Background: an optimization exercise with open tools, aiming at small area, a short achievable clock period and few clock cycles. Do not read the settings as production practice. RTL that was checked went through simulation tests only; none was proved equivalent to the original. The series may have gaps, and a smaller design here may also do less where the tests do not look. Function not checked in runs 1 to 14: the RTL went through the layout flow alone.

**Run 1: clock distribution**

Scale: 1 px per um.
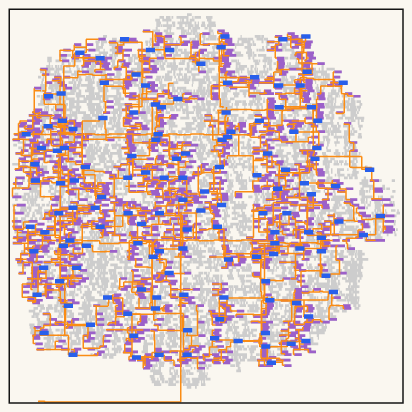
**Run 1: the routed nets**

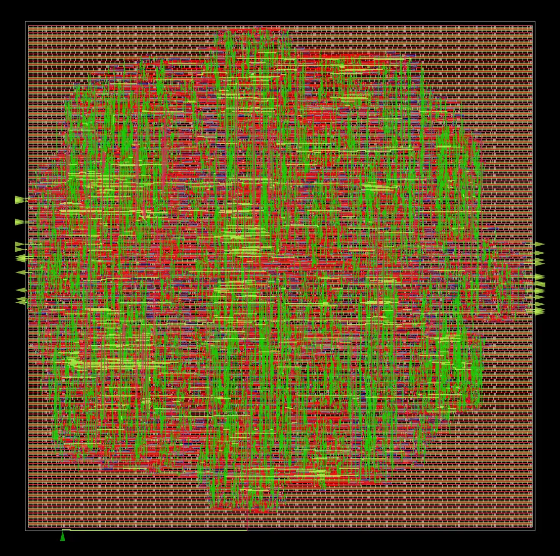
**Run 1: M2 wires**

Scale: 1.5 px per um.
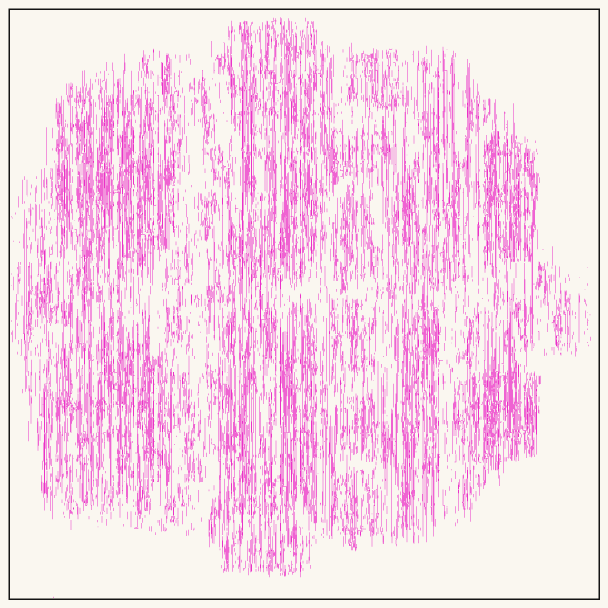
==> flow/design.v <==
module JAM (
input CLK,
input RST,
output reg [2:0] W,
output reg [2:0] J,
input [6:0] Cost,
output reg [3:0] MatchCount,
output reg [9:0] MinCost,
output reg Valid );
function [1:0] cmp8;
  input [7:0] p;
  input [7:0] q;
  reg [7:0] x, g;
  reg l;
  integer k;
  begin
    x = p ^ q;
    g = ~p & q;
    l = 1'b0;
    for (k = 0; k < 8; k = k + 1) l = g[k] | (~x[k] & l);
    cmp8 = {l, ~|x};
  end
endfunction
function [1:0] cmp9;
  input [8:0] p;
  input [8:0] q;
  reg [8:0] x, g;
  reg l;
  integer k;
  begin
    x = p ^ q;
    g = ~p & q;
    l = 1'b0;
    for (k = 0; k < 9; k = k + 1) l = g[k] | (~x[k] & l);
    cmp9 = {l, ~|x};
  end
endfunction
function [1:0] cmp10;
  input [9:0] p;
  input [9:0] q;
  reg [9:0] x, g;
  reg l;
  integer k;
  begin
    x = p ^ q;
    g = ~p & q;
    l = 1'b0;
    for (k = 0; k < 10; k = k + 1) l = g[k] | (~x[k] & l);
    cmp10 = {l, ~|x};
  end
endfunction
reg [7:0] cnt;
wire reading = (cnt[7:6] == 2'd0);
always @(posedge CLK or posedge RST)
  if (RST) cnt <= 8'd0;
  else if (cnt != 8'd255) cnt <= cnt + 8'd1;
wire [7:0] cntn = cnt + 8'd1;
reg [2:0] wnext;
always @(*) begin
  case (cntn[5:3])
    3'd0: wnext = 3'd0;
    3'd1: wnext = 3'd4;
    3'd2: wnext = 3'd1;
    3'd3: wnext = 3'd5;
    3'd4: wnext = 3'd2;
    3'd5: wnext = 3'd6;
    3'd6: wnext = 3'd3;
    3'd7: wnext = 3'd7;
    default: wnext = 3'd0;
  endcase
end
always @(posedge CLK or posedge RST)
  if (RST) begin W <= 3'd0; J <= 3'd0; end
  else begin W <= wnext; J <= cntn[2:0]; end
reg [6:0] R0_0, R0_1, R0_2, R0_3, R0_4, R0_5, R0_6, R0_7;
reg [6:0] R1_0, R1_1, R1_2, R1_3, R1_4, R1_5, R1_6, R1_7;
reg [6:0] R2_0, R2_1, R2_2, R2_3, R2_4, R2_5, R2_6, R2_7;
reg [6:0] R3_0, R3_1, R3_2, R3_3, R3_4, R3_5, R3_6, R3_7;
reg [6:0] R4_0, R4_1, R4_2, R4_3, R4_4, R4_5, R4_6, R4_7;
reg [6:0] R5_0, R5_1, R5_2, R5_3, R5_4, R5_5, R5_6, R5_7;
reg [6:0] R6_0, R6_1, R6_2, R6_3, R6_4, R6_5, R6_6, R6_7;
reg [6:0] R7_0, R7_1, R7_2, R7_3, R7_4, R7_5, R7_6, R7_7;
always @(posedge CLK) begin
  R0_0 <= R0_1;
  R0_1 <= R0_2;
  R0_2 <= R0_3;
  R0_3 <= R0_4;
  R0_4 <= R0_5;
  R0_5 <= R0_6;
  R0_6 <= R0_7;
  R0_7 <= (reading && W == 3'd0) ? Cost : R0_0;
  R1_0 <= R1_1;
  R1_1 <= R1_2;
  R1_2 <= R1_3;
  R1_3 <= R1_4;
  R1_4 <= R1_5;
  R1_5 <= R1_6;
  R1_6 <= R1_7;
  R1_7 <= (reading && W == 3'd1) ? Cost : R1_0;
  R2_0 <= R2_1;
  R2_1 <= R2_2;
  R2_2 <= R2_3;
  R2_3 <= R2_4;
  R2_4 <= R2_5;
  R2_5 <= R2_6;
  R2_6 <= R2_7;
  R2_7 <= (reading && W == 3'd2) ? Cost : R2_0;
  R3_0 <= R3_1;
  R3_1 <= R3_2;
  R3_2 <= R3_3;
  R3_3 <= R3_4;
  R3_4 <= R3_5;
  R3_5 <= R3_6;
  R3_6 <= R3_7;
  R3_7 <= (reading && W == 3'd3) ? Cost : R3_0;
  R4_0 <= R4_1;
  R4_1 <= R4_2;
  R4_2 <= R4_3;
  R4_3 <= R4_4;
  R4_4 <= R4_5;
  R4_5 <= R4_6;
  R4_6 <= R4_7;
  R4_7 <= (reading && W == 3'd4) ? Cost : R4_0;
  R5_0 <= R5_1;
  R5_1 <= R5_2;
  R5_2 <= R5_3;
  R5_3 <= R5_4;
  R5_4 <= R5_5;
  R5_5 <= R5_6;
  R5_6 <= R5_7;
  R5_7 <= (reading && W == 3'd5) ? Cost : R5_0;
  R6_0 <= R6_1;
  R6_1 <= R6_2;
  R6_2 <= R6_3;
  R6_3 <= R6_4;
  R6_4 <= R6_5;
  R6_5 <= R6_6;
  R6_6 <= R6_7;
  R6_7 <= (reading && W == 3'd6) ? Cost : R6_0;
  R7_0 <= R7_1;
  R7_1 <= R7_2;
  R7_2 <= R7_3;
  R7_3 <= R7_4;
  R7_4 <= R7_5;
  R7_5 <= R7_6;
  R7_6 <= R7_7;
  R7_7 <= (reading && W == 3'd7) ? Cost : R7_0;
end
wire ev0 = (cnt >= 8'd60) && (cnt < 8'd130);
wire last0 = (cnt == 8'd129);
reg [7:1] ev, lst;
always @(posedge CLK or posedge RST)
  if (RST) begin ev <= 7'd0; lst <= 7'd0; end
  else begin ev <= {ev[6:1], ev0}; lst <= {lst[6:1], last0}; end
wire [7:0] kn = cntn - 8'd59;
reg [3:0] patn;
always @(*) begin
  case (kn)
    8'd0: patn = 4'd0;
    8'd1: patn = 4'd0;
    8'd2: patn = 4'd0;
    8'd3: patn = 4'd0;
    8'd4: patn = 4'd0;
    8'd5: patn = 4'd0;
    8'd6: patn = 4'd0;
    8'd7: patn = 4'd0;
    8'd8: patn = 4'd1;
    8'd9: patn = 4'd1;
    8'd10: patn = 4'd1;
    8'd11: patn = 4'd1;
    8'd12: patn = 4'd1;
    8'd13: patn = 4'd1;
    8'd14: patn = 4'd1;
    8'd15: patn = 4'd1;
    8'd16: patn = 4'd2;
    8'd17: patn = 4'd2;
    8'd18: patn = 4'd2;
    8'd19: patn = 4'd2;
    8'd20: patn = 4'd2;
    8'd21: patn = 4'd2;
    8'd22: patn = 4'd2;
    8'd23: patn = 4'd2;
    8'd24: patn = 4'd3;
    8'd25: patn = 4'd3;
    8'd26: patn = 4'd3;
    8'd27: patn = 4'd3;
    8'd28: patn = 4'd3;
    8'd29: patn = 4'd3;
    8'd30: patn = 4'd3;
    8'd31: patn = 4'd3;
    8'd32: patn = 4'd4;
    8'd33: patn = 4'd4;
    8'd34: patn = 4'd4;
    8'd35: patn = 4'd4;
    8'd36: patn = 4'd4;
    8'd37: patn = 4'd4;
    8'd38: patn = 4'd4;
    8'd39: patn = 4'd4;
    8'd40: patn = 4'd5;
    8'd41: patn = 4'd5;
    8'd42: patn = 4'd5;
    8'd43: patn = 4'd5;
    8'd44: patn = 4'd5;
    8'd45: patn = 4'd5;
    8'd46: patn = 4'd5;
    8'd47: patn = 4'd5;
    8'd48: patn = 4'd6;
    8'd49: patn = 4'd6;
    8'd50: patn = 4'd6;
    8'd51: patn = 4'd6;
    8'd52: patn = 4'd6;
    8'd53: patn = 4'd6;
    8'd54: patn = 4'd6;
    8'd55: patn = 4'd6;
    8'd56: patn = 4'd7;
    8'd57: patn = 4'd7;
    8'd58: patn = 4'd7;
    8'd59: patn = 4'd7;
    8'd60: patn = 4'd7;
    8'd61: patn = 4'd7;
    8'd62: patn = 4'd7;
    8'd63: patn = 4'd7;
    8'd64: patn = 4'd8;
    8'd65: patn = 4'd8;
    8'd66: patn = 4'd8;
    8'd67: patn = 4'd8;
    8'd68: patn = 4'd9;
    8'd69: patn = 4'd9;
    default: patn = 4'd0;
  endcase
end
reg [3:0] patD0, patD1, patD2, patD3, patD4;
always @(posedge CLK) begin
  patD0 <= patn;
  patD1 <= patD0;
  patD2 <= patD1;
  patD3 <= patD2;
  patD4 <= patD3;
end
wire [6:0] X0_0 = R0_0;
wire [6:0] X1_0 = R1_0;
reg selT1_1_0;
always @(posedge CLK) selT1_1_0 <= patD0 == 4'd0 || patD0 == 4'd2 || patD0 == 4'd3 || patD0 == 4'd4 || patD0 == 4'd7 || patD0 == 4'd8;
reg selT1_2_0;
always @(posedge CLK) selT1_2_0 <= patD0 == 4'd9;
reg selT1_5_0;
always @(posedge CLK) selT1_5_0 <= patD0 == 4'd1 || patD0 == 4'd5 || patD0 == 4'd6;
wire [6:0] X0_1 = ({7{selT1_1_0}} & R0_1) | ({7{selT1_2_0}} & R0_2) | ({7{selT1_5_0}} & R0_5);
wire [6:0] X1_1 = ({7{selT1_1_0}} & R1_1) | ({7{selT1_2_0}} & R1_2) | ({7{selT1_5_0}} & R1_5);
reg selT2_2_0;
always @(posedge CLK) selT2_2_0 <= patD0 == 4'd0 || patD0 == 4'd2 || patD0 == 4'd3 || patD0 == 4'd5 || patD0 == 4'd6;
reg selT2_4_0;
always @(posedge CLK) selT2_4_0 <= patD0 == 4'd1 || patD0 == 4'd4 || patD0 == 4'd7 || patD0 == 4'd8 || patD0 == 4'd9;
wire [6:0] X0_2 = ({7{selT2_2_0}} & R0_2) | ({7{selT2_4_0}} & R0_4);
wire [6:0] X1_2 = ({7{selT2_2_0}} & R1_2) | ({7{selT2_4_0}} & R1_4);
reg selT3_3_0;
always @(posedge CLK) selT3_3_0 <= patD0 == 4'd0 || patD0 == 4'd4 || patD0 == 4'd6;
reg selT3_5_0;
always @(posedge CLK) selT3_5_0 <= patD0 == 4'd2 || patD0 == 4'd8;
reg selT3_6_0;
always @(posedge CLK) selT3_6_0 <= patD0 == 4'd1 || patD0 == 4'd3 || patD0 == 4'd5 || patD0 == 4'd7 || patD0 == 4'd9;
wire [6:0] X0_3 = ({7{selT3_3_0}} & R0_3) | ({7{selT3_5_0}} & R0_5) | ({7{selT3_6_0}} & R0_6);
wire [6:0] X1_3 = ({7{selT3_3_0}} & R1_3) | ({7{selT3_5_0}} & R1_5) | ({7{selT3_6_0}} & R1_6);
wire [6:0] X2_0 = R2_6;
reg selT1_1_2;
always @(posedge CLK) selT1_1_2 <= patD2 == 4'd0 || patD2 == 4'd2 || patD2 == 4'd3 || patD2 == 4'd4 || patD2 == 4'd7 || patD2 == 4'd8;
reg selT1_2_2;
always @(posedge CLK) selT1_2_2 <= patD2 == 4'd9;
reg selT1_5_2;
always @(posedge CLK) selT1_5_2 <= patD2 == 4'd1 || patD2 == 4'd5 || patD2 == 4'd6;
wire [6:0] X2_1 = ({7{selT1_1_2}} & R2_7) | ({7{selT1_2_2}} & R2_0) | ({7{selT1_5_2}} & R2_3);
reg selT2_2_2;
always @(posedge CLK) selT2_2_2 <= patD2 == 4'd0 || patD2 == 4'd2 || patD2 == 4'd3 || patD2 == 4'd5 || patD2 == 4'd6;
reg selT2_4_2;
always @(posedge CLK) selT2_4_2 <= patD2 == 4'd1 || patD2 == 4'd4 || patD2 == 4'd7 || patD2 == 4'd8 || patD2 == 4'd9;
wire [6:0] X2_2 = ({7{selT2_2_2}} & R2_0) | ({7{selT2_4_2}} & R2_2);
reg selT3_3_2;
always @(posedge CLK) selT3_3_2 <= patD2 == 4'd0 || patD2 == 4'd4 || patD2 == 4'd6;
reg selT3_5_2;
always @(posedge CLK) selT3_5_2 <= patD2 == 4'd2 || patD2 == 4'd8;
reg selT3_6_2;
always @(posedge CLK) selT3_6_2 <= patD2 == 4'd1 || patD2 == 4'd3 || patD2 == 4'd5 || patD2 == 4'd7 || patD2 == 4'd9;
wire [6:0] X2_3 = ({7{selT3_3_2}} & R2_1) | ({7{selT3_5_2}} & R2_3) | ({7{selT3_6_2}} & R2_4);
wire [6:0] X3_0 = R3_4;
reg selT1_1_4;
always @(posedge CLK) selT1_1_4 <= patD4 == 4'd0 || patD4 == 4'd2 || patD4 == 4'd3 || patD4 == 4'd4 || patD4 == 4'd7 || patD4 == 4'd8;
reg selT1_2_4;
always @(posedge CLK) selT1_2_4 <= patD4 == 4'd9;
reg selT1_5_4;
always @(posedge CLK) selT1_5_4 <= patD4 == 4'd1 || patD4 == 4'd5 || patD4 == 4'd6;
wire [6:0] X3_1 = ({7{selT1_1_4}} & R3_5) | ({7{selT1_2_4}} & R3_6) | ({7{selT1_5_4}} & R3_1);
reg selT2_2_4;
always @(posedge CLK) selT2_2_4 <= patD4 == 4'd0 || patD4 == 4'd2 || patD4 == 4'd3 || patD4 == 4'd5 || patD4 == 4'd6;
reg selT2_4_4;
always @(posedge CLK) selT2_4_4 <= patD4 == 4'd1 || patD4 == 4'd4 || patD4 == 4'd7 || patD4 == 4'd8 || patD4 == 4'd9;
wire [6:0] X3_2 = ({7{selT2_2_4}} & R3_6) | ({7{selT2_4_4}} & R3_0);
reg selT3_3_4;
always @(posedge CLK) selT3_3_4 <= patD4 == 4'd0 || patD4 == 4'd4 || patD4 == 4'd6;
reg selT3_5_4;
always @(posedge CLK) selT3_5_4 <= patD4 == 4'd2 || patD4 == 4'd8;
reg selT3_6_4;
always @(posedge CLK) selT3_6_4 <= patD4 == 4'd1 || patD4 == 4'd3 || patD4 == 4'd5 || patD4 == 4'd7 || patD4 == 4'd9;
wire [6:0] X3_3 = ({7{selT3_3_4}} & R3_7) | ({7{selT3_5_4}} & R3_1) | ({7{selT3_6_4}} & R3_2);
reg [7:0] TS_01_1, TS_01_2;
reg [7:0] TS_02_1, TS_02_2;
reg [7:0] TS_03_1, TS_03_2;
reg [7:0] TS_12_1, TS_12_2;
reg [7:0] TS_13_1, TS_13_2;
reg [7:0] TS_23_1, TS_23_2;
always @(posedge CLK) begin
  TS_01_1 <= X0_0 + X1_1;
  TS_01_2 <= X0_1 + X1_0;
  TS_02_1 <= X0_0 + X1_2;
  TS_02_2 <= X0_2 + X1_0;
  TS_03_1 <= X0_0 + X1_3;
  TS_03_2 <= X0_3 + X1_0;
  TS_12_1 <= X0_1 + X1_2;
  TS_12_2 <= X0_2 + X1_1;
  TS_13_1 <= X0_1 + X1_3;
  TS_13_2 <= X0_3 + X1_1;
  TS_23_1 <= X0_2 + X1_3;
  TS_23_2 <= X0_3 + X1_2;
end
wire [1:0] TP_01_c = cmp8(TS_01_1, TS_01_2);
reg [7:0] TP_01; reg TP_01_e;
wire [1:0] TP_02_c = cmp8(TS_02_1, TS_02_2);
reg [7:0] TP_02; reg TP_02_e;
wire [1:0] TP_03_c = cmp8(TS_03_1, TS_03_2);
reg [7:0] TP_03; reg TP_03_e;
wire [1:0] TP_12_c = cmp8(TS_12_1, TS_12_2);
reg [7:0] TP_12; reg TP_12_e;
wire [1:0] TP_13_c = cmp8(TS_13_1, TS_13_2);
reg [7:0] TP_13; reg TP_13_e;
wire [1:0] TP_23_c = cmp8(TS_23_1, TS_23_2);
reg [7:0] TP_23; reg TP_23_e;
always @(posedge CLK) begin
  TP_01 <= TP_01_c[1] ? TS_01_1 : TS_01_2;
  TP_01_e <= TP_01_c[0];
  TP_02 <= TP_02_c[1] ? TS_02_1 : TS_02_2;
  TP_02_e <= TP_02_c[0];
  TP_03 <= TP_03_c[1] ? TS_03_1 : TS_03_2;
  TP_03_e <= TP_03_c[0];
  TP_12 <= TP_12_c[1] ? TS_12_1 : TS_12_2;
  TP_12_e <= TP_12_c[0];
  TP_13 <= TP_13_c[1] ? TS_13_1 : TS_13_2;
  TP_13_e <= TP_13_c[0];
  TP_23 <= TP_23_c[1] ? TS_23_1 : TS_23_2;
  TP_23_e <= TP_23_c[0];
end
reg [5:0] TE2, TE3;
always @(posedge CLK) begin
  TE2 <= {TP_23_e, TP_13_e, TP_12_e, TP_03_e, TP_02_e, TP_01_e};
  TE3 <= TE2;
end
reg [8:0] TU3_012_0, TU3_012_1, TU3_012_2;
reg [8:0] TU3_013_0, TU3_013_1, TU3_013_3;
reg [8:0] TU3_023_0, TU3_023_2, TU3_023_3;
reg [8:0] TU3_123_1, TU3_123_2, TU3_123_3;
always @(posedge CLK) begin
  TU3_012_0 <= {1'b0, TP_12} + {2'b0, X2_0};
  TU3_012_1 <= {1'b0, TP_02} + {2'b0, X2_1};
  TU3_012_2 <= {1'b0, TP_01} + {2'b0, X2_2};
  TU3_013_0 <= {1'b0, TP_13} + {2'b0, X2_0};
  TU3_013_1 <= {1'b0, TP_03} + {2'b0, X2_1};
  TU3_013_3 <= {1'b0, TP_01} + {2'b0, X2_3};
  TU3_023_0 <= {1'b0, TP_23} + {2'b0, X2_0};
  TU3_023_2 <= {1'b0, TP_03} + {2'b0, X2_2};
  TU3_023_3 <= {1'b0, TP_02} + {2'b0, X2_3};
  TU3_123_1 <= {1'b0, TP_23} + {2'b0, X2_1};
  TU3_123_2 <= {1'b0, TP_13} + {2'b0, X2_2};
  TU3_123_3 <= {1'b0, TP_12} + {2'b0, X2_3};
end
wire [1:0] TF3_012_c01 = cmp9(TU3_012_0, TU3_012_1);
wire [1:0] TF3_012_c02 = cmp9(TU3_012_0, TU3_012_2);
wire [1:0] TF3_012_c12 = cmp9(TU3_012_1, TU3_012_2);
wire TF3_012_m0 = ~(~TF3_012_c01[1] & ~TF3_012_c01[0]) & ~(~TF3_012_c02[1] & ~TF3_012_c02[0]);
wire TF3_012_m1 = ~TF3_012_c01[1] & ~(~TF3_012_c12[1] & ~TF3_012_c12[0]);
wire TF3_012_m2 = ~TF3_012_c02[1] & ~TF3_012_c12[1];
reg [8:0] TV3_012; reg [2:0] TM3_012;
always @(posedge CLK) begin
  TV3_012 <= ({9{TF3_012_m0}} & TU3_012_0) | ({9{TF3_012_m1}} & TU3_012_1) | ({9{TF3_012_m2}} & TU3_012_2);
  TM3_012 <= {TF3_012_m2, TF3_012_m1, TF3_012_m0};
end
wire [1:0] TF3_013_c01 = cmp9(TU3_013_0, TU3_013_1);
wire [1:0] TF3_013_c02 = cmp9(TU3_013_0, TU3_013_3);
wire [1:0] TF3_013_c12 = cmp9(TU3_013_1, TU3_013_3);
wire TF3_013_m0 = ~(~TF3_013_c01[1] & ~TF3_013_c01[0]) & ~(~TF3_013_c02[1] & ~TF3_013_c02[0]);
wire TF3_013_m1 = ~TF3_013_c01[1] & ~(~TF3_013_c12[1] & ~TF3_013_c12[0]);
wire TF3_013_m2 = ~TF3_013_c02[1] & ~TF3_013_c12[1];
reg [8:0] TV3_013; reg [2:0] TM3_013;
always @(posedge CLK) begin
  TV3_013 <= ({9{TF3_013_m0}} & TU3_013_0) | ({9{TF3_013_m1}} & TU3_013_1) | ({9{TF3_013_m2}} & TU3_013_3);
  TM3_013 <= {TF3_013_m2, TF3_013_m1, TF3_013_m0};
end
wire [1:0] TF3_023_c01 = cmp9(TU3_023_0, TU3_023_2);
wire [1:0] TF3_023_c02 = cmp9(TU3_023_0, TU3_023_3);
wire [1:0] TF3_023_c12 = cmp9(TU3_023_2, TU3_023_3);
wire TF3_023_m0 = ~(~TF3_023_c01[1] & ~TF3_023_c01[0]) & ~(~TF3_023_c02[1] & ~TF3_023_c02[0]);
wire TF3_023_m1 = ~TF3_023_c01[1] & ~(~TF3_023_c12[1] & ~TF3_023_c12[0]);
wire TF3_023_m2 = ~TF3_023_c02[1] & ~TF3_023_c12[1];
reg [8:0] TV3_023; reg [2:0] TM3_023;
always @(posedge CLK) begin
  TV3_023 <= ({9{TF3_023_m0}} & TU3_023_0) | ({9{TF3_023_m1}} & TU3_023_2) | ({9{TF3_023_m2}} & TU3_023_3);
  TM3_023 <= {TF3_023_m2, TF3_023_m1, TF3_023_m0};
end
wire [1:0] TF3_123_c01 = cmp9(TU3_123_1, TU3_123_2);
wire [1:0] TF3_123_c02 = cmp9(TU3_123_1, TU3_123_3);
wire [1:0] TF3_123_c12 = cmp9(TU3_123_2, TU3_123_3);
wire TF3_123_m0 = ~(~TF3_123_c01[1] & ~TF3_123_c01[0]) & ~(~TF3_123_c02[1] & ~TF3_123_c02[0]);
wire TF3_123_m1 = ~TF3_123_c01[1] & ~(~TF3_123_c12[1] & ~TF3_123_c12[0]);
wire TF3_123_m2 = ~TF3_123_c02[1] & ~TF3_123_c12[1];
reg [8:0] TV3_123; reg [2:0] TM3_123;
always @(posedge CLK) begin
  TV3_123 <= ({9{TF3_123_m0}} & TU3_123_1) | ({9{TF3_123_m1}} & TU3_123_2) | ({9{TF3_123_m2}} & TU3_123_3);
  TM3_123 <= {TF3_123_m2, TF3_123_m1, TF3_123_m0};
end
reg [9:0] TU4_0, TU4_1, TU4_2, TU4_3;
reg [2:0] TN3_0, TN3_1, TN3_2, TN3_3;
always @(posedge CLK) begin
  TU4_0 <= {1'b0, TV3_123} + {3'b0, X3_0};
  TN3_0 <= ({3{TM3_123[0]}} & {1'b0, TE3[5], ~TE3[5]}) + ({3{TM3_123[1]}} & {1'b0, TE3[4], ~TE3[4]}) + ({3{TM3_123[2]}} & {1'b0, TE3[3], ~TE3[3]});
  TU4_1 <= {1'b0, TV3_023} + {3'b0, X3_1};
  TN3_1 <= ({3{TM3_023[0]}} & {1'b0, TE3[5], ~TE3[5]}) + ({3{TM3_023[1]}} & {1'b0, TE3[2], ~TE3[2]}) + ({3{TM3_023[2]}} & {1'b0, TE3[1], ~TE3[1]});
  TU4_2 <= {1'b0, TV3_013} + {3'b0, X3_2};
  TN3_2 <= ({3{TM3_013[0]}} & {1'b0, TE3[4], ~TE3[4]}) + ({3{TM3_013[1]}} & {1'b0, TE3[2], ~TE3[2]}) + ({3{TM3_013[2]}} & {1'b0, TE3[0], ~TE3[0]});
  TU4_3 <= {1'b0, TV3_012} + {3'b0, X3_3};
  TN3_3 <= ({3{TM3_012[0]}} & {1'b0, TE3[3], ~TE3[3]}) + ({3{TM3_012[1]}} & {1'b0, TE3[1], ~TE3[1]}) + ({3{TM3_012[2]}} & {1'b0, TE3[0], ~TE3[0]});
end
wire [1:0] TF4_c01 = cmp10(TU4_0, TU4_1);
wire [1:0] TF4_c02 = cmp10(TU4_0, TU4_2);
wire [1:0] TF4_c03 = cmp10(TU4_0, TU4_3);
wire [1:0] TF4_c12 = cmp10(TU4_1, TU4_2);
wire [1:0] TF4_c13 = cmp10(TU4_1, TU4_3);
wire [1:0] TF4_c23 = cmp10(TU4_2, TU4_3);
wire TF4_m0 = ~(~TF4_c01[1] & ~TF4_c01[0]) & ~(~TF4_c02[1] & ~TF4_c02[0]) & ~(~TF4_c03[1] & ~TF4_c03[0]);
wire TF4_m1 = ~TF4_c01[1] & ~(~TF4_c12[1] & ~TF4_c12[0]) & ~(~TF4_c13[1] & ~TF4_c13[0]);
wire TF4_m2 = ~TF4_c02[1] & ~TF4_c12[1] & ~(~TF4_c23[1] & ~TF4_c23[0]);
wire TF4_m3 = ~TF4_c03[1] & ~TF4_c13[1] & ~TF4_c23[1];
reg [9:0] TV4; reg [3:0] TM4; reg [2:0] TN4_0, TN4_1, TN4_2, TN4_3;
always @(posedge CLK) begin
  TV4 <= ({10{TF4_m0}} & TU4_0) | ({10{TF4_m1}} & TU4_1) | ({10{TF4_m2}} & TU4_2) | ({10{TF4_m3}} & TU4_3);
  TM4 <= {TF4_m3, TF4_m2, TF4_m1, TF4_m0};
  TN4_0 <= TN3_0;
  TN4_1 <= TN3_1;
  TN4_2 <= TN3_2;
  TN4_3 <= TN3_3;
end
wire [3:0] Tn = ({4{TM4[0]}} & {1'b0, TN4_0}) + ({4{TM4[1]}} & {1'b0, TN4_1}) + ({4{TM4[2]}} & {1'b0, TN4_2}) + ({4{TM4[3]}} & {1'b0, TN4_3});
reg selB0_2_0;
always @(posedge CLK) selB0_2_0 <= patD0 == 4'd1 || patD0 == 4'd4 || patD0 == 4'd7 || patD0 == 4'd8;
reg selB0_4_0;
always @(posedge CLK) selB0_4_0 <= patD0 == 4'd0 || patD0 == 4'd2 || patD0 == 4'd3 || patD0 == 4'd5 || patD0 == 4'd6;
reg selB0_5_0;
always @(posedge CLK) selB0_5_0 <= patD0 == 4'd9;
wire [6:0] X4_0 = ({7{selB0_2_0}} & R4_2) | ({7{selB0_4_0}} & R4_4) | ({7{selB0_5_0}} & R4_5);
wire [6:0] X5_0 = ({7{selB0_2_0}} & R5_2) | ({7{selB0_4_0}} & R5_4) | ({7{selB0_5_0}} & R5_5);
reg selB1_1_0;
always @(posedge CLK) selB1_1_0 <= patD0 == 4'd1 || patD0 == 4'd5 || patD0 == 4'd6 || patD0 == 4'd9;
reg selB1_3_0;
always @(posedge CLK) selB1_3_0 <= patD0 == 4'd2 || patD0 == 4'd8;
reg selB1_5_0;
always @(posedge CLK) selB1_5_0 <= patD0 == 4'd0 || patD0 == 4'd3 || patD0 == 4'd4 || patD0 == 4'd7;
wire [6:0] X4_1 = ({7{selB1_1_0}} & R4_1) | ({7{selB1_3_0}} & R4_3) | ({7{selB1_5_0}} & R4_5);
wire [6:0] X5_1 = ({7{selB1_1_0}} & R5_1) | ({7{selB1_3_0}} & R5_3) | ({7{selB1_5_0}} & R5_5);
wire [6:0] X4_2 = R4_7;
wire [6:0] X5_2 = R5_7;
reg selB3_3_0;
always @(posedge CLK) selB3_3_0 <= patD0 == 4'd1 || patD0 == 4'd3 || patD0 == 4'd5 || patD0 == 4'd7 || patD0 == 4'd9;
reg selB3_6_0;
always @(posedge CLK) selB3_6_0 <= patD0 == 4'd0 || patD0 == 4'd2 || patD0 == 4'd4 || patD0 == 4'd6 || patD0 == 4'd8;
wire [6:0] X4_3 = ({7{selB3_3_0}} & R4_3) | ({7{selB3_6_0}} & R4_6);
wire [6:0] X5_3 = ({7{selB3_3_0}} & R5_3) | ({7{selB3_6_0}} & R5_6);
reg selB0_2_2;
always @(posedge CLK) selB0_2_2 <= patD2 == 4'd1 || patD2 == 4'd4 || patD2 == 4'd7 || patD2 == 4'd8;
reg selB0_4_2;
always @(posedge CLK) selB0_4_2 <= patD2 == 4'd0 || patD2 == 4'd2 || patD2 == 4'd3 || patD2 == 4'd5 || patD2 == 4'd6;
reg selB0_5_2;
always @(posedge CLK) selB0_5_2 <= patD2 == 4'd9;
wire [6:0] X6_0 = ({7{selB0_2_2}} & R6_0) | ({7{selB0_4_2}} & R6_2) | ({7{selB0_5_2}} & R6_3);
reg selB1_1_2;
always @(posedge CLK) selB1_1_2 <= patD2 == 4'd1 || patD2 == 4'd5 || patD2 == 4'd6 || patD2 == 4'd9;
reg selB1_3_2;
always @(posedge CLK) selB1_3_2 <= patD2 == 4'd2 || patD2 == 4'd8;
reg selB1_5_2;
always @(posedge CLK) selB1_5_2 <= patD2 == 4'd0 || patD2 == 4'd3 || patD2 == 4'd4 || patD2 == 4'd7;
wire [6:0] X6_1 = ({7{selB1_1_2}} & R6_7) | ({7{selB1_3_2}} & R6_1) | ({7{selB1_5_2}} & R6_3);
wire [6:0] X6_2 = R6_5;
reg selB3_3_2;
always @(posedge CLK) selB3_3_2 <= patD2 == 4'd1 || patD2 == 4'd3 || patD2 == 4'd5 || patD2 == 4'd7 || patD2 == 4'd9;
reg selB3_6_2;
always @(posedge CLK) selB3_6_2 <= patD2 == 4'd0 || patD2 == 4'd2 || patD2 == 4'd4 || patD2 == 4'd6 || patD2 == 4'd8;
wire [6:0] X6_3 = ({7{selB3_3_2}} & R6_1) | ({7{selB3_6_2}} & R6_4);
reg selB0_2_4;
always @(posedge CLK) selB0_2_4 <= patD4 == 4'd1 || patD4 == 4'd4 || patD4 == 4'd7 || patD4 == 4'd8;
reg selB0_4_4;
always @(posedge CLK) selB0_4_4 <= patD4 == 4'd0 || patD4 == 4'd2 || patD4 == 4'd3 || patD4 == 4'd5 || patD4 == 4'd6;
reg selB0_5_4;
always @(posedge CLK) selB0_5_4 <= patD4 == 4'd9;
wire [6:0] X7_0 = ({7{selB0_2_4}} & R7_6) | ({7{selB0_4_4}} & R7_0) | ({7{selB0_5_4}} & R7_1);
reg selB1_1_4;
always @(posedge CLK) selB1_1_4 <= patD4 == 4'd1 || patD4 == 4'd5 || patD4 == 4'd6 || patD4 == 4'd9;
reg selB1_3_4;
always @(posedge CLK) selB1_3_4 <= patD4 == 4'd2 || patD4 == 4'd8;
reg selB1_5_4;
always @(posedge CLK) selB1_5_4 <= patD4 == 4'd0 || patD4 == 4'd3 || patD4 == 4'd4 || patD4 == 4'd7;
wire [6:0] X7_1 = ({7{selB1_1_4}} & R7_5) | ({7{selB1_3_4}} & R7_7) | ({7{selB1_5_4}} & R7_1);
wire [6:0] X7_2 = R7_3;
reg selB3_3_4;
always @(posedge CLK) selB3_3_4 <= patD4 == 4'd1 || patD4 == 4'd3 || patD4 == 4'd5 || patD4 == 4'd7 || patD4 == 4'd9;
reg selB3_6_4;
always @(posedge CLK) selB3_6_4 <= patD4 == 4'd0 || patD4 == 4'd2 || patD4 == 4'd4 || patD4 == 4'd6 || patD4 == 4'd8;
wire [6:0] X7_3 = ({7{selB3_3_4}} & R7_7) | ({7{selB3_6_4}} & R7_2);
reg [7:0] BS_01_1, BS_01_2;
reg [7:0] BS_02_1, BS_02_2;
reg [7:0] BS_03_1, BS_03_2;
reg [7:0] BS_12_1, BS_12_2;
reg [7:0] BS_13_1, BS_13_2;
reg [7:0] BS_23_1, BS_23_2;
always @(posedge CLK) begin
  BS_01_1 <= X4_0 + X5_1;
  BS_01_2 <= X4_1 + X5_0;
  BS_02_1 <= X4_0 + X5_2;
  BS_02_2 <= X4_2 + X5_0;
  BS_03_1 <= X4_0 + X5_3;
  BS_03_2 <= X4_3 + X5_0;
  BS_12_1 <= X4_1 + X5_2;
  BS_12_2 <= X4_2 + X5_1;
  BS_13_1 <= X4_1 + X5_3;
  BS_13_2 <= X4_3 + X5_1;
  BS_23_1 <= X4_2 + X5_3;
  BS_23_2 <= X4_3 + X5_2;
end
wire [1:0] BP_01_c = cmp8(BS_01_1, BS_01_2);
reg [7:0] BP_01; reg BP_01_e;
wire [1:0] BP_02_c = cmp8(BS_02_1, BS_02_2);
reg [7:0] BP_02; reg BP_02_e;
wire [1:0] BP_03_c = cmp8(BS_03_1, BS_03_2);
reg [7:0] BP_03; reg BP_03_e;
wire [1:0] BP_12_c = cmp8(BS_12_1, BS_12_2);
reg [7:0] BP_12; reg BP_12_e;
wire [1:0] BP_13_c = cmp8(BS_13_1, BS_13_2);
reg [7:0] BP_13; reg BP_13_e;
wire [1:0] BP_23_c = cmp8(BS_23_1, BS_23_2);
reg [7:0] BP_23; reg BP_23_e;
always @(posedge CLK) begin
  BP_01 <= BP_01_c[1] ? BS_01_1 : BS_01_2;
  BP_01_e <= BP_01_c[0];
  BP_02 <= BP_02_c[1] ? BS_02_1 : BS_02_2;
  BP_02_e <= BP_02_c[0];
  BP_03 <= BP_03_c[1] ? BS_03_1 : BS_03_2;
  BP_03_e <= BP_03_c[0];
  BP_12 <= BP_12_c[1] ? BS_12_1 : BS_12_2;
  BP_12_e <= BP_12_c[0];
  BP_13 <= BP_13_c[1] ? BS_13_1 : BS_13_2;
  BP_13_e <= BP_13_c[0];
  BP_23 <= BP_23_c[1] ? BS_23_1 : BS_23_2;
  BP_23_e <= BP_23_c[0];
end
reg [5:0] BE2, BE3;
always @(posedge CLK) begin
  BE2 <= {BP_23_e, BP_13_e, BP_12_e, BP_03_e, BP_02_e, BP_01_e};
  BE3 <= BE2;
end
reg [8:0] BU3_012_0, BU3_012_1, BU3_012_2;
reg [8:0] BU3_013_0, BU3_013_1, BU3_013_3;
reg [8:0] BU3_023_0, BU3_023_2, BU3_023_3;
reg [8:0] BU3_123_1, BU3_123_2, BU3_123_3;
always @(posedge CLK) begin
  BU3_012_0 <= {1'b0, BP_12} + {2'b0, X6_0};
  BU3_012_1 <= {1'b0, BP_02} + {2'b0, X6_1};
  BU3_012_2 <= {1'b0, BP_01} + {2'b0, X6_2};
  BU3_013_0 <= {1'b0, BP_13} + {2'b0, X6_0};
  BU3_013_1 <= {1'b0, BP_03} + {2'b0, X6_1};
  BU3_013_3 <= {1'b0, BP_01} + {2'b0, X6_3};
  BU3_023_0 <= {1'b0, BP_23} + {2'b0, X6_0};
  BU3_023_2 <= {1'b0, BP_03} + {2'b0, X6_2};
  BU3_023_3 <= {1'b0, BP_02} + {2'b0, X6_3};
  BU3_123_1 <= {1'b0, BP_23} + {2'b0, X6_1};
  BU3_123_2 <= {1'b0, BP_13} + {2'b0, X6_2};
  BU3_123_3 <= {1'b0, BP_12} + {2'b0, X6_3};
end
wire [1:0] BF3_012_c01 = cmp9(BU3_012_0, BU3_012_1);
wire [1:0] BF3_012_c02 = cmp9(BU3_012_0, BU3_012_2);
wire [1:0] BF3_012_c12 = cmp9(BU3_012_1, BU3_012_2);
wire BF3_012_m0 = ~(~BF3_012_c01[1] & ~BF3_012_c01[0]) & ~(~BF3_012_c02[1] & ~BF3_012_c02[0]);
wire BF3_012_m1 = ~BF3_012_c01[1] & ~(~BF3_012_c12[1] & ~BF3_012_c12[0]);
wire BF3_012_m2 = ~BF3_012_c02[1] & ~BF3_012_c12[1];
reg [8:0] BV3_012; reg [2:0] BM3_012;
always @(posedge CLK) begin
  BV3_012 <= ({9{BF3_012_m0}} & BU3_012_0) | ({9{BF3_012_m1}} & BU3_012_1) | ({9{BF3_012_m2}} & BU3_012_2);
  BM3_012 <= {BF3_012_m2, BF3_012_m1, BF3_012_m0};
end
wire [1:0] BF3_013_c01 = cmp9(BU3_013_0, BU3_013_1);
wire [1:0] BF3_013_c02 = cmp9(BU3_013_0, BU3_013_3);
wire [1:0] BF3_013_c12 = cmp9(BU3_013_1, BU3_013_3);
wire BF3_013_m0 = ~(~BF3_013_c01[1] & ~BF3_013_c01[0]) & ~(~BF3_013_c02[1] & ~BF3_013_c02[0]);
wire BF3_013_m1 = ~BF3_013_c01[1] & ~(~BF3_013_c12[1] & ~BF3_013_c12[0]);
wire BF3_013_m2 = ~BF3_013_c02[1] & ~BF3_013_c12[1];
reg [8:0] BV3_013; reg [2:0] BM3_013;
always @(posedge CLK) begin
  BV3_013 <= ({9{BF3_013_m0}} & BU3_013_0) | ({9{BF3_013_m1}} & BU3_013_1) | ({9{BF3_013_m2}} & BU3_013_3);
  BM3_013 <= {BF3_013_m2, BF3_013_m1, BF3_013_m0};
end
wire [1:0] BF3_023_c01 = cmp9(BU3_023_0, BU3_023_2);
wire [1:0] BF3_023_c02 = cmp9(BU3_023_0, BU3_023_3);
wire [1:0] BF3_023_c12 = cmp9(BU3_023_2, BU3_023_3);
wire BF3_023_m0 = ~(~BF3_023_c01[1] & ~BF3_023_c01[0]) & ~(~BF3_023_c02[1] & ~BF3_023_c02[0]);
wire BF3_023_m1 = ~BF3_023_c01[1] & ~(~BF3_023_c12[1] & ~BF3_023_c12[0]);
wire BF3_023_m2 = ~BF3_023_c02[1] & ~BF3_023_c12[1];
reg [8:0] BV3_023; reg [2:0] BM3_023;
always @(posedge CLK) begin
  BV3_023 <= ({9{BF3_023_m0}} & BU3_023_0) | ({9{BF3_023_m1}} & BU3_023_2) | ({9{BF3_023_m2}} & BU3_023_3);
  BM3_023 <= {BF3_023_m2, BF3_023_m1, BF3_023_m0};
end
wire [1:0] BF3_123_c01 = cmp9(BU3_123_1, BU3_123_2);
wire [1:0] BF3_123_c02 = cmp9(BU3_123_1, BU3_123_3);
wire [1:0] BF3_123_c12 = cmp9(BU3_123_2, BU3_123_3);
wire BF3_123_m0 = ~(~BF3_123_c01[1] & ~BF3_123_c01[0]) & ~(~BF3_123_c02[1] & ~BF3_123_c02[0]);
wire BF3_123_m1 = ~BF3_123_c01[1] & ~(~BF3_123_c12[1] & ~BF3_123_c12[0]);
wire BF3_123_m2 = ~BF3_123_c02[1] & ~BF3_123_c12[1];
reg [8:0] BV3_123; reg [2:0] BM3_123;
always @(posedge CLK) begin
  BV3_123 <= ({9{BF3_123_m0}} & BU3_123_1) | ({9{BF3_123_m1}} & BU3_123_2) | ({9{BF3_123_m2}} & BU3_123_3);
  BM3_123 <= {BF3_123_m2, BF3_123_m1, BF3_123_m0};
end
reg [9:0] BU4_0, BU4_1, BU4_2, BU4_3;
reg [2:0] BN3_0, BN3_1, BN3_2, BN3_3;
always @(posedge CLK) begin
  BU4_0 <= {1'b0, BV3_123} + {3'b0, X7_0};
  BN3_0 <= ({3{BM3_123[0]}} & {1'b0, BE3[5], ~BE3[5]}) + ({3{BM3_123[1]}} & {1'b0, BE3[4], ~BE3[4]}) + ({3{BM3_123[2]}} & {1'b0, BE3[3], ~BE3[3]});
  BU4_1 <= {1'b0, BV3_023} + {3'b0, X7_1};
  BN3_1 <= ({3{BM3_023[0]}} & {1'b0, BE3[5], ~BE3[5]}) + ({3{BM3_023[1]}} & {1'b0, BE3[2], ~BE3[2]}) + ({3{BM3_023[2]}} & {1'b0, BE3[1], ~BE3[1]});
  BU4_2 <= {1'b0, BV3_013} + {3'b0, X7_2};
  BN3_2 <= ({3{BM3_013[0]}} & {1'b0, BE3[4], ~BE3[4]}) + ({3{BM3_013[1]}} & {1'b0, BE3[2], ~BE3[2]}) + ({3{BM3_013[2]}} & {1'b0, BE3[0], ~BE3[0]});
  BU4_3 <= {1'b0, BV3_012} + {3'b0, X7_3};
  BN3_3 <= ({3{BM3_012[0]}} & {1'b0, BE3[3], ~BE3[3]}) + ({3{BM3_012[1]}} & {1'b0, BE3[1], ~BE3[1]}) + ({3{BM3_012[2]}} & {1'b0, BE3[0], ~BE3[0]});
end
wire [1:0] BF4_c01 = cmp10(BU4_0, BU4_1);
wire [1:0] BF4_c02 = cmp10(BU4_0, BU4_2);
wire [1:0] BF4_c03 = cmp10(BU4_0, BU4_3);
wire [1:0] BF4_c12 = cmp10(BU4_1, BU4_2);
wire [1:0] BF4_c13 = cmp10(BU4_1, BU4_3);
wire [1:0] BF4_c23 = cmp10(BU4_2, BU4_3);
wire BF4_m0 = ~(~BF4_c01[1] & ~BF4_c01[0]) & ~(~BF4_c02[1] & ~BF4_c02[0]) & ~(~BF4_c03[1] & ~BF4_c03[0]);
wire BF4_m1 = ~BF4_c01[1] & ~(~BF4_c12[1] & ~BF4_c12[0]) & ~(~BF4_c13[1] & ~BF4_c13[0]);
wire BF4_m2 = ~BF4_c02[1] & ~BF4_c12[1] & ~(~BF4_c23[1] & ~BF4_c23[0]);
wire BF4_m3 = ~BF4_c03[1] & ~BF4_c13[1] & ~BF4_c23[1];
reg [9:0] BV4; reg [3:0] BM4; reg [2:0] BN4_0, BN4_1, BN4_2, BN4_3;
always @(posedge CLK) begin
  BV4 <= ({10{BF4_m0}} & BU4_0) | ({10{BF4_m1}} & BU4_1) | ({10{BF4_m2}} & BU4_2) | ({10{BF4_m3}} & BU4_3);
  BM4 <= {BF4_m3, BF4_m2, BF4_m1, BF4_m0};
  BN4_0 <= BN3_0;
  BN4_1 <= BN3_1;
  BN4_2 <= BN3_2;
  BN4_3 <= BN3_3;
end
wire [3:0] Bn = ({4{BM4[0]}} & {1'b0, BN4_0}) + ({4{BM4[1]}} & {1'b0, BN4_1}) + ({4{BM4[2]}} & {1'b0, BN4_2}) + ({4{BM4[3]}} & {1'b0, BN4_3});
reg [9:0] tot; reg [3:0] Fn, Gn;
always @(posedge CLK) begin
  tot <= TV4 + BV4;
  Fn <= Tn; Gn <= Bn;
end
wire [3:0] totn = Fn * Gn;
wire [1:0] tc = cmp10(tot, MinCost);
always @(posedge CLK or posedge RST) begin
  if (RST) begin
    MinCost <= 10'd1023;
    MatchCount <= 4'd0;
    Valid <= 1'b0;
  end else begin
    if (ev[7]) begin
      if (tc[1]) begin
        MinCost <= tot;
        MatchCount <= totn;
      end else if (tc[0]) begin
        MatchCount <= MatchCount + totn;
      end
    end
    if (lst[7]) Valid <= 1'b1;
  end
end
endmodule
==> flow/run.sh <==
#!/bin/bash
# synth_recipe.tcl (not shown) runs the flow's synth.tcl, then flattens the netlist and writes it again
# the make line also repeats each setting of config.mk as NAME=value (left out here)
make -C /OpenROAD-flow-scripts/flow DESIGN_CONFIG=/design/flow/config.mk WORK_HOME=/design/flow/orfs CLKGATE_MAP_FILE= SYNTH_SCRIPT=/design/flow/synth_recipe.tcl finish
==> flow/config.mk <==
export PLATFORM = sky130hd
export DESIGN_NAME = JAM
export DESIGN_NICKNAME = JAM
export VERILOG_FILES = /design/flow/design.v
export SDC_FILE = /design/flow/constraint.sdc
export NUM_CORES = 4
export LEC_CHECK = 0
export CAP_MARGIN = 20
export CORE_MARGIN = 2
export CORE_UTILIZATION = 40
export SETUP_SLACK_MARGIN = 2.5
export SLEW_MARGIN = 20
export TNS_END_PERCENT = 100
==> flow/constraint.sdc <==
create_clock -name core_clock -period 5.0 [get_ports {CLK}]
set_input_delay 1.0000 -clock core_clock [delete_from_list [all_inputs] [get_ports {CLK}]]
set_output_delay 1.0000 -clock core_clock [all_outputs]
set_load 0.01 [all_outputs]
==> flow_metrics.env, run 1 <==
export IMPL_nNetsFinal=6844
export IMPL_rsz0062_at_grt="true"
export IMPL_grt_max_degree=44
export IMPL_worstMarginPinSlew_ns=1.097
export IMPL_clk_share_pct=6.759
export IMPL_final_cell_mix="dfxtp_1, ha_1, inv_1"
export IMPL_crit_type="reg -> reg"
export IMPL_synth_edf_count=0
export IMPL_seq_share_pct=38.84
export IMPL_diodes=2
export IMPL_bufAreaShareNonClock_pct=2.417
export IMPL_dp_cells=7573
export IMPL_status="complete, no violations"
export IMPL_core_area_mm2=0.1498
export IMPL_cpPeakStageDelay_ns=0.38
export IMPL_dpl_cell_area_mm2=0.06288
export IMPL_post_cts_buffers=58
export IMPL_grt_busiest_layer="met2"
export IMPL_whs_path_depth=0
export IMPL_nNonClkBuffers=205
export IMPL_holdPathEnd="R0_6[6]$_DFF_P_"
export IMPL_cts_tree="yes"
export IMPL_cts_root_buf="clkbuf_16"
export IMPL_die_y_um=392.3
export IMPL_synth_top_cell_area_share_pct=43.62
export IMPL_cp_max_fo=7
export IMPL_fin_skew_ns=0.03376
export IMPL_numCtsBuffers=140
export IMPL_maxSlewViolCount=0
export IMPL_critPathArrivalTime_ns=3.26
export IMPL_yosys_area_share_simple_pct=6.061
export IMPL_hold_start="R0_7[6]$_DFF_P_"
export IMPL_synth_commonest_cells="dfxtp_1, ha_1, inv_1"
export IMPL_yosys_area_top_type="dfxtp_1"
export IMPL_synth_xor_area_share_pct=5.156
export IMPL_regArea_mm2=0.02752
export IMPL_synth_compound_area_share_pct=14.92
export IMPL_whs_ns=0.3070
## Picture notes: 'clock distribution'
[blue] clock drivers | count: 140
[purple] flip-flops | count: 1,357
[orange] clock wires | length: 15,800 um
routed clock nets: 141

## Picture notes: 'the routed nets'
DR vias: 41.11k
Top Layer Used: met4
gr usage total: 20.47%

## Picture notes: 'M2 wires'
longest straight run: 124 um
share of all routed wire: 45%
M2 GR Usage: 32.77%
WL final: 160,900 um

==> run 2, diff against run 1 <==
--- a/flow/design.v
+++ b/flow/design.v
@@ -49,6 +49,271 @@
     cmp10 = {l, ~|x};
   end
 endfunction
+function [3:0] mul16;
+  input [3:0] a;
+  input [3:0] b;
+  begin
+    case ({a, b})
+      8'd0: mul16 = 4'd0;
+      8'd1: mul16 = 4'd0;
+      8'd2: mul16 = 4'd0;
+      8'd3: mul16 = 4'd0;
+      8'd4: mul16 = 4'd0;
+      8'd5: mul16 = 4'd0;
+      8'd6: mul16 = 4'd0;
+      8'd7: mul16 = 4'd0;
+      8'd8: mul16 = 4'd0;
+      8'd9: mul16 = 4'd0;
+      8'd10: mul16 = 4'd0;
+      8'd11: mul16 = 4'd0;
+      8'd12: mul16 = 4'd0;
+      8'd13: mul16 = 4'd0;
+      8'd14: mul16 = 4'd0;
+      8'd15: mul16 = 4'd0;
+      8'd16: mul16 = 4'd0;
+      8'd17: mul16 = 4'd1;
+      8'd18: mul16 = 4'd2;
+      8'd19: mul16 = 4'd3;
+      8'd20: mul16 = 4'd4;
+      8'd21: mul16 = 4'd5;
+      8'd22: mul16 = 4'd6;
+      8'd23: mul16 = 4'd7;
+      8'd24: mul16 = 4'd8;
+      8'd25: mul16 = 4'd9;
+      8'd26: mul16 = 4'd10;
+      8'd27: mul16 = 4'd11;
+      8'd28: mul16 = 4'd12;
+      8'd29: mul16 = 4'd13;
+      8'd30: mul16 = 4'd14;
+      8'd31: mul16 = 4'd15;
+      8'd32: mul16 = 4'd0;
+      8'd33: mul16 = 4'd2;
+      8'd34: mul16 = 4'd4;
+      8'd35: mul16 = 4'd6;
+      8'd36: mul16 = 4'd8;
+      8'd37: mul16 = 4'd10;
+      8'd38: mul16 = 4'd12;
+      8'd39: mul16 = 4'd14;
+      8'd40: mul16 = 4'd0;
+      8'd41: mul16 = 4'd2;
+      8'd42: mul16 = 4'd4;
+      8'd43: mul16 = 4'd6;
+      8'd44: mul16 = 4'd8;
+      8'd45: mul16 = 4'd10;
+      8'd46: mul16 = 4'd12;
+      8'd47: mul16 = 4'd14;
+      8'd48: mul16 = 4'd0;
+      8'd49: mul16 = 4'd3;
+      8'd50: mul16 = 4'd6;
+      8'd51: mul16 = 4'd9;
+      8'd52: mul16 = 4'd12;
+      8'd53: mul16 = 4'd15;
+      8'd54: mul16 = 4'd2;
+      8'd55: mul16 = 4'd5;
+      8'd56: mul16 = 4'd8;
+      8'd57: mul16 = 4'd11;
+      8'd58: mul16 = 4'd14;
+      8'd59: mul16 = 4'd1;
+      8'd60: mul16 = 4'd4;
+      8'd61: mul16 = 4'd7;
+      8'd62: mul16 = 4'd10;
+      8'd63: mul16 = 4'd13;
+      8'd64: mul16 = 4'd0;
+      8'd65: mul16 = 4'd4;
+      8'd66: mul16 = 4'd8;
+      8'd67: mul16 = 4'd12;
+      8'd68: mul16 = 4'd0;
+      8'd69: mul16 = 4'd4;
+      8'd70: mul16 = 4'd8;
+      8'd71: mul16 = 4'd12;
+      8'd72: mul16 = 4'd0;
+      8'd73: mul16 = 4'd4;
+      8'd74: mul16 = 4'd8;
+      8'd75: mul16 = 4'd12;
+      8'd76: mul16 = 4'd0;
+      8'd77: mul16 = 4'd4;
+      8'd78: mul16 = 4'd8;
+      8'd79: mul16 = 4'd12;
+      8'd80: mul16 = 4'd0;
+      8'd81: mul16 = 4'd5;
+      8'd82: mul16 = 4'd10;
+      8'd83: mul16 = 4'd15;
+      8'd84: mul16 = 4'd4;
+      8'd85: mul16 = 4'd9;
+      8'd86: mul16 = 4'd14;
+      8'd87: mul16 = 4'd3;
+      8'd88: mul16 = 4'd8;
+      8'd89: mul16 = 4'd13;
+      8'd90: mul16 = 4'd2;
+      8'd91: mul16 = 4'd7;
+      8'd92: mul16 = 4'd12;
+      8'd93: mul16 = 4'd1;
+      8'd94: mul16 = 4'd6;
+      8'd95: mul16 = 4'd11;
+      8'd96: mul16 = 4'd0;
+      8'd97: mul16 = 4'd6;
+      8'd98: mul16 = 4'd12;
+      8'd99: mul16 = 4'd2;
+      8'd100: mul16 = 4'd8;
+      8'd101: mul16 = 4'd14;
+      8'd102: mul16 = 4'd4;
+      8'd103: mul16 = 4'd10;
+      8'd104: mul16 = 4'd0;
+      8'd105: mul16 = 4'd6;
+      8'd106: mul16 = 4'd12;
+      8'd107: mul16 = 4'd2;
+      8'd108: mul16 = 4'd8;
+      8'd109: mul16 = 4'd14;
+      8'd110: mul16 = 4'd4;
+      8'd111: mul16 = 4'd10;
+      8'd112: mul16 = 4'd0;
+      8'd113: mul16 = 4'd7;
+      8'd114: mul16 = 4'd14;
+      8'd115: mul16 = 4'd5;
+      8'd116: mul16 = 4'd12;
+      8'd117: mul16 = 4'd3;
+      8'd118: mul16 = 4'd10;
+      8'd119: mul16 = 4'd1;
+      8'd120: mul16 = 4'd8;
+      8'd121: mul16 = 4'd15;
+      8'd122: mul16 = 4'd6;
+      8'd123: mul16 = 4'd13;
+      8'd124: mul16 = 4'd4;
+      8'd125: mul16 = 4'd11;
+      8'd126: mul16 = 4'd2;
+      8'd127: mul16 = 4'd9;
+      8'd128: mul16 = 4'd0;
+      8'd129: mul16 = 4'd8;
+      8'd130: mul16 = 4'd0;
+      8'd131: mul16 = 4'd8;
+      8'd132: mul16 = 4'd0;
+      8'd133: mul16 = 4'd8;
+      8'd134: mul16 = 4'd0;
+      8'd135: mul16 = 4'd8;
+      8'd136: mul16 = 4'd0;
+      8'd137: mul16 = 4'd8;
+      8'd138: mul16 = 4'd0;
+      8'd139: mul16 = 4'd8;
+      8'd140: mul16 = 4'd0;
+      8'd141: mul16 = 4'd8;
+      8'd142: mul16 = 4'd0;
+      8'd143: mul16 = 4'd8;
+      8'd144: mul16 = 4'd0;
+      8'd145: mul16 = 4'd9;
+      8'd146: mul16 = 4'd2;
+      8'd147: mul16 = 4'd11;
+      8'd148: mul16 = 4'd4;
+      8'd149: mul16 = 4'd13;
+      8'd150: mul16 = 4'd6;
+      8'd151: mul16 = 4'd15;
+      8'd152: mul16 = 4'd8;
+      8'd153: mul16 = 4'd1;
+      8'd154: mul16 = 4'd10;
+      8'd155: mul16 = 4'd3;
+      8'd156: mul16 = 4'd12;
+      8'd157: mul16 = 4'd5;
+      8'd158: mul16 = 4'd14;
+      8'd159: mul16 = 4'd7;
+      8'd160: mul16 = 4'd0;
+      8'd161: mul16 = 4'd10;
+      8'd162: mul16 = 4'd4;
+      8'd163: mul16 = 4'd14;
+      8'd164: mul16 = 4'd8;
+      8'd165: mul16 = 4'd2;
+      8'd166: mul16 = 4'd12;
+      8'd167: mul16 = 4'd6;
+      8'd168: mul16 = 4'd0;
+      8'd169: mul16 = 4'd10;
+      8'd170: mul16 = 4'd4;
+      8'd171: mul16 = 4'd14;
+      8'd172: mul16 = 4'd8;
+      8'd173: mul16 = 4'd2;
+      8'd174: mul16 = 4'd12;
+      8'd175: mul16 = 4'd6;
+      8'd176: mul16 = 4'd0;
+      8'd177: mul16 = 4'd11;
+      8'd178: mul16 = 4'd6;
+      8'd179: mul16 = 4'd1;
+      8'd180: mul16 = 4'd12;
+      8'd181: mul16 = 4'd7;
+      8'd182: mul16 = 4'd2;
+      8'd183: mul16 = 4'd13;
+      8'd184: mul16 = 4'd8;
+      8'd185: mul16 = 4'd3;
+      8'd186: mul16 = 4'd14;
+      8'd187: mul16 = 4'd9;
+      8'd188: mul16 = 4'd4;
+      8'd189: mul16 = 4'd15;
+      8'd190: mul16 = 4'd10;
+      8'd191: mul16 = 4'd5;
+      8'd192: mul16 = 4'd0;
+      8'd193: mul16 = 4'd12;
+      8'd194: mul16 = 4'd8;
+      8'd195: mul16 = 4'd4;
+      8'd196: mul16 = 4'd0;
+      8'd197: mul16 = 4'd12;
+      8'd198: mul16 = 4'd8;
+      8'd199: mul16 = 4'd4;
+      8'd200: mul16 = 4'd0;
+      8'd201: mul16 = 4'd12;
+      8'd202: mul16 = 4'd8;
+      8'd203: mul16 = 4'd4;
+      8'd204: mul16 = 4'd0;
+      8'd205: mul16 = 4'd12;
+      8'd206: mul16 = 4'd8;
+      8'd207: mul16 = 4'd4;
+      8'd208: mul16 = 4'd0;
+      8'd209: mul16 = 4'd13;
+      8'd210: mul16 = 4'd10;
+      8'd211: mul16 = 4'd7;
+      8'd212: mul16 = 4'd4;
+      8'd213: mul16 = 4'd1;
+      8'd214: mul16 = 4'd14;
+      8'd215: mul16 = 4'd11;
+      8'd216: mul16 = 4'd8;
+      8'd217: mul16 = 4'd5;
+      8'd218: mul16 = 4'd2;
+      8'd219: mul16 = 4'd15;
+      8'd220: mul16 = 4'd12;
+      8'd221: mul16 = 4'd9;
+      8'd222: mul16 = 4'd6;
+      8'd223: mul16 = 4'd3;
+      8'd224: mul16 = 4'd0;
+      8'd225: mul16 = 4'd14;
+      8'd226: mul16 = 4'd12;
+      8'd227: mul16 = 4'd10;
+      8'd228: mul16 = 4'd8;
+      8'd229: mul16 = 4'd6;
+      8'd230: mul16 = 4'd4;
+      8'd231: mul16 = 4'd2;
+      8'd232: mul16 = 4'd0;
+      8'd233: mul16 = 4'd14;
+      8'd234: mul16 = 4'd12;
+      8'd235: mul16 = 4'd10;
+      8'd236: mul16 = 4'd8;
+      8'd237: mul16 = 4'd6;
+      8'd238: mul16 = 4'd4;
+      8'd239: mul16 = 4'd2;
+      8'd240: mul16 = 4'd0;
+      8'd241: mul16 = 4'd15;
+      8'd242: mul16 = 4'd14;
+      8'd243: mul16 = 4'd13;
+      8'd244: mul16 = 4'd12;
+      8'd245: mul16 = 4'd11;
+      8'd246: mul16 = 4'd10;
+      8'd247: mul16 = 4'd9;
+      8'd248: mul16 = 4'd8;
+      8'd249: mul16 = 4'd7;
+      8'd250: mul16 = 4'd6;
+      8'd251: mul16 = 4'd5;
+      8'd252: mul16 = 4'd4;
+      8'd253: mul16 = 4'd3;
+      8'd254: mul16 = 4'd2;
+      8'd255: mul16 = 4'd1;
+      default: mul16 = 4'd0;
+    endcase
+  end
+endfunction
 reg [7:0] cnt;
 wire reading = (cnt[7:6] == 2'd0);
 always @(posedge CLK or posedge RST)
@@ -69,9 +334,14 @@
     default: wnext = 3'd0;
   endcase
 end
+reg [2:0] Wi;    
 always @(posedge CLK or posedge RST)
-  if (RST) begin W <= 3'd0; J <= 3'd0; end
-  else begin W <= wnext; J <= cntn[2:0]; end
+  if (RST) Wi <= 3'd0;
+  else Wi <= wnext;
+always @(posedge CLK) begin
+  W <= RST ? 3'd0 : wnext;
+  J <= RST ? 3'd0 : cntn[2:0];
+end
 reg [6:0] R0_0, R0_1, R0_2, R0_3, R0_4, R0_5, R0_6, R0_7;
 reg [6:0] R1_0, R1_1, R1_2, R1_3, R1_4, R1_5, R1_6, R1_7;
 reg [6:0] R2_0, R2_1, R2_2, R2_3, R2_4, R2_5, R2_6, R2_7;
@@ -84,75 +354,76 @@
   R0_0 <= R0_1;
   R0_1 <= R0_2;
   R0_2 <= R0_3;
-  R0_3 <= R0_4;
   R0_4 <= R0_5;
   R0_5 <= R0_6;
   R0_6 <= R0_7;
-  R0_7 <= (reading && W == 3'd0) ? Cost : R0_0;
+  R0_7 <= R0_0;
+  R0_3 <= (reading && Wi == 3'd0) ? Cost : R0_4;
   R1_0 <= R1_1;
   R1_1 <= R1_2;
   R1_2 <= R1_3;
-  R1_3 <= R1_4;
   R1_4 <= R1_5;
   R1_5 <= R1_6;
   R1_6 <= R1_7;
-  R1_7 <= (reading && W == 3'd1) ? Cost : R1_0;
+  R1_7 <= R1_0;
+  R1_3 <= (reading && Wi == 3'd1) ? Cost : R1_4;
   R2_0 <= R2_1;
   R2_1 <= R2_2;
   R2_2 <= R2_3;
-  R2_3 <= R2_4;
   R2_4 <= R2_5;
   R2_5 <= R2_6;
   R2_6 <= R2_7;
-  R2_7 <= (reading && W == 3'd2) ? Cost : R2_0;
+  R2_7 <= R2_0;
+  R2_3 <= (reading && Wi == 3'd2) ? Cost : R2_4;
   R3_0 <= R3_1;
   R3_1 <= R3_2;
   R3_2 <= R3_3;
-  R3_3 <= R3_4;
   R3_4 <= R3_5;
   R3_5 <= R3_6;
   R3_6 <= R3_7;
-  R3_7 <= (reading && W == 3'd3) ? Cost : R3_0;
+  R3_7 <= R3_0;
+  R3_3 <= (reading && Wi == 3'd3) ? Cost : R3_4;
   R4_0 <= R4_1;
   R4_1 <= R4_2;
   R4_2 <= R4_3;
-  R4_3 <= R4_4;
   R4_4 <= R4_5;
   R4_5 <= R4_6;
   R4_6 <= R4_7;
-  R4_7 <= (reading && W == 3'd4) ? Cost : R4_0;
+  R4_7 <= R4_0;
+  R4_3 <= (reading && Wi == 3'd4) ? Cost : R4_4;
   R5_0 <= R5_1;
   R5_1 <= R5_2;
   R5_2 <= R5_3;
-  R5_3 <= R5_4;
   R5_4 <= R5_5;
   R5_5 <= R5_6;
   R5_6 <= R5_7;
-  R5_7 <= (reading && W == 3'd5) ? Cost : R5_0;
+  R5_7 <= R5_0;
+  R5_3 <= (reading && Wi == 3'd5) ? Cost : R5_4;
   R6_0 <= R6_1;
   R6_1 <= R6_2;
   R6_2 <= R6_3;
-  R6_3 <= R6_4;
   R6_4 <= R6_5;
   R6_5 <= R6_6;
   R6_6 <= R6_7;
-  R6_7 <= (reading && W == 3'd6) ? Cost : R6_0;
+  R6_7 <= R6_0;
+  R6_3 <= (reading && Wi == 3'd6) ? Cost : R6_4;
   R7_0 <= R7_1;
   R7_1 <= R7_2;
   R7_2 <= R7_3;
-  R7_3 <= R7_4;
   R7_4 <= R7_5;
   R7_5 <= R7_6;
   R7_6 <= R7_7;
-  R7_7 <= (reading && W == 3'd7) ? Cost : R7_0;
+  R7_7 <= R7_0;
+  R7_3 <= (reading && Wi == 3'd7) ? Cost : R7_4;
 end
-wire ev0 = (cnt >= 8'd60) && (cnt < 8'd130);
-wire last0 = (cnt == 8'd129);
-reg [7:1] ev, lst;
+wire ev0 = (cnt >= 8'd56) && (cnt < 8'd126);
+wire last0 = (cnt == 8'd125);
+wire first0 = (cnt == 8'd56);
+reg [7:1] ev, lst, fst;
 always @(posedge CLK or posedge RST)
-  if (RST) begin ev <= 7'd0; lst <= 7'd0; end
-  else begin ev <= {ev[6:1], ev0}; lst <= {lst[6:1], last0}; end
-wire [7:0] kn = cntn - 8'd59;
+  if (RST) begin ev <= 7'd0; lst <= 7'd0; fst <= 7'd0; end
+  else begin ev <= {ev[6:1], ev0}; lst <= {lst[6:1], last0}; fst <= {fst[6:1], first0}; end
+wire [7:0] kn = cntn - 8'd55;
 reg [3:0] patn;
 always @(*) begin
   case (kn)
@@ -414,38 +685,36 @@
   TV3_123 <= ({9{TF3_123_m0}} & TU3_123_1) | ({9{TF3_123_m1}} & TU3_123_2) | ({9{TF3_123_m2}} & TU3_123_3);
   TM3_123 <= {TF3_123_m2, TF3_123_m1, TF3_123_m0};
 end
-reg [9:0] TU4_0, TU4_1, TU4_2, TU4_3;
+reg [8:0] TU4_0, TU4_1, TU4_2, TU4_3;
 reg [2:0] TN3_0, TN3_1, TN3_2, TN3_3;
 always @(posedge CLK) begin
-  TU4_0 <= {1'b0, TV3_123} + {3'b0, X3_0};
+  TU4_0 <= TV3_123 + {2'b0, X3_0};    
   TN3_0 <= ({3{TM3_123[0]}} & {1'b0, TE3[5], ~TE3[5]}) + ({3{TM3_123[1]}} & {1'b0, TE3[4], ~TE3[4]}) + ({3{TM3_123[2]}} & {1'b0, TE3[3], ~TE3[3]});
-  TU4_1 <= {1'b0, TV3_023} + {3'b0, X3_1};
+  TU4_1 <= TV3_023 + {2'b0, X3_1};    
   TN3_1 <= ({3{TM3_023[0]}} & {1'b0, TE3[5], ~TE3[5]}) + ({3{TM3_023[1]}} & {1'b0, TE3[2], ~TE3[2]}) + ({3{TM3_023[2]}} & {1'b0, TE3[1], ~TE3[1]});
-  TU4_2 <= {1'b0, TV3_013} + {3'b0, X3_2};
+  TU4_2 <= TV3_013 + {2'b0, X3_2};    
   TN3_2 <= ({3{TM3_013[0]}} & {1'b0, TE3[4], ~TE3[4]}) + ({3{TM3_013[1]}} & {1'b0, TE3[2], ~TE3[2]}) + ({3{TM3_013[2]}} & {1'b0, TE3[0], ~TE3[0]});
-  TU4_3 <= {1'b0, TV3_012} + {3'b0, X3_3};
+  TU4_3 <= TV3_012 + {2'b0, X3_3};    
   TN3_3 <= ({3{TM3_012[0]}} & {1'b0, TE3[3], ~TE3[3]}) + ({3{TM3_012[1]}} & {1'b0, TE3[1], ~TE3[1]}) + ({3{TM3_012[2]}} & {1'b0, TE3[0], ~TE3[0]});
 end
-wire [1:0] TF4_c01 = cmp10(TU4_0, TU4_1);
-wire [1:0] TF4_c02 = cmp10(TU4_0, TU4_2);
-wire [1:0] TF4_c03 = cmp10(TU4_0, TU4_3);
-wire [1:0] TF4_c12 = cmp10(TU4_1, TU4_2);
-wire [1:0] TF4_c13 = cmp10(TU4_1, TU4_3);
-wire [1:0] TF4_c23 = cmp10(TU4_2, TU4_3);
+wire [1:0] TF4_c01 = cmp9(TU4_0, TU4_1);
+wire [1:0] TF4_c02 = cmp9(TU4_0, TU4_2);
+wire [1:0] TF4_c03 = cmp9(TU4_0, TU4_3);
+wire [1:0] TF4_c12 = cmp9(TU4_1, TU4_2);
+wire [1:0] TF4_c13 = cmp9(TU4_1, TU4_3);
+wire [1:0] TF4_c23 = cmp9(TU4_2, TU4_3);
 wire TF4_m0 = ~(~TF4_c01[1] & ~TF4_c01[0]) & ~(~TF4_c02[1] & ~TF4_c02[0]) & ~(~TF4_c03[1] & ~TF4_c03[0]);
 wire TF4_m1 = ~TF4_c01[1] & ~(~TF4_c12[1] & ~TF4_c12[0]) & ~(~TF4_c13[1] & ~TF4_c13[0]);
 wire TF4_m2 = ~TF4_c02[1] & ~TF4_c12[1] & ~(~TF4_c23[1] & ~TF4_c23[0]);
 wire TF4_m3 = ~TF4_c03[1] & ~TF4_c13[1] & ~TF4_c23[1];
-reg [9:0] TV4; reg [3:0] TM4; reg [2:0] TN4_0, TN4_1, TN4_2, TN4_3;
-always @(posedge CLK) begin
-  TV4 <= ({10{TF4_m0}} & TU4_0) | ({10{TF4_m1}} & TU4_1) | ({10{TF4_m2}} & TU4_2) | ({10{TF4_m3}} & TU4_3);
-  TM4 <= {TF4_m3, TF4_m2, TF4_m1, TF4_m0};
-  TN4_0 <= TN3_0;
-  TN4_1 <= TN3_1;
-  TN4_2 <= TN3_2;
-  TN4_3 <= TN3_3;
+wire [3:0] TN01 = {1'b0, TN3_0} + {1'b0, TN3_1};
+wire [3:0] TN23 = {1'b0, TN3_2} + {1'b0, TN3_3};
+reg [8:0] TV4; reg [3:0] TCA, TCB;    
+always @(posedge CLK) begin
+  TV4 <= ({9{TF4_m0}} & TU4_0) | ({9{TF4_m1}} & TU4_1) | ({9{TF4_m2}} & TU4_2) | ({9{TF4_m3}} & TU4_3);
+  TCA <= (TF4_m0 & TF4_m1) ? TN01 : TF4_m0 ? {1'b0, TN3_0} : TF4_m1 ? {1'b0, TN3_1} : 4'd0;
+  TCB <= (TF4_m2 & TF4_m3) ? TN23 : TF4_m2 ? {1'b0, TN3_2} : TF4_m3 ? {1'b0, TN3_3} : 4'd0;
 end
-wire [3:0] Tn = ({4{TM4[0]}} & {1'b0, TN4_0}) + ({4{TM4[1]}} & {1'b0, TN4_1}) + ({4{TM4[2]}} & {1'b0, TN4_2}) + ({4{TM4[3]}} & {1'b0, TN4_3});
 reg selB0_2_0;
 always @(posedge CLK) selB0_2_0 <= patD0 == 4'd1 || patD0 == 4'd4 || patD0 == 4'd7 || patD0 == 4'd8;
 reg selB0_4_0;
@@ -623,60 +892,53 @@
   BV3_123 <= ({9{BF3_123_m0}} & BU3_123_1) | ({9{BF3_123_m1}} & BU3_123_2) | ({9{BF3_123_m2}} & BU3_123_3);
   BM3_123 <= {BF3_123_m2, BF3_123_m1, BF3_123_m0};
 end
-reg [9:0] BU4_0, BU4_1, BU4_2, BU4_3;
+reg [8:0] BU4_0, BU4_1, BU4_2, BU4_3;
 reg [2:0] BN3_0, BN3_1, BN3_2, BN3_3;
 always @(posedge CLK) begin
-  BU4_0 <= {1'b0, BV3_123} + {3'b0, X7_0};
+  BU4_0 <= BV3_123 + {2'b0, X7_0};    
   BN3_0 <= ({3{BM3_123[0]}} & {1'b0, BE3[5], ~BE3[5]}) + ({3{BM3_123[1]}} & {1'b0, BE3[4], ~BE3[4]}) + ({3{BM3_123[2]}} & {1'b0, BE3[3], ~BE3[3]});
-  BU4_1 <= {1'b0, BV3_023} + {3'b0, X7_1};
+  BU4_1 <= BV3_023 + {2'b0, X7_1};    
   BN3_1 <= ({3{BM3_023[0]}} & {1'b0, BE3[5], ~BE3[5]}) + ({3{BM3_023[1]}} & {1'b0, BE3[2], ~BE3[2]}) + ({3{BM3_023[2]}} & {1'b0, BE3[1], ~BE3[1]});
-  BU4_2 <= {1'b0, BV3_013} + {3'b0, X7_2};
+  BU4_2 <= BV3_013 + {2'b0, X7_2};    
   BN3_2 <= ({3{BM3_013[0]}} & {1'b0, BE3[4], ~BE3[4]}) + ({3{BM3_013[1]}} & {1'b0, BE3[2], ~BE3[2]}) + ({3{BM3_013[2]}} & {1'b0, BE3[0], ~BE3[0]});
-  BU4_3 <= {1'b0, BV3_012} + {3'b0, X7_3};
+  BU4_3 <= BV3_012 + {2'b0, X7_3};    
   BN3_3 <= ({3{BM3_012[0]}} & {1'b0, BE3[3], ~BE3[3]}) + ({3{BM3_012[1]}} & {1'b0, BE3[1], ~BE3[1]}) + ({3{BM3_012[2]}} & {1'b0, BE3[0], ~BE3[0]});
 end
-wire [1:0] BF4_c01 = cmp10(BU4_0, BU4_1);
-wire [1:0] BF4_c02 = cmp10(BU4_0, BU4_2);
-wire [1:0] BF4_c03 = cmp10(BU4_0, BU4_3);
-wire [1:0] BF4_c12 = cmp10(BU4_1, BU4_2);
-wire [1:0] BF4_c13 = cmp10(BU4_1, BU4_3);
-wire [1:0] BF4_c23 = cmp10(BU4_2, BU4_3);
+wire [1:0] BF4_c01 = cmp9(BU4_0, BU4_1);
+wire [1:0] BF4_c02 = cmp9(BU4_0, BU4_2);
+wire [1:0] BF4_c03 = cmp9(BU4_0, BU4_3);
+wire [1:0] BF4_c12 = cmp9(BU4_1, BU4_2);
+wire [1:0] BF4_c13 = cmp9(BU4_1, BU4_3);
+wire [1:0] BF4_c23 = cmp9(BU4_2, BU4_3);
 wire BF4_m0 = ~(~BF4_c01[1] & ~BF4_c01[0]) & ~(~BF4_c02[1] & ~BF4_c02[0]) & ~(~BF4_c03[1] & ~BF4_c03[0]);
 wire BF4_m1 = ~BF4_c01[1] & ~(~BF4_c12[1] & ~BF4_c12[0]) & ~(~BF4_c13[1] & ~BF4_c13[0]);
 wire BF4_m2 = ~BF4_c02[1] & ~BF4_c12[1] & ~(~BF4_c23[1] & ~BF4_c23[0]);
 wire BF4_m3 = ~BF4_c03[1] & ~BF4_c13[1] & ~BF4_c23[1];
-reg [9:0] BV4; reg [3:0] BM4; reg [2:0] BN4_0, BN4_1, BN4_2, BN4_3;
-always @(posedge CLK) begin
-  BV4 <= ({10{BF4_m0}} & BU4_0) | ({10{BF4_m1}} & BU4_1) | ({10{BF4_m2}} & BU4_2) | ({10{BF4_m3}} & BU4_3);
-  BM4 <= {BF4_m3, BF4_m2, BF4_m1, BF4_m0};
-  BN4_0 <= BN3_0;
-  BN4_1 <= BN3_1;
-  BN4_2 <= BN3_2;
-  BN4_3 <= BN3_3;
-end
-wire [3:0] Bn = ({4{BM4[0]}} & {1'b0, BN4_0}) + ({4{BM4[1]}} & {1'b0, BN4_1}) + ({4{BM4[2]}} & {1'b0, BN4_2}) + ({4{BM4[3]}} & {1'b0, BN4_3});
-reg [9:0] tot; reg [3:0] Fn, Gn;
-always @(posedge CLK) begin
-  tot <= TV4 + BV4;
-  Fn <= Tn; Gn <= Bn;
-end
-wire [3:0] totn = Fn * Gn;
-wire [1:0] tc = cmp10(tot, MinCost);
-always @(posedge CLK or posedge RST) begin
-  if (RST) begin
-    MinCost <= 10'd1023;
-    MatchCount <= 4'd0;
-    Valid <= 1'b0;
-  end else begin
-    if (ev[7]) begin
-      if (tc[1]) begin
-        MinCost <= tot;
-        MatchCount <= totn;
-      end else if (tc[0]) begin
-        MatchCount <= MatchCount + totn;
-      end
-    end
-    if (lst[7]) Valid <= 1'b1;
-  end
+wire [3:0] BN01 = {1'b0, BN3_0} + {1'b0, BN3_1};
+wire [3:0] BN23 = {1'b0, BN3_2} + {1'b0, BN3_3};
+reg [8:0] BV4; reg [3:0] BCA, BCB;    
+always @(posedge CLK) begin
+  BV4 <= ({9{BF4_m0}} & BU4_0) | ({9{BF4_m1}} & BU4_1) | ({9{BF4_m2}} & BU4_2) | ({9{BF4_m3}} & BU4_3);
+  BCA <= (BF4_m0 & BF4_m1) ? BN01 : BF4_m0 ? {1'b0, BN3_0} : BF4_m1 ? {1'b0, BN3_1} : 4'd0;
+  BCB <= (BF4_m2 & BF4_m3) ? BN23 : BF4_m2 ? {1'b0, BN3_2} : BF4_m3 ? {1'b0, BN3_3} : 4'd0;
+end
+wire [3:0] Fn = TCA + TCB;
+wire [3:0] Gn = BCA + BCB;
+reg [9:0] tot; reg [3:0] totn;
+always @(posedge CLK) begin
+  tot <= {1'b0, TV4} + {1'b0, BV4};
+  totn <= mul16(Fn, Gn);
+end
+reg [9:0] mc; reg [3:0] mn;
+wire [1:0] tc = cmp10(tot, mc);
+wire ld = fst[7] || (ev[7] && tc[1]);
+wire acc = ev[7] && tc[0];
+wire [9:0] mc_n = ld ? tot : mc;
+wire [3:0] mn_n = ld ? totn : acc ? mn + totn : mn;
+always @(posedge CLK) begin
+  mc <= mc_n; mn <= mn_n;
+  if (ld) MinCost <= tot;
+  if (ld) MatchCount <= totn; else if (acc) MatchCount <= MatchCount + totn;
+  Valid <= RST ? 1'b0 : (Valid | lst[7]);
 end
 endmodule
==> flow_metrics.env, run 2 <==
export IMPL_status="complete, no violations"
export IMPL_critPathArrivalTime_ns=3.36
export IMPL_io_pin_count=30
export IMPL_hold_viol_final=0
export IMPL_dpl_cell_area_mm2=0.06294
export IMPL_yosys_area_top_type="dfxtp_1"
export IMPL_bufAreaShareNonClock_pct=2.926
export IMPL_final_core_util_pct=48.02
export IMPL_rr_startpoint="selT1_2_0$_DFF_P_"
export IMPL_cpPeakStageDelay_ns=0.50
export IMPL_clk_share_pct=6.777
export IMPL_synth_edf_count=14
export IMPL_post_route_cell_area_mm2=0.07193
export IMPL_final_cell_mix="dfxtp_1, ha_1, inv_1"
export IMPL_drc=0
export IMPL_die_y_um=392.5
export IMPL_regArea_mm2=0.02725
export IMPL_clockBufferDepth=3
export IMPL_cp_top_family="compound AO/OA/AOI/OAI gates"
export IMPL_nNetsFinal=6927
export IMPL_rsz0062_at_grt="true"
export IMPL_worstMarginPinSlew_ns=1.165
export IMPL_synth_commonest_cells="dfxtp_1, ha_1, inv_1"
export IMPL_whs_path_depth=0
export IMPL_die_w_um=392.5
export IMPL_post_cts_buffers=96
export IMPL_seq_share_pct=37.88
export IMPL_maxSlewViolCount=0
export IMPL_cts_tree="yes"
export IMPL_synth_top_cell_area_share_pct=42.81
export IMPL_grt_pass1_wl_um=246100
export IMPL_grt_max_degree=33
export IMPL_dieArea_mm2=0.1540
export IMPL_use_met3_pct=3.371
export IMPL_detail_route_vias_per_cell=5.206
export IMPL_startpoint="selT1_2_0$_DFF_P_"
export IMPL_yosys_area_share_simple_pct=6.267
export IMPL_hold_start="R1_7[2]$_DFF_P_"
export IMPL_whs_ns=0.3209
export IMPL_gr_usage_met1_pct=28.17
export IMPL_h_tree_depth=4
export IMPL_diodes=2
export IMPL_synth_compound_area_share_pct=14.80
export IMPL_r2r_end="BS_03_1[6]$_DFF_P_"
export IMPL_fin_crit_ns=2.661
export IMPL_clock_fmax_ghz=0.3758
export IMPL_crit_type="reg -> reg"
export IMPL_fin_skew_ns=0.03409
export IMPL_core_area_mm2=0.1498
export IMPL_grt_busiest_layer="met2"
export IMPL_synth_area_mm2=0.06037
export IMPL_nNonClkBuffers=249
export IMPL_synth_distinct_cells=81
export IMPL_grt_pass1_vias=41590
export IMPL_reg2reg_depth=14
export IMPL_num_nonclk_inverters=674
export IMPL_worst_ep_required_time_ns=5.70
export IMPL_multi_input_area_mm2=0.03263
export IMPL_synth_xor_area_share_pct=5.364
export IMPL_finalWorstSetupSlack_ns=2.339
export IMPL_top_layer="met4"
export IMPL_final_common_cell="dfxtp_1"
export IMPL_cp_max_fo=8
export IMPL_numCtsBuffers=141
export IMPL_tns_ns=0
export IMPL_cts_root_buf="clkbuf_16"
export IMPL_clock_buffers=194
export IMPL_overflow=0
export IMPL_dp_cells=7608
export IMPL_worstSetupEndpointType="flip-flop"
export IMPL_holdPathEnd="R1_6[2]$_DFF_P_"
export IMPL_synth_ff_type="dfxtp_1"
export IMPL_drive_above_1_share_pct=18.15
**Run 2: the routed nets**

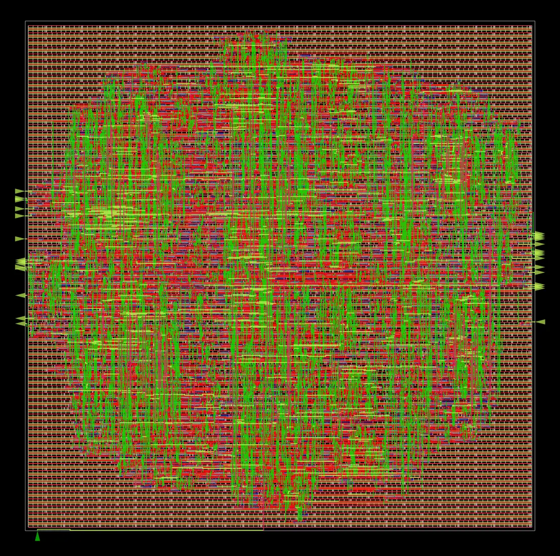
DR vias: 42.10k
routed wl met3: 8257 um
WL final: 165,600 um
length of routed met2 wiring: 75,320 um
gr usage total: 20.99%

**Run 2: M2 wires**

Scale: 1.5 px per um.
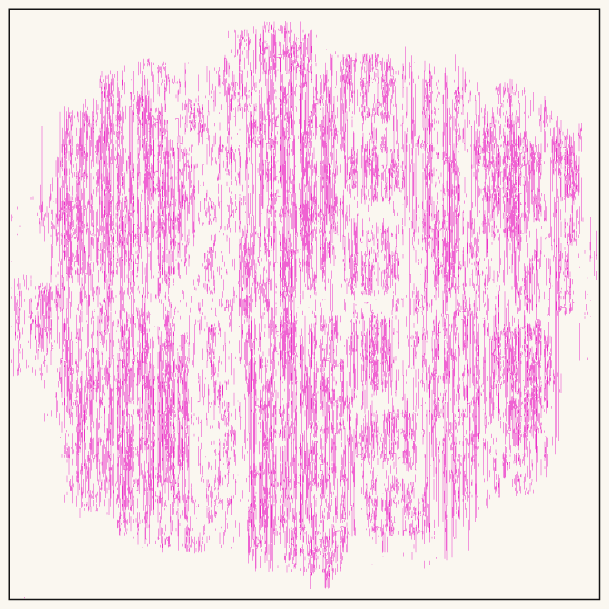
main direction: vertical
longest straight run: 163 um
M2 GR Usage: 34.08%

==> run 3, diff against run 2 <==
--- a/flow/design.v
+++ b/flow/design.v
@@ -510,28 +510,108 @@
 end
 wire [6:0] X0_0 = R0_0;
 wire [6:0] X1_0 = R1_0;
-reg selT1_1_0;
-always @(posedge CLK) selT1_1_0 <= patD0 == 4'd0 || patD0 == 4'd2 || patD0 == 4'd3 || patD0 == 4'd4 || patD0 == 4'd7 || patD0 == 4'd8;
-reg selT1_2_0;
-always @(posedge CLK) selT1_2_0 <= patD0 == 4'd9;
-reg selT1_5_0;
-always @(posedge CLK) selT1_5_0 <= patD0 == 4'd1 || patD0 == 4'd5 || patD0 == 4'd6;
-wire [6:0] X0_1 = ({7{selT1_1_0}} & R0_1) | ({7{selT1_2_0}} & R0_2) | ({7{selT1_5_0}} & R0_5);
-wire [6:0] X1_1 = ({7{selT1_1_0}} & R1_1) | ({7{selT1_2_0}} & R1_2) | ({7{selT1_5_0}} & R1_5);
-reg selT2_2_0;
-always @(posedge CLK) selT2_2_0 <= patD0 == 4'd0 || patD0 == 4'd2 || patD0 == 4'd3 || patD0 == 4'd5 || patD0 == 4'd6;
-reg selT2_4_0;
-always @(posedge CLK) selT2_4_0 <= patD0 == 4'd1 || patD0 == 4'd4 || patD0 == 4'd7 || patD0 == 4'd8 || patD0 == 4'd9;
-wire [6:0] X0_2 = ({7{selT2_2_0}} & R0_2) | ({7{selT2_4_0}} & R0_4);
-wire [6:0] X1_2 = ({7{selT2_2_0}} & R1_2) | ({7{selT2_4_0}} & R1_4);
-reg selT3_3_0;
-always @(posedge CLK) selT3_3_0 <= patD0 == 4'd0 || patD0 == 4'd4 || patD0 == 4'd6;
-reg selT3_5_0;
-always @(posedge CLK) selT3_5_0 <= patD0 == 4'd2 || patD0 == 4'd8;
-reg selT3_6_0;
-always @(posedge CLK) selT3_6_0 <= patD0 == 4'd1 || patD0 == 4'd3 || patD0 == 4'd5 || patD0 == 4'd7 || patD0 == 4'd9;
-wire [6:0] X0_3 = ({7{selT3_3_0}} & R0_3) | ({7{selT3_5_0}} & R0_5) | ({7{selT3_6_0}} & R0_6);
-wire [6:0] X1_3 = ({7{selT3_3_0}} & R1_3) | ({7{selT3_5_0}} & R1_5) | ({7{selT3_6_0}} & R1_6);
+reg [6:0] X0_1; reg [6:0] X0_1_d;
+always @(*) begin
+  case (patD0)
+    4'd0: X0_1_d = R0_2;
+    4'd1: X0_1_d = R0_6;
+    4'd2: X0_1_d = R0_2;
+    4'd3: X0_1_d = R0_2;
+    4'd4: X0_1_d = R0_2;
+    4'd5: X0_1_d = R0_6;
+    4'd6: X0_1_d = R0_6;
+    4'd7: X0_1_d = R0_2;
+    4'd8: X0_1_d = R0_2;
+    4'd9: X0_1_d = R0_3;
+    default: X0_1_d = R0_2;
+  endcase
+end
+always @(posedge CLK) X0_1 <= X0_1_d;
+reg [6:0] X1_1; reg [6:0] X1_1_d;
+always @(*) begin
+  case (patD0)
+    4'd0: X1_1_d = R1_2;
+    4'd1: X1_1_d = R1_6;
+    4'd2: X1_1_d = R1_2;
+    4'd3: X1_1_d = R1_2;
+    4'd4: X1_1_d = R1_2;
+    4'd5: X1_1_d = R1_6;
+    4'd6: X1_1_d = R1_6;
+    4'd7: X1_1_d = R1_2;
+    4'd8: X1_1_d = R1_2;
+    4'd9: X1_1_d = R1_3;
+    default: X1_1_d = R1_2;
+  endcase
+end
+always @(posedge CLK) X1_1 <= X1_1_d;
+reg [6:0] X0_2; reg [6:0] X0_2_d;
+always @(*) begin
+  case (patD0)
+    4'd0: X0_2_d = R0_3;
+    4'd1: X0_2_d = R0_5;
+    4'd2: X0_2_d = R0_3;
+    4'd3: X0_2_d = R0_3;
+    4'd4: X0_2_d = R0_5;
+    4'd5: X0_2_d = R0_3;
+    4'd6: X0_2_d = R0_3;
+    4'd7: X0_2_d = R0_5;
+    4'd8: X0_2_d = R0_5;
+    4'd9: X0_2_d = R0_5;
+    default: X0_2_d = R0_3;
+  endcase
+end
+always @(posedge CLK) X0_2 <= X0_2_d;
+reg [6:0] X1_2; reg [6:0] X1_2_d;
+always @(*) begin
+  case (patD0)
+    4'd0: X1_2_d = R1_3;
+    4'd1: X1_2_d = R1_5;
+    4'd2: X1_2_d = R1_3;
+    4'd3: X1_2_d = R1_3;
+    4'd4: X1_2_d = R1_5;
+    4'd5: X1_2_d = R1_3;
+    4'd6: X1_2_d = R1_3;
+    4'd7: X1_2_d = R1_5;
+    4'd8: X1_2_d = R1_5;
+    4'd9: X1_2_d = R1_5;
+    default: X1_2_d = R1_3;
+  endcase
+end
+always @(posedge CLK) X1_2 <= X1_2_d;
+reg [6:0] X0_3; reg [6:0] X0_3_d;
+always @(*) begin
+  case (patD0)
+    4'd0: X0_3_d = R0_4;
+    4'd1: X0_3_d = R0_7;
+    4'd2: X0_3_d = R0_6;
+    4'd3: X0_3_d = R0_7;
+    4'd4: X0_3_d = R0_4;
+    4'd5: X0_3_d = R0_7;
+    4'd6: X0_3_d = R0_4;
+    4'd7: X0_3_d = R0_7;
+    4'd8: X0_3_d = R0_6;
+    4'd9: X0_3_d = R0_7;
+    default: X0_3_d = R0_4;
+  endcase
+end
+always @(posedge CLK) X0_3 <= X0_3_d;
+reg [6:0] X1_3; reg [6:0] X1_3_d;
+always @(*) begin
+  case (patD0)
+    4'd0: X1_3_d = R1_4;
+    4'd1: X1_3_d = R1_7;
+    4'd2: X1_3_d = R1_6;
+    4'd3: X1_3_d = R1_7;
+    4'd4: X1_3_d = R1_4;
+    4'd5: X1_3_d = R1_7;
+    4'd6: X1_3_d = R1_4;
+    4'd7: X1_3_d = R1_7;
+    4'd8: X1_3_d = R1_6;
+    4'd9: X1_3_d = R1_7;
+    default: X1_3_d = R1_4;
+  endcase
+end
+always @(posedge CLK) X1_3 <= X1_3_d;
 wire [6:0] X2_0 = R2_6;
 reg selT1_1_2;
 always @(posedge CLK) selT1_1_2 <= patD2 == 4'd0 || patD2 == 4'd2 || patD2 == 4'd3 || patD2 == 4'd4 || patD2 == 4'd7 || patD2 == 4'd8;
@@ -715,30 +795,110 @@
   TCA <= (TF4_m0 & TF4_m1) ? TN01 : TF4_m0 ? {1'b0, TN3_0} : TF4_m1 ? {1'b0, TN3_1} : 4'd0;
   TCB <= (TF4_m2 & TF4_m3) ? TN23 : TF4_m2 ? {1'b0, TN3_2} : TF4_m3 ? {1'b0, TN3_3} : 4'd0;
 end
-reg selB0_2_0;
-always @(posedge CLK) selB0_2_0 <= patD0 == 4'd1 || patD0 == 4'd4 || patD0 == 4'd7 || patD0 == 4'd8;
-reg selB0_4_0;
-always @(posedge CLK) selB0_4_0 <= patD0 == 4'd0 || patD0 == 4'd2 || patD0 == 4'd3 || patD0 == 4'd5 || patD0 == 4'd6;
-reg selB0_5_0;
-always @(posedge CLK) selB0_5_0 <= patD0 == 4'd9;
-wire [6:0] X4_0 = ({7{selB0_2_0}} & R4_2) | ({7{selB0_4_0}} & R4_4) | ({7{selB0_5_0}} & R4_5);
-wire [6:0] X5_0 = ({7{selB0_2_0}} & R5_2) | ({7{selB0_4_0}} & R5_4) | ({7{selB0_5_0}} & R5_5);
-reg selB1_1_0;
-always @(posedge CLK) selB1_1_0 <= patD0 == 4'd1 || patD0 == 4'd5 || patD0 == 4'd6 || patD0 == 4'd9;
-reg selB1_3_0;
-always @(posedge CLK) selB1_3_0 <= patD0 == 4'd2 || patD0 == 4'd8;
-reg selB1_5_0;
-always @(posedge CLK) selB1_5_0 <= patD0 == 4'd0 || patD0 == 4'd3 || patD0 == 4'd4 || patD0 == 4'd7;
-wire [6:0] X4_1 = ({7{selB1_1_0}} & R4_1) | ({7{selB1_3_0}} & R4_3) | ({7{selB1_5_0}} & R4_5);
-wire [6:0] X5_1 = ({7{selB1_1_0}} & R5_1) | ({7{selB1_3_0}} & R5_3) | ({7{selB1_5_0}} & R5_5);
+reg [6:0] X4_0; reg [6:0] X4_0_d;
+always @(*) begin
+  case (patD0)
+    4'd0: X4_0_d = R4_5;
+    4'd1: X4_0_d = R4_3;
+    4'd2: X4_0_d = R4_5;
+    4'd3: X4_0_d = R4_5;
+    4'd4: X4_0_d = R4_3;
+    4'd5: X4_0_d = R4_5;
+    4'd6: X4_0_d = R4_5;
+    4'd7: X4_0_d = R4_3;
+    4'd8: X4_0_d = R4_3;
+    4'd9: X4_0_d = R4_6;
+    default: X4_0_d = R4_5;
+  endcase
+end
+always @(posedge CLK) X4_0 <= X4_0_d;
+reg [6:0] X5_0; reg [6:0] X5_0_d;
+always @(*) begin
+  case (patD0)
+    4'd0: X5_0_d = R5_5;
+    4'd1: X5_0_d = R5_3;
+    4'd2: X5_0_d = R5_5;
+    4'd3: X5_0_d = R5_5;
+    4'd4: X5_0_d = R5_3;
+    4'd5: X5_0_d = R5_5;
+    4'd6: X5_0_d = R5_5;
+    4'd7: X5_0_d = R5_3;
+    4'd8: X5_0_d = R5_3;
+    4'd9: X5_0_d = R5_6;
+    default: X5_0_d = R5_5;
+  endcase
+end
+always @(posedge CLK) X5_0 <= X5_0_d;
+reg [6:0] X4_1; reg [6:0] X4_1_d;
+always @(*) begin
+  case (patD0)
+    4'd0: X4_1_d = R4_6;
+    4'd1: X4_1_d = R4_2;
+    4'd2: X4_1_d = R4_4;
+    4'd3: X4_1_d = R4_6;
+    4'd4: X4_1_d = R4_6;
+    4'd5: X4_1_d = R4_2;
+    4'd6: X4_1_d = R4_2;
+    4'd7: X4_1_d = R4_6;
+    4'd8: X4_1_d = R4_4;
+    4'd9: X4_1_d = R4_2;
+    default: X4_1_d = R4_6;
+  endcase
+end
+always @(posedge CLK) X4_1 <= X4_1_d;
+reg [6:0] X5_1; reg [6:0] X5_1_d;
+always @(*) begin
+  case (patD0)
+    4'd0: X5_1_d = R5_6;
+    4'd1: X5_1_d = R5_2;
+    4'd2: X5_1_d = R5_4;
+    4'd3: X5_1_d = R5_6;
+    4'd4: X5_1_d = R5_6;
+    4'd5: X5_1_d = R5_2;
+    4'd6: X5_1_d = R5_2;
+    4'd7: X5_1_d = R5_6;
+    4'd8: X5_1_d = R5_4;
+    4'd9: X5_1_d = R5_2;
+    default: X5_1_d = R5_6;
+  endcase
+end
+always @(posedge CLK) X5_1 <= X5_1_d;
 wire [6:0] X4_2 = R4_7;
 wire [6:0] X5_2 = R5_7;
-reg selB3_3_0;
-always @(posedge CLK) selB3_3_0 <= patD0 == 4'd1 || patD0 == 4'd3 || patD0 == 4'd5 || patD0 == 4'd7 || patD0 == 4'd9;
-reg selB3_6_0;
-always @(posedge CLK) selB3_6_0 <= patD0 == 4'd0 || patD0 == 4'd2 || patD0 == 4'd4 || patD0 == 4'd6 || patD0 == 4'd8;
-wire [6:0] X4_3 = ({7{selB3_3_0}} & R4_3) | ({7{selB3_6_0}} & R4_6);
-wire [6:0] X5_3 = ({7{selB3_3_0}} & R5_3) | ({7{selB3_6_0}} & R5_6);
+reg [6:0] X4_3; reg [6:0] X4_3_d;
+always @(*) begin
+  case (patD0)
+    4'd0: X4_3_d = R4_7;
+    4'd1: X4_3_d = R4_4;
+    4'd2: X4_3_d = R4_7;
+    4'd3: X4_3_d = R4_4;
+    4'd4: X4_3_d = R4_7;
+    4'd5: X4_3_d = R4_4;
+    4'd6: X4_3_d = R4_7;
+    4'd7: X4_3_d = R4_4;
+    4'd8: X4_3_d = R4_7;
+    4'd9: X4_3_d = R4_4;
+    default: X4_3_d = R4_7;
+  endcase
+end
+always @(posedge CLK) X4_3 <= X4_3_d;
+reg [6:0] X5_3; reg [6:0] X5_3_d;
+always @(*) begin
+  case (patD0)
+    4'd0: X5_3_d = R5_7;
+    4'd1: X5_3_d = R5_4;
+    4'd2: X5_3_d = R5_7;
+    4'd3: X5_3_d = R5_4;
+    4'd4: X5_3_d = R5_7;
+    4'd5: X5_3_d = R5_4;
+    4'd6: X5_3_d = R5_7;
+    4'd7: X5_3_d = R5_4;
+    4'd8: X5_3_d = R5_7;
+    4'd9: X5_3_d = R5_4;
+    default: X5_3_d = R5_7;
+  endcase
+end
+always @(posedge CLK) X5_3 <= X5_3_d;
 reg selB0_2_2;
 always @(posedge CLK) selB0_2_2 <= patD2 == 4'd1 || patD2 == 4'd4 || patD2 == 4'd7 || patD2 == 4'd8;
 reg selB0_4_2;
@@ -922,13 +1082,13 @@
   BCA <= (BF4_m0 & BF4_m1) ? BN01 : BF4_m0 ? {1'b0, BN3_0} : BF4_m1 ? {1'b0, BN3_1} : 4'd0;
   BCB <= (BF4_m2 & BF4_m3) ? BN23 : BF4_m2 ? {1'b0, BN3_2} : BF4_m3 ? {1'b0, BN3_3} : 4'd0;
 end
-wire [3:0] Fn = TCA + TCB;
-wire [3:0] Gn = BCA + BCB;
-reg [9:0] tot; reg [3:0] totn;
+reg [9:0] tot; reg [3:0] Fn, Gn;
 always @(posedge CLK) begin
   tot <= {1'b0, TV4} + {1'b0, BV4};
-  totn <= mul16(Fn, Gn);
+  Fn <= TCA + TCB;
+  Gn <= BCA + BCB;
 end
+wire [3:0] totn = mul16(Fn, Gn);
 reg [9:0] mc; reg [3:0] mn;
 wire [1:0] tc = cmp10(tot, mc);
 wire ld = fst[7] || (ev[7] && tc[1]);
@@ -937,8 +1097,8 @@
 wire [3:0] mn_n = ld ? totn : acc ? mn + totn : mn;
 always @(posedge CLK) begin
   mc <= mc_n; mn <= mn_n;
-  if (ld) MinCost <= tot;
-  if (ld) MatchCount <= totn; else if (acc) MatchCount <= MatchCount + totn;
+  MinCost <= RST ? 10'd0 : mc_n;
+  MatchCount <= RST ? 4'd0 : mn_n;
   Valid <= RST ? 1'b0 : (Valid | lst[7]);
 end
 endmodule
--- a/flow/config.mk
+++ b/flow/config.mk
@@ -5,9 +5,10 @@
 export SDC_FILE = /design/flow/constraint.sdc
 export NUM_CORES = 4
 export LEC_CHECK = 0
+export ABC_AREA = 1
 export CAP_MARGIN = 20
 export CORE_MARGIN = 2
 export CORE_UTILIZATION = 40
-export SETUP_SLACK_MARGIN = 2.5
+export SETUP_SLACK_MARGIN = 2.7
 export SLEW_MARGIN = 20
 export TNS_END_PERCENT = 100
==> flow_metrics.env, run 3 <==
export IMPL_status="complete, no violations"
export IMPL_final_core_util_pct=46.01
export IMPL_clock_buffers=200
export IMPL_gr_usage_all_layers_pct=20.66
export IMPL_final_common_cell="nand2_1"
export IMPL_dp_cells=9007
export IMPL_ant_nets=0
export IMPL_gr_usage_met1_pct=26.68
export IMPL_cap_violations=0
export IMPL_dieArea_mm2=0.1607
export IMPL_rr_startpoint="cnt[6]$_DFFE_PP0P_"
export IMPL_wl_met3_um=7824
export IMPL_h_tree_depth=4
export IMPL_slew_headroom_pct=32.62
export IMPL_synthMuxAreaShare_pct=0.1072
export IMPL_nNetsFinal=8128
export IMPL_die_w_um=400.9
export IMPL_num_nonclk_inverters=893
export IMPL_synth_commonest_cells="nand2_1, dfxtp_1, ha_1"
export IMPL_fin_skew_ns=0.02391
export IMPL_synth_adder_area_share_pct=20.08
export IMPL_top_layer="met5"
export IMPL_core_area_mm2=0.1564
export IMPL_drc=0
export IMPL_cts_tree="yes"
export IMPL_detail_route_vias_per_cell=4.905
export IMPL_numCtsBuffers=146
export IMPL_portBuffers=29
export IMPL_clock_fmax_ghz=0.4298
export IMPL_crit_type="reg -> reg"
export IMPL_drive_above_1_share_pct=7.676
export IMPL_yosys_area_top_type="dfxtp_1"
export IMPL_cp_max_fo=14
export IMPL_dp_hpwl_um=132500
export IMPL_grt_pass1_vias=44970
export IMPL_startpoint="cnt[6]$_DFFE_PP0P_"
export IMPL_final_cell_mix="nand2_1, dfxtp_1, inv_1"
export IMPL_yosys_area_share_simple_pct=15.21
export IMPL_rows=145
export IMPL_nNonClkBuffers=92
export IMPL_flops_and_latches=1423
export IMPL_whs_path_depth=0
export IMPL_post_cts_buffers=7
export IMPL_grt_max_degree=33
export IMPL_synth_ff_type="dfxtp_1"
export IMPL_dpl_cell_area_mm2=0.06564
export IMPL_tns_ns=0
export IMPL_r2r_end="R7_3[4]$_DFF_P_"
export IMPL_synth_distinct_cells=49
export IMPL_avgRoutedWirePerCell_um=18.11
export IMPL_hold_viol_final=0
export IMPL_synth_area_mm2=0.06300
export IMPL_synth_edf_count=0
export IMPL_cpPeakStageDelay_ns=0.62
export IMPL_synth_top_cell_area_share_pct=44.20
export IMPL_post_route_cell_area_mm2=0.07195
export IMPL_wl_met2_um=78360
export IMPL_bufAreaShareNonClock_pct=1.002
export IMPL_grt_pass1_wl_um=257400
export IMPL_critPathArrivalTime_ns=2.93
export IMPL_reg2reg_depth=6
export IMPL_die_y_um=400.9
export IMPL_io_pin_count=30
export IMPL_diodes=2
export IMPL_clk_share_pct=6.810
export IMPL_holdPathEnd="R2_4[4]$_DFF_P_"
export IMPL_synth_compound_area_share_pct=8.355
export IMPL_grt_busiest_layer="met2"
export IMPL_maxSlewViolCount=0
export IMPL_cts_root_buf="clkbuf_16"
export IMPL_use_met3_pct=2.943
export IMPL_worstSetupEndpointType="flip-flop"
export IMPL_seq_share_pct=39.93
export IMPL_hold_start="R2_5[4]$_DFF_P_"
export IMPL_regArea_mm2=0.02873
export IMPL_whs_ns=0.3231
export IMPL_critPathLaunchType="flip-flop"
export IMPL_worstMarginPinSlew_ns=1.010
export IMPL_clockBufferDepth=3
**Run 3: M2 wires**

Scale: 1.5 px per um.
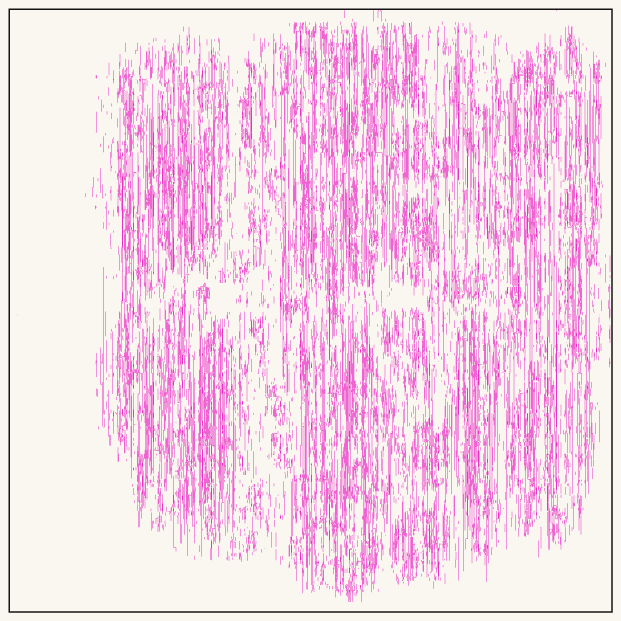
main direction: vertical
wire length on this layer: 78.4 mm
longest straight run: 136 um
share of all routed wire: 46%
M2 GR Usage: 34.96%
DR vias: 45.76k
WL final: 168,900 um

**Run 3: the worst timing path**

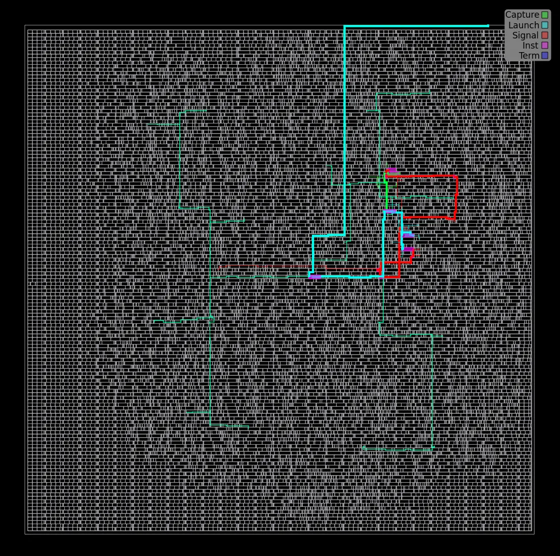
final worst slack: 2.674 ns
Final min period: 2.326 ns

==> run 4, diff against run 3 <==
--- a/flow/config.mk
+++ b/flow/config.mk
@@ -9,6 +9,7 @@
 export CAP_MARGIN = 20
 export CORE_MARGIN = 2
 export CORE_UTILIZATION = 40
+export PLACE_DENSITY = 0.7
 export SETUP_SLACK_MARGIN = 2.7
 export SLEW_MARGIN = 20
 export TNS_END_PERCENT = 100
==> flow_metrics.env, run 4 <==
export IMPL_status="complete, no violations"
export IMPL_clk_pin_slew_ns=0.06
export IMPL_worstMarginPinSlew_ns=1.023
export IMPL_multi_input_area_mm2=0.03169
export IMPL_cp_max_fo=1
export IMPL_gr_usage_all_layers_pct=20.39
export IMPL_holdPathEnd="R4_0[0]$_DFF_P_"
export IMPL_grt_busiest_layer="met2"
export IMPL_nNonClkBuffers=91
export IMPL_post_route_cell_area_mm2=0.07220
export IMPL_grt_pass1_vias=46010
export IMPL_worstSetupEndpointType="primary output"
export IMPL_clock_fmax_ghz=0.4391
export IMPL_final_common_cell="nand2_1"
export IMPL_drc=0
export IMPL_gr_usage_met1_pct=26.19
export IMPL_finalWorstSetupSlack_ns=2.723
export IMPL_diodes=5
export IMPL_whs_path_depth=0
export IMPL_synth_edf_count=0
export IMPL_tns_ns=0
export IMPL_rows=145
export IMPL_num_nonclk_inverters=891
export IMPL_die_y_um=400.9
export IMPL_cap_violations=0
export IMPL_maxSlewViolCount=0
export IMPL_clock_buffers=195
export IMPL_drive_above_1_share_pct=7.840
export IMPL_clk_share_pct=7.045
export IMPL_synth_commonest_cells="nand2_1, dfxtp_1, ha_1"
export IMPL_clockBufferDepth=3
export IMPL_nNetsFinal=8124
export IMPL_routed_wl_um=168100
export IMPL_dp_cells=9007
export IMPL_synth_ff_type="dfxtp_1"
export IMPL_bufAreaShareNonClock_pct=0.9791
export IMPL_cp_top_family="flip-flops"
export IMPL_cpPeakStageDelay_ns=0.39
export IMPL_fin_crit_ns=2.277
export IMPL_synth_area_mm2=0.06300
export IMPL_use_met2_pct=33.94
export IMPL_seq_share_pct=39.77
export IMPL_post_cts_buffers=10
export IMPL_numCtsBuffers=146
export IMPL_flops_and_latches=1423
export IMPL_fin_skew_ns=0.02329
export IMPL_overflow=0
export IMPL_rsz0062_at_grt="true"
export IMPL_crit_buf_inv=1
export IMPL_crit_type="reg -> out"
export IMPL_detail_route_vias_per_cell=4.981
export IMPL_grt_pass1_wl_um=256300
export IMPL_dieArea_mm2=0.1607
export IMPL_yosys_top_cells_area="dfxtp_1, ha_1, nand2_1, inv_1, a21oi_1"
export IMPL_critPathArrivalTime_ns=1.28
export IMPL_r2r_end="TU3_013_1[6]$_DFF_P_"
export IMPL_grt_max_degree=37
export IMPL_area_delta_synth_final_pct=14.60
export IMPL_core_area_mm2=0.1564
export IMPL_regArea_mm2=0.02872
export IMPL_synth_xor_area_share_pct=4.985
export IMPL_reg2reg_depth=9
export IMPL_dp_hpwl_um=131800
export IMPL_io_pin_count=30
export IMPL_synth_top_cell_area_share_pct=44.20
export IMPL_rr_startpoint="selB0_5_2$_DFF_P_"
export IMPL_whs_ns=0.3228
export IMPL_yosys_area_top_type="dfxtp_1"
export IMPL_syn_area_per_cell_um2=9.022
export IMPL_portBuffers=29
export IMPL_hold_start="R4_1[0]$_DFF_P_"
export IMPL_ant_nets=0
export IMPL_cts_root_buf="clkbuf_16"
export IMPL_die_w_um=400.9
export IMPL_dp_slack_ns=2.159
export IMPL_dpl_cell_area_mm2=0.06564
export IMPL_use_met3_pct=2.939
export IMPL_critPathLaunchType="flip-flop"
export IMPL_synth_distinct_cells=49
export IMPL_final_core_util_pct=46.17
export IMPL_cts_tree="yes"
export IMPL_yosys_area_share_simple_pct=15.21
export IMPL_final_cell_mix="nand2_1, dfxtp_1, inv_1"
export IMPL_slew_headroom_pct=31.72
export IMPL_hold_viol_final=0
export IMPL_synthMuxAreaShare_pct=0.1072
export IMPL_h_tree_depth=4
export IMPL_startpoint="W[1]$_SDFF_PP0_"
export IMPL_synth_compound_area_share_pct=8.355
export IMPL_worst_ep_required_time_ns=4.00
export IMPL_synth_adder_area_share_pct=20.08
**Run 4: the routed nets**

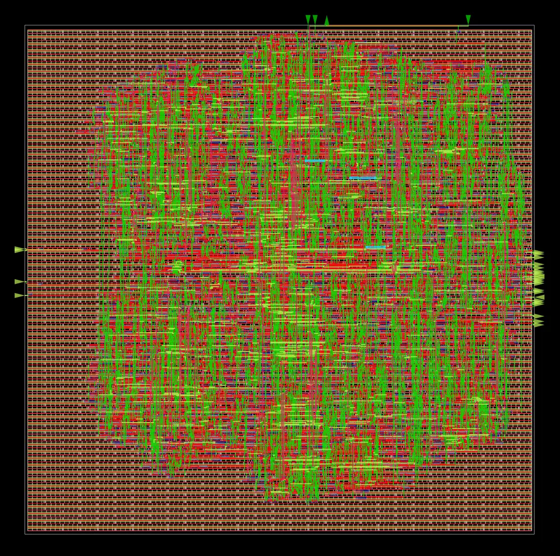
routed wl met3: 8848 um
WL/cell: 18.01 um
DR vias: 46.49k
length of routed met2 wiring: 77,980 um
Top Layer Used: met5

**Run 4: clock distribution**

Scale: 1 px per um.
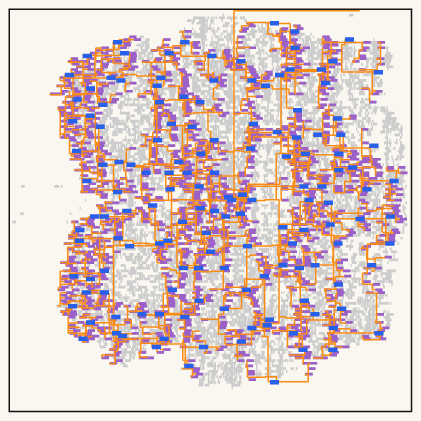
[purple] flip-flops | count: 1,423
[blue] clock drivers | count: 146
[orange] clock wires | length: 16,000 um
routed clock nets: 147
clock latency on the worst-skew pair: 0.78 ns

==> run 5, diff against run 4 <==
--- a/flow/config.mk
+++ b/flow/config.mk
@@ -10,6 +10,6 @@
 export CORE_MARGIN = 2
 export CORE_UTILIZATION = 40
 export PLACE_DENSITY = 0.7
-export SETUP_SLACK_MARGIN = 2.7
+export SETUP_SLACK_MARGIN = 2.8
 export SLEW_MARGIN = 20
 export TNS_END_PERCENT = 100
==> flow_metrics.env, run 5 <==
export IMPL_io_pin_count=30
export IMPL_synth_distinct_cells=49
export IMPL_reg2reg_depth=12
export IMPL_regArea_mm2=0.02877
export IMPL_syn_area_per_cell_um2=9.022
export IMPL_synth_compound_area_share_pct=8.355
export IMPL_cp_top_family="flip-flops"
export IMPL_yosys_top_cells_area="dfxtp_1, ha_1, nand2_1, inv_1, a21oi_1"
export IMPL_rsz0062_at_grt="true"
export IMPL_synth_top_cell_area_share_pct=44.20
export IMPL_seq_share_pct=39.26
export IMPL_yosys_area_top_type="dfxtp_1"
export IMPL_multi_input_area_mm2=0.03242
export IMPL_detail_route_vias_per_cell=5.010
export IMPL_synth_commonest_cells="nand2_1, dfxtp_1, ha_1"
export IMPL_yosys_area_share_simple_pct=15.21
export IMPL_drc=0
export IMPL_hold_start="R2_5[0]$_DFF_P_"
export IMPL_status="complete, no violations"
export IMPL_use_met2_pct=34.10
export IMPL_fin_skew_ns=0.02305
export IMPL_tns_ns=0
export IMPL_dpl_cell_area_mm2=0.06564
export IMPL_portBuffers=29
export IMPL_synth_area_mm2=0.06300
export IMPL_grt_max_degree=37
export IMPL_crit_type="reg -> out"
export IMPL_h_tree_depth=4
export IMPL_r2r_end="BU3_012_1[7]$_DFF_P_"
export IMPL_core_area_mm2=0.1564
export IMPL_wl_met3_um=9205
export IMPL_dp_slack_ns=2.159
export IMPL_ant_nets=0
export IMPL_grt_busiest_layer="met2"
export IMPL_die_y_um=400.9
export IMPL_critPathLaunchType="flip-flop"
**Run 5: M2 wires**

Scale: 1.5 px per um.
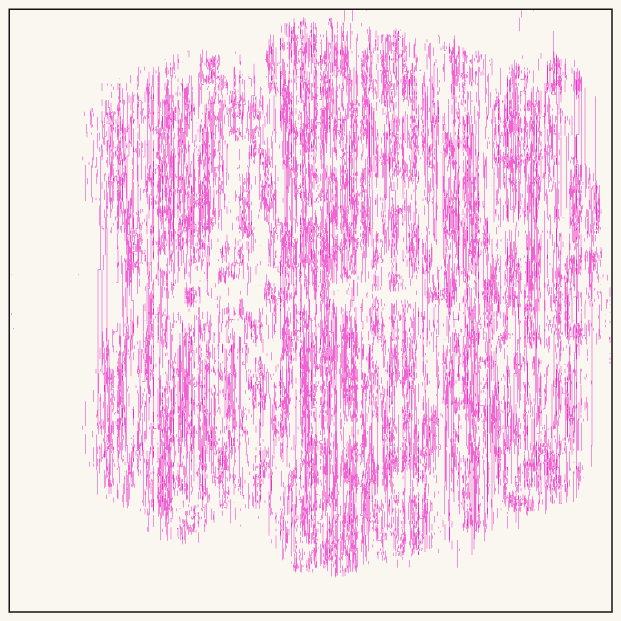
wire length on this layer: 79.2 mm
share of all routed wire: 47%
longest straight run: 141 um
nets with wire on the layer: 6,771
DR vias: 46.93k
WL final: 170,200 um

**Run 5: the routed nets**

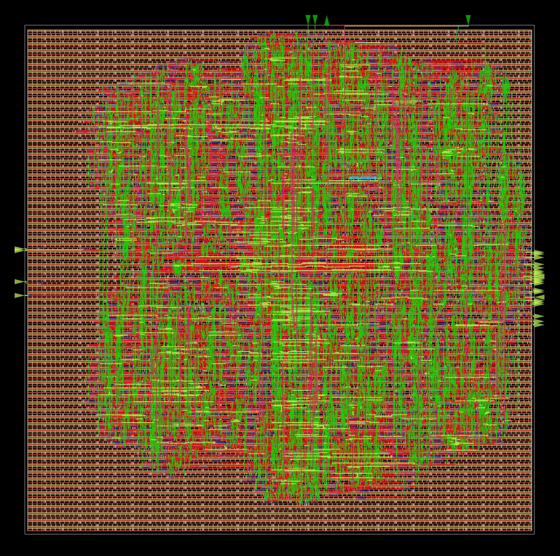
WL/cell: 18.17 um
gr usage total: 20.49%
Metal-1 WL: 74,290 um
length of routed met2 wiring: 79,160 um

==> run 6, diff against run 5 <==
--- a/flow/config.mk
+++ b/flow/config.mk
@@ -9,6 +9,8 @@
 export CAP_MARGIN = 20
 export CORE_MARGIN = 2
 export CORE_UTILIZATION = 40
+export CTS_CLUSTER_DIAMETER = 150
+export CTS_CLUSTER_SIZE = 25
 export PLACE_DENSITY = 0.7
 export SETUP_SLACK_MARGIN = 2.8
 export SLEW_MARGIN = 20
==> flow_metrics.env, run 6 <==
export IMPL_grt_pass1_wl_um=252800
export IMPL_synthMuxAreaShare_pct=0.1072
export IMPL_routed_wl_um=166700
export IMPL_rsz0062_at_grt="true"
export IMPL_synth_commonest_cells="nand2_1, dfxtp_1, ha_1"
export IMPL_slew_headroom_pct=33.36
export IMPL_worst_ep_required_time_ns=5.57
export IMPL_crit_buf_inv=0
export IMPL_clock_latency_ns=0.69
export IMPL_area_delta_synth_final_pct=10.95
export IMPL_gr_usage_all_layers_pct=20.04
export IMPL_dp_cells=9007
export IMPL_maxSlewViolCount=0
export IMPL_status="complete, no violations"
export IMPL_worstSetupEndpointType="flip-flop"
export IMPL_dieArea_mm2=0.1607
export IMPL_grt_busiest_layer="met2"
export IMPL_use_met3_pct=2.102
export IMPL_whs_path_depth=0
export IMPL_hold_start="R1_1[1]$_DFF_P_"
export IMPL_syn_area_per_cell_um2=9.022
export IMPL_cts_repair_resized=273
export IMPL_numCtsBuffers=66
export IMPL_crit_type="reg -> reg"
export IMPL_final_common_cell="nand2_1"
export IMPL_portBuffers=29
export IMPL_dpl_cell_area_mm2=0.06564
export IMPL_clk_share_pct=2.565
export IMPL_rr_startpoint="selB3_3_2$_DFF_P_"
export IMPL_cp_max_fo=14
export IMPL_io_pin_count=30
export IMPL_cap_violations=0
export IMPL_clock_buffers=72
export IMPL_diodes=5
export IMPL_synth_ff_type="dfxtp_1"
export IMPL_synth_compound_area_share_pct=8.355
export IMPL_post_cts_buffers=35
export IMPL_endpoint="TU3_123_3[7]$_DFF_P_"
export IMPL_hold_viol_final=0
export IMPL_use_met2_pct=33.68
export IMPL_ant_nets=0
export IMPL_r2r_end="TU3_123_3[7]$_DFF_P_"
export IMPL_wl_met2_um=77300
export IMPL_cts_tree="yes"
export IMPL_final_cell_mix="nand2_1, dfxtp_1, inv_1"
export IMPL_cp_top_family="simple AND/OR/NAND/NOR gates"
export IMPL_synth_distinct_cells=49
export IMPL_detail_route_vias_per_cell=5.008
export IMPL_critPathArrivalTime_ns=2.78
export IMPL_clk_pin_slew_ns=0.10
export IMPL_tns_ns=0
export IMPL_post_route_cell_area_mm2=0.06990
export IMPL_finalWorstSetupSlack_ns=2.792
export IMPL_die_y_um=400.9
export IMPL_dp_slack_ns=2.159
export IMPL_worstMarginPinSlew_ns=0.9986
export IMPL_bufAreaShareNonClock_pct=1.350
export IMPL_route_vias_total=45940
export IMPL_top_layer="met4"
export IMPL_grt_pass1_vias=45090
export IMPL_nNetsFinal=8073
export IMPL_overflow=0
export IMPL_yosys_area_top_type="dfxtp_1"
export IMPL_seq_share_pct=41.16
export IMPL_clock_fmax_ghz=0.4529
export IMPL_cpPeakStageDelay_ns=0.49
export IMPL_synth_edf_count=0
export IMPL_yosys_area_share_simple_pct=15.21
export IMPL_gr_usage_met1_pct=26.39
export IMPL_die_w_um=400.9
export IMPL_nNonClkBuffers=117
export IMPL_synth_area_mm2=0.06300
export IMPL_cts_root_buf="clkbuf_16"
export IMPL_wl_met3_um=7661
export IMPL_reg2reg_depth=12
export IMPL_dp_hpwl_um=131800
export IMPL_rows=145
export IMPL_core_area_mm2=0.1564
export IMPL_regArea_mm2=0.02877
export IMPL_yosys_top_cells_area="dfxtp_1, ha_1, nand2_1, inv_1, a21oi_1"
export IMPL_startpoint="selB3_3_2$_DFF_P_"
export IMPL_grt_max_degree=37
**Run 6: the worst timing path**

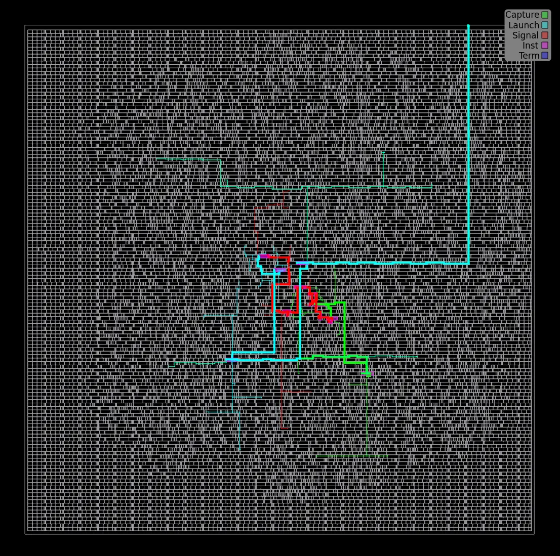
Util after Layout: 44.70%
Final min period: 2.208 ns

**Run 6: the routed nets**

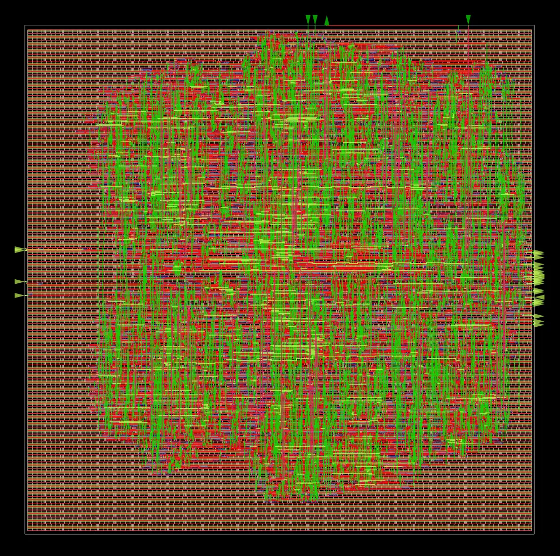
WL/cell: 18.17 um
Metal-1 WL: 74,700 um

==> run 7, diff against run 6 <==
==> flow/config.mk (replaced) <==
export PLATFORM = sky130hd
export DESIGN_NAME = JAM
export DESIGN_NICKNAME = JAM
export VERILOG_FILES = /design/flow/design.v
export SDC_FILE = /design/flow/constraint.sdc
export NUM_CORES = 4
export LEC_CHECK = 0
export ABC_AREA = 1
export CAP_MARGIN = 0
export CORE_MARGIN = 2
export CORE_UTILIZATION = 40
export SETUP_SLACK_MARGIN = 2.7
export SLEW_MARGIN = 0
export TNS_END_PERCENT = 100
==> flow_metrics.env, run 7 <==
export IMPL_startpoint="cnt[6]$_DFFE_PP0P_"
export IMPL_crit_type="reg -> reg"
export IMPL_yosys_area_share_simple_pct=15.21
export IMPL_cp_top_family="simple AND/OR/NAND/NOR gates"
export IMPL_worstSetupEndpointType="flip-flop"
export IMPL_yosys_top_cells_area="dfxtp_1, ha_1, nand2_1, inv_1, a21oi_1"
export IMPL_dpl_cell_area_mm2=0.06564
export IMPL_critPathArrivalTime_ns=2.93
export IMPL_synth_xor_area_share_pct=4.985
export IMPL_gr_usage_met1_pct=26.68
export IMPL_holdPathEnd="R2_4[4]$_DFF_P_"
export IMPL_use_met3_pct=2.943
export IMPL_synth_top_cell_area_share_pct=44.20
export IMPL_synth_adder_area_share_pct=20.08
export IMPL_ant_nets=0
export IMPL_nNetsFinal=8128
export IMPL_post_cts_buffers=7
export IMPL_detail_route_vias_per_cell=4.905
export IMPL_wl_met3_um=7824
export IMPL_avgRoutedWirePerCell_um=18.11
export IMPL_critPathLaunchType="flip-flop"
export IMPL_grt_pass1_wl_um=257400
export IMPL_clockBufferDepth=3
export IMPL_synth_commonest_cells="nand2_1, dfxtp_1, ha_1"
export IMPL_clk_pin_slew_ns=0.06
export IMPL_fin_skew_ns=0.02391
export IMPL_dp_slack_ns=2.135
export IMPL_multi_input_area_mm2=0.03160
export IMPL_status="complete, no violations"
export IMPL_finalWorstSetupSlack_ns=2.674
export IMPL_worst_ep_required_time_ns=5.61
export IMPL_final_cell_mix="nand2_1, dfxtp_1, inv_1"
export IMPL_yosys_area_top_type="dfxtp_1"
export IMPL_synth_ff_type="dfxtp_1"
export IMPL_h_tree_depth=4
export IMPL_numCtsBuffers=146
export IMPL_grt_max_degree=33
export IMPL_synth_area_mm2=0.06300
export IMPL_area_delta_synth_final_pct=14.20
export IMPL_worstMarginPinSlew_ns=1.010
export IMPL_flops_and_latches=1423
export IMPL_diodes=2
export IMPL_io_pin_count=30
export IMPL_drc=0
**Run 7: cells coloured by class**

Scale: 1 px per um. Fill, decap, tap and diode cells in grey.
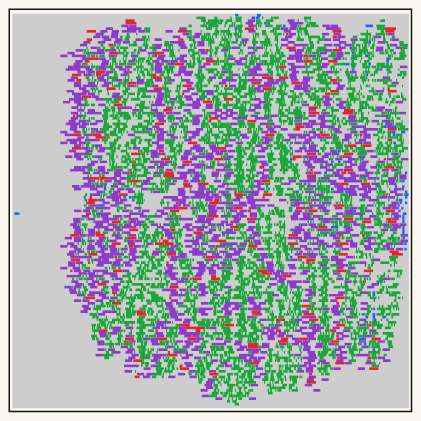
[red] clock drivers and dummy loads | cells: 261
[green] combinational and other logic | cells: 5,493
[purple] flops | cells: 1,423
[blue] other buffers and delay cells | cells: 92
CORE AREA: 0.1564 mm2
FP Rows: 145
Util after Layout: 46.01%
sequential cell area share: 39.93%
final instance area: 0.07195 mm2

**Run 7: the routed nets**

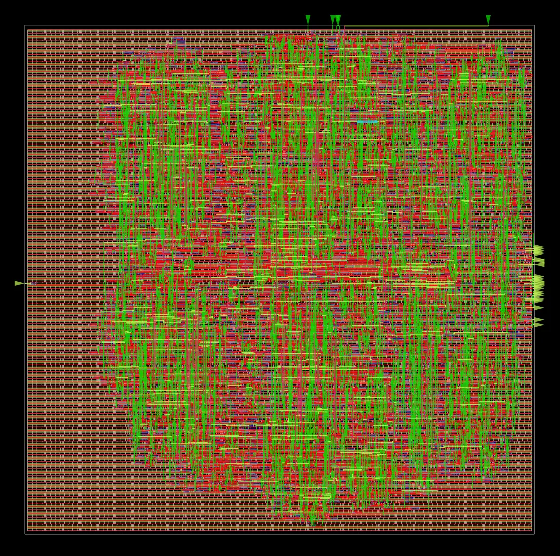
gr usage total: 20.66%
Metal-1 WL: 76,550 um

==> run 8, diff against run 7 <==
--- a/flow/design.v
+++ b/flow/design.v
@@ -354,76 +354,76 @@
   R0_0 <= R0_1;
   R0_1 <= R0_2;
   R0_2 <= R0_3;
-  R0_4 <= R0_5;
+  R0_3 <= R0_4;
   R0_5 <= R0_6;
   R0_6 <= R0_7;
   R0_7 <= R0_0;
-  R0_3 <= (reading && Wi == 3'd0) ? Cost : R0_4;
+  R0_4 <= (reading && Wi == 3'd0) ? Cost : R0_5;
   R1_0 <= R1_1;
   R1_1 <= R1_2;
   R1_2 <= R1_3;
-  R1_4 <= R1_5;
+  R1_3 <= R1_4;
   R1_5 <= R1_6;
   R1_6 <= R1_7;
   R1_7 <= R1_0;
-  R1_3 <= (reading && Wi == 3'd1) ? Cost : R1_4;
+  R1_4 <= (reading && Wi == 3'd1) ? Cost : R1_5;
   R2_0 <= R2_1;
   R2_1 <= R2_2;
   R2_2 <= R2_3;
-  R2_4 <= R2_5;
+  R2_3 <= R2_4;
   R2_5 <= R2_6;
   R2_6 <= R2_7;
   R2_7 <= R2_0;
-  R2_3 <= (reading && Wi == 3'd2) ? Cost : R2_4;
+  R2_4 <= (reading && Wi == 3'd2) ? Cost : R2_5;
   R3_0 <= R3_1;
   R3_1 <= R3_2;
   R3_2 <= R3_3;
-  R3_4 <= R3_5;
+  R3_3 <= R3_4;
   R3_5 <= R3_6;
   R3_6 <= R3_7;
   R3_7 <= R3_0;
-  R3_3 <= (reading && Wi == 3'd3) ? Cost : R3_4;
+  R3_4 <= (reading && Wi == 3'd3) ? Cost : R3_5;
   R4_0 <= R4_1;
   R4_1 <= R4_2;
   R4_2 <= R4_3;
-  R4_4 <= R4_5;
+  R4_3 <= R4_4;
   R4_5 <= R4_6;
   R4_6 <= R4_7;
   R4_7 <= R4_0;
-  R4_3 <= (reading && Wi == 3'd4) ? Cost : R4_4;
+  R4_4 <= (reading && Wi == 3'd4) ? Cost : R4_5;
   R5_0 <= R5_1;
   R5_1 <= R5_2;
   R5_2 <= R5_3;
-  R5_4 <= R5_5;
+  R5_3 <= R5_4;
   R5_5 <= R5_6;
   R5_6 <= R5_7;
   R5_7 <= R5_0;
-  R5_3 <= (reading && Wi == 3'd5) ? Cost : R5_4;
+  R5_4 <= (reading && Wi == 3'd5) ? Cost : R5_5;
   R6_0 <= R6_1;
   R6_1 <= R6_2;
   R6_2 <= R6_3;
-  R6_4 <= R6_5;
+  R6_3 <= R6_4;
   R6_5 <= R6_6;
   R6_6 <= R6_7;
   R6_7 <= R6_0;
-  R6_3 <= (reading && Wi == 3'd6) ? Cost : R6_4;
+  R6_4 <= (reading && Wi == 3'd6) ? Cost : R6_5;
   R7_0 <= R7_1;
   R7_1 <= R7_2;
   R7_2 <= R7_3;
-  R7_4 <= R7_5;
+  R7_3 <= R7_4;
   R7_5 <= R7_6;
   R7_6 <= R7_7;
   R7_7 <= R7_0;
-  R7_3 <= (reading && Wi == 3'd7) ? Cost : R7_4;
+  R7_4 <= (reading && Wi == 3'd7) ? Cost : R7_5;
 end
-wire ev0 = (cnt >= 8'd56) && (cnt < 8'd126);
-wire last0 = (cnt == 8'd125);
-wire first0 = (cnt == 8'd56);
+wire ev0 = (cnt >= 8'd57) && (cnt < 8'd127);
+wire last0 = (cnt == 8'd126);
+wire first0 = (cnt == 8'd57);
 reg [7:1] ev, lst, fst;
 always @(posedge CLK or posedge RST)
   if (RST) begin ev <= 7'd0; lst <= 7'd0; fst <= 7'd0; end
   else begin ev <= {ev[6:1], ev0}; lst <= {lst[6:1], last0}; fst <= {fst[6:1], first0}; end
-wire [7:0] kn = cntn - 8'd55;
+wire [7:0] kn = cntn - 8'd56;
 reg [3:0] patn;
 always @(*) begin
   case (kn)
@@ -613,45 +613,109 @@
 end
 always @(posedge CLK) X1_3 <= X1_3_d;
 wire [6:0] X2_0 = R2_6;
-reg selT1_1_2;
-always @(posedge CLK) selT1_1_2 <= patD2 == 4'd0 || patD2 == 4'd2 || patD2 == 4'd3 || patD2 == 4'd4 || patD2 == 4'd7 || patD2 == 4'd8;
-reg selT1_2_2;
-always @(posedge CLK) selT1_2_2 <= patD2 == 4'd9;
-reg selT1_5_2;
-always @(posedge CLK) selT1_5_2 <= patD2 == 4'd1 || patD2 == 4'd5 || patD2 == 4'd6;
-wire [6:0] X2_1 = ({7{selT1_1_2}} & R2_7) | ({7{selT1_2_2}} & R2_0) | ({7{selT1_5_2}} & R2_3);
-reg selT2_2_2;
-always @(posedge CLK) selT2_2_2 <= patD2 == 4'd0 || patD2 == 4'd2 || patD2 == 4'd3 || patD2 == 4'd5 || patD2 == 4'd6;
-reg selT2_4_2;
-always @(posedge CLK) selT2_4_2 <= patD2 == 4'd1 || patD2 == 4'd4 || patD2 == 4'd7 || patD2 == 4'd8 || patD2 == 4'd9;
-wire [6:0] X2_2 = ({7{selT2_2_2}} & R2_0) | ({7{selT2_4_2}} & R2_2);
-reg selT3_3_2;
-always @(posedge CLK) selT3_3_2 <= patD2 == 4'd0 || patD2 == 4'd4 || patD2 == 4'd6;
-reg selT3_5_2;
-always @(posedge CLK) selT3_5_2 <= patD2 == 4'd2 || patD2 == 4'd8;
-reg selT3_6_2;
-always @(posedge CLK) selT3_6_2 <= patD2 == 4'd1 || patD2 == 4'd3 || patD2 == 4'd5 || patD2 == 4'd7 || patD2 == 4'd9;
-wire [6:0] X2_3 = ({7{selT3_3_2}} & R2_1) | ({7{selT3_5_2}} & R2_3) | ({7{selT3_6_2}} & R2_4);
+reg [6:0] X2_1; reg [6:0] X2_1_d;
+always @(*) begin
+  case (patD2)
+    4'd0: X2_1_d = R2_0;
+    4'd1: X2_1_d = R2_4;
+    4'd2: X2_1_d = R2_0;
+    4'd3: X2_1_d = R2_0;
+    4'd4: X2_1_d = R2_0;
+    4'd5: X2_1_d = R2_4;
+    4'd6: X2_1_d = R2_4;
+    4'd7: X2_1_d = R2_0;
+    4'd8: X2_1_d = R2_0;
+    4'd9: X2_1_d = R2_1;
+    default: X2_1_d = R2_0;
+  endcase
+end
+always @(posedge CLK) X2_1 <= X2_1_d;
+reg [6:0] X2_2; reg [6:0] X2_2_d;
+always @(*) begin
+  case (patD2)
+    4'd0: X2_2_d = R2_1;
+    4'd1: X2_2_d = R2_3;
+    4'd2: X2_2_d = R2_1;
+    4'd3: X2_2_d = R2_1;
+    4'd4: X2_2_d = R2_3;
+    4'd5: X2_2_d = R2_1;
+    4'd6: X2_2_d = R2_1;
+    4'd7: X2_2_d = R2_3;
+    4'd8: X2_2_d = R2_3;
+    4'd9: X2_2_d = R2_3;
+    default: X2_2_d = R2_1;
+  endcase
+end
+always @(posedge CLK) X2_2 <= X2_2_d;
+reg [6:0] X2_3; reg [6:0] X2_3_d;
+always @(*) begin
+  case (patD2)
+    4'd0: X2_3_d = R2_2;
+    4'd1: X2_3_d = R2_5;
+    4'd2: X2_3_d = R2_4;
+    4'd3: X2_3_d = R2_5;
+    4'd4: X2_3_d = R2_2;
+    4'd5: X2_3_d = R2_5;
+    4'd6: X2_3_d = R2_2;
+    4'd7: X2_3_d = R2_5;
+    4'd8: X2_3_d = R2_4;
+    4'd9: X2_3_d = R2_5;
+    default: X2_3_d = R2_2;
+  endcase
+end
+always @(posedge CLK) X2_3 <= X2_3_d;
 wire [6:0] X3_0 = R3_4;
-reg selT1_1_4;
-always @(posedge CLK) selT1_1_4 <= patD4 == 4'd0 || patD4 == 4'd2 || patD4 == 4'd3 || patD4 == 4'd4 || patD4 == 4'd7 || patD4 == 4'd8;
-reg selT1_2_4;
-always @(posedge CLK) selT1_2_4 <= patD4 == 4'd9;
-reg selT1_5_4;
-always @(posedge CLK) selT1_5_4 <= patD4 == 4'd1 || patD4 == 4'd5 || patD4 == 4'd6;
-wire [6:0] X3_1 = ({7{selT1_1_4}} & R3_5) | ({7{selT1_2_4}} & R3_6) | ({7{selT1_5_4}} & R3_1);
-reg selT2_2_4;
-always @(posedge CLK) selT2_2_4 <= patD4 == 4'd0 || patD4 == 4'd2 || patD4 == 4'd3 || patD4 == 4'd5 || patD4 == 4'd6;
-reg selT2_4_4;
-always @(posedge CLK) selT2_4_4 <= patD4 == 4'd1 || patD4 == 4'd4 || patD4 == 4'd7 || patD4 == 4'd8 || patD4 == 4'd9;
-wire [6:0] X3_2 = ({7{selT2_2_4}} & R3_6) | ({7{selT2_4_4}} & R3_0);
-reg selT3_3_4;
-always @(posedge CLK) selT3_3_4 <= patD4 == 4'd0 || patD4 == 4'd4 || patD4 == 4'd6;
-reg selT3_5_4;
-always @(posedge CLK) selT3_5_4 <= patD4 == 4'd2 || patD4 == 4'd8;
-reg selT3_6_4;
-always @(posedge CLK) selT3_6_4 <= patD4 == 4'd1 || patD4 == 4'd3 || patD4 == 4'd5 || patD4 == 4'd7 || patD4 == 4'd9;
-wire [6:0] X3_3 = ({7{selT3_3_4}} & R3_7) | ({7{selT3_5_4}} & R3_1) | ({7{selT3_6_4}} & R3_2);
+reg [6:0] X3_1; reg [6:0] X3_1_d;
+always @(*) begin
+  case (patD4)
+    4'd0: X3_1_d = R3_6;
+    4'd1: X3_1_d = R3_2;
+    4'd2: X3_1_d = R3_6;
+    4'd3: X3_1_d = R3_6;
+    4'd4: X3_1_d = R3_6;
+    4'd5: X3_1_d = R3_2;
+    4'd6: X3_1_d = R3_2;
+    4'd7: X3_1_d = R3_6;
+    4'd8: X3_1_d = R3_6;
+    4'd9: X3_1_d = R3_7;
+    default: X3_1_d = R3_6;
+  endcase
+end
+always @(posedge CLK) X3_1 <= X3_1_d;
+reg [6:0] X3_2; reg [6:0] X3_2_d;
+always @(*) begin
+  case (patD4)
+    4'd0: X3_2_d = R3_7;
+    4'd1: X3_2_d = R3_1;
+    4'd2: X3_2_d = R3_7;
+    4'd3: X3_2_d = R3_7;
+    4'd4: X3_2_d = R3_1;
+    4'd5: X3_2_d = R3_7;
+    4'd6: X3_2_d = R3_7;
+    4'd7: X3_2_d = R3_1;
+    4'd8: X3_2_d = R3_1;
+    4'd9: X3_2_d = R3_1;
+    default: X3_2_d = R3_7;
+  endcase
+end
+always @(posedge CLK) X3_2 <= X3_2_d;
+reg [6:0] X3_3; reg [6:0] X3_3_d;
+always @(*) begin
+  case (patD4)
+    4'd0: X3_3_d = R3_0;
+    4'd1: X3_3_d = R3_3;
+    4'd2: X3_3_d = R3_2;
+    4'd3: X3_3_d = R3_3;
+    4'd4: X3_3_d = R3_0;
+    4'd5: X3_3_d = R3_3;
+    4'd6: X3_3_d = R3_0;
+    4'd7: X3_3_d = R3_3;
+    4'd8: X3_3_d = R3_2;
+    4'd9: X3_3_d = R3_3;
+    default: X3_3_d = R3_0;
+  endcase
+end
+always @(posedge CLK) X3_3 <= X3_3_d;
 reg [7:0] TS_01_1, TS_01_2;
 reg [7:0] TS_02_1, TS_02_2;
 reg [7:0] TS_03_1, TS_03_2;
@@ -899,46 +963,110 @@
   endcase
 end
 always @(posedge CLK) X5_3 <= X5_3_d;
-reg selB0_2_2;
-always @(posedge CLK) selB0_2_2 <= patD2 == 4'd1 || patD2 == 4'd4 || patD2 == 4'd7 || patD2 == 4'd8;
-reg selB0_4_2;
-always @(posedge CLK) selB0_4_2 <= patD2 == 4'd0 || patD2 == 4'd2 || patD2 == 4'd3 || patD2 == 4'd5 || patD2 == 4'd6;
-reg selB0_5_2;
-always @(posedge CLK) selB0_5_2 <= patD2 == 4'd9;
-wire [6:0] X6_0 = ({7{selB0_2_2}} & R6_0) | ({7{selB0_4_2}} & R6_2) | ({7{selB0_5_2}} & R6_3);
-reg selB1_1_2;
-always @(posedge CLK) selB1_1_2 <= patD2 == 4'd1 || patD2 == 4'd5 || patD2 == 4'd6 || patD2 == 4'd9;
-reg selB1_3_2;
-always @(posedge CLK) selB1_3_2 <= patD2 == 4'd2 || patD2 == 4'd8;
-reg selB1_5_2;
-always @(posedge CLK) selB1_5_2 <= patD2 == 4'd0 || patD2 == 4'd3 || patD2 == 4'd4 || patD2 == 4'd7;
-wire [6:0] X6_1 = ({7{selB1_1_2}} & R6_7) | ({7{selB1_3_2}} & R6_1) | ({7{selB1_5_2}} & R6_3);
+reg [6:0] X6_0; reg [6:0] X6_0_d;
+always @(*) begin
+  case (patD2)
+    4'd0: X6_0_d = R6_3;
+    4'd1: X6_0_d = R6_1;
+    4'd2: X6_0_d = R6_3;
+    4'd3: X6_0_d = R6_3;
+    4'd4: X6_0_d = R6_1;
+    4'd5: X6_0_d = R6_3;
+    4'd6: X6_0_d = R6_3;
+    4'd7: X6_0_d = R6_1;
+    4'd8: X6_0_d = R6_1;
+    4'd9: X6_0_d = R6_4;
+    default: X6_0_d = R6_3;
+  endcase
+end
+always @(posedge CLK) X6_0 <= X6_0_d;
+reg [6:0] X6_1; reg [6:0] X6_1_d;
+always @(*) begin
+  case (patD2)
+    4'd0: X6_1_d = R6_4;
+    4'd1: X6_1_d = R6_0;
+    4'd2: X6_1_d = R6_2;
+    4'd3: X6_1_d = R6_4;
+    4'd4: X6_1_d = R6_4;
+    4'd5: X6_1_d = R6_0;
+    4'd6: X6_1_d = R6_0;
+    4'd7: X6_1_d = R6_4;
+    4'd8: X6_1_d = R6_2;
+    4'd9: X6_1_d = R6_0;
+    default: X6_1_d = R6_4;
+  endcase
+end
+always @(posedge CLK) X6_1 <= X6_1_d;
 wire [6:0] X6_2 = R6_5;
-reg selB3_3_2;
-always @(posedge CLK) selB3_3_2 <= patD2 == 4'd1 || patD2 == 4'd3 || patD2 == 4'd5 || patD2 == 4'd7 || patD2 == 4'd9;
-reg selB3_6_2;
-always @(posedge CLK) selB3_6_2 <= patD2 == 4'd0 || patD2 == 4'd2 || patD2 == 4'd4 || patD2 == 4'd6 || patD2 == 4'd8;
-wire [6:0] X6_3 = ({7{selB3_3_2}} & R6_1) | ({7{selB3_6_2}} & R6_4);
-reg selB0_2_4;
-always @(posedge CLK) selB0_2_4 <= patD4 == 4'd1 || patD4 == 4'd4 || patD4 == 4'd7 || patD4 == 4'd8;
-reg selB0_4_4;
-always @(posedge CLK) selB0_4_4 <= patD4 == 4'd0 || patD4 == 4'd2 || patD4 == 4'd3 || patD4 == 4'd5 || patD4 == 4'd6;
-reg selB0_5_4;
-always @(posedge CLK) selB0_5_4 <= patD4 == 4'd9;
-wire [6:0] X7_0 = ({7{selB0_2_4}} & R7_6) | ({7{selB0_4_4}} & R7_0) | ({7{selB0_5_4}} & R7_1);
-reg selB1_1_4;
-always @(posedge CLK) selB1_1_4 <= patD4 == 4'd1 || patD4 == 4'd5 || patD4 == 4'd6 || patD4 == 4'd9;
-reg selB1_3_4;
-always @(posedge CLK) selB1_3_4 <= patD4 == 4'd2 || patD4 == 4'd8;
-reg selB1_5_4;
-always @(posedge CLK) selB1_5_4 <= patD4 == 4'd0 || patD4 == 4'd3 || patD4 == 4'd4 || patD4 == 4'd7;
-wire [6:0] X7_1 = ({7{selB1_1_4}} & R7_5) | ({7{selB1_3_4}} & R7_7) | ({7{selB1_5_4}} & R7_1);
+reg [6:0] X6_3; reg [6:0] X6_3_d;
+always @(*) begin
+  case (patD2)
+    4'd0: X6_3_d = R6_5;
+    4'd1: X6_3_d = R6_2;
+    4'd2: X6_3_d = R6_5;
+    4'd3: X6_3_d = R6_2;
+    4'd4: X6_3_d = R6_5;
+    4'd5: X6_3_d = R6_2;
+    4'd6: X6_3_d = R6_5;
+    4'd7: X6_3_d = R6_2;
+    4'd8: X6_3_d = R6_5;
+    4'd9: X6_3_d = R6_2;
+    default: X6_3_d = R6_5;
+  endcase
+end
+always @(posedge CLK) X6_3 <= X6_3_d;
+reg [6:0] X7_0; reg [6:0] X7_0_d;
+always @(*) begin
+  case (patD4)
+    4'd0: X7_0_d = R7_1;
+    4'd1: X7_0_d = R7_7;
+    4'd2: X7_0_d = R7_1;
+    4'd3: X7_0_d = R7_1;
+    4'd4: X7_0_d = R7_7;
+    4'd5: X7_0_d = R7_1;
+    4'd6: X7_0_d = R7_1;
+    4'd7: X7_0_d = R7_7;
+    4'd8: X7_0_d = R7_7;
+    4'd9: X7_0_d = R7_2;
+    default: X7_0_d = R7_1;
+  endcase
+end
+always @(posedge CLK) X7_0 <= X7_0_d;
+reg [6:0] X7_1; reg [6:0] X7_1_d;
+always @(*) begin
+  case (patD4)
+    4'd0: X7_1_d = R7_2;
+    4'd1: X7_1_d = R7_6;
+    4'd2: X7_1_d = R7_0;
+    4'd3: X7_1_d = R7_2;
+    4'd4: X7_1_d = R7_2;
+    4'd5: X7_1_d = R7_6;
+    4'd6: X7_1_d = R7_6;
+    4'd7: X7_1_d = R7_2;
+    4'd8: X7_1_d = R7_0;
+    4'd9: X7_1_d = R7_6;
+    default: X7_1_d = R7_2;
+  endcase
+end
+always @(posedge CLK) X7_1 <= X7_1_d;
 wire [6:0] X7_2 = R7_3;
-reg selB3_3_4;
-always @(posedge CLK) selB3_3_4 <= patD4 == 4'd1 || patD4 == 4'd3 || patD4 == 4'd5 || patD4 == 4'd7 || patD4 == 4'd9;
-reg selB3_6_4;
-always @(posedge CLK) selB3_6_4 <= patD4 == 4'd0 || patD4 == 4'd2 || patD4 == 4'd4 || patD4 == 4'd6 || patD4 == 4'd8;
-wire [6:0] X7_3 = ({7{selB3_3_4}} & R7_7) | ({7{selB3_6_4}} & R7_2);
+reg [6:0] X7_3; reg [6:0] X7_3_d;
+always @(*) begin
+  case (patD4)
+    4'd0: X7_3_d = R7_3;
+    4'd1: X7_3_d = R7_0;
+    4'd2: X7_3_d = R7_3;
+    4'd3: X7_3_d = R7_0;
+    4'd4: X7_3_d = R7_3;
+    4'd5: X7_3_d = R7_0;
+    4'd6: X7_3_d = R7_3;
+    4'd7: X7_3_d = R7_0;
+    4'd8: X7_3_d = R7_3;
+    4'd9: X7_3_d = R7_0;
+    default: X7_3_d = R7_3;
+  endcase
+end
+always @(posedge CLK) X7_3 <= X7_3_d;
 reg [7:0] BS_01_1, BS_01_2;
 reg [7:0] BS_02_1, BS_02_2;
 reg [7:0] BS_03_1, BS_03_2;
@@ -1082,13 +1210,13 @@
   BCA <= (BF4_m0 & BF4_m1) ? BN01 : BF4_m0 ? {1'b0, BN3_0} : BF4_m1 ? {1'b0, BN3_1} : 4'd0;
   BCB <= (BF4_m2 & BF4_m3) ? BN23 : BF4_m2 ? {1'b0, BN3_2} : BF4_m3 ? {1'b0, BN3_3} : 4'd0;
 end
-reg [9:0] tot; reg [3:0] Fn, Gn;
+wire [3:0] Fn = TCA + TCB;
+wire [3:0] Gn = BCA + BCB;
+reg [9:0] tot; reg [3:0] totn;
 always @(posedge CLK) begin
   tot <= {1'b0, TV4} + {1'b0, BV4};
-  Fn <= TCA + TCB;
-  Gn <= BCA + BCB;
+  totn <= mul16(Fn, Gn);
 end
-wire [3:0] totn = mul16(Fn, Gn);
 reg [9:0] mc; reg [3:0] mn;
 wire [1:0] tc = cmp10(tot, mc);
 wire ld = fst[7] || (ev[7] && tc[1]);
@@ -1097,8 +1225,8 @@
 wire [3:0] mn_n = ld ? totn : acc ? mn + totn : mn;
 always @(posedge CLK) begin
   mc <= mc_n; mn <= mn_n;
-  MinCost <= RST ? 10'd0 : mc_n;
-  MatchCount <= RST ? 4'd0 : mn_n;
+  if (ld) MinCost <= tot;
+  if (ld) MatchCount <= totn; else if (acc) MatchCount <= MatchCount + totn;
   Valid <= RST ? 1'b0 : (Valid | lst[7]);
 end
 endmodule
==> flow/config.mk (replaced) <==
export PLATFORM = sky130hd
export DESIGN_NAME = JAM
export DESIGN_NICKNAME = JAM
export VERILOG_FILES = /design/flow/design.v
export SDC_FILE = /design/flow/constraint.sdc
export NUM_CORES = 4
export LEC_CHECK = 0
export CAP_MARGIN = 20
export CORE_MARGIN = 2
export CORE_UTILIZATION = 40
export SETUP_SLACK_MARGIN = 2.7
export SLEW_MARGIN = 20
export TNS_END_PERCENT = 100
==> flow_metrics.env, run 8 <==
export IMPL_cts_root_buf="clkbuf_16"
export IMPL_nNonClkBuffers=136
export IMPL_synth_adder_area_share_pct=19.84
export IMPL_async_reset_ff_share_pct=2.178
export IMPL_overflow=0
export IMPL_fin_skew_ns=0.03204
export IMPL_top_regs="MinCost x10, tot x10"
export IMPL_critPathLaunchType="flip-flop"
export IMPL_synth_commonest_cells="dfxtp_1, ha_1, inv_1"
export IMPL_gr_usage_met1_pct=28.35
export IMPL_hold_start="R2_7[6]$_DFF_P_"
export IMPL_multi_input_area_mm2=0.03297
export IMPL_gr_usage_all_layers_pct=20.55
export IMPL_dp_hpwl_um=131500
export IMPL_drt_iter0_drc=2898
export IMPL_synth_top_cell_area_share_pct=44.63
export IMPL_yosys_area_share_simple_pct=7.811
export IMPL_dp_slack_ns=2.058
export IMPL_synth_distinct_cells=73
export IMPL_grt_pass1_vias=42940
export IMPL_die_y_um=403.5
export IMPL_startpoint="BU4_1[6]$_DFF_P_"
export IMPL_reg2reg_depth=11
export IMPL_regArea_mm2=0.02984
export IMPL_worst_ep_required_time_ns=5.67
export IMPL_use_met3_pct=2.825
export IMPL_die_w_um=403.5
export IMPL_slew_headroom_pct=37.07
export IMPL_numCtsBuffers=153
export IMPL_fin_crit_ns=2.510
export IMPL_yosys_top_cells_area="dfxtp_1, ha_1, inv_1, xnor2_1, nand2_1"
export IMPL_final_cell_mix="dfxtp_1, ha_1, inv_1"
export IMPL_flops_and_latches=1469
export IMPL_crit_buf_inv=4
export IMPL_clock_latency_ns=0.78
export IMPL_tns_ns=0
export IMPL_r2r_end="BCA[0]$_DFF_P_"
export IMPL_clk_pin_slew_ns=0.06
export IMPL_avgRoutedWirePerCell_um=19.91
export IMPL_top_layer="met4"
export IMPL_wl_met1_um=80990
export IMPL_post_cts_buffers=53
export IMPL_nNetsFinal=7317
export IMPL_rr_startpoint="BU4_1[6]$_DFF_P_"
export IMPL_synth_ff_type="dfxtp_1"
export IMPL_grt_max_degree=32
export IMPL_dieArea_mm2=0.1628
export IMPL_status="complete, no violations"
export IMPL_post_route_cell_area_mm2=0.07473
export IMPL_maxSlewViolCount=0
export IMPL_synth_edf_count=14
export IMPL_clockBufferDepth=3
export IMPL_finalWorstSetupSlack_ns=2.490
export IMPL_clock_fmax_ghz=0.3984
export IMPL_cap_violations=0
export IMPL_final_common_cell="dfxtp_1"
export IMPL_dp_cells=8148
export IMPL_area_delta_synth_final_pct=17.08
export IMPL_yosys_area_top_type="dfxtp_1"
export IMPL_grt_busiest_layer="met2"
export IMPL_whs_path_depth=0
export IMPL_h_tree_depth=4
export IMPL_cp_top_family="compound AO/OA/AOI/OAI gates"
export IMPL_detail_route_vias_per_cell=5.055
export IMPL_crit_type="reg -> reg"
export IMPL_grt_pass1_wl_um=256500
export IMPL_worstSetupEndpointType="flip-flop"
export IMPL_synth_area_mm2=0.06383
export IMPL_num_nonclk_inverters=744
export IMPL_drc=0
export IMPL_rsz0062_at_grt="true"
export IMPL_worstMarginPinSlew_ns=0.9410
export IMPL_cpPeakStageDelay_ns=0.36
export IMPL_clock_buffers=212
export IMPL_synth_xor_area_share_pct=4.526
export IMPL_io_pin_count=30
export IMPL_wl_met3_um=7156
export IMPL_hold_viol_final=0
export IMPL_synth_compound_area_share_pct=12.97
export IMPL_final_core_util_pct=47.19
export IMPL_ant_nets=0
export IMPL_clk_share_pct=7.295
export IMPL_whs_ns=0.3114
export IMPL_synthMuxAreaShare_pct=3.338
export IMPL_holdPathEnd="R2_6[6]$_DFF_P_"
export IMPL_use_met2_pct=33.07
export IMPL_syn_area_per_cell_um2=10.44
export IMPL_portBuffers=29
export IMPL_bufAreaShareNonClock_pct=1.428
export IMPL_cts_repair_resized=291
export IMPL_endpoint="BCA[0]$_DFF_P_"
export IMPL_drive_above_1_share_pct=14.02
export IMPL_dpl_cell_area_mm2=0.06652
export IMPL_cp_max_fo=6
**Run 8: the routed nets**

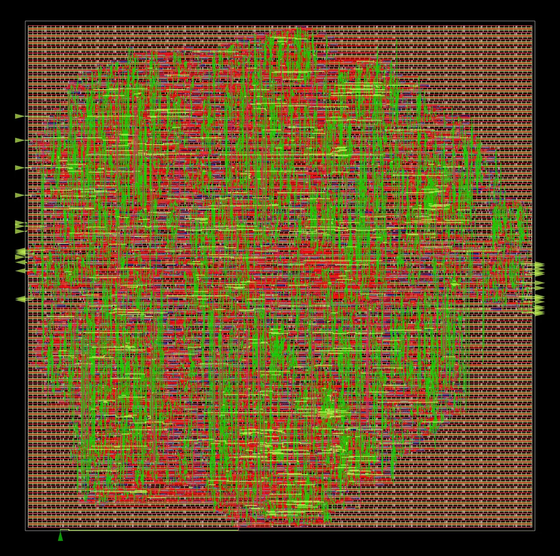
WL final: 170,100 um
length of routed met2 wiring: 76,470 um
DR vias: 43.17k

**Run 8: cells coloured by class**

Scale: 1 px per um. Fill, decap, tap and diode cells in grey.
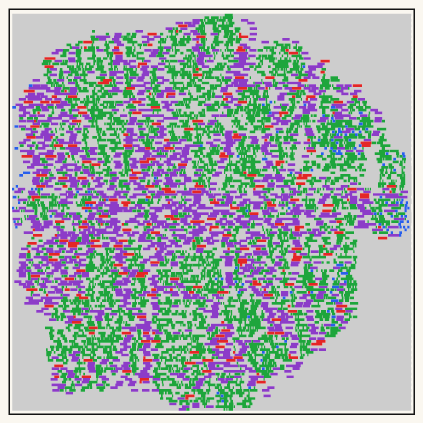
[green] combinational and other logic | cells: 4,584
[red] clock drivers and dummy loads | cells: 280
[purple] flops | cells: 1,469
[blue] other buffers and delay cells | cells: 136
FP Rows: 146
sequential cell area share: 39.93%
CORE AREA: 0.1584 mm2

==> run 9, diff against run 8 <==
--- a/flow/config.mk
+++ b/flow/config.mk
@@ -8,6 +8,6 @@
 export CAP_MARGIN = 20
 export CORE_MARGIN = 2
 export CORE_UTILIZATION = 40
-export SETUP_SLACK_MARGIN = 2.7
+export SETUP_SLACK_MARGIN = 2.5
 export SLEW_MARGIN = 20
 export TNS_END_PERCENT = 100
==> flow_metrics.env, run 9 <==
export IMPL_gr_usage_all_layers_pct=20.40
export IMPL_crit_buf_inv=1
export IMPL_syn_area_per_cell_um2=10.44
export IMPL_r2r_end="BCA[0]$_DFF_P_"
export IMPL_maxSlewViolCount=0
export IMPL_dp_slack_ns=2.066
export IMPL_flops_and_latches=1469
export IMPL_area_delta_synth_final_pct=14.01
export IMPL_fin_skew_ns=0.03063
export IMPL_hold_start="patD3[3]$_DFF_P_"
export IMPL_clk_share_pct=7.245
export IMPL_cts_root_buf="clkbuf_16"
export IMPL_detail_route_vias_per_cell=5.025
export IMPL_worstSetupEndpointType="flip-flop"
export IMPL_drive_above_1_share_pct=10.15
export IMPL_async_reset_ff_share_pct=2.178
export IMPL_core_area_mm2=0.1584
export IMPL_cts_tree="yes"
export IMPL_grt_pass1_vias=42620
export IMPL_synthMuxAreaShare_pct=3.338
export IMPL_nNetsFinal=7251
export IMPL_overflow=0
export IMPL_grt_max_degree=33
export IMPL_worstMarginPinSlew_ns=0.9803
export IMPL_io_pin_count=30
export IMPL_synth_compound_area_share_pct=12.97
export IMPL_nNonClkBuffers=77
export IMPL_portBuffers=29
export IMPL_synth_edf_count=14
export IMPL_whs_path_depth=0
export IMPL_die_w_um=403.5
export IMPL_drt_iter0_drc=2498
export IMPL_wl_met3_um=6848
export IMPL_synth_adder_area_share_pct=19.84
export IMPL_avgRoutedWirePerCell_um=19.83
export IMPL_cts_repair_resized=106
export IMPL_num_nonclk_inverters=744
export IMPL_critPathArrivalTime_ns=3.12
export IMPL_numClockSinks=1469
export IMPL_multi_input_area_mm2=0.03175
export IMPL_ctsHoldBuffers=0
export IMPL_synth_area_mm2=0.06383
export IMPL_clock_latency_ns=0.78
export IMPL_clock_fmax_ghz=0.4072
export IMPL_synth_distinct_cells=73
export IMPL_top_regs="MinCost x10, tot x10"
export IMPL_synth_top_cell_area_share_pct=44.63
export IMPL_synth_xor_area_share_pct=4.526
export IMPL_cpPeakStageDelay_ns=0.43
export IMPL_cp_max_fo=7
export IMPL_yosys_top_cells_area="dfxtp_1, ha_1, inv_1, xnor2_1, nand2_1"
export IMPL_cap_violations=0
export IMPL_holdPathEnd="patD4[3]$_DFF_P_"
export IMPL_crit_type="reg -> reg"
export IMPL_wl_met2_um=75780
export IMPL_rsz0062_at_grt="true"
export IMPL_die_y_um=403.5
export IMPL_clock_buffers=206
export IMPL_grt_busiest_layer="met2"
export IMPL_dp_cells=8154
export IMPL_post_cts_buffers=12
export IMPL_rows=146
export IMPL_bufAreaShareNonClock_pct=0.8407
export IMPL_h_tree_depth=4
export IMPL_wl_met1_um=80310
export IMPL_dpl_cell_area_mm2=0.06650
export IMPL_final_cell_mix="dfxtp_1, ha_1, inv_1"
export IMPL_final_common_cell="dfxtp_1"
export IMPL_use_met2_pct=32.94
export IMPL_grt_pass1_wl_um=254100
export IMPL_place_gp_congestion=0.9315
export IMPL_numCtsBuffers=154
export IMPL_synth_ff_type="dfxtp_1"
export IMPL_endpoint="BCA[0]$_DFF_P_"
export IMPL_diodes=1
export IMPL_whs_ns=0.3072
export IMPL_yosys_area_top_type="dfxtp_1"
export IMPL_status="complete, no violations"
export IMPL_dieArea_mm2=0.1628
export IMPL_hold_viol_final=0
export IMPL_worst_ep_required_time_ns=5.67
export IMPL_slew_headroom_pct=34.44
export IMPL_yosys_area_share_simple_pct=7.811
export IMPL_drc=0
export IMPL_route_vias_total=42610
export IMPL_clockBufferDepth=3
export IMPL_clk_pin_slew_ns=0.06
**Run 9: cells coloured by class**

Scale: 1 px per um. Fill, decap, tap and diode cells in grey.
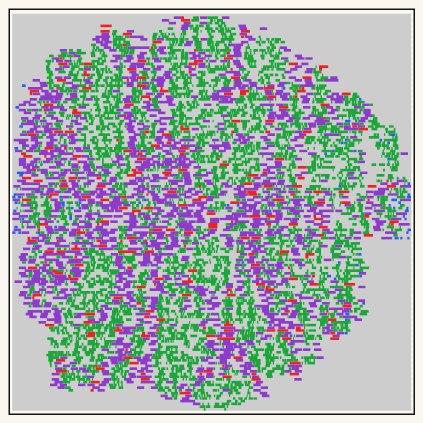
[purple] flops | cells: 1,469
[red] clock drivers and dummy loads | cells: 283
[blue] other buffers and delay cells | cells: 77
[green] combinational and other logic | cells: 4,576
sequential cell area share: 40.88%
final instance area: 0.07277 mm2
Util after Layout: 45.95%

**Run 9: the worst timing path**

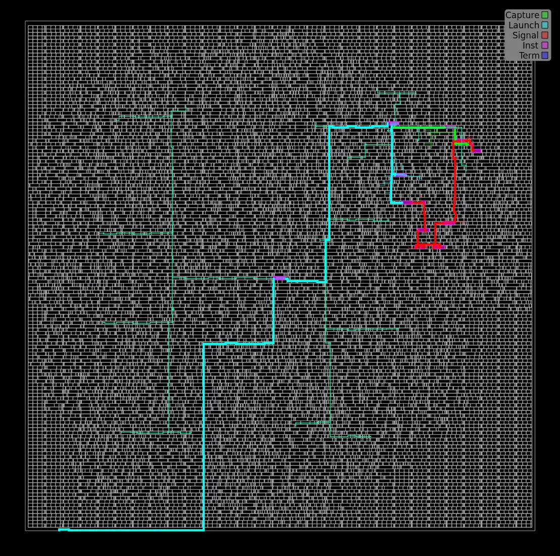
final std cells w/o fill: 8,478
setup TNS: 0 ns
final worst slack: 2.544 ns
Final min period: 2.456 ns

==> run 10, diff against run 9 <==
--- a/flow/design.v
+++ b/flow/design.v
@@ -1210,13 +1210,13 @@
   BCA <= (BF4_m0 & BF4_m1) ? BN01 : BF4_m0 ? {1'b0, BN3_0} : BF4_m1 ? {1'b0, BN3_1} : 4'd0;
   BCB <= (BF4_m2 & BF4_m3) ? BN23 : BF4_m2 ? {1'b0, BN3_2} : BF4_m3 ? {1'b0, BN3_3} : 4'd0;
 end
-wire [3:0] Fn = TCA + TCB;
-wire [3:0] Gn = BCA + BCB;
-reg [9:0] tot; reg [3:0] totn;
+reg [9:0] tot; reg [3:0] Fn, Gn;
 always @(posedge CLK) begin
   tot <= {1'b0, TV4} + {1'b0, BV4};
-  totn <= mul16(Fn, Gn);
+  Fn <= TCA + TCB;
+  Gn <= BCA + BCB;
 end
+wire [3:0] totn = mul16(Fn, Gn);
 reg [9:0] mc; reg [3:0] mn;
 wire [1:0] tc = cmp10(tot, mc);
 wire ld = fst[7] || (ev[7] && tc[1]);
--- a/flow/config.mk
+++ b/flow/config.mk
@@ -5,6 +5,7 @@
 export SDC_FILE = /design/flow/constraint.sdc
 export NUM_CORES = 4
 export LEC_CHECK = 0
+export ABC_AREA = 1
 export CAP_MARGIN = 20
 export CORE_MARGIN = 2
 export CORE_UTILIZATION = 40
==> flow_metrics.env, run 10 <==
export IMPL_multi_input_area_mm2=0.03056
export IMPL_grt_pass1_wl_um=258100
export IMPL_regArea_mm2=0.02971
export IMPL_hold_viol_final=0
export IMPL_grt_busiest_layer="met2"
export IMPL_dieArea_mm2=0.1631
export IMPL_clock_fmax_ghz=0.4085
export IMPL_post_cts_buffers=10
export IMPL_yosys_area_share_simple_pct=14.33
export IMPL_async_reset_ff_share_pct=2.178
export IMPL_nNonClkBuffers=65
export IMPL_num_nonclk_inverters=949
export IMPL_r2r_end="TV3_123[7]$_DFF_P_"
export IMPL_synth_area_mm2=0.06394
export IMPL_synth_compound_area_share_pct=8.587
export IMPL_synth_commonest_cells="nand2_1, dfxtp_1, inv_1"
export IMPL_synth_edf_count=14
export IMPL_use_met2_pct=34.96
export IMPL_whs_path_depth=0
export IMPL_flops_and_latches=1469
export IMPL_portBuffers=29
export IMPL_bufAreaShareNonClock_pct=0.7962
export IMPL_whs_ns=0.3103
export IMPL_endpoint="MinCost[8]"
export IMPL_cp_top_family="flip-flops"
export IMPL_worstMarginPinSlew_ns=0.8777
export IMPL_numClockSinks=1469
export IMPL_grt_pass1_vias=44660
export IMPL_h_tree_depth=4
export IMPL_startpoint="MinCost[8]$_DFFE_PP_"
export IMPL_rows=146
export IMPL_cts_tree="yes"
export IMPL_cp_max_fo=2
export IMPL_maxSlewViolCount=0
export IMPL_synth_xor_area_share_pct=4.863
export IMPL_synthMuxAreaShare_pct=0
export IMPL_reg2reg_depth=11
export IMPL_route_vias_total=45670
export IMPL_worst_ep_required_time_ns=4.00
export IMPL_yosys_area_top_type="dfxtp_1"
export IMPL_drive_above_1_share_pct=5.051
export IMPL_slew_headroom_pct=41.48
export IMPL_area_delta_synth_final_pct=13.05
export IMPL_dp_hpwl_um=133600
export IMPL_status="complete, no violations"
export IMPL_io_pin_count=30
export IMPL_cpPeakStageDelay_ns=0.40
export IMPL_synth_top_cell_area_share_pct=44.55
export IMPL_clk_share_pct=7.239
export IMPL_crit_type="reg -> out"
export IMPL_holdPathEnd="R2_6[6]$_DFF_P_"
export IMPL_die_w_um=403.8
export IMPL_avgRoutedWirePerCell_um=18.08
export IMPL_clk_pin_slew_ns=0.06
export IMPL_clockBufferDepth=3
export IMPL_critPathArrivalTime_ns=1.45
export IMPL_clock_buffers=203
export IMPL_dpl_cell_area_mm2=0.06662
export IMPL_place_gp_congestion=0.9045
export IMPL_top_layer="met4"
export IMPL_die_y_um=403.8
export IMPL_cap_violations=0
export IMPL_cts_repair_resized=49
export IMPL_overflow=0
export IMPL_synth_adder_area_share_pct=19.80
export IMPL_dp_slack_ns=2.104
export IMPL_nNetsFinal=8155
export IMPL_synth_distinct_cells=51
export IMPL_synth_ff_type="dfxtp_1"
**Run 10: the worst timing path**

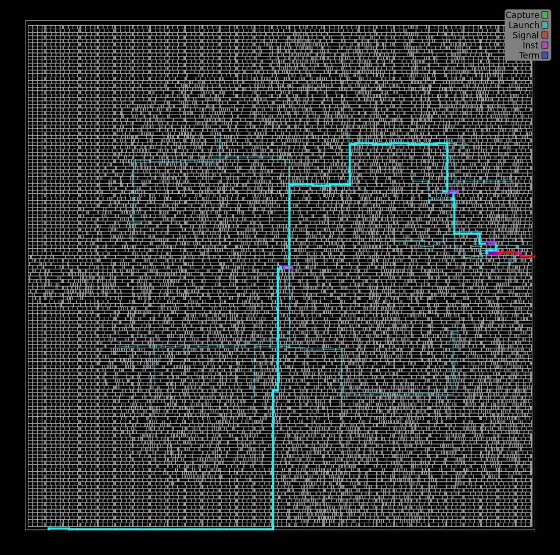
final worst slack: 2.552 ns
Util after Layout: 45.59%
Final min period: 2.448 ns
final std cells w/o fill: 9,379

**Run 10: clock distribution**

Scale: 1 px per um.
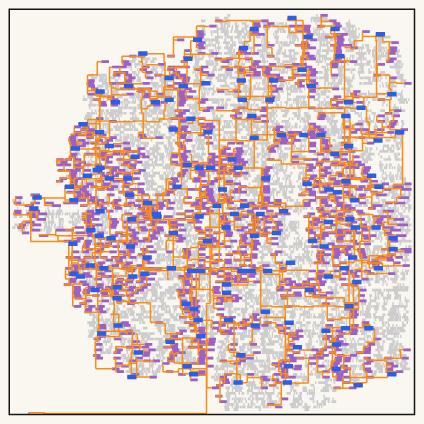
[blue] clock drivers | count: 152
[purple] flip-flops | count: 1,469
[orange] clock wires | length: 17,200 um
flops lie: widely spread
clock latency on the worst-skew pair: 0.79 ns
clock skew: 0.03308 ns

==> run 11, diff against run 10 <==
--- a/flow/config.mk
+++ b/flow/config.mk
@@ -9,6 +9,6 @@
 export CAP_MARGIN = 20
 export CORE_MARGIN = 2
 export CORE_UTILIZATION = 40
-export SETUP_SLACK_MARGIN = 2.5
+export SETUP_SLACK_MARGIN = 2.6
 export SLEW_MARGIN = 20
 export TNS_END_PERCENT = 100
==> flow_metrics.env, run 11 <==
export IMPL_critPathLaunchType="flip-flop"
export IMPL_grt_pass1_vias=44700
export IMPL_endpoint="MinCost[9]"
export IMPL_status="complete, no violations"
export IMPL_drt_iter0_drc=3281
export IMPL_wl_met2_um=80170
export IMPL_yosys_area_top_type="dfxtp_1"
export IMPL_r2r_end="X2_2[5]$_DFF_P_"
export IMPL_gr_usage_met1_pct=27.25
export IMPL_synth_adder_area_share_pct=19.80
export IMPL_wl_met1_um=78430
export IMPL_grt_max_degree=33
export IMPL_clk_share_pct=7.224
export IMPL_multi_input_area_mm2=0.03070
export IMPL_final_cell_mix="nand2_1, dfxtp_1, inv_1"
export IMPL_seq_share_pct=41.02
export IMPL_synth_compound_area_share_pct=8.587
export IMPL_clock_buffers=203
export IMPL_multi_input_cells=4545
export IMPL_dp_slack_ns=2.104
export IMPL_avgRoutedWirePerCell_um=18.16
export IMPL_place_gp_congestion=0.9045
export IMPL_drc=0
export IMPL_yosys_top_cells_area="dfxtp_1, ha_1, nand2_1, inv_1, a21oi_1"
export IMPL_drive_above_1_share_pct=5.799
export IMPL_numClockSinks=1469
export IMPL_wl_met3_um=7101
export IMPL_io_pin_count=30
export IMPL_worst_ep_required_time_ns=4.00
export IMPL_tns_ns=0
export IMPL_core_area_mm2=0.1586
export IMPL_crit_buf_inv=1
export IMPL_synth_seq_cells=1469
export IMPL_rr_startpoint="patD2[0]$_DFF_P_"
export IMPL_whs_path_depth=0
export IMPL_synth_edf_count=14
export IMPL_hold_start="R2_7[6]$_DFF_P_"
export IMPL_maxSlewViolCount=0
export IMPL_cts_root_buf="clkbuf_16"
export IMPL_clock_fmax_ghz=0.4246
export IMPL_cts_tree="yes"
export IMPL_numCtsBuffers=152
export IMPL_slew_headroom_pct=41.15
export IMPL_area_delta_synth_final_pct=13.28
export IMPL_worstSetupEndpointType="primary output"
export IMPL_synth_commonest_cells="nand2_1, dfxtp_1, inv_1"
export IMPL_diodes=1
export IMPL_nNetsFinal=8160
export IMPL_h_tree_depth=4
export IMPL_flops_and_latches=1469
export IMPL_dpl_cell_area_mm2=0.06662
export IMPL_synth_ff_type="dfxtp_1"
export IMPL_cts_repair_resized=88
export IMPL_dieArea_mm2=0.1631
export IMPL_dp_hpwl_um=133600
export IMPL_top_regs="MinCost x10, tot x10"
export IMPL_die_y_um=403.8
export IMPL_rows=146
export IMPL_post_route_cell_area_mm2=0.07243
export IMPL_use_met3_pct=2.589
export IMPL_nNonClkBuffers=67
export IMPL_cpPeakStageDelay_ns=0.40
export IMPL_crit_type="reg -> out"
export IMPL_fin_skew_ns=0.02933
export IMPL_clk_pin_slew_ns=0.06
export IMPL_grt_busiest_layer="met2"
export IMPL_post_cts_buffers=13
export IMPL_top_layer="met4"
export IMPL_startpoint="MinCost[9]$_DFFE_PP_"
export IMPL_worstMarginPinSlew_ns=0.8788
export IMPL_synth_distinct_cells=51
export IMPL_reg2reg_depth=6
export IMPL_synth_area_mm2=0.06394
export IMPL_clock_latency_ns=0.79
export IMPL_whs_ns=0.3097
export IMPL_syn_area_per_cell_um2=9.112
export IMPL_ctsHoldBuffers=0
export IMPL_synthMuxAreaShare_pct=0
export IMPL_clockBufferDepth=3
export IMPL_num_nonclk_inverters=952
export IMPL_async_reset_ff_share_pct=2.178
export IMPL_final_common_cell="nand2_1"
export IMPL_rsz0062_at_grt="true"
export IMPL_holdPathEnd="R2_6[6]$_DFF_P_"
export IMPL_antenna_found_initial=16
export IMPL_cp_top_family="flip-flops"
export IMPL_grt_pass1_wl_um=258200
export IMPL_yosys_area_share_simple_pct=14.33
export IMPL_synth_top_cell_area_share_pct=44.55
export IMPL_portBuffers=29
export IMPL_critPathArrivalTime_ns=1.35
export IMPL_regArea_mm2=0.02971
**Run 11: the worst timing path**

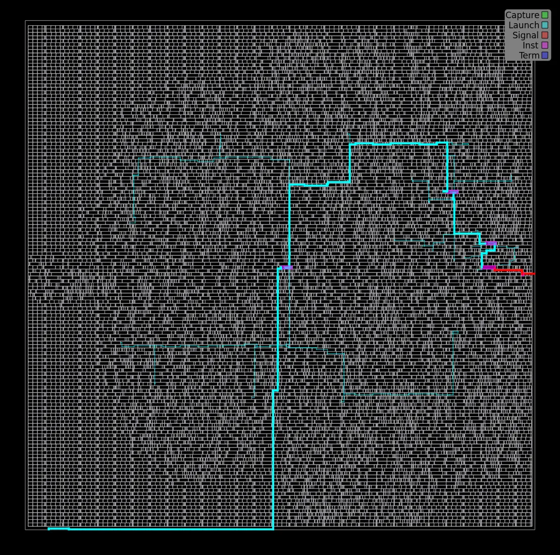
final worst slack: 2.645 ns
final std cells w/o fill: 9,384
Final min period: 2.355 ns
Util after Layout: 45.68%

**Run 11: M2 wires**

Scale: 1.5 px per um.
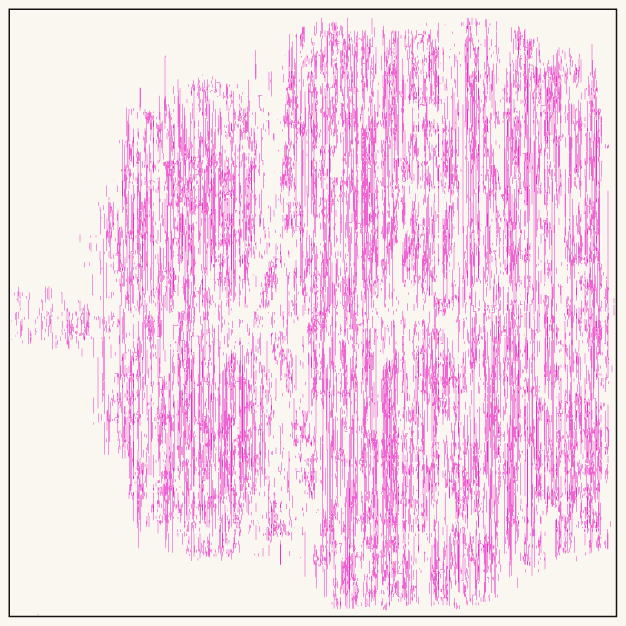
share of all routed wire: 47%
wire length on this layer: 80.2 mm
longest straight run: 162 um
nets with wire on the layer: 6,615
WL final: 170,400 um
DR vias: 45.83k
M2 GR Usage: 34.99%

==> run 12, diff against run 11 <==
--- a/flow/config.mk
+++ b/flow/config.mk
@@ -9,6 +9,6 @@
 export CAP_MARGIN = 20
 export CORE_MARGIN = 2
 export CORE_UTILIZATION = 40
-export SETUP_SLACK_MARGIN = 2.6
+export SETUP_SLACK_MARGIN = 2.7
 export SLEW_MARGIN = 20
 export TNS_END_PERCENT = 100
==> flow_metrics.env, run 12 <==
export IMPL_cpPeakStageDelay_ns=0.40
export IMPL_dp_cells=9066
export IMPL_nNetsFinal=8180
export IMPL_synth_adder_area_share_pct=19.80
export IMPL_wl_met2_um=80110
export IMPL_drt_iter0_drc=3218
export IMPL_synthMuxAreaShare_pct=0
export IMPL_clock_latency_ns=0.79
export IMPL_fin_crit_ns=2.352
export IMPL_layout_cells_non_filler=9404
export IMPL_status="complete, no violations"
export IMPL_crit_type="reg -> out"
export IMPL_clock_buffers=203
export IMPL_nNonClkBuffers=89
export IMPL_slew_headroom_pct=41.93
export IMPL_cp_max_fo=2
export IMPL_clk_pin_slew_ns=0.06
export IMPL_startpoint="MinCost[9]$_DFFE_PP_"
export IMPL_dp_hpwl_um=133600
export IMPL_gr_usage_met1_pct=27.24
export IMPL_endpoint="MinCost[9]"
export IMPL_hold_start="R2_7[6]$_DFF_P_"
export IMPL_yosys_area_top_type="dfxtp_1"
export IMPL_avgRoutedWirePerCell_um=18.13
export IMPL_numClockSinks=1469
export IMPL_rows=146
export IMPL_place_gp_congestion=0.9045
export IMPL_dp_slack_ns=2.104
export IMPL_final_common_cell="nand2_1"
export IMPL_synth_seq_cells=1469
export IMPL_finalWorstSetupSlack_ns=2.648
export IMPL_tns_ns=0
export IMPL_maxSlewViolCount=0
export IMPL_multi_input_cells=4545
export IMPL_detail_route_vias_per_cell=4.881
export IMPL_die_w_um=403.8
export IMPL_synth_distinct_cells=51
export IMPL_use_met2_pct=34.98
export IMPL_clk_share_pct=7.184
export IMPL_grt_busiest_layer="met2"
export IMPL_wl_met1_um=77880
export IMPL_yosys_area_share_simple_pct=14.33
export IMPL_worstMarginPinSlew_ns=0.8711
export IMPL_gr_usage_all_layers_pct=20.63
export IMPL_regArea_mm2=0.02973
export IMPL_crit_buf_inv=1
export IMPL_synth_commonest_cells="nand2_1, dfxtp_1, inv_1"
export IMPL_diodes=1
export IMPL_yosys_top_cells_area="dfxtp_1, ha_1, nand2_1, inv_1, a21oi_1"
export IMPL_synth_top_cell_area_share_pct=44.55
export IMPL_cts_tree="yes"
export IMPL_reg2reg_depth=12
export IMPL_worstSetupEndpointType="primary output"
export IMPL_dieArea_mm2=0.1631
export IMPL_die_y_um=403.8
export IMPL_drc=0
export IMPL_syn_area_per_cell_um2=9.112
export IMPL_synth_ff_type="dfxtp_1"
export IMPL_cp_top_family="flip-flops"
export IMPL_wl_met3_um=7367
export IMPL_worst_ep_required_time_ns=4.00
export IMPL_use_met3_pct=2.612
export IMPL_overflow=0
**Run 12: cells coloured by class**

Scale: 1 px per um. Fill, decap, tap and diode cells in grey.
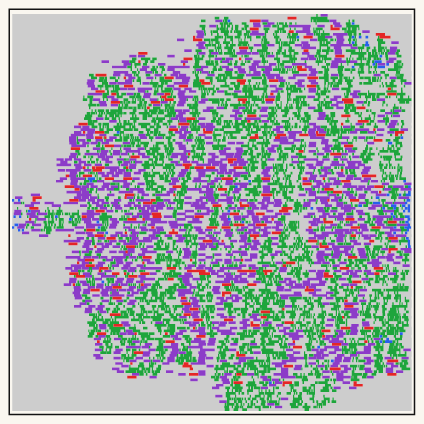
[green] combinational and other logic | cells: 5,495
[purple] flops | cells: 1,469
[blue] other buffers and delay cells | cells: 89
[red] clock drivers and dummy loads | cells: 278
CORE AREA: 0.1586 mm2
sequential cell area share: 40.82%
Util after Layout: 45.93%
final instance area: 0.07283 mm2

**Run 12: M2 wires**

Scale: 1.5 px per um.
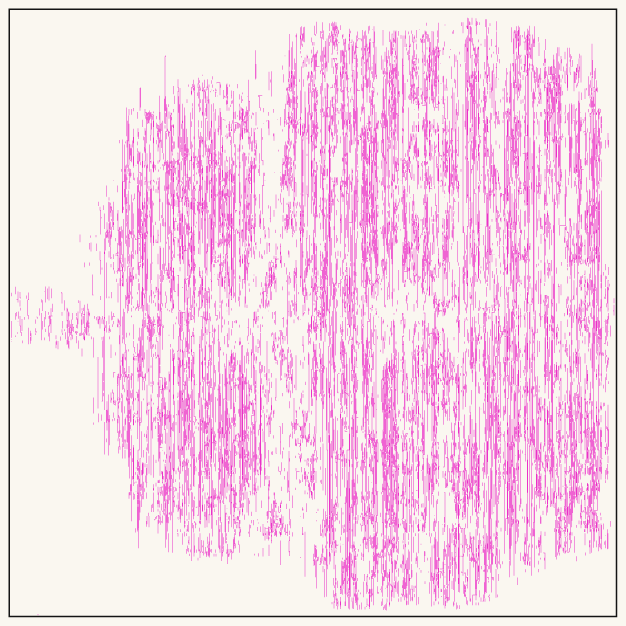
share of all routed wire: 47%
wire length on this layer: 80.1 mm
nets with wire on the layer: 6,623
WL final: 170,500 um
DR vias: 45.90k

==> run 13, diff against run 12 <==
--- a/flow/config.mk
+++ b/flow/config.mk
@@ -9,6 +9,6 @@
 export CAP_MARGIN = 20
 export CORE_MARGIN = 2
 export CORE_UTILIZATION = 40
-export SETUP_SLACK_MARGIN = 2.7
+export SETUP_SLACK_MARGIN = 2.9
 export SLEW_MARGIN = 20
 export TNS_END_PERCENT = 100
==> flow_metrics.env, run 13 <==
export IMPL_status="complete, no violations"
export IMPL_dp_cells=9067
export IMPL_slew_headroom_pct=45.15
export IMPL_holdPathEnd="R2_6[6]$_DFF_P_"
export IMPL_clockBufferDepth=3
export IMPL_route_vias_total=46180
export IMPL_dp_hpwl_um=134100
export IMPL_whs_path_depth=0
export IMPL_cts_root_buf="clkbuf_16"
export IMPL_reg2reg_depth=12
export IMPL_flops_and_latches=1469
export IMPL_grt_max_degree=33
export IMPL_gr_usage_met1_pct=27.45
export IMPL_numCtsBuffers=155
export IMPL_multi_input_cells=4551
export IMPL_numClockSinks=1469
export IMPL_synth_area_mm2=0.06394
export IMPL_worst_ep_required_time_ns=4.00
export IMPL_antenna_found_initial=15
export IMPL_h_tree_depth=4
export IMPL_crit_type="reg -> out"
export IMPL_final_cell_mix="nand2_1, dfxtp_1, inv_1"
export IMPL_grt_busiest_layer="met2"
export IMPL_die_w_um=403.8
export IMPL_synth_commonest_cells="nand2_1, dfxtp_1, inv_1"
export IMPL_tns_ns=0
export IMPL_cap_violations=0
export IMPL_drt_iter0_drc=2983
export IMPL_cp_top_family="flip-flops"
export IMPL_io_pin_count=30
export IMPL_synth_seq_cells=1469
export IMPL_cts_repair_resized=250
export IMPL_wl_met1_um=79010
export IMPL_clk_share_pct=7.428
export IMPL_num_nonclk_inverters=951
export IMPL_top_regs="MinCost x10, tot x10"
export IMPL_layout_cells_non_filler=9449
**Run 13: clock distribution**

Scale: 1 px per um.
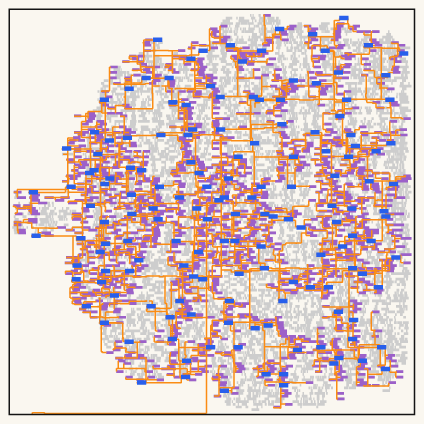
[purple] flip-flops | count: 1,469
[blue] clock drivers | count: 155
[orange] clock wires | length: 17,300 um
routed clock nets: 156
clock latency on the worst-skew pair: 0.80 ns

**Run 13: cells coloured by class**

Scale: 1 px per um. Fill, decap, tap and diode cells in grey.
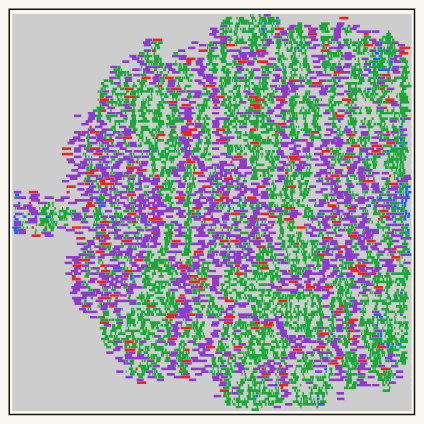
[green] combinational and other logic | cells: 5,502
[red] clock drivers and dummy loads | cells: 283
[purple] flops | cells: 1,469
[blue] other buffers and delay cells | cells: 120
Util after Layout: 47.06%
final instance area: 0.07462 mm2

==> run 14, diff against run 13 <==
--- a/flow/config.mk
+++ b/flow/config.mk
@@ -9,6 +9,6 @@
 export CAP_MARGIN = 20
 export CORE_MARGIN = 2
 export CORE_UTILIZATION = 40
-export SETUP_SLACK_MARGIN = 2.9
+export SETUP_SLACK_MARGIN = 3.2
 export SLEW_MARGIN = 20
 export TNS_END_PERCENT = 100
==> flow_metrics.env, run 14 <==
export IMPL_wl_met3_um=8506
export IMPL_crit_buf_inv=1
export IMPL_whs_ns=0.3064
export IMPL_synth_distinct_cells=51
export IMPL_io_pin_count=30
export IMPL_startpoint="MinCost[7]$_DFFE_PP_"
export IMPL_yosys_top_cells_area="dfxtp_1, ha_1, nand2_1, inv_1, a21oi_1"
export IMPL_h_tree_depth=4
export IMPL_worstSetupEndpointType="primary output"
export IMPL_holdPathEnd="R4_7[3]$_DFF_P_"
export IMPL_numClockSinks=1469
export IMPL_worstMarginPinSlew_ns=0.8217
export IMPL_dp_hpwl_um=133800
export IMPL_synth_area_mm2=0.06394
export IMPL_nNonClkBuffers=429
export IMPL_gr_usage_met1_pct=27.58
export IMPL_dpl_cell_area_mm2=0.06678
export IMPL_clk_pin_slew_ns=0.07
export IMPL_fin_skew_ns=0.03668
export IMPL_drc=0
export IMPL_top_regs="MinCost x10, tot x10"
export IMPL_endpoint="MinCost[7]"
export IMPL_cp_top_family="flip-flops"
export IMPL_diodes=3
export IMPL_dieArea_mm2=0.1631
export IMPL_final_common_cell="nand2_1"
export IMPL_drive_above_1_share_pct=31.08
export IMPL_portBuffers=29
export IMPL_status="complete, no violations"
export IMPL_slew_headroom_pct=45.16
export IMPL_use_met3_pct=2.731
export IMPL_synth_ff_type="dfxtp_1"
export IMPL_grt_max_degree=33
export IMPL_yosys_area_top_type="dfxtp_1"
export IMPL_ant_nets=0
export IMPL_place_gp_congestion=0.9172
export IMPL_multi_input_area_mm2=0.03812
export IMPL_bufAreaShareNonClock_pct=4.598
export IMPL_whs_path_depth=0
export IMPL_synth_commonest_cells="nand2_1, dfxtp_1, inv_1"
export IMPL_route_vias_total=48840
export IMPL_clockBufferDepth=3
export IMPL_nNetsFinal=8547
export IMPL_rows=146
export IMPL_grt_pass1_vias=47800
export IMPL_numCtsBuffers=150
export IMPL_antenna_found_initial=19
export IMPL_rsz0062_at_grt="true"
export IMPL_die_y_um=403.8
export IMPL_cts_root_buf="clkbuf_16"
export IMPL_yosys_area_share_simple_pct=14.33
export IMPL_synth_adder_area_share_pct=19.80
export IMPL_clock_latency_ns=0.81
export IMPL_regArea_mm2=0.03041
export IMPL_cp_max_fo=2
export IMPL_critPathLaunchType="flip-flop"
export IMPL_synth_xor_area_share_pct=4.863
export IMPL_top_layer="met5"
export IMPL_core_area_mm2=0.1586
export IMPL_wl_met2_um=90280
export IMPL_avgRoutedWirePerCell_um=19.13
export IMPL_final_cell_mix="nand2_1, dfxtp_1, inv_1"
export IMPL_cpPeakStageDelay_ns=0.42
export IMPL_grt_pass1_wl_um=271900
export IMPL_use_met2_pct=37.22
**Run 14: cells coloured by class**

Scale: 1 px per um. Fill, decap, tap and diode cells in grey.
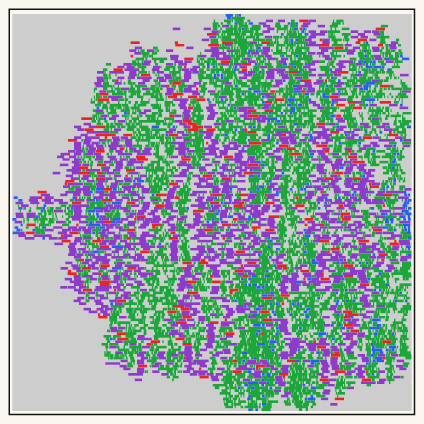
[purple] flops | cells: 1,469
[green] combinational and other logic | cells: 5,524
[blue] other buffers and delay cells | cells: 429
[red] clock drivers and dummy loads | cells: 278
Util after Layout: 53.19%
sequential cell area share: 36.06%
final instance area: 0.08434 mm2

**Run 14: the worst timing path**

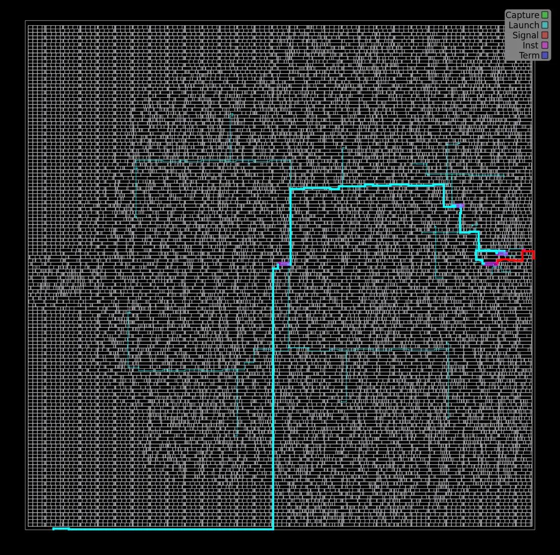
Final min period: 2.381 ns
final worst slack: 2.619 ns
final std cells w/o fill: 9,775

==> run 15, diff against run 14 <==
--- a/flow/design.v
+++ b/flow/design.v
@@ -1225,8 +1225,8 @@
 wire [3:0] mn_n = ld ? totn : acc ? mn + totn : mn;
 always @(posedge CLK) begin
   mc <= mc_n; mn <= mn_n;
-  if (ld) MinCost <= tot;
-  if (ld) MatchCount <= totn; else if (acc) MatchCount <= MatchCount + totn;
+  MinCost <= RST ? 10'd0 : mc_n;
+  MatchCount <= RST ? 4'd0 : mn_n;
   Valid <= RST ? 1'b0 : (Valid | lst[7]);
 end
 endmodule
--- a/flow/config.mk
+++ b/flow/config.mk
@@ -9,6 +9,7 @@
 export CAP_MARGIN = 20
 export CORE_MARGIN = 2
 export CORE_UTILIZATION = 40
-export SETUP_SLACK_MARGIN = 3.2
+export PLACE_DENSITY = 0.7
+export SETUP_SLACK_MARGIN = 2.7
 export SLEW_MARGIN = 20
 export TNS_END_PERCENT = 100
==> flow_metrics.env, run 15 <==
export IMPL_gr_usage_met1_pct=27.53
export IMPL_layout_cells_non_filler=9542
export IMPL_final_common_cell="nand2_1"
export IMPL_numClockSinks=1483
export IMPL_dieArea_mm2=0.1643
export IMPL_holdPathEnd="R7_3[0]$_DFF_P_"
export IMPL_status="complete, no violations"
export IMPL_dpl_cell_area_mm2=0.06725
export IMPL_place_gp_congestion=0.9411
export IMPL_grt_pass1_vias=45540
export IMPL_clk_share_pct=6.969
export IMPL_die_w_um=405.3
export IMPL_post_route_cell_area_mm2=0.07314
export IMPL_dp_cells=9236
export IMPL_dp_slack_ns=2.239
export IMPL_overflow=0
export IMPL_ff2ff_setup_slack_ns=2.77
export IMPL_portBuffers=29
export IMPL_clk_pin_slew_ns=0.06
export IMPL_ctsHoldBuffers=0
export IMPL_clock_latency_ns=0.80
export IMPL_flops_and_latches=1483
export IMPL_crit_buf_inv=1
export IMPL_cts_tree="yes"
export IMPL_wl_met1_um=78540
export IMPL_critPathArrivalTime_ns=1.26
export IMPL_hold_viol_final=0
export IMPL_rows=147
export IMPL_numCtsBuffers=145
export IMPL_die_y_um=405.3
export IMPL_startpoint="MinCost[1]$_SDFF_PP0_"
export IMPL_synth_commonest_cells="nand2_1, dfxtp_1, inv_1"
export IMPL_nNonClkBuffers=79
export IMPL_endpoint="MinCost[1]"
export IMPL_clockBufferDepth=3
export IMPL_synth_area_mm2=0.06442
export IMPL_core_area_mm2=0.1602
export IMPL_dp_hpwl_um=131300
export IMPL_synth_ff_type="dfxtp_1"
export IMPL_final_core_util_pct=45.66
export IMPL_fin_crit_ns=2.256
export IMPL_num_nonclk_inverters=955
export IMPL_bufAreaShareNonClock_pct=0.8810
export IMPL_syn_area_per_cell_um2=9.073
export IMPL_io_pin_count=30
export IMPL_area_delta_synth_final_pct=13.54
export IMPL_regArea_mm2=0.02988
export IMPL_synth_top_cell_area_share_pct=45.09
export IMPL_yosys_top_cells_area="dfxtp_1, ha_1, nand2_1, inv_1, a21oi_1"
export IMPL_ant_nets=0
export IMPL_worst_ep_required_time_ns=4.00
export IMPL_synth_distinct_cells=49
export IMPL_hold_start="R7_4[0]$_DFF_P_"
export IMPL_whs_path_depth=0
export IMPL_nNetsFinal=8237
export IMPL_cp_max_fo=1
export IMPL_synth_edf_count=0
export IMPL_h_tree_depth=4
export IMPL_synth_compound_area_share_pct=8.513
export IMPL_worstMarginPinSlew_ns=0.9479
export IMPL_synth_xor_area_share_pct=4.825
export IMPL_rr_startpoint="patD2[1]$_DFF_P_"
export IMPL_cpPeakStageDelay_ns=0.34
export IMPL_worstSetupEndpointType="primary output"
export IMPL_final_cell_mix="nand2_1, dfxtp_1, inv_1"
export IMPL_top_regs="MinCost x10, mc x10, tot x10"
export IMPL_cap_violations=0
export IMPL_clock_buffers=196
export IMPL_whs_ns=0.3206
export IMPL_finalWorstSetupSlack_ns=2.744
export IMPL_diodes=3
export IMPL_multi_input_area_mm2=0.03113
export IMPL_critPathLaunchType="flip-flop"
export IMPL_reg2reg_depth=8
export IMPL_yosys_area_share_simple_pct=14.59
export IMPL_grt_pass1_wl_um=257800
export IMPL_multi_input_cells=4600
export IMPL_detail_route_vias_per_cell=4.871
export IMPL_yosys_area_top_type="dfxtp_1"
export IMPL_drc=0
export IMPL_grt_max_degree=33
export IMPL_grt_busiest_layer="met2"
export IMPL_wl_met2_um=76300
export IMPL_gr_usage_all_layers_pct=20.23
export IMPL_rsz0062_at_grt="true"
export IMPL_crit_type="reg -> out"
export IMPL_drt_iter0_drc=3712
export IMPL_cts_root_buf="clkbuf_16"
export IMPL_r2r_end="X2_2[4]$_DFF_P_"
export IMPL_antenna_found_initial=12
Testbench counts for the RTL of run 15, summed over its fixed seeds: cycles 5,392.
**Run 15: M2 wires**

Scale: 1.5 px per um.
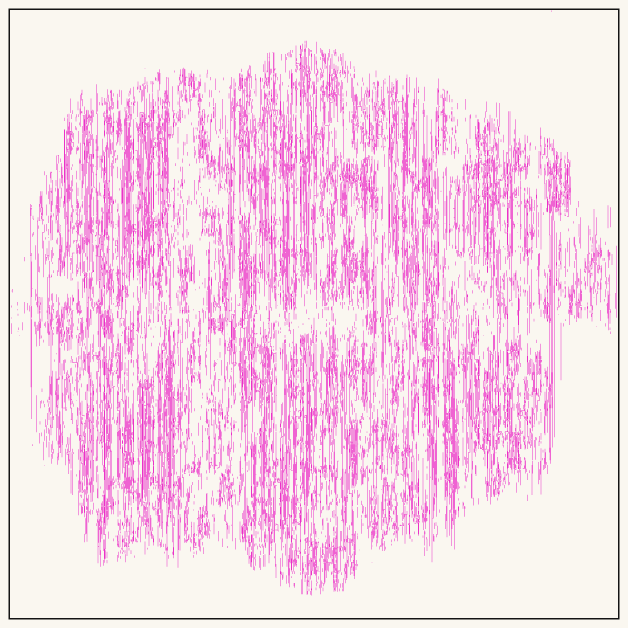
share of all routed wire: 45%
nets with wire on the layer: 6,639
longest straight run: 157 um
WL final: 167,900 um
M2 GR Usage: 33.12%

**Run 15: the routed nets**

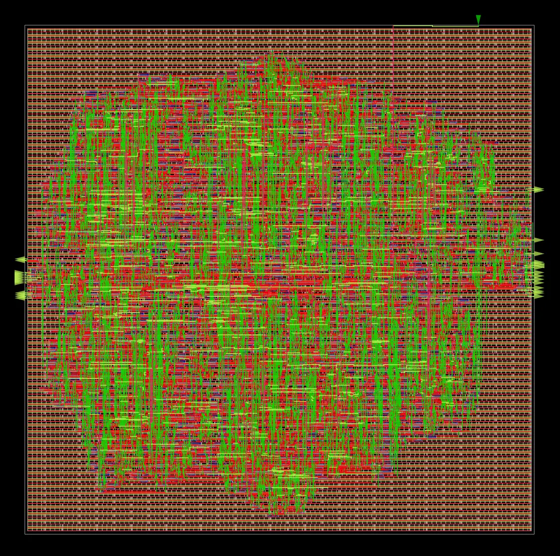
Top Layer Used: met4
routed wl met3: 8235 um
DR vias: 46.48k
WL/cell: 17.60 um

==> run 16, diff against run 15 <==
--- a/flow/config.mk
+++ b/flow/config.mk
@@ -9,7 +9,6 @@
 export CAP_MARGIN = 20
 export CORE_MARGIN = 2
 export CORE_UTILIZATION = 40
-export PLACE_DENSITY = 0.7
 export SETUP_SLACK_MARGIN = 2.7
 export SLEW_MARGIN = 20
 export TNS_END_PERCENT = 100
==> flow_metrics.env, run 16 <==
export IMPL_wl_met2_um=78180
export IMPL_yosys_area_share_simple_pct=14.59
export IMPL_worstSetupEndpointType="flip-flop"
export IMPL_synth_xor_area_share_pct=4.825
export IMPL_dp_hpwl_um=135100
export IMPL_crit_type="reg -> reg"
export IMPL_clk_pin_slew_ns=0.06
export IMPL_crit_buf_inv=2
export IMPL_worstMarginPinSlew_ns=0.9983
export IMPL_synth_top_cell_area_share_pct=45.09
export IMPL_dp_cells=9234
export IMPL_rr_startpoint="R6_5[1]$_DFF_P_"
export IMPL_flops_and_latches=1483
export IMPL_cp_top_family="compound AO/OA/AOI/OAI gates"
export IMPL_overflow=0
export IMPL_dp_slack_ns=2.108
export IMPL_synth_compound_area_share_pct=8.513
export IMPL_synth_distinct_cells=49
export IMPL_nNetsFinal=8248
export IMPL_whs_ns=0.2990
export IMPL_drc=0
export IMPL_use_met3_pct=2.651
export IMPL_wl_met3_um=7044
export IMPL_rsz0062_at_grt="true"
export IMPL_grt_pass1_wl_um=262700
export IMPL_multi_input_area_mm2=0.03127
export IMPL_status="complete, no violations"
export IMPL_synth_commonest_cells="nand2_1, dfxtp_1, inv_1"
export IMPL_io_pin_count=30
export IMPL_top_layer="met4"
export IMPL_yosys_top_cells_area="dfxtp_1, ha_1, nand2_1, inv_1, a21oi_1"
export IMPL_drive_above_1_share_pct=7.016
export IMPL_grt_max_degree=30
export IMPL_ant_nets=0
export IMPL_critPathArrivalTime_ns=3.00
export IMPL_nNonClkBuffers=83
export IMPL_holdPathEnd="R7_3[3]$_DFF_P_"
export IMPL_startpoint="R6_5[1]$_DFF_P_"
export IMPL_cts_tree="yes"
export IMPL_area_delta_synth_final_pct=14.16
export IMPL_gr_usage_met1_pct=28.22
export IMPL_drt_iter0_drc=2987
export IMPL_grt_busiest_layer="met2"
export IMPL_finalWorstSetupSlack_ns=2.740
export IMPL_hold_start="R7_4[3]$_DFF_P_"
export IMPL_tns_ns=0
export IMPL_ff2ff_setup_slack_ns=2.74
export IMPL_post_cts_buffers=14
export IMPL_syn_area_per_cell_um2=9.073
export IMPL_clock_buffers=206
export IMPL_wl_met1_um=81150
export IMPL_regArea_mm2=0.02989
export IMPL_dieArea_mm2=0.1643
export IMPL_synth_adder_area_share_pct=19.66
export IMPL_avgRoutedWirePerCell_um=17.94
export IMPL_cpPeakStageDelay_ns=0.51
export IMPL_hold_viol_final=0
export IMPL_synth_edf_count=0
export IMPL_clock_latency_ns=0.81
export IMPL_place_gp_congestion=0.9157
export IMPL_synth_area_mm2=0.06442
export IMPL_detail_route_vias_per_cell=4.825
export IMPL_final_common_cell="nand2_1"
**Run 16: the worst timing path**

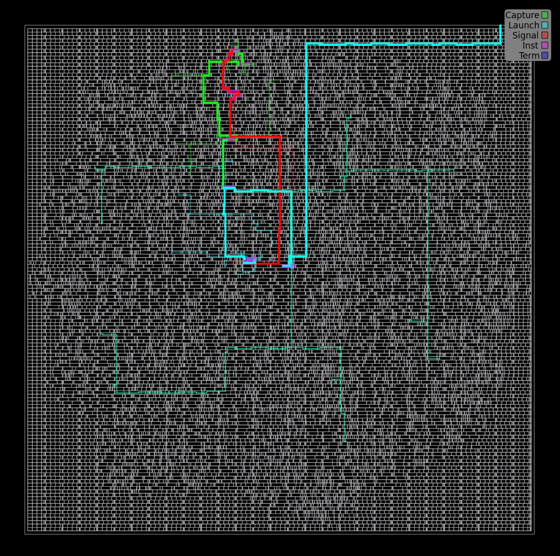
final std cells w/o fill: 9,557
Final min period: 2.260 ns
Util after Layout: 45.91%

**Run 16: cells coloured by class**

Scale: 1 px per um. Fill, decap, tap and diode cells in grey.
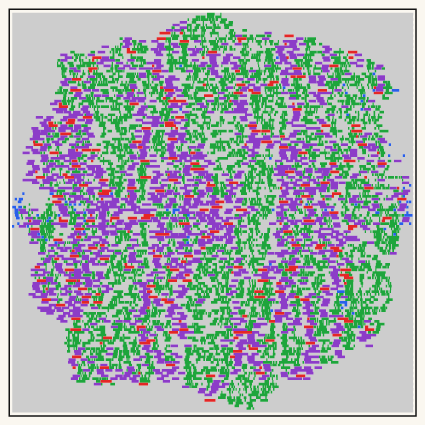
[purple] flops | cells: 1,483
[green] combinational and other logic | cells: 5,555
[blue] other buffers and delay cells | cells: 83
[red] clock drivers and dummy loads | cells: 276
sequential cell area share: 40.64%
FP Rows: 147

==> run 17, diff against run 16 <==
--- a/flow/config.mk
+++ b/flow/config.mk
@@ -9,6 +9,7 @@
 export CAP_MARGIN = 20
 export CORE_MARGIN = 2
 export CORE_UTILIZATION = 40
-export SETUP_SLACK_MARGIN = 2.7
+export PLACE_DENSITY = 0.7
+export SETUP_SLACK_MARGIN = 2.9
 export SLEW_MARGIN = 20
 export TNS_END_PERCENT = 100
==> flow_metrics.env, run 17 <==
export IMPL_dp_cells=9235
export IMPL_worstSetupEndpointType="primary output"
export IMPL_status="complete, no violations"
export IMPL_multi_input_area_mm2=0.03201
export IMPL_antenna_found_initial=10
export IMPL_clk_share_pct=7.197
export IMPL_rr_startpoint="BCA[0]$_DFF_P_"
export IMPL_reg2reg_depth=15
export IMPL_die_y_um=405.3
export IMPL_dpl_cell_area_mm2=0.06724
export IMPL_top_layer="met4"
export IMPL_syn_area_per_cell_um2=9.073
export IMPL_wl_met2_um=79920
export IMPL_grt_pass1_wl_um=260800
export IMPL_hold_start="R5_0[0]$_DFF_P_"
export IMPL_final_common_cell="nand2_1"
export IMPL_yosys_top_cells_area="dfxtp_1, ha_1, nand2_1, inv_1, a21oi_1"
export IMPL_synthMuxAreaShare_pct=0.1049
export IMPL_synth_top_cell_area_share_pct=45.09
export IMPL_final_core_util_pct=46.78
export IMPL_tns_ns=0
export IMPL_layout_cells_non_filler=9601
export IMPL_detail_route_vias_per_cell=4.935
export IMPL_async_reset_ff_share_pct=2.158
export IMPL_gr_usage_all_layers_pct=20.48
export IMPL_regArea_mm2=0.03002
export IMPL_critPathArrivalTime_ns=1.27
export IMPL_nNetsFinal=8295
export IMPL_fin_crit_ns=2.270
export IMPL_flops_and_latches=1483
export IMPL_whs_ns=0.3219
export IMPL_ctsHoldBuffers=0
export IMPL_worst_ep_required_time_ns=4.00
export IMPL_bufAreaShareNonClock_pct=1.514
export IMPL_ff2ff_setup_slack_ns=2.82
export IMPL_crit_type="reg -> out"
export IMPL_post_cts_buffers=31
export IMPL_cts_root_buf="clkbuf_16"
export IMPL_synth_area_mm2=0.06442
export IMPL_yosys_area_share_simple_pct=14.59
export IMPL_finalWorstSetupSlack_ns=2.730
export IMPL_synth_adder_area_share_pct=19.66
export IMPL_cp_top_family="flip-flops"
export IMPL_hold_viol_final=0
export IMPL_synth_distinct_cells=49
export IMPL_multi_input_cells=4605
export IMPL_cp_max_fo=1
export IMPL_synth_compound_area_share_pct=8.513
export IMPL_critPathLaunchType="flip-flop"
export IMPL_diodes=0
export IMPL_synth_xor_area_share_pct=4.825
export IMPL_io_pin_count=30
export IMPL_place_gp_congestion=0.9690
export IMPL_clockBufferDepth=3
export IMPL_slew_headroom_pct=30.01
export IMPL_synth_ff_type="dfxtp_1"
export IMPL_grt_max_degree=33
export IMPL_holdPathEnd="R5_7[0]$_DFF_P_"
export IMPL_startpoint="J[0]$_SDFF_PP0_"
export IMPL_yosys_area_top_type="dfxtp_1"
export IMPL_ant_nets=0
export IMPL_core_area_mm2=0.1602
export IMPL_clock_buffers=194
export IMPL_dp_slack_ns=2.198
export IMPL_cts_tree="yes"
export IMPL_num_nonclk_inverters=954
export IMPL_final_cell_mix="nand2_1, dfxtp_1, inv_1"
export IMPL_die_w_um=405.3
export IMPL_overflow=0
export IMPL_area_delta_synth_final_pct=16.34
export IMPL_r2r_end="totn[3]$_DFF_P_"
export IMPL_portBuffers=29
export IMPL_numClockSinks=1483
export IMPL_synth_commonest_cells="nand2_1, dfxtp_1, inv_1"
export IMPL_grt_pass1_vias=46550
export IMPL_nNonClkBuffers=128
export IMPL_clk_pin_slew_ns=0.07
export IMPL_grt_busiest_layer="met2"
export IMPL_numCtsBuffers=150
export IMPL_crit_buf_inv=1
export IMPL_h_tree_depth=4
**Run 17: clock distribution**

Scale: 1 px per um.
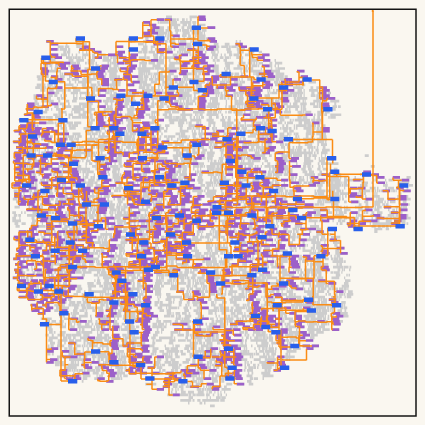
[blue] clock drivers | count: 150
[purple] flip-flops | count: 1,483
[orange] clock wires | length: 16,900 um
routed clock nets: 151
clock skew: 0.03184 ns
clock latency on the worst-skew pair: 0.79 ns

**Run 17: M2 wires**

Scale: 1.5 px per um.
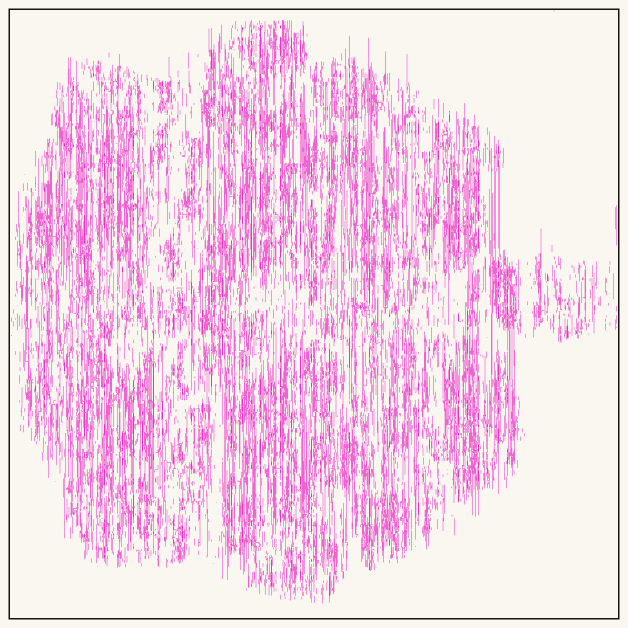
wire length on this layer: 79.9 mm
nets with wire on the layer: 6,783
DR vias: 47.38k
M2 GR Usage: 34.32%
WL final: 171,800 um

==> run 18, diff against run 17 <==
--- a/flow/config.mk
+++ b/flow/config.mk
@@ -9,6 +9,8 @@
 export CAP_MARGIN = 20
 export CORE_MARGIN = 2
 export CORE_UTILIZATION = 40
+export CTS_CLUSTER_DIAMETER = 150
+export CTS_CLUSTER_SIZE = 25
 export PLACE_DENSITY = 0.7
 export SETUP_SLACK_MARGIN = 2.9
 export SLEW_MARGIN = 20
==> flow_metrics.env, run 18 <==
export IMPL_status="complete, no violations"
export IMPL_final_common_cell="nand2_1"
export IMPL_grt_busiest_layer="met2"
export IMPL_synth_ff_type="dfxtp_1"
export IMPL_route_vias_total=46470
export IMPL_synth_edf_count=0
export IMPL_regArea_mm2=0.03004
export IMPL_use_met2_pct=33.52
export IMPL_synth_top_cell_area_share_pct=45.09
export IMPL_grt_pass1_wl_um=254900
export IMPL_synth_xor_area_share_pct=4.825
export IMPL_place_gp_congestion=0.9690
export IMPL_endpoint="W[0]"
export IMPL_h_tree_depth=3
export IMPL_dpl_cell_area_mm2=0.06724
export IMPL_clock_fmax_ghz=0.4533
export IMPL_cpPeakStageDelay_ns=0.37
export IMPL_reg2reg_depth=12
export IMPL_yosys_area_top_type="dfxtp_1"
export IMPL_numCtsBuffers=70
export IMPL_synth_adder_area_share_pct=19.66
export IMPL_clock_latency_ns=0.72
export IMPL_worst_ep_required_time_ns=4.00
export IMPL_top_layer="met4"
export IMPL_dp_hpwl_um=132100
export IMPL_bufAreaShareNonClock_pct=1.542
export IMPL_ctsHoldBuffers=0
export IMPL_r2r_end="totn[3]$_DFF_P_"
export IMPL_dp_cells=9235
export IMPL_cts_tree="yes"
export IMPL_synth_distinct_cells=49
export IMPL_area_delta_synth_final_pct=11.12
export IMPL_post_cts_buffers=26
export IMPL_die_w_um=405.3
export IMPL_num_nonclk_inverters=953
export IMPL_wl_met3_um=8140
export IMPL_synth_compound_area_share_pct=8.513
export IMPL_drc=0
export IMPL_synthMuxAreaShare_pct=0.1049
export IMPL_overflow=0
**Run 18: cells coloured by class**

Scale: 1 px per um. Fill, decap, tap and diode cells in grey.
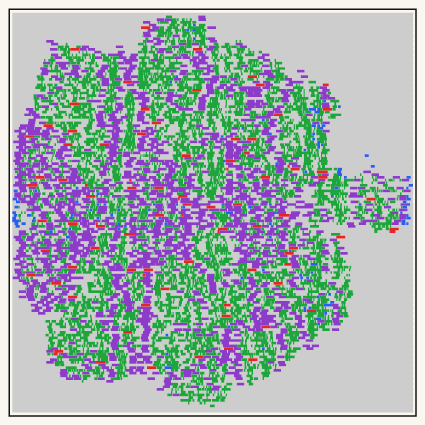
[purple] flops | cells: 1,483
[green] combinational and other logic | cells: 5,558
[red] clock drivers and dummy loads | cells: 89
[blue] other buffers and delay cells | cells: 125
CORE AREA: 0.1602 mm2
final instance area: 0.07158 mm2
sequential cell area share: 41.96%

**Run 18: the worst timing path**

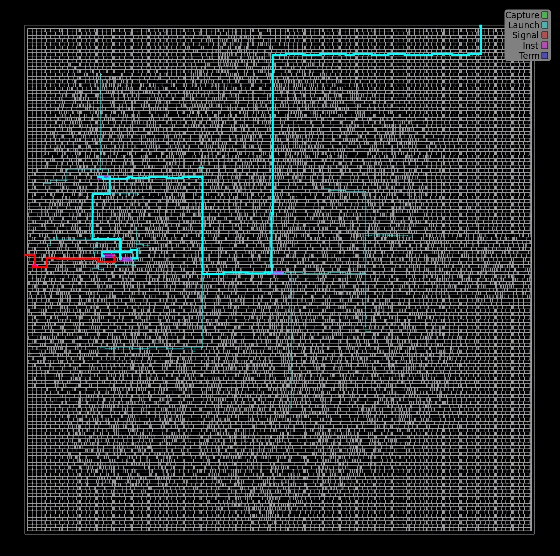
Final min period: 2.206 ns
final worst slack: 2.794 ns

==> run 19, diff against run 18 <==
--- a/flow/config.mk
+++ b/flow/config.mk
@@ -12,6 +12,6 @@
 export CTS_CLUSTER_DIAMETER = 150
 export CTS_CLUSTER_SIZE = 25
 export PLACE_DENSITY = 0.7
-export SETUP_SLACK_MARGIN = 2.9
+export SETUP_SLACK_MARGIN = 2.8
 export SLEW_MARGIN = 20
 export TNS_END_PERCENT = 100
==> flow_metrics.env, run 19 <==
export IMPL_slew_headroom_pct=46.68
export IMPL_synth_ff_type="dfxtp_1"
export IMPL_synth_xor_area_share_pct=4.825
export IMPL_cts_tree="yes"
export IMPL_tns_ns=0
export IMPL_hold_start="R6_6[0]$_DFF_P_"
export IMPL_clock_buffers=84
export IMPL_hold_viol_final=0
export IMPL_final_cell_mix="nand2_1, dfxtp_1, inv_1"
export IMPL_detail_route_vias_per_cell=4.914
export IMPL_drc=0
export IMPL_yosys_top_cells_area="dfxtp_1, ha_1, nand2_1, inv_1, a21oi_1"
export IMPL_wl_met2_um=75410
export IMPL_grt_max_degree=33
export IMPL_post_route_cell_area_mm2=0.07063
export IMPL_clock_fmax_ghz=0.4612
export IMPL_rr_startpoint="BCB[0]$_DFF_P_"
export IMPL_dp_cells=9236
export IMPL_bufAreaShareNonClock_pct=1.233
export IMPL_numClockSinks=1483
export IMPL_grt_busiest_layer="met2"
export IMPL_rows=147
export IMPL_wl_met3_um=8259
export IMPL_grt_pass1_wl_um=253600
export IMPL_synth_compound_area_share_pct=8.513
export IMPL_crit_type="reg -> out"
export IMPL_cp_max_fo=2
export IMPL_cap_violations=0
export IMPL_synth_seq_cells=1483
export IMPL_die_w_um=405.3
export IMPL_clockBufferDepth=3
export IMPL_status="complete, no violations"
export IMPL_clk_share_pct=2.670
export IMPL_area_delta_synth_final_pct=9.643
export IMPL_yosys_area_top_type="dfxtp_1"
export IMPL_gr_usage_met1_pct=27.33
export IMPL_rsz0062_at_grt="true"
export IMPL_nNonClkBuffers=97
export IMPL_top_regs="MinCost x10, mc x10, tot x10"
export IMPL_yosys_area_share_simple_pct=14.59
export IMPL_clk_pin_slew_ns=0.10
export IMPL_whs_ns=0.3288
export IMPL_async_reset_ff_share_pct=2.158
export IMPL_wl_met1_um=77650
export IMPL_reg2reg_depth=13
export IMPL_dp_hpwl_um=131300
export IMPL_flops_and_latches=1483
export IMPL_worstSetupEndpointType="primary output"
export IMPL_seq_share_pct=42.39
export IMPL_dp_slack_ns=2.239
export IMPL_gr_usage_all_layers_pct=19.85
export IMPL_use_met3_pct=2.430
export IMPL_top_layer="met5"
export IMPL_startpoint="Valid$_SDFF_PP0_"
export IMPL_ant_nets=0
export IMPL_io_pin_count=30
export IMPL_ctsHoldBuffers=0
export IMPL_portBuffers=29
export IMPL_holdPathEnd="R6_5[0]$_DFF_P_"
export IMPL_crit_buf_inv=1
export IMPL_use_met2_pct=32.51
export IMPL_h_tree_depth=3
export IMPL_synth_area_mm2=0.06442
export IMPL_synth_adder_area_share_pct=19.66
export IMPL_place_gp_congestion=0.9411
export IMPL_worst_ep_required_time_ns=4.00
export IMPL_syn_area_per_cell_um2=9.073
export IMPL_critPathArrivalTime_ns=1.17
export IMPL_final_common_cell="nand2_1"
export IMPL_ff2ff_setup_slack_ns=2.84
export IMPL_dieArea_mm2=0.1643
export IMPL_r2r_end="totn[3]$_DFF_P_"
export IMPL_diodes=2
export IMPL_maxSlewViolCount=0
export IMPL_synth_edf_count=0
export IMPL_cts_repair_resized=200
**Run 19: the worst timing path**

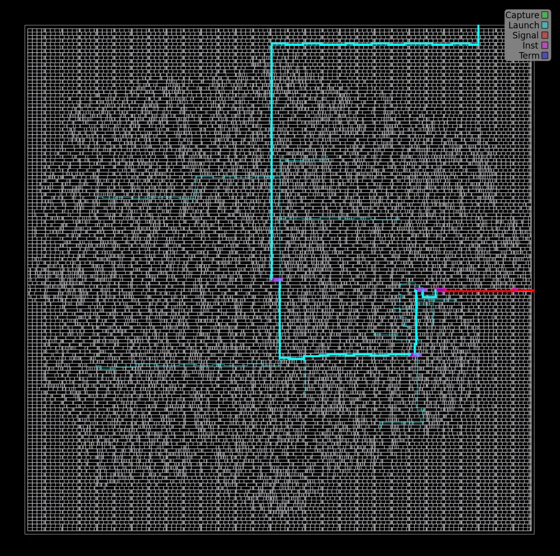
final worst slack: 2.832 ns
Final min period: 2.168 ns
Util after Layout: 44.09%
final std cells w/o fill: 9,388

**Run 19: the routed nets**

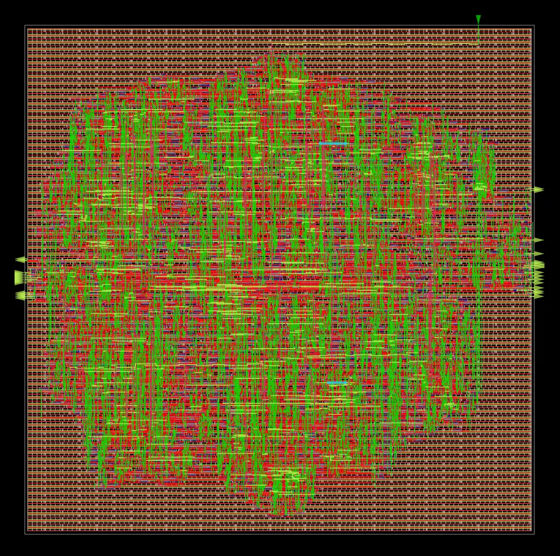
WL final: 166,500 um
WL/cell: 17.74 um

==> run 20, diff against run 19 <==
--- a/flow/config.mk
+++ b/flow/config.mk
@@ -11,6 +11,7 @@
 export CORE_UTILIZATION = 40
 export CTS_CLUSTER_DIAMETER = 150
 export CTS_CLUSTER_SIZE = 25
+export GPL_ROUTABILITY_DRIVEN = 0
 export PLACE_DENSITY = 0.7
 export SETUP_SLACK_MARGIN = 2.8
 export SLEW_MARGIN = 20
==> flow_metrics.env, run 20 <==
export IMPL_dieArea_mm2=0.1643
export IMPL_flops_and_latches=1483
export IMPL_synth_ff_type="dfxtp_1"
export IMPL_async_reset_ff_share_pct=2.158
export IMPL_synth_adder_area_share_pct=19.66
export IMPL_r2r_end="BV3_012[4]$_DFF_P_"
export IMPL_synth_compound_area_share_pct=8.513
export IMPL_layout_cells_non_filler=9383
export IMPL_dp_slack_ns=2.000
export IMPL_avgRoutedWirePerCell_um=17.42
export IMPL_detail_route_vias_per_cell=5.029
export IMPL_synthMuxAreaShare_pct=0.1049
export IMPL_antenna_found_initial=12
export IMPL_core_area_mm2=0.1602
export IMPL_fin_skew_ns=0.03000
export IMPL_whs_path_depth=0
export IMPL_wl_met3_um=11000
export IMPL_synth_distinct_cells=49
export IMPL_yosys_area_top_type="dfxtp_1"
export IMPL_nNonClkBuffers=91
export IMPL_numClockSinks=1483
export IMPL_yosys_area_share_simple_pct=14.59
export IMPL_post_cts_buffers=16
export IMPL_regArea_mm2=0.02994
export IMPL_clock_fmax_ghz=0.4461
export IMPL_route_vias_total=47180
export IMPL_grt_pass1_vias=45240
export IMPL_crit_buf_inv=2
export IMPL_multi_input_area_mm2=0.03155
export IMPL_critPathArrivalTime_ns=2.75
export IMPL_wl_met1_um=73480
export IMPL_use_met3_pct=2.493
export IMPL_worstSetupEndpointType="flip-flop"
export IMPL_gr_usage_met1_pct=26.56
export IMPL_hold_viol_final=0
export IMPL_slew_headroom_pct=33.52
export IMPL_cap_violations=0
export IMPL_final_cell_mix="nand2_1, dfxtp_1, inv_1"
export IMPL_h_tree_depth=3
export IMPL_overflow=0
export IMPL_synth_area_mm2=0.06442
export IMPL_status="complete, no violations"
export IMPL_numCtsBuffers=69
export IMPL_synth_seq_cells=1483
export IMPL_grt_busiest_layer="met2"
export IMPL_bufAreaShareNonClock_pct=1.110
export IMPL_yosys_top_cells_area="dfxtp_1, ha_1, nand2_1, inv_1, a21oi_1"
export IMPL_ctsHoldBuffers=0
export IMPL_startpoint="BU3_012_1[2]$_DFF_P_"
export IMPL_die_y_um=405.3
export IMPL_cpPeakStageDelay_ns=0.38
export IMPL_cp_max_fo=5
export IMPL_final_common_cell="nand2_1"
export IMPL_rr_startpoint="BU3_012_1[2]$_DFF_P_"
export IMPL_rsz0062_at_grt="true"
export IMPL_cp_top_family="simple AND/OR/NAND/NOR gates"
export IMPL_hold_start="R1_1[5]$_DFF_P_"
export IMPL_top_layer="met4"
export IMPL_cts_tree="yes"
export IMPL_routed_wl_um=163500
export IMPL_reg2reg_depth=14
export IMPL_critPathLaunchType="flip-flop"
export IMPL_synth_top_cell_area_share_pct=45.09
export IMPL_gr_usage_all_layers_pct=19.43
export IMPL_clk_share_pct=2.736
export IMPL_whs_ns=0.3101
export IMPL_syn_area_per_cell_um2=9.073
export IMPL_clock_buffers=84
export IMPL_maxSlewViolCount=0
export IMPL_endpoint="BV3_012[4]$_DFF_P_"
export IMPL_diodes=2
export IMPL_synth_xor_area_share_pct=4.825
export IMPL_grt_pass1_wl_um=249900
export IMPL_area_delta_synth_final_pct=9.529
export IMPL_nNetsFinal=8175
export IMPL_crit_type="reg -> reg"
export IMPL_multi_input_cells=4605
export IMPL_tns_ns=0
export IMPL_num_nonclk_inverters=952
export IMPL_ant_nets=0
**Run 20: the worst timing path**

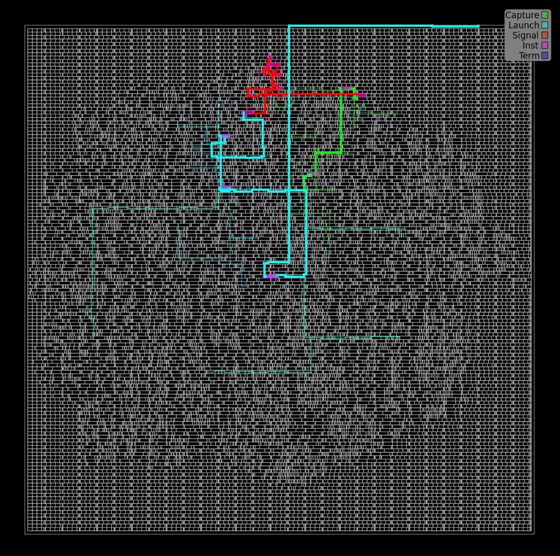
final worst slack: 2.758 ns
Final min period: 2.242 ns

**Run 20: cells coloured by class**

Scale: 1 px per um. Fill, decap, tap and diode cells in grey.
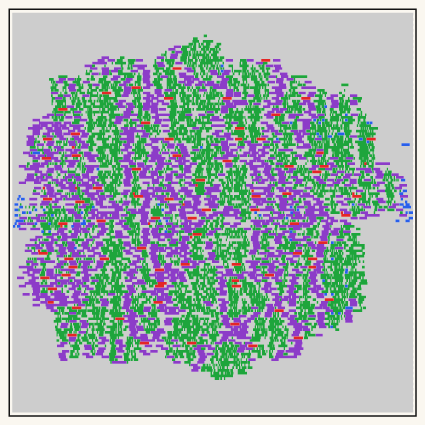
[blue] other buffers and delay cells | cells: 91
[red] clock drivers and dummy loads | cells: 90
[purple] flops | cells: 1,483
[green] combinational and other logic | cells: 5,557
final instance area: 0.07056 mm2
Util after Layout: 44.04%
sequential cell area share: 42.43%

==> run 21, diff against run 20 <==
--- a/flow/config.mk
+++ b/flow/config.mk
@@ -11,8 +11,7 @@
 export CORE_UTILIZATION = 40
 export CTS_CLUSTER_DIAMETER = 150
 export CTS_CLUSTER_SIZE = 25
-export GPL_ROUTABILITY_DRIVEN = 0
-export PLACE_DENSITY = 0.7
+export PLACE_DENSITY = 0.65
 export SETUP_SLACK_MARGIN = 2.8
 export SLEW_MARGIN = 20
 export TNS_END_PERCENT = 100
==> flow_metrics.env, run 21 <==
export IMPL_grt_busiest_layer="met2"
export IMPL_slew_headroom_pct=42.91
export IMPL_drc=0
export IMPL_crit_buf_inv=1
export IMPL_clk_pin_slew_ns=0.10
export IMPL_post_route_cell_area_mm2=0.07058
export IMPL_flops_and_latches=1483
export IMPL_clockBufferDepth=3
export IMPL_synth_seq_cells=1483
export IMPL_detail_route_vias_per_cell=4.869
export IMPL_portBuffers=29
export IMPL_dp_cells=9234
export IMPL_clk_share_pct=2.702
export IMPL_wl_met3_um=6819
export IMPL_ant_nets=0
export IMPL_use_met3_pct=2.131
export IMPL_hold_start="R5_0[0]$_DFF_P_"
export IMPL_synthMuxAreaShare_pct=0.1049
export IMPL_hold_viol_final=0
export IMPL_critPathLaunchType="flip-flop"
export IMPL_cts_tree="yes"
export IMPL_cp_top_family="adder cells"
export IMPL_grt_max_degree=33
export IMPL_synth_area_mm2=0.06442
export IMPL_post_cts_buffers=17
export IMPL_yosys_area_top_type="dfxtp_1"
export IMPL_reg2reg_depth=12
export IMPL_ff2ff_setup_slack_ns=2.82
export IMPL_synth_edf_count=0
export IMPL_drt_iter0_drc=3034
export IMPL_clock_buffers=81
export IMPL_synth_commonest_cells="nand2_1, dfxtp_1, inv_1"
export IMPL_numClockSinks=1483
export IMPL_area_delta_synth_final_pct=9.566
export IMPL_clock_fmax_ghz=0.4590
export IMPL_r2r_end="totn[3]$_DFF_P_"
export IMPL_cap_violations=0
export IMPL_synth_adder_area_share_pct=19.66
export IMPL_cts_root_buf="clkbuf_16"
export IMPL_bufAreaShareNonClock_pct=1.172
export IMPL_ctsHoldBuffers=0
export IMPL_io_pin_count=30
export IMPL_gr_usage_met1_pct=28.19
export IMPL_startpoint="BCA[0]$_DFF_P_"
export IMPL_place_gp_congestion=0.9363
export IMPL_dieArea_mm2=0.1643
export IMPL_wl_met1_um=80150
export IMPL_avgRoutedWirePerCell_um=17.94
export IMPL_fin_skew_ns=0.02600
export IMPL_whs_path_depth=0
export IMPL_top_regs="MinCost x10, mc x10, tot x10"
export IMPL_cts_repair_resized=209
export IMPL_synth_distinct_cells=49
export IMPL_multi_input_area_mm2=0.03153
export IMPL_critPathArrivalTime_ns=2.79
export IMPL_cpPeakStageDelay_ns=0.66
export IMPL_numCtsBuffers=69
export IMPL_overflow=0
export IMPL_drive_above_1_share_pct=5.983
export IMPL_antenna_found_initial=10
export IMPL_async_reset_ff_share_pct=2.158
export IMPL_diodes=0
export IMPL_worst_ep_required_time_ns=5.61
export IMPL_grt_pass1_wl_um=255600
export IMPL_nNetsFinal=8176
export IMPL_seq_share_pct=42.43
export IMPL_synth_top_cell_area_share_pct=45.09
export IMPL_grt_pass1_vias=44130
export IMPL_yosys_area_share_simple_pct=14.59
export IMPL_dpl_cell_area_mm2=0.06723
export IMPL_top_layer="met4"
export IMPL_worstMarginPinSlew_ns=0.8512
export IMPL_tns_ns=0
export IMPL_final_cell_mix="nand2_1, dfxtp_1, inv_1"
export IMPL_status="complete, no violations"
export IMPL_fin_crit_ns=2.179
export IMPL_dp_hpwl_um=134200
export IMPL_final_core_util_pct=44.06
export IMPL_nFillCells=15350
export IMPL_gr_usage_all_layers_pct=20.13
export IMPL_worstSetupEndpointType="flip-flop"
export IMPL_synth_compound_area_share_pct=8.513
export IMPL_num_nonclk_inverters=953
export IMPL_layout_cells_non_filler=9381
export IMPL_regArea_mm2=0.02995
export IMPL_synth_xor_area_share_pct=4.825
export IMPL_wl_met2_um=76490
export IMPL_synth_ff_type="dfxtp_1"
export IMPL_rr_startpoint="BCA[0]$_DFF_P_"
**Run 21: M2 wires**

Scale: 1.5 px per um.
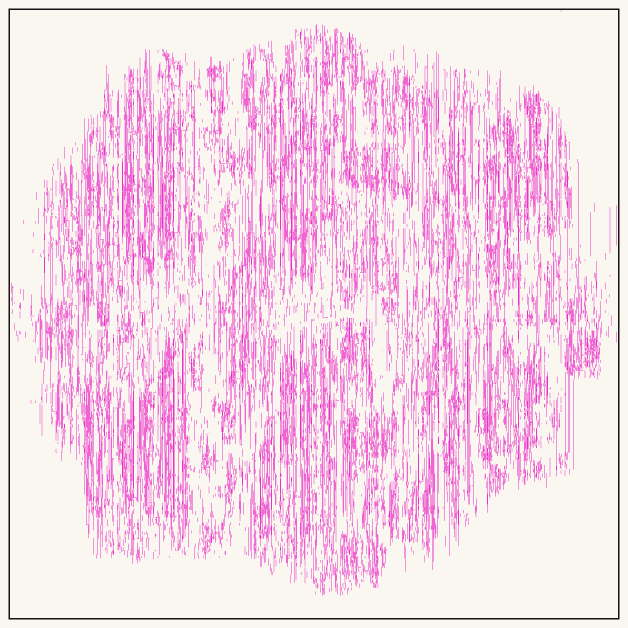
longest straight run: 118 um
main direction: vertical
wire length on this layer: 76.5 mm
nets with wire on the layer: 6,520
M2 GR Usage: 32.96%
WL final: 168,300 um
DR vias: 45.67k

**Run 21: clock distribution**

Scale: 1 px per um.
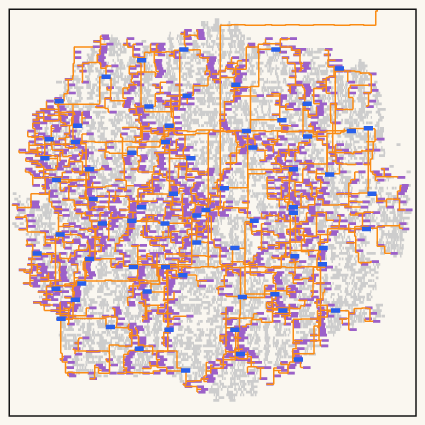
[blue] clock drivers | count: 69
[purple] flip-flops | count: 1,483
[orange] clock wires | length: 15,000 um
routed clock nets: 70
clock latency on the worst-skew pair: 0.71 ns

==> run 22, diff against run 21 <==
--- a/flow/config.mk
+++ b/flow/config.mk
@@ -10,8 +10,8 @@
 export CORE_MARGIN = 2
 export CORE_UTILIZATION = 40
 export CTS_CLUSTER_DIAMETER = 150
-export CTS_CLUSTER_SIZE = 25
-export PLACE_DENSITY = 0.65
+export CTS_CLUSTER_SIZE = 20
+export PLACE_DENSITY = 0.7
 export SETUP_SLACK_MARGIN = 2.8
 export SLEW_MARGIN = 20
 export TNS_END_PERCENT = 100
==> flow_metrics.env, run 22 <==
export IMPL_dp_hpwl_um=131300
export IMPL_reg2reg_depth=8
export IMPL_nNetsFinal=8202
export IMPL_die_w_um=405.3
export IMPL_multi_input_area_mm2=0.03155
export IMPL_clock_buffers=96
export IMPL_multi_input_cells=4602
export IMPL_fin_skew_ns=0.04455
export IMPL_io_pin_count=30
export IMPL_cts_tree="yes"
export IMPL_avgRoutedWirePerCell_um=17.68
export IMPL_status="complete, no violations"
export IMPL_drt_iter0_drc=3510
export IMPL_yosys_top_cells_area="dfxtp_1, ha_1, nand2_1, inv_1, a21oi_1"
export IMPL_syn_area_per_cell_um2=9.073
export IMPL_clk_pin_slew_ns=0.09
export IMPL_detail_route_vias_per_cell=4.902
export IMPL_wl_met3_um=8194
export IMPL_slew_headroom_pct=45.81
export IMPL_critPathLaunchType="flip-flop"
export IMPL_cap_violations=0
export IMPL_synth_xor_area_share_pct=4.825
export IMPL_use_met2_pct=32.39
export IMPL_whs_ns=0.3214
export IMPL_num_nonclk_inverters=954
export IMPL_worstMarginPinSlew_ns=0.8120
export IMPL_async_reset_ff_share_pct=2.158
export IMPL_worstSetupEndpointType="primary output"
export IMPL_whs_path_depth=0
export IMPL_nFillCells=15270
export IMPL_clock_fmax_ghz=0.4586
export IMPL_clockBufferDepth=3
export IMPL_use_met3_pct=2.517
export IMPL_wl_met2_um=74910
export IMPL_overflow=0
export IMPL_regArea_mm2=0.02994
export IMPL_ant_nets=0
export IMPL_numClockSinks=1483
export IMPL_ff2ff_setup_slack_ns=2.83
export IMPL_dpl_cell_area_mm2=0.06725
export IMPL_portBuffers=29
export IMPL_synth_compound_area_share_pct=8.513
export IMPL_final_cell_mix="nand2_1, dfxtp_1, inv_1"
export IMPL_tns_ns=0
export IMPL_gr_usage_all_layers_pct=19.90
export IMPL_synth_area_mm2=0.06442
export IMPL_yosys_area_top_type="dfxtp_1"
export IMPL_routed_wl_um=166400
export IMPL_r2r_end="TS_01_1[6]$_DFF_P_"
export IMPL_drc=0
export IMPL_synth_top_cell_area_share_pct=45.09
export IMPL_wl_met1_um=77710
export IMPL_top_layer="met5"
export IMPL_synthMuxAreaShare_pct=0.1049
export IMPL_clock_latency_ns=0.73
export IMPL_synth_ff_type="dfxtp_1"
export IMPL_route_vias_total=46120
export IMPL_drive_above_1_share_pct=6.293
export IMPL_numCtsBuffers=84
export IMPL_synth_commonest_cells="nand2_1, dfxtp_1, inv_1"
export IMPL_grt_busiest_layer="met2"
export IMPL_bufAreaShareNonClock_pct=1.311
export IMPL_grt_pass1_wl_um=254200
export IMPL_core_area_mm2=0.1602
export IMPL_synth_distinct_cells=49
export IMPL_final_common_cell="nand2_1"
export IMPL_clk_share_pct=3.228
export IMPL_dp_slack_ns=2.239
export IMPL_worst_ep_required_time_ns=4.00
export IMPL_rsz0062_at_grt="true"
export IMPL_antenna_found_initial=12
export IMPL_gr_usage_met1_pct=27.37
export IMPL_grt_max_degree=33
export IMPL_die_y_um=405.3
export IMPL_cpPeakStageDelay_ns=0.37
export IMPL_ctsHoldBuffers=0
export IMPL_maxSlewViolCount=0
export IMPL_cp_top_family="flip-flops"
export IMPL_rr_startpoint="R0_0[0]$_DFF_P_"
export IMPL_dp_cells=9236
export IMPL_hold_start="R4_1[6]$_DFF_P_"
export IMPL_hold_viol_final=0
**Run 22: the worst timing path**

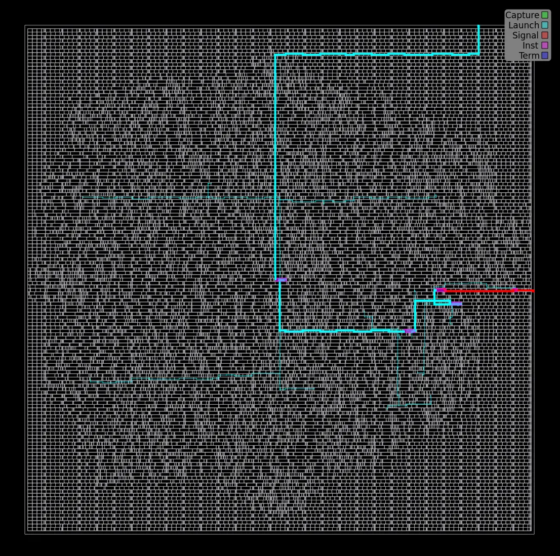
Final min period: 2.181 ns
final worst slack: 2.819 ns
Util after Layout: 44.38%
final std cells w/o fill: 9,408

**Run 22: cells coloured by class**

Scale: 1 px per um. Fill, decap, tap and diode cells in grey.
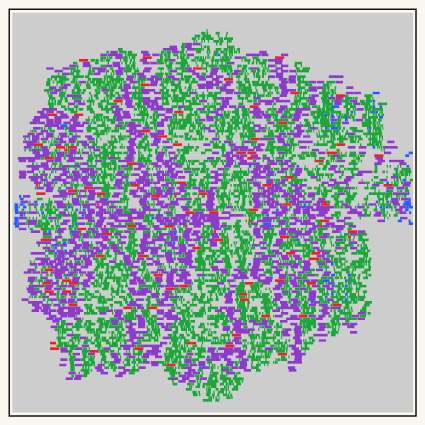
[green] combinational and other logic | cells: 5,556
[blue] other buffers and delay cells | cells: 104
[purple] flops | cells: 1,483
[red] clock drivers and dummy loads | cells: 103
sequential cell area share: 42.11%
final instance area: 0.07109 mm2

==> run 23, diff against run 22 <==
--- a/flow/config.mk
+++ b/flow/config.mk
@@ -10,7 +10,7 @@
 export CORE_MARGIN = 2
 export CORE_UTILIZATION = 40
 export CTS_CLUSTER_DIAMETER = 150
-export CTS_CLUSTER_SIZE = 20
+export CTS_CLUSTER_SIZE = 28
 export PLACE_DENSITY = 0.7
 export SETUP_SLACK_MARGIN = 2.8
 export SLEW_MARGIN = 20
==> flow_metrics.env, run 23 <==
export IMPL_crit_type="reg -> out"
export IMPL_area_delta_synth_final_pct=9.082
export IMPL_grt_pass1_wl_um=252400
export IMPL_startpoint="W[0]$_SDFF_PP0_"
export IMPL_nNetsFinal=8168
export IMPL_maxSlewViolCount=0
export IMPL_worst_ep_required_time_ns=4.00
export IMPL_slew_headroom_pct=44.67
export IMPL_layout_cells_non_filler=9367
export IMPL_drt_iter0_drc=3448
export IMPL_synth_xor_area_share_pct=4.825
export IMPL_crit_buf_inv=1
export IMPL_grt_busiest_layer="met2"
export IMPL_numClockSinks=1483
export IMPL_clockBufferDepth=3
export IMPL_synth_edf_count=0
export IMPL_status="complete, no violations"
export IMPL_synth_area_mm2=0.06442
export IMPL_antenna_found_initial=13
export IMPL_clk_share_pct=2.215
export IMPL_dpl_cell_area_mm2=0.06725
export IMPL_drc=0
export IMPL_core_area_mm2=0.1602
export IMPL_die_w_um=405.3
export IMPL_endpoint="W[0]"
export IMPL_dieArea_mm2=0.1643
export IMPL_final_core_util_pct=43.86
export IMPL_cts_root_buf="clkbuf_16"
export IMPL_yosys_area_share_simple_pct=14.59
export IMPL_ff2ff_setup_slack_ns=2.81
export IMPL_top_regs="MinCost x10, mc x10, tot x10"
export IMPL_yosys_area_top_type="dfxtp_1"
export IMPL_syn_area_per_cell_um2=9.073
export IMPL_io_pin_count=30
export IMPL_use_met3_pct=1.871
export IMPL_portBuffers=29
export IMPL_gr_usage_met1_pct=27.25
export IMPL_critPathLaunchType="flip-flop"
export IMPL_async_reset_ff_share_pct=2.158
export IMPL_place_gp_congestion=0.9411
export IMPL_synth_seq_cells=1483
export IMPL_cts_tree="yes"
export IMPL_drive_above_1_share_pct=5.703
export IMPL_yosys_top_cells_area="dfxtp_1, ha_1, nand2_1, inv_1, a21oi_1"
export IMPL_tns_ns=0
export IMPL_fin_crit_ns=2.192
export IMPL_grt_max_degree=33
export IMPL_rows=147
export IMPL_hold_start="R4_0[1]$_DFF_P_"
export IMPL_synthMuxAreaShare_pct=0.1049
export IMPL_top_layer="met4"
export IMPL_wl_met2_um=74840
export IMPL_reg2reg_depth=8
**Run 23: clock distribution**

Scale: 1 px per um.
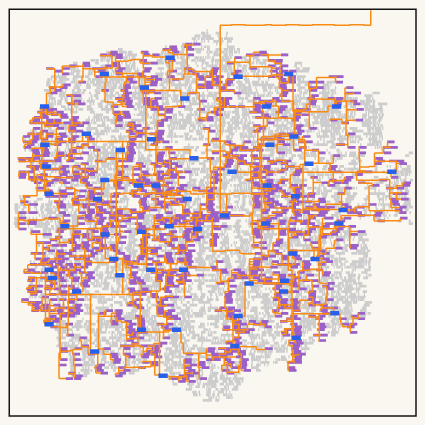
[orange] clock wires | length: 14,200 um
[purple] flip-flops | count: 1,483
[blue] clock drivers | count: 58
routed clock nets: 59
clock skew: 0.05952 ns
clock latency on the worst-skew pair: 0.74 ns

**Run 23: M2 wires**

Scale: 1.5 px per um.
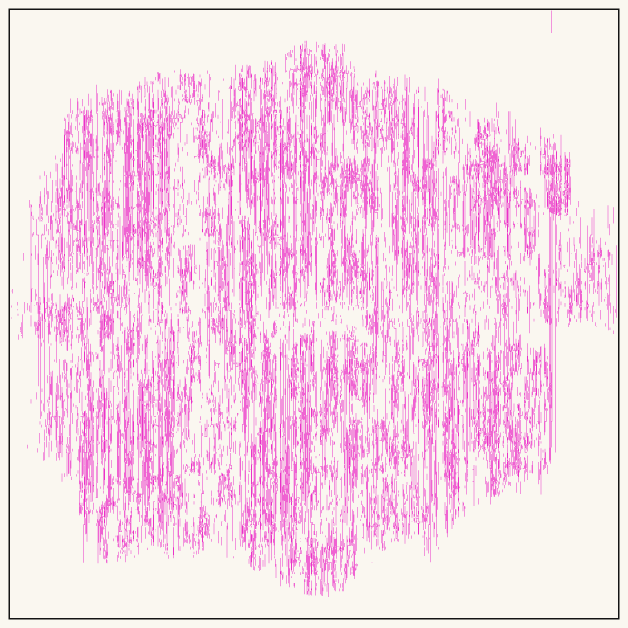
wire length on this layer: 74.8 mm
share of all routed wire: 45%
main direction: vertical
longest straight run: 169 um
nets with wire on the layer: 6,572
WL final: 165,400 um
DR vias: 45.96k
M2 GR Usage: 32.37%

==> run 24, diff against run 23 <==
--- a/flow/config.mk
+++ b/flow/config.mk
@@ -9,8 +9,6 @@
 export CAP_MARGIN = 20
 export CORE_MARGIN = 2
 export CORE_UTILIZATION = 40
-export CTS_CLUSTER_DIAMETER = 150
-export CTS_CLUSTER_SIZE = 28
 export PLACE_DENSITY = 0.7
 export SETUP_SLACK_MARGIN = 2.8
 export SLEW_MARGIN = 20
==> flow_metrics.env, run 24 <==
export IMPL_cts_root_buf="clkbuf_16"
export IMPL_hold_start="R7_4[2]$_DFF_P_"
export IMPL_nFillCells=14970
export IMPL_synth_compound_area_share_pct=8.513
export IMPL_area_delta_synth_final_pct=14.49
export IMPL_final_core_util_pct=46.04
export IMPL_rr_startpoint="R0_0[0]$_DFF_P_"
export IMPL_rsz0062_at_grt="true"
export IMPL_num_nonclk_inverters=953
export IMPL_clk_pin_slew_ns=0.07
export IMPL_crit_buf_inv=1
export IMPL_cp_top_family="flip-flops"
export IMPL_whs_path_depth=0
export IMPL_worstMarginPinSlew_ns=0.8428
export IMPL_status="complete, no violations"
export IMPL_grt_pass1_vias=45650
export IMPL_synth_area_mm2=0.06442
export IMPL_final_cell_mix="nand2_1, dfxtp_1, inv_1"
export IMPL_critPathArrivalTime_ns=1.25
export IMPL_cts_repair_resized=202
export IMPL_hold_viol_final=0
export IMPL_dieArea_mm2=0.1643
export IMPL_ctsHoldBuffers=0
export IMPL_endpoint="MinCost[0]"
export IMPL_grt_busiest_layer="met2"
export IMPL_top_layer="met4"
export IMPL_synth_top_cell_area_share_pct=45.09
export IMPL_yosys_area_share_simple_pct=14.59
export IMPL_overflow=0
export IMPL_final_common_cell="nand2_1"
export IMPL_synthMuxAreaShare_pct=0.1049
export IMPL_r2r_end="TS_01_1[6]$_DFF_P_"
export IMPL_clock_buffers=196
export IMPL_clockBufferDepth=3
export IMPL_slew_headroom_pct=43.75
export IMPL_multi_input_cells=4603
export IMPL_die_w_um=405.3
export IMPL_place_gp_congestion=0.9411
export IMPL_dp_hpwl_um=131300
export IMPL_drt_iter0_drc=3686
export IMPL_drc=0
export IMPL_synth_commonest_cells="nand2_1, dfxtp_1, inv_1"
export IMPL_reg2reg_depth=8
export IMPL_async_reset_ff_share_pct=2.158
export IMPL_whs_ns=0.3215
export IMPL_dp_slack_ns=2.239
export IMPL_multi_input_area_mm2=0.03154
export IMPL_seq_share_pct=40.58
export IMPL_dpl_cell_area_mm2=0.06725
export IMPL_rows=147
export IMPL_cts_tree="yes"
export IMPL_grt_pass1_wl_um=258200
export IMPL_antenna_found_initial=12
**Run 24: M2 wires**

Scale: 1.5 px per um.
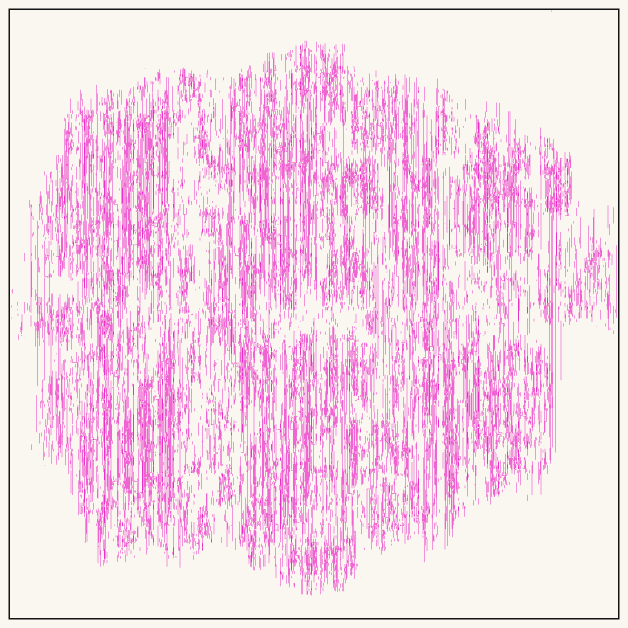
share of all routed wire: 46%
wire length on this layer: 77.0 mm
longest straight run: 160 um
nets with wire on the layer: 6,671
main direction: vertical
M2 GR Usage: 33.17%
WL final: 169,300 um

**Run 24: the routed nets**

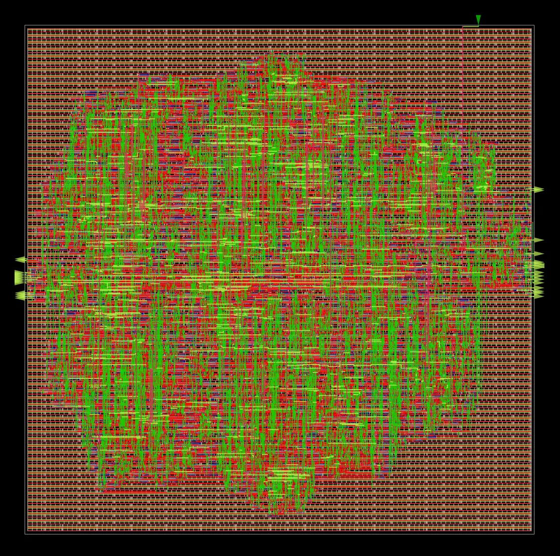
length of routed met2 wiring: 77,000 um
gr usage total: 20.27%
WL/cell: 17.71 um
routed wl met3: 9180 um
Metal-1 WL: 77,870 um

==> run 25, diff against run 24 <==
--- a/flow/config.mk
+++ b/flow/config.mk
@@ -9,7 +9,7 @@
 export CAP_MARGIN = 20
 export CORE_MARGIN = 2
 export CORE_UTILIZATION = 40
-export PLACE_DENSITY = 0.7
+export PLACE_DENSITY = 0.75
 export SETUP_SLACK_MARGIN = 2.8
 export SLEW_MARGIN = 20
 export TNS_END_PERCENT = 100
==> flow_metrics.env, run 25 <==
export IMPL_fin_skew_ns=0.04462
export IMPL_bufAreaShareNonClock_pct=1.028
export IMPL_ff2ff_setup_slack_ns=2.76
export IMPL_ant_nets=0
export IMPL_cts_repair_resized=186
export IMPL_area_delta_synth_final_pct=14.35
export IMPL_clockBufferDepth=3
export IMPL_clock_buffers=189
export IMPL_yosys_area_share_simple_pct=14.59
export IMPL_cp_max_fo=2
export IMPL_fin_crit_ns=2.250
export IMPL_cp_top_family="flip-flops"
export IMPL_slew_headroom_pct=38.66
export IMPL_clock_fmax_ghz=0.4444
export IMPL_whs_path_depth=0
export IMPL_critPathArrivalTime_ns=1.25
export IMPL_maxSlewViolCount=0
export IMPL_worstSetupEndpointType="primary output"
export IMPL_synth_edf_count=0
export IMPL_rsz0062_at_grt="true"
export IMPL_layout_cells_non_filler=9550
export IMPL_worst_ep_required_time_ns=4.00
export IMPL_dp_cells=9234
export IMPL_multi_input_cells=4603
export IMPL_use_met3_pct=3.206
export IMPL_crit_buf_inv=1
export IMPL_yosys_top_cells_area="dfxtp_1, ha_1, nand2_1, inv_1, a21oi_1"
export IMPL_dp_slack_ns=1.996
export IMPL_clock_latency_ns=0.80
export IMPL_antenna_found_initial=12
export IMPL_place_gp_congestion=0.9606
export IMPL_final_cell_mix="nand2_1, dfxtp_1, inv_1"
export IMPL_cpPeakStageDelay_ns=0.36
export IMPL_final_common_cell="nand2_1"
export IMPL_critPathLaunchType="flip-flop"
export IMPL_wl_met3_um=10620
export IMPL_drt_iter0_drc=3241
export IMPL_top_regs="MinCost x10, mc x10, tot x10"
export IMPL_yosys_area_top_type="dfxtp_1"
export IMPL_multi_input_area_mm2=0.03142
export IMPL_synth_top_cell_area_share_pct=45.09
export IMPL_die_y_um=405.3
export IMPL_rows=147
export IMPL_post_cts_buffers=21
export IMPL_use_met2_pct=32.88
export IMPL_diodes=2
export IMPL_grt_max_degree=33
export IMPL_numClockSinks=1483
export IMPL_gr_usage_all_layers_pct=20.34
export IMPL_routed_wl_um=170200
export IMPL_startpoint="Valid$_SDFF_PP0_"
export IMPL_clk_pin_slew_ns=0.06
export IMPL_nFillCells=14790
export IMPL_r2r_end="BS_03_2[6]$_DFF_P_"
export IMPL_nNetsFinal=8242
export IMPL_drive_above_1_share_pct=7.580
export IMPL_portBuffers=29
export IMPL_wl_met1_um=76340
export IMPL_holdPathEnd="R7_3[5]$_DFF_P_"
export IMPL_syn_area_per_cell_um2=9.073
export IMPL_synth_area_mm2=0.06442
export IMPL_cap_violations=0
export IMPL_grt_busiest_layer="met2"
export IMPL_reg2reg_depth=8
export IMPL_grt_pass1_vias=46600
export IMPL_core_area_mm2=0.1602
export IMPL_gr_usage_met1_pct=26.91
export IMPL_drc=0
export IMPL_status="complete, no violations"
export IMPL_grt_pass1_wl_um=259200
export IMPL_dpl_cell_area_mm2=0.06724
export IMPL_numCtsBuffers=143
export IMPL_io_pin_count=30
export IMPL_synth_ff_type="dfxtp_1"
export IMPL_clk_share_pct=7.040
export IMPL_async_reset_ff_share_pct=2.158
export IMPL_synthMuxAreaShare_pct=0.1049
export IMPL_synth_distinct_cells=49
export IMPL_die_w_um=405.3
export IMPL_cts_tree="yes"
export IMPL_overflow=0
export IMPL_cts_root_buf="clkbuf_16"
export IMPL_num_nonclk_inverters=953
export IMPL_h_tree_depth=4
export IMPL_hold_start="R7_4[5]$_DFF_P_"
export IMPL_endpoint="Valid"
export IMPL_hold_viol_final=0
export IMPL_synth_commonest_cells="nand2_1, dfxtp_1, inv_1"
**Run 25: the routed nets**

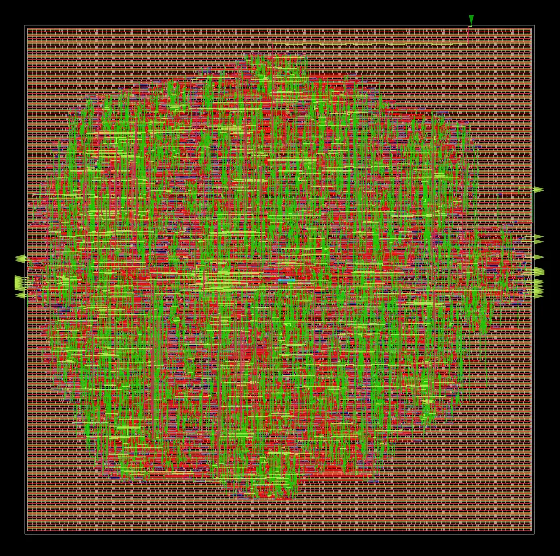
DR vias: 47.26k
length of routed met2 wiring: 76,460 um
Top Layer Used: met5

**Run 25: cells coloured by class**

Scale: 1 px per um. Fill, decap, tap and diode cells in grey.
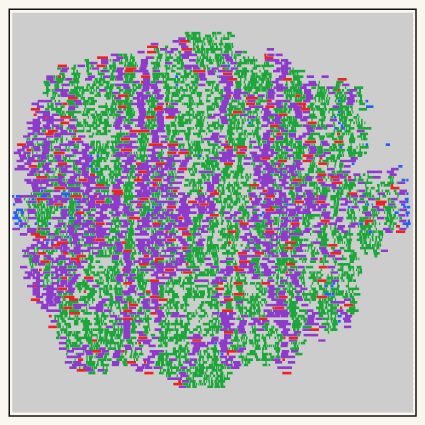
[green] combinational and other logic | cells: 5,556
[purple] flops | cells: 1,483
[red] clock drivers and dummy loads | cells: 264
[blue] other buffers and delay cells | cells: 85
final instance area: 0.07366 mm2
sequential cell area share: 40.63%
Util after Layout: 45.98%

==> run 26, diff against run 25 <==
--- a/flow/config.mk
+++ b/flow/config.mk
@@ -8,8 +8,8 @@
 export ABC_AREA = 1
 export CAP_MARGIN = 20
 export CORE_MARGIN = 2
-export CORE_UTILIZATION = 40
-export PLACE_DENSITY = 0.75
+export CORE_UTILIZATION = 60
+export PLACE_DENSITY = 0.7
 export SETUP_SLACK_MARGIN = 2.8
 export SLEW_MARGIN = 20
 export TNS_END_PERCENT = 100
==> flow_metrics.env, run 26 <==
export IMPL_status="complete, no violations"
export IMPL_dp_hpwl_um=128900
export IMPL_synth_top_cell_area_share_pct=45.09
export IMPL_die_w_um=331.7
export IMPL_worstSetupEndpointType="primary output"
export IMPL_synth_area_mm2=0.06442
export IMPL_slew_headroom_pct=38.12
export IMPL_async_reset_ff_share_pct=2.158
export IMPL_post_cts_buffers=23
export IMPL_tns_ns=0
export IMPL_gr_usage_met1_pct=40.17
export IMPL_use_met3_pct=3.667
export IMPL_area_delta_synth_final_pct=13.24
export IMPL_portBuffers=29
export IMPL_nFillCells=8407
export IMPL_yosys_area_share_simple_pct=14.59
export IMPL_nNonClkBuffers=84
export IMPL_synth_compound_area_share_pct=8.513
export IMPL_nNetsFinal=8244
export IMPL_clock_buffers=208
export IMPL_cp_top_family="flip-flops"
export IMPL_crit_type="reg -> out"
export IMPL_rsz0062_at_grt="true"
export IMPL_critPathArrivalTime_ns=1.26
export IMPL_final_cell_mix="nand2_1, dfxtp_1, inv_1"
export IMPL_clock_fmax_ghz=0.4428
export IMPL_diodes=1
export IMPL_clk_pin_slew_ns=0.07
export IMPL_cap_violations=0
export IMPL_hold_start="R4_0[4]$_DFF_P_"
export IMPL_final_common_cell="nand2_1"
export IMPL_clock_latency_ns=0.77
export IMPL_cpPeakStageDelay_ns=0.38
export IMPL_synth_commonest_cells="nand2_1, dfxtp_1, inv_1"
export IMPL_cts_root_buf="clkbuf_16"
export IMPL_num_nonclk_inverters=952
export IMPL_grt_pass1_vias=45750
export IMPL_cts_repair_resized=194
export IMPL_grt_max_degree=33
export IMPL_detail_route_vias_per_cell=5.352
export IMPL_grt_busiest_layer="met2"
export IMPL_synth_ff_type="dfxtp_1"
export IMPL_startpoint="Valid$_SDFF_PP0_"
export IMPL_endpoint="Valid"
export IMPL_dp_slack_ns=2.185
export IMPL_synthMuxAreaShare_pct=0.1049
export IMPL_place_gp_congestion=0.9821
export IMPL_synth_adder_area_share_pct=19.66
export IMPL_top_regs="MinCost x10, mc x10, tot x10"
export IMPL_ctsHoldBuffers=0
export IMPL_post_route_cell_area_mm2=0.07295
export IMPL_top_layer="met5"
export IMPL_final_core_util_pct=68.33
export IMPL_crit_buf_inv=1
export IMPL_synth_edf_count=0
export IMPL_ant_nets=0
export IMPL_h_tree_depth=4
export IMPL_reg2reg_depth=6
export IMPL_yosys_area_top_type="dfxtp_1"
export IMPL_yosys_top_cells_area="dfxtp_1, ha_1, nand2_1, inv_1, a21oi_1"
export IMPL_cp_max_fo=2
export IMPL_fin_crit_ns=2.258
export IMPL_whs_path_depth=0
export IMPL_core_area_mm2=0.1068
**Run 26: M2 wires**

Scale: 2 px per um.
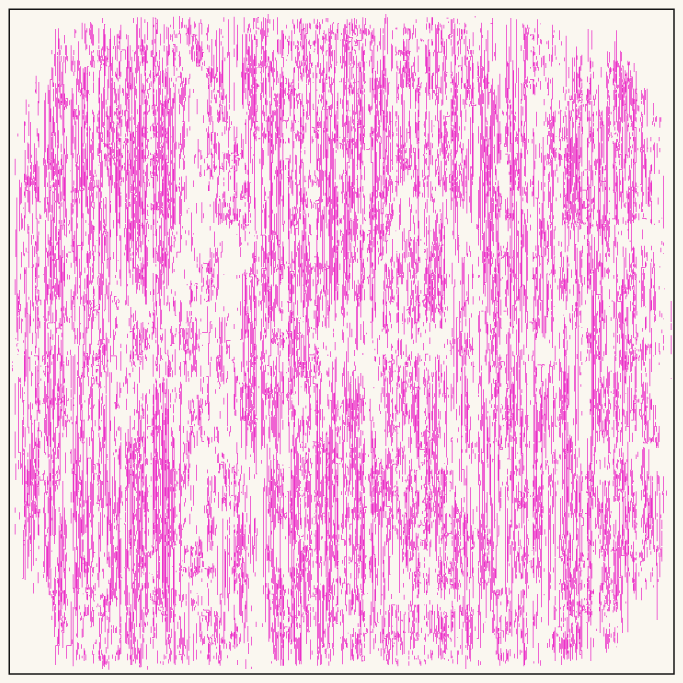
nets with wire on the layer: 6,735
longest straight run: 105 um
wire length on this layer: 75.7 mm
main direction: vertical
WL final: 165,700 um
M2 GR Usage: 48.99%
DR vias: 47.05k

**Run 26: the routed nets**

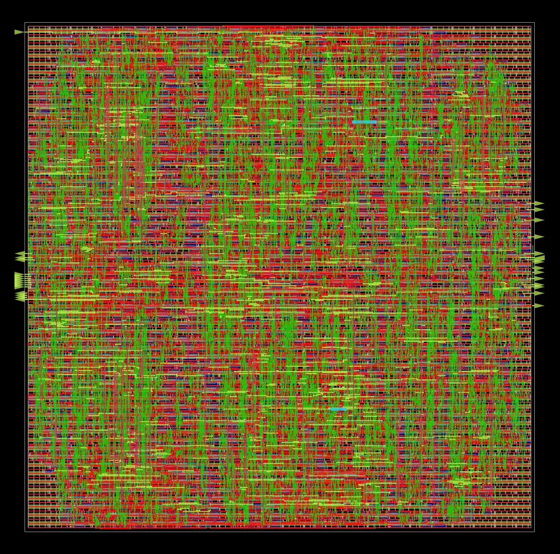
Metal-1 WL: 75,200 um
gr usage total: 29.79%
length of routed met2 wiring: 75,750 um
routed wl met3: 8833 um

==> run 27, diff against run 26 <==
--- a/flow/config.mk
+++ b/flow/config.mk
@@ -8,7 +8,9 @@
 export ABC_AREA = 1
 export CAP_MARGIN = 20
 export CORE_MARGIN = 2
-export CORE_UTILIZATION = 60
+export CORE_UTILIZATION = 40
+export CTS_CLUSTER_DIAMETER = 60
+export CTS_CLUSTER_SIZE = 10
 export PLACE_DENSITY = 0.7
 export SETUP_SLACK_MARGIN = 2.8
 export SLEW_MARGIN = 20
==> flow_metrics.env, run 27 <==
export IMPL_worstSetupEndpointType="primary output"
export IMPL_drc=0
export IMPL_multi_input_cells=4602
export IMPL_hold_viol_final=0
export IMPL_whs_ns=0.3026
export IMPL_finalWorstSetupSlack_ns=2.739
export IMPL_numCtsBuffers=175
export IMPL_yosys_area_share_simple_pct=14.59
export IMPL_drt_iter0_drc=3548
export IMPL_synth_compound_area_share_pct=8.513
export IMPL_rows=147
export IMPL_top_layer="met4"
export IMPL_wl_met1_um=77640
export IMPL_die_w_um=405.3
export IMPL_yosys_area_top_type="dfxtp_1"
export IMPL_startpoint="Valid$_SDFF_PP0_"
export IMPL_layout_cells_non_filler=9514
export IMPL_synth_top_cell_area_share_pct=45.09
export IMPL_r2r_end="totn[3]$_DFF_P_"
export IMPL_antenna_found_initial=12
export IMPL_avgRoutedWirePerCell_um=17.85
export IMPL_async_reset_ff_share_pct=2.158
export IMPL_post_route_cell_area_mm2=0.07365
export IMPL_clk_pin_slew_ns=0.05
export IMPL_synth_distinct_cells=49
export IMPL_wl_met3_um=9694
export IMPL_cts_tree="yes"
export IMPL_critPathLaunchType="flip-flop"
export IMPL_routed_wl_um=169800
export IMPL_synth_xor_area_share_pct=4.825
export IMPL_synth_ff_type="dfxtp_1"
export IMPL_dp_cells=9236
export IMPL_hold_start="R7_4[2]$_DFF_P_"
export IMPL_cap_violations=0
export IMPL_die_y_um=405.3
export IMPL_detail_route_vias_per_cell=4.934
export IMPL_drive_above_1_share_pct=7.574
export IMPL_gr_usage_met1_pct=27.61
export IMPL_dpl_cell_area_mm2=0.06725
export IMPL_cts_root_buf="clkbuf_16"
export IMPL_dieArea_mm2=0.1643
export IMPL_use_met2_pct=33.05
export IMPL_flops_and_latches=1483
export IMPL_status="complete, no violations"
export IMPL_cp_top_family="flip-flops"
export IMPL_area_delta_synth_final_pct=14.33
export IMPL_clk_share_pct=6.768
export IMPL_nFillCells=14980
export IMPL_overflow=0
export IMPL_nNetsFinal=8281
export IMPL_syn_area_per_cell_um2=9.073
export IMPL_synth_area_mm2=0.06442
export IMPL_multi_input_area_mm2=0.03156
export IMPL_place_gp_congestion=0.9411
export IMPL_slew_headroom_pct=43.33
export IMPL_endpoint="Valid"
export IMPL_use_met3_pct=2.859
export IMPL_ant_nets=0
export IMPL_ff2ff_setup_slack_ns=2.79
export IMPL_clock_fmax_ghz=0.4423
**Run 27: cells coloured by class**

Scale: 1 px per um. Fill, decap, tap and diode cells in grey.
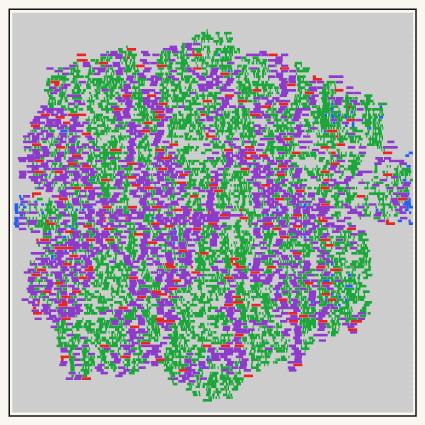
[blue] other buffers and delay cells | cells: 92
[purple] flops | cells: 1,483
[green] combinational and other logic | cells: 5,556
[red] clock drivers and dummy loads | cells: 223
sequential cell area share: 40.63%
Util after Layout: 45.97%

**Run 27: clock distribution**

Scale: 1 px per um.
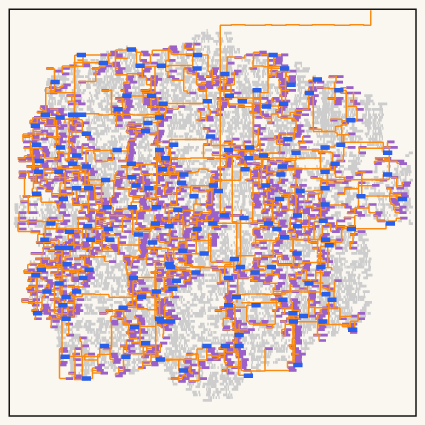
[blue] clock drivers | count: 175
[orange] clock wires | length: 17,100 um
[purple] flip-flops | count: 1,483
routed clock nets: 176
clock latency on the worst-skew pair: 0.81 ns
clock skew: 0.03831 ns

==> run 28, diff against run 27 <==
--- a/flow/config.mk
+++ b/flow/config.mk
@@ -9,8 +9,8 @@
 export CAP_MARGIN = 20
 export CORE_MARGIN = 2
 export CORE_UTILIZATION = 40
-export CTS_CLUSTER_DIAMETER = 60
-export CTS_CLUSTER_SIZE = 10
+export CTS_CLUSTER_DIAMETER = 100
+export CTS_CLUSTER_SIZE = 25
 export PLACE_DENSITY = 0.7
 export SETUP_SLACK_MARGIN = 2.8
 export SLEW_MARGIN = 20
==> flow_metrics.env, run 28 <==
export IMPL_status="complete, no violations"
export IMPL_nFillCells=15330
export IMPL_route_vias_total=46200
export IMPL_holdPathEnd="R5_0[0]$_DFF_P_"
export IMPL_routed_wl_um=166300
export IMPL_final_common_cell="nand2_1"
export IMPL_clk_share_pct=2.794
export IMPL_clockBufferDepth=3
export IMPL_diodes=0
export IMPL_wl_met2_um=75340
export IMPL_core_area_mm2=0.1602
export IMPL_cts_root_buf="clkbuf_16"
export IMPL_drive_above_1_share_pct=6.247
export IMPL_grt_pass1_vias=44670
export IMPL_cts_tree="yes"
export IMPL_critPathLaunchType="flip-flop"
export IMPL_numClockSinks=1483
export IMPL_nNetsFinal=8187
export IMPL_dieArea_mm2=0.1643
export IMPL_hold_start="R5_1[0]$_DFF_P_"
export IMPL_rr_startpoint="X4_1[1]$_DFF_P_"
export IMPL_synth_top_cell_area_share_pct=45.09
export IMPL_gr_usage_met1_pct=27.37
export IMPL_gr_usage_all_layers_pct=19.84
export IMPL_whs_path_depth=0
export IMPL_finalWorstSetupSlack_ns=2.824
export IMPL_yosys_area_share_simple_pct=14.59
export IMPL_place_gp_congestion=0.9411
export IMPL_cap_violations=0
export IMPL_clock_buffers=83
export IMPL_ctsHoldBuffers=0
export IMPL_dpl_cell_area_mm2=0.06725
export IMPL_crit_buf_inv=1
export IMPL_clk_pin_slew_ns=0.09
export IMPL_critPathArrivalTime_ns=1.18
export IMPL_async_reset_ff_share_pct=2.158
export IMPL_dp_cells=9236
export IMPL_cpPeakStageDelay_ns=0.37
export IMPL_cp_top_family="flip-flops"
export IMPL_worst_ep_required_time_ns=4.00
**Run 28: the worst timing path**

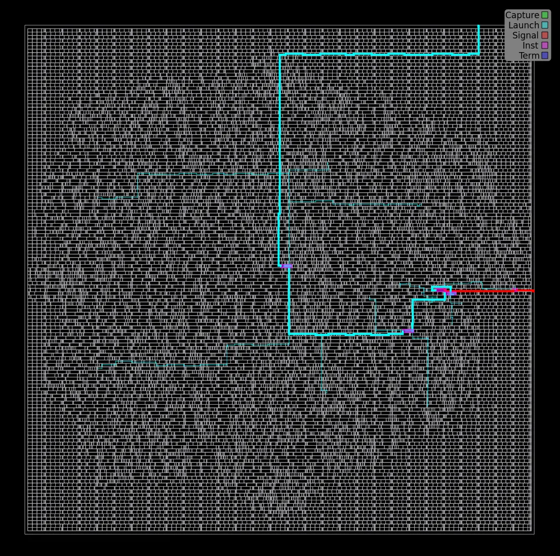
Util after Layout: 44.19%
Final min period: 2.176 ns
final std cells w/o fill: 9,395

**Run 28: clock distribution**

Scale: 1 px per um.
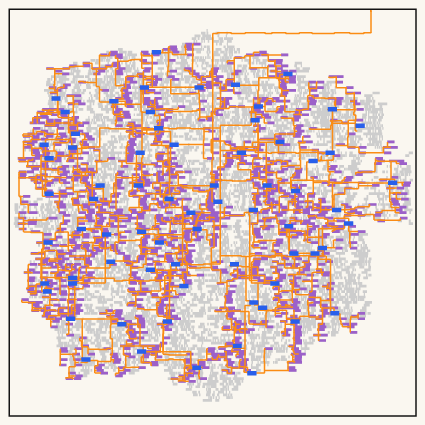
[orange] clock wires | length: 14,800 um
[purple] flip-flops | count: 1,483
[blue] clock drivers | count: 70
routed clock nets: 71
clock latency on the worst-skew pair: 0.73 ns
clock skew: 0.03351 ns

==> static timing again, ports no longer ideal <==
In the flow no input, the clock included, has a driving cell. The finished layouts below were timed again as built, in two steps. Step 1 assumes that a clkbuf_16 drives the clock port and a buf_2 every other input. Step 2 times the ports against the registers' clock, not the clock port: input delays grow and output delays shrink by t, the midpoint of the rising clock arrivals with the driver on. a / b / c = ideal ports / drivers / drivers and shift; a / b = the first two.
| run | t, ns | setup WS [ns] | worst data-port slew with drivers (ns) |
|---|---|---|---|
| run 1 | 0.834 | 2.379 / 2.379 / 2.260 | 0.04 |
| run 2 | 0.845 | 2.339 / 2.339 / 2.225 | 0.03 |
| run 3 | 0.842 | 2.674 / 2.674 / 2.370 | 0.03 |
| run 4 | 0.843 | 2.723 / 2.644 / 2.404 | 0.05 |
| run 5 | 0.839 | 2.719 / 2.641 / 2.412 | 0.05 |
| run 6 | 0.753 | 2.792 / 2.723 / 2.372 | 0.05 |
| run 7 | 0.842 | 2.674 / 2.674 / 2.370 | 0.03 |
| run 8 | 0.843 | 2.490 / 2.490 / 2.393 | 0.03 |
| run 9 | 0.841 | 2.544 / 2.507 / 2.357 | 0.03 |
| run 10 | 0.851 | 2.552 / 2.478 / 2.523 | 0.07 |
| run 11 | 0.847 | 2.645 / 2.571 / 2.526 | 0.07 |
| run 12 | 0.847 | 2.648 / 2.575 / 2.541 | 0.08 |
| run 13 | 0.851 | 2.631 / 2.558 / 2.577 | 0.06 |
| run 14 | 0.865 | 2.619 / 2.544 / 2.566 | 0.06 |
| run 15 | 0.857 | 2.744 / 2.671 / 2.584 | 0.03 |
| run 16 | 0.861 | 2.740 / 2.671 / 2.546 | 0.03 |
| run 17 | 0.853 | 2.730 / 2.652 / 2.299 | 0.03 |
| run 18 | 0.780 | 2.794 / 2.716 / 2.301 | 0.03 |
| run 19 | 0.769 | 2.832 / 2.751 / 2.622 | 0.03 |
| run 20 | 0.771 | 2.758 / 2.746 / 2.477 | 0.04 |
| run 21 | 0.783 | 2.821 / 2.744 / 2.385 | 0.04 |
| run 22 | 0.788 | 2.819 / 2.740 / 2.587 | 0.03 |
| run 23 | 0.787 | 2.808 / 2.730 / 2.629 | 0.03 |
| run 24 | 0.858 | 2.751 / 2.676 / 2.615 | 0.03 |
| run 25 | 0.855 | 2.750 / 2.671 / 2.604 | 0.03 |
| run 26 | 0.840 | 2.742 / 2.662 / 2.577 | 0.03 |
| run 27 | 0.863 | 2.739 / 2.663 / 2.605 | 0.03 |
| run 28 | 0.778 | 2.824 / 2.751 / 2.607 | 0.03 |
After both steps setup and hold are still met in every run listed. For run 18, which loses most, drivers alone change the setup slack by -0.078 ns; drivers and shift together by -0.493 ns. Setup slack includes reset recovery checks.
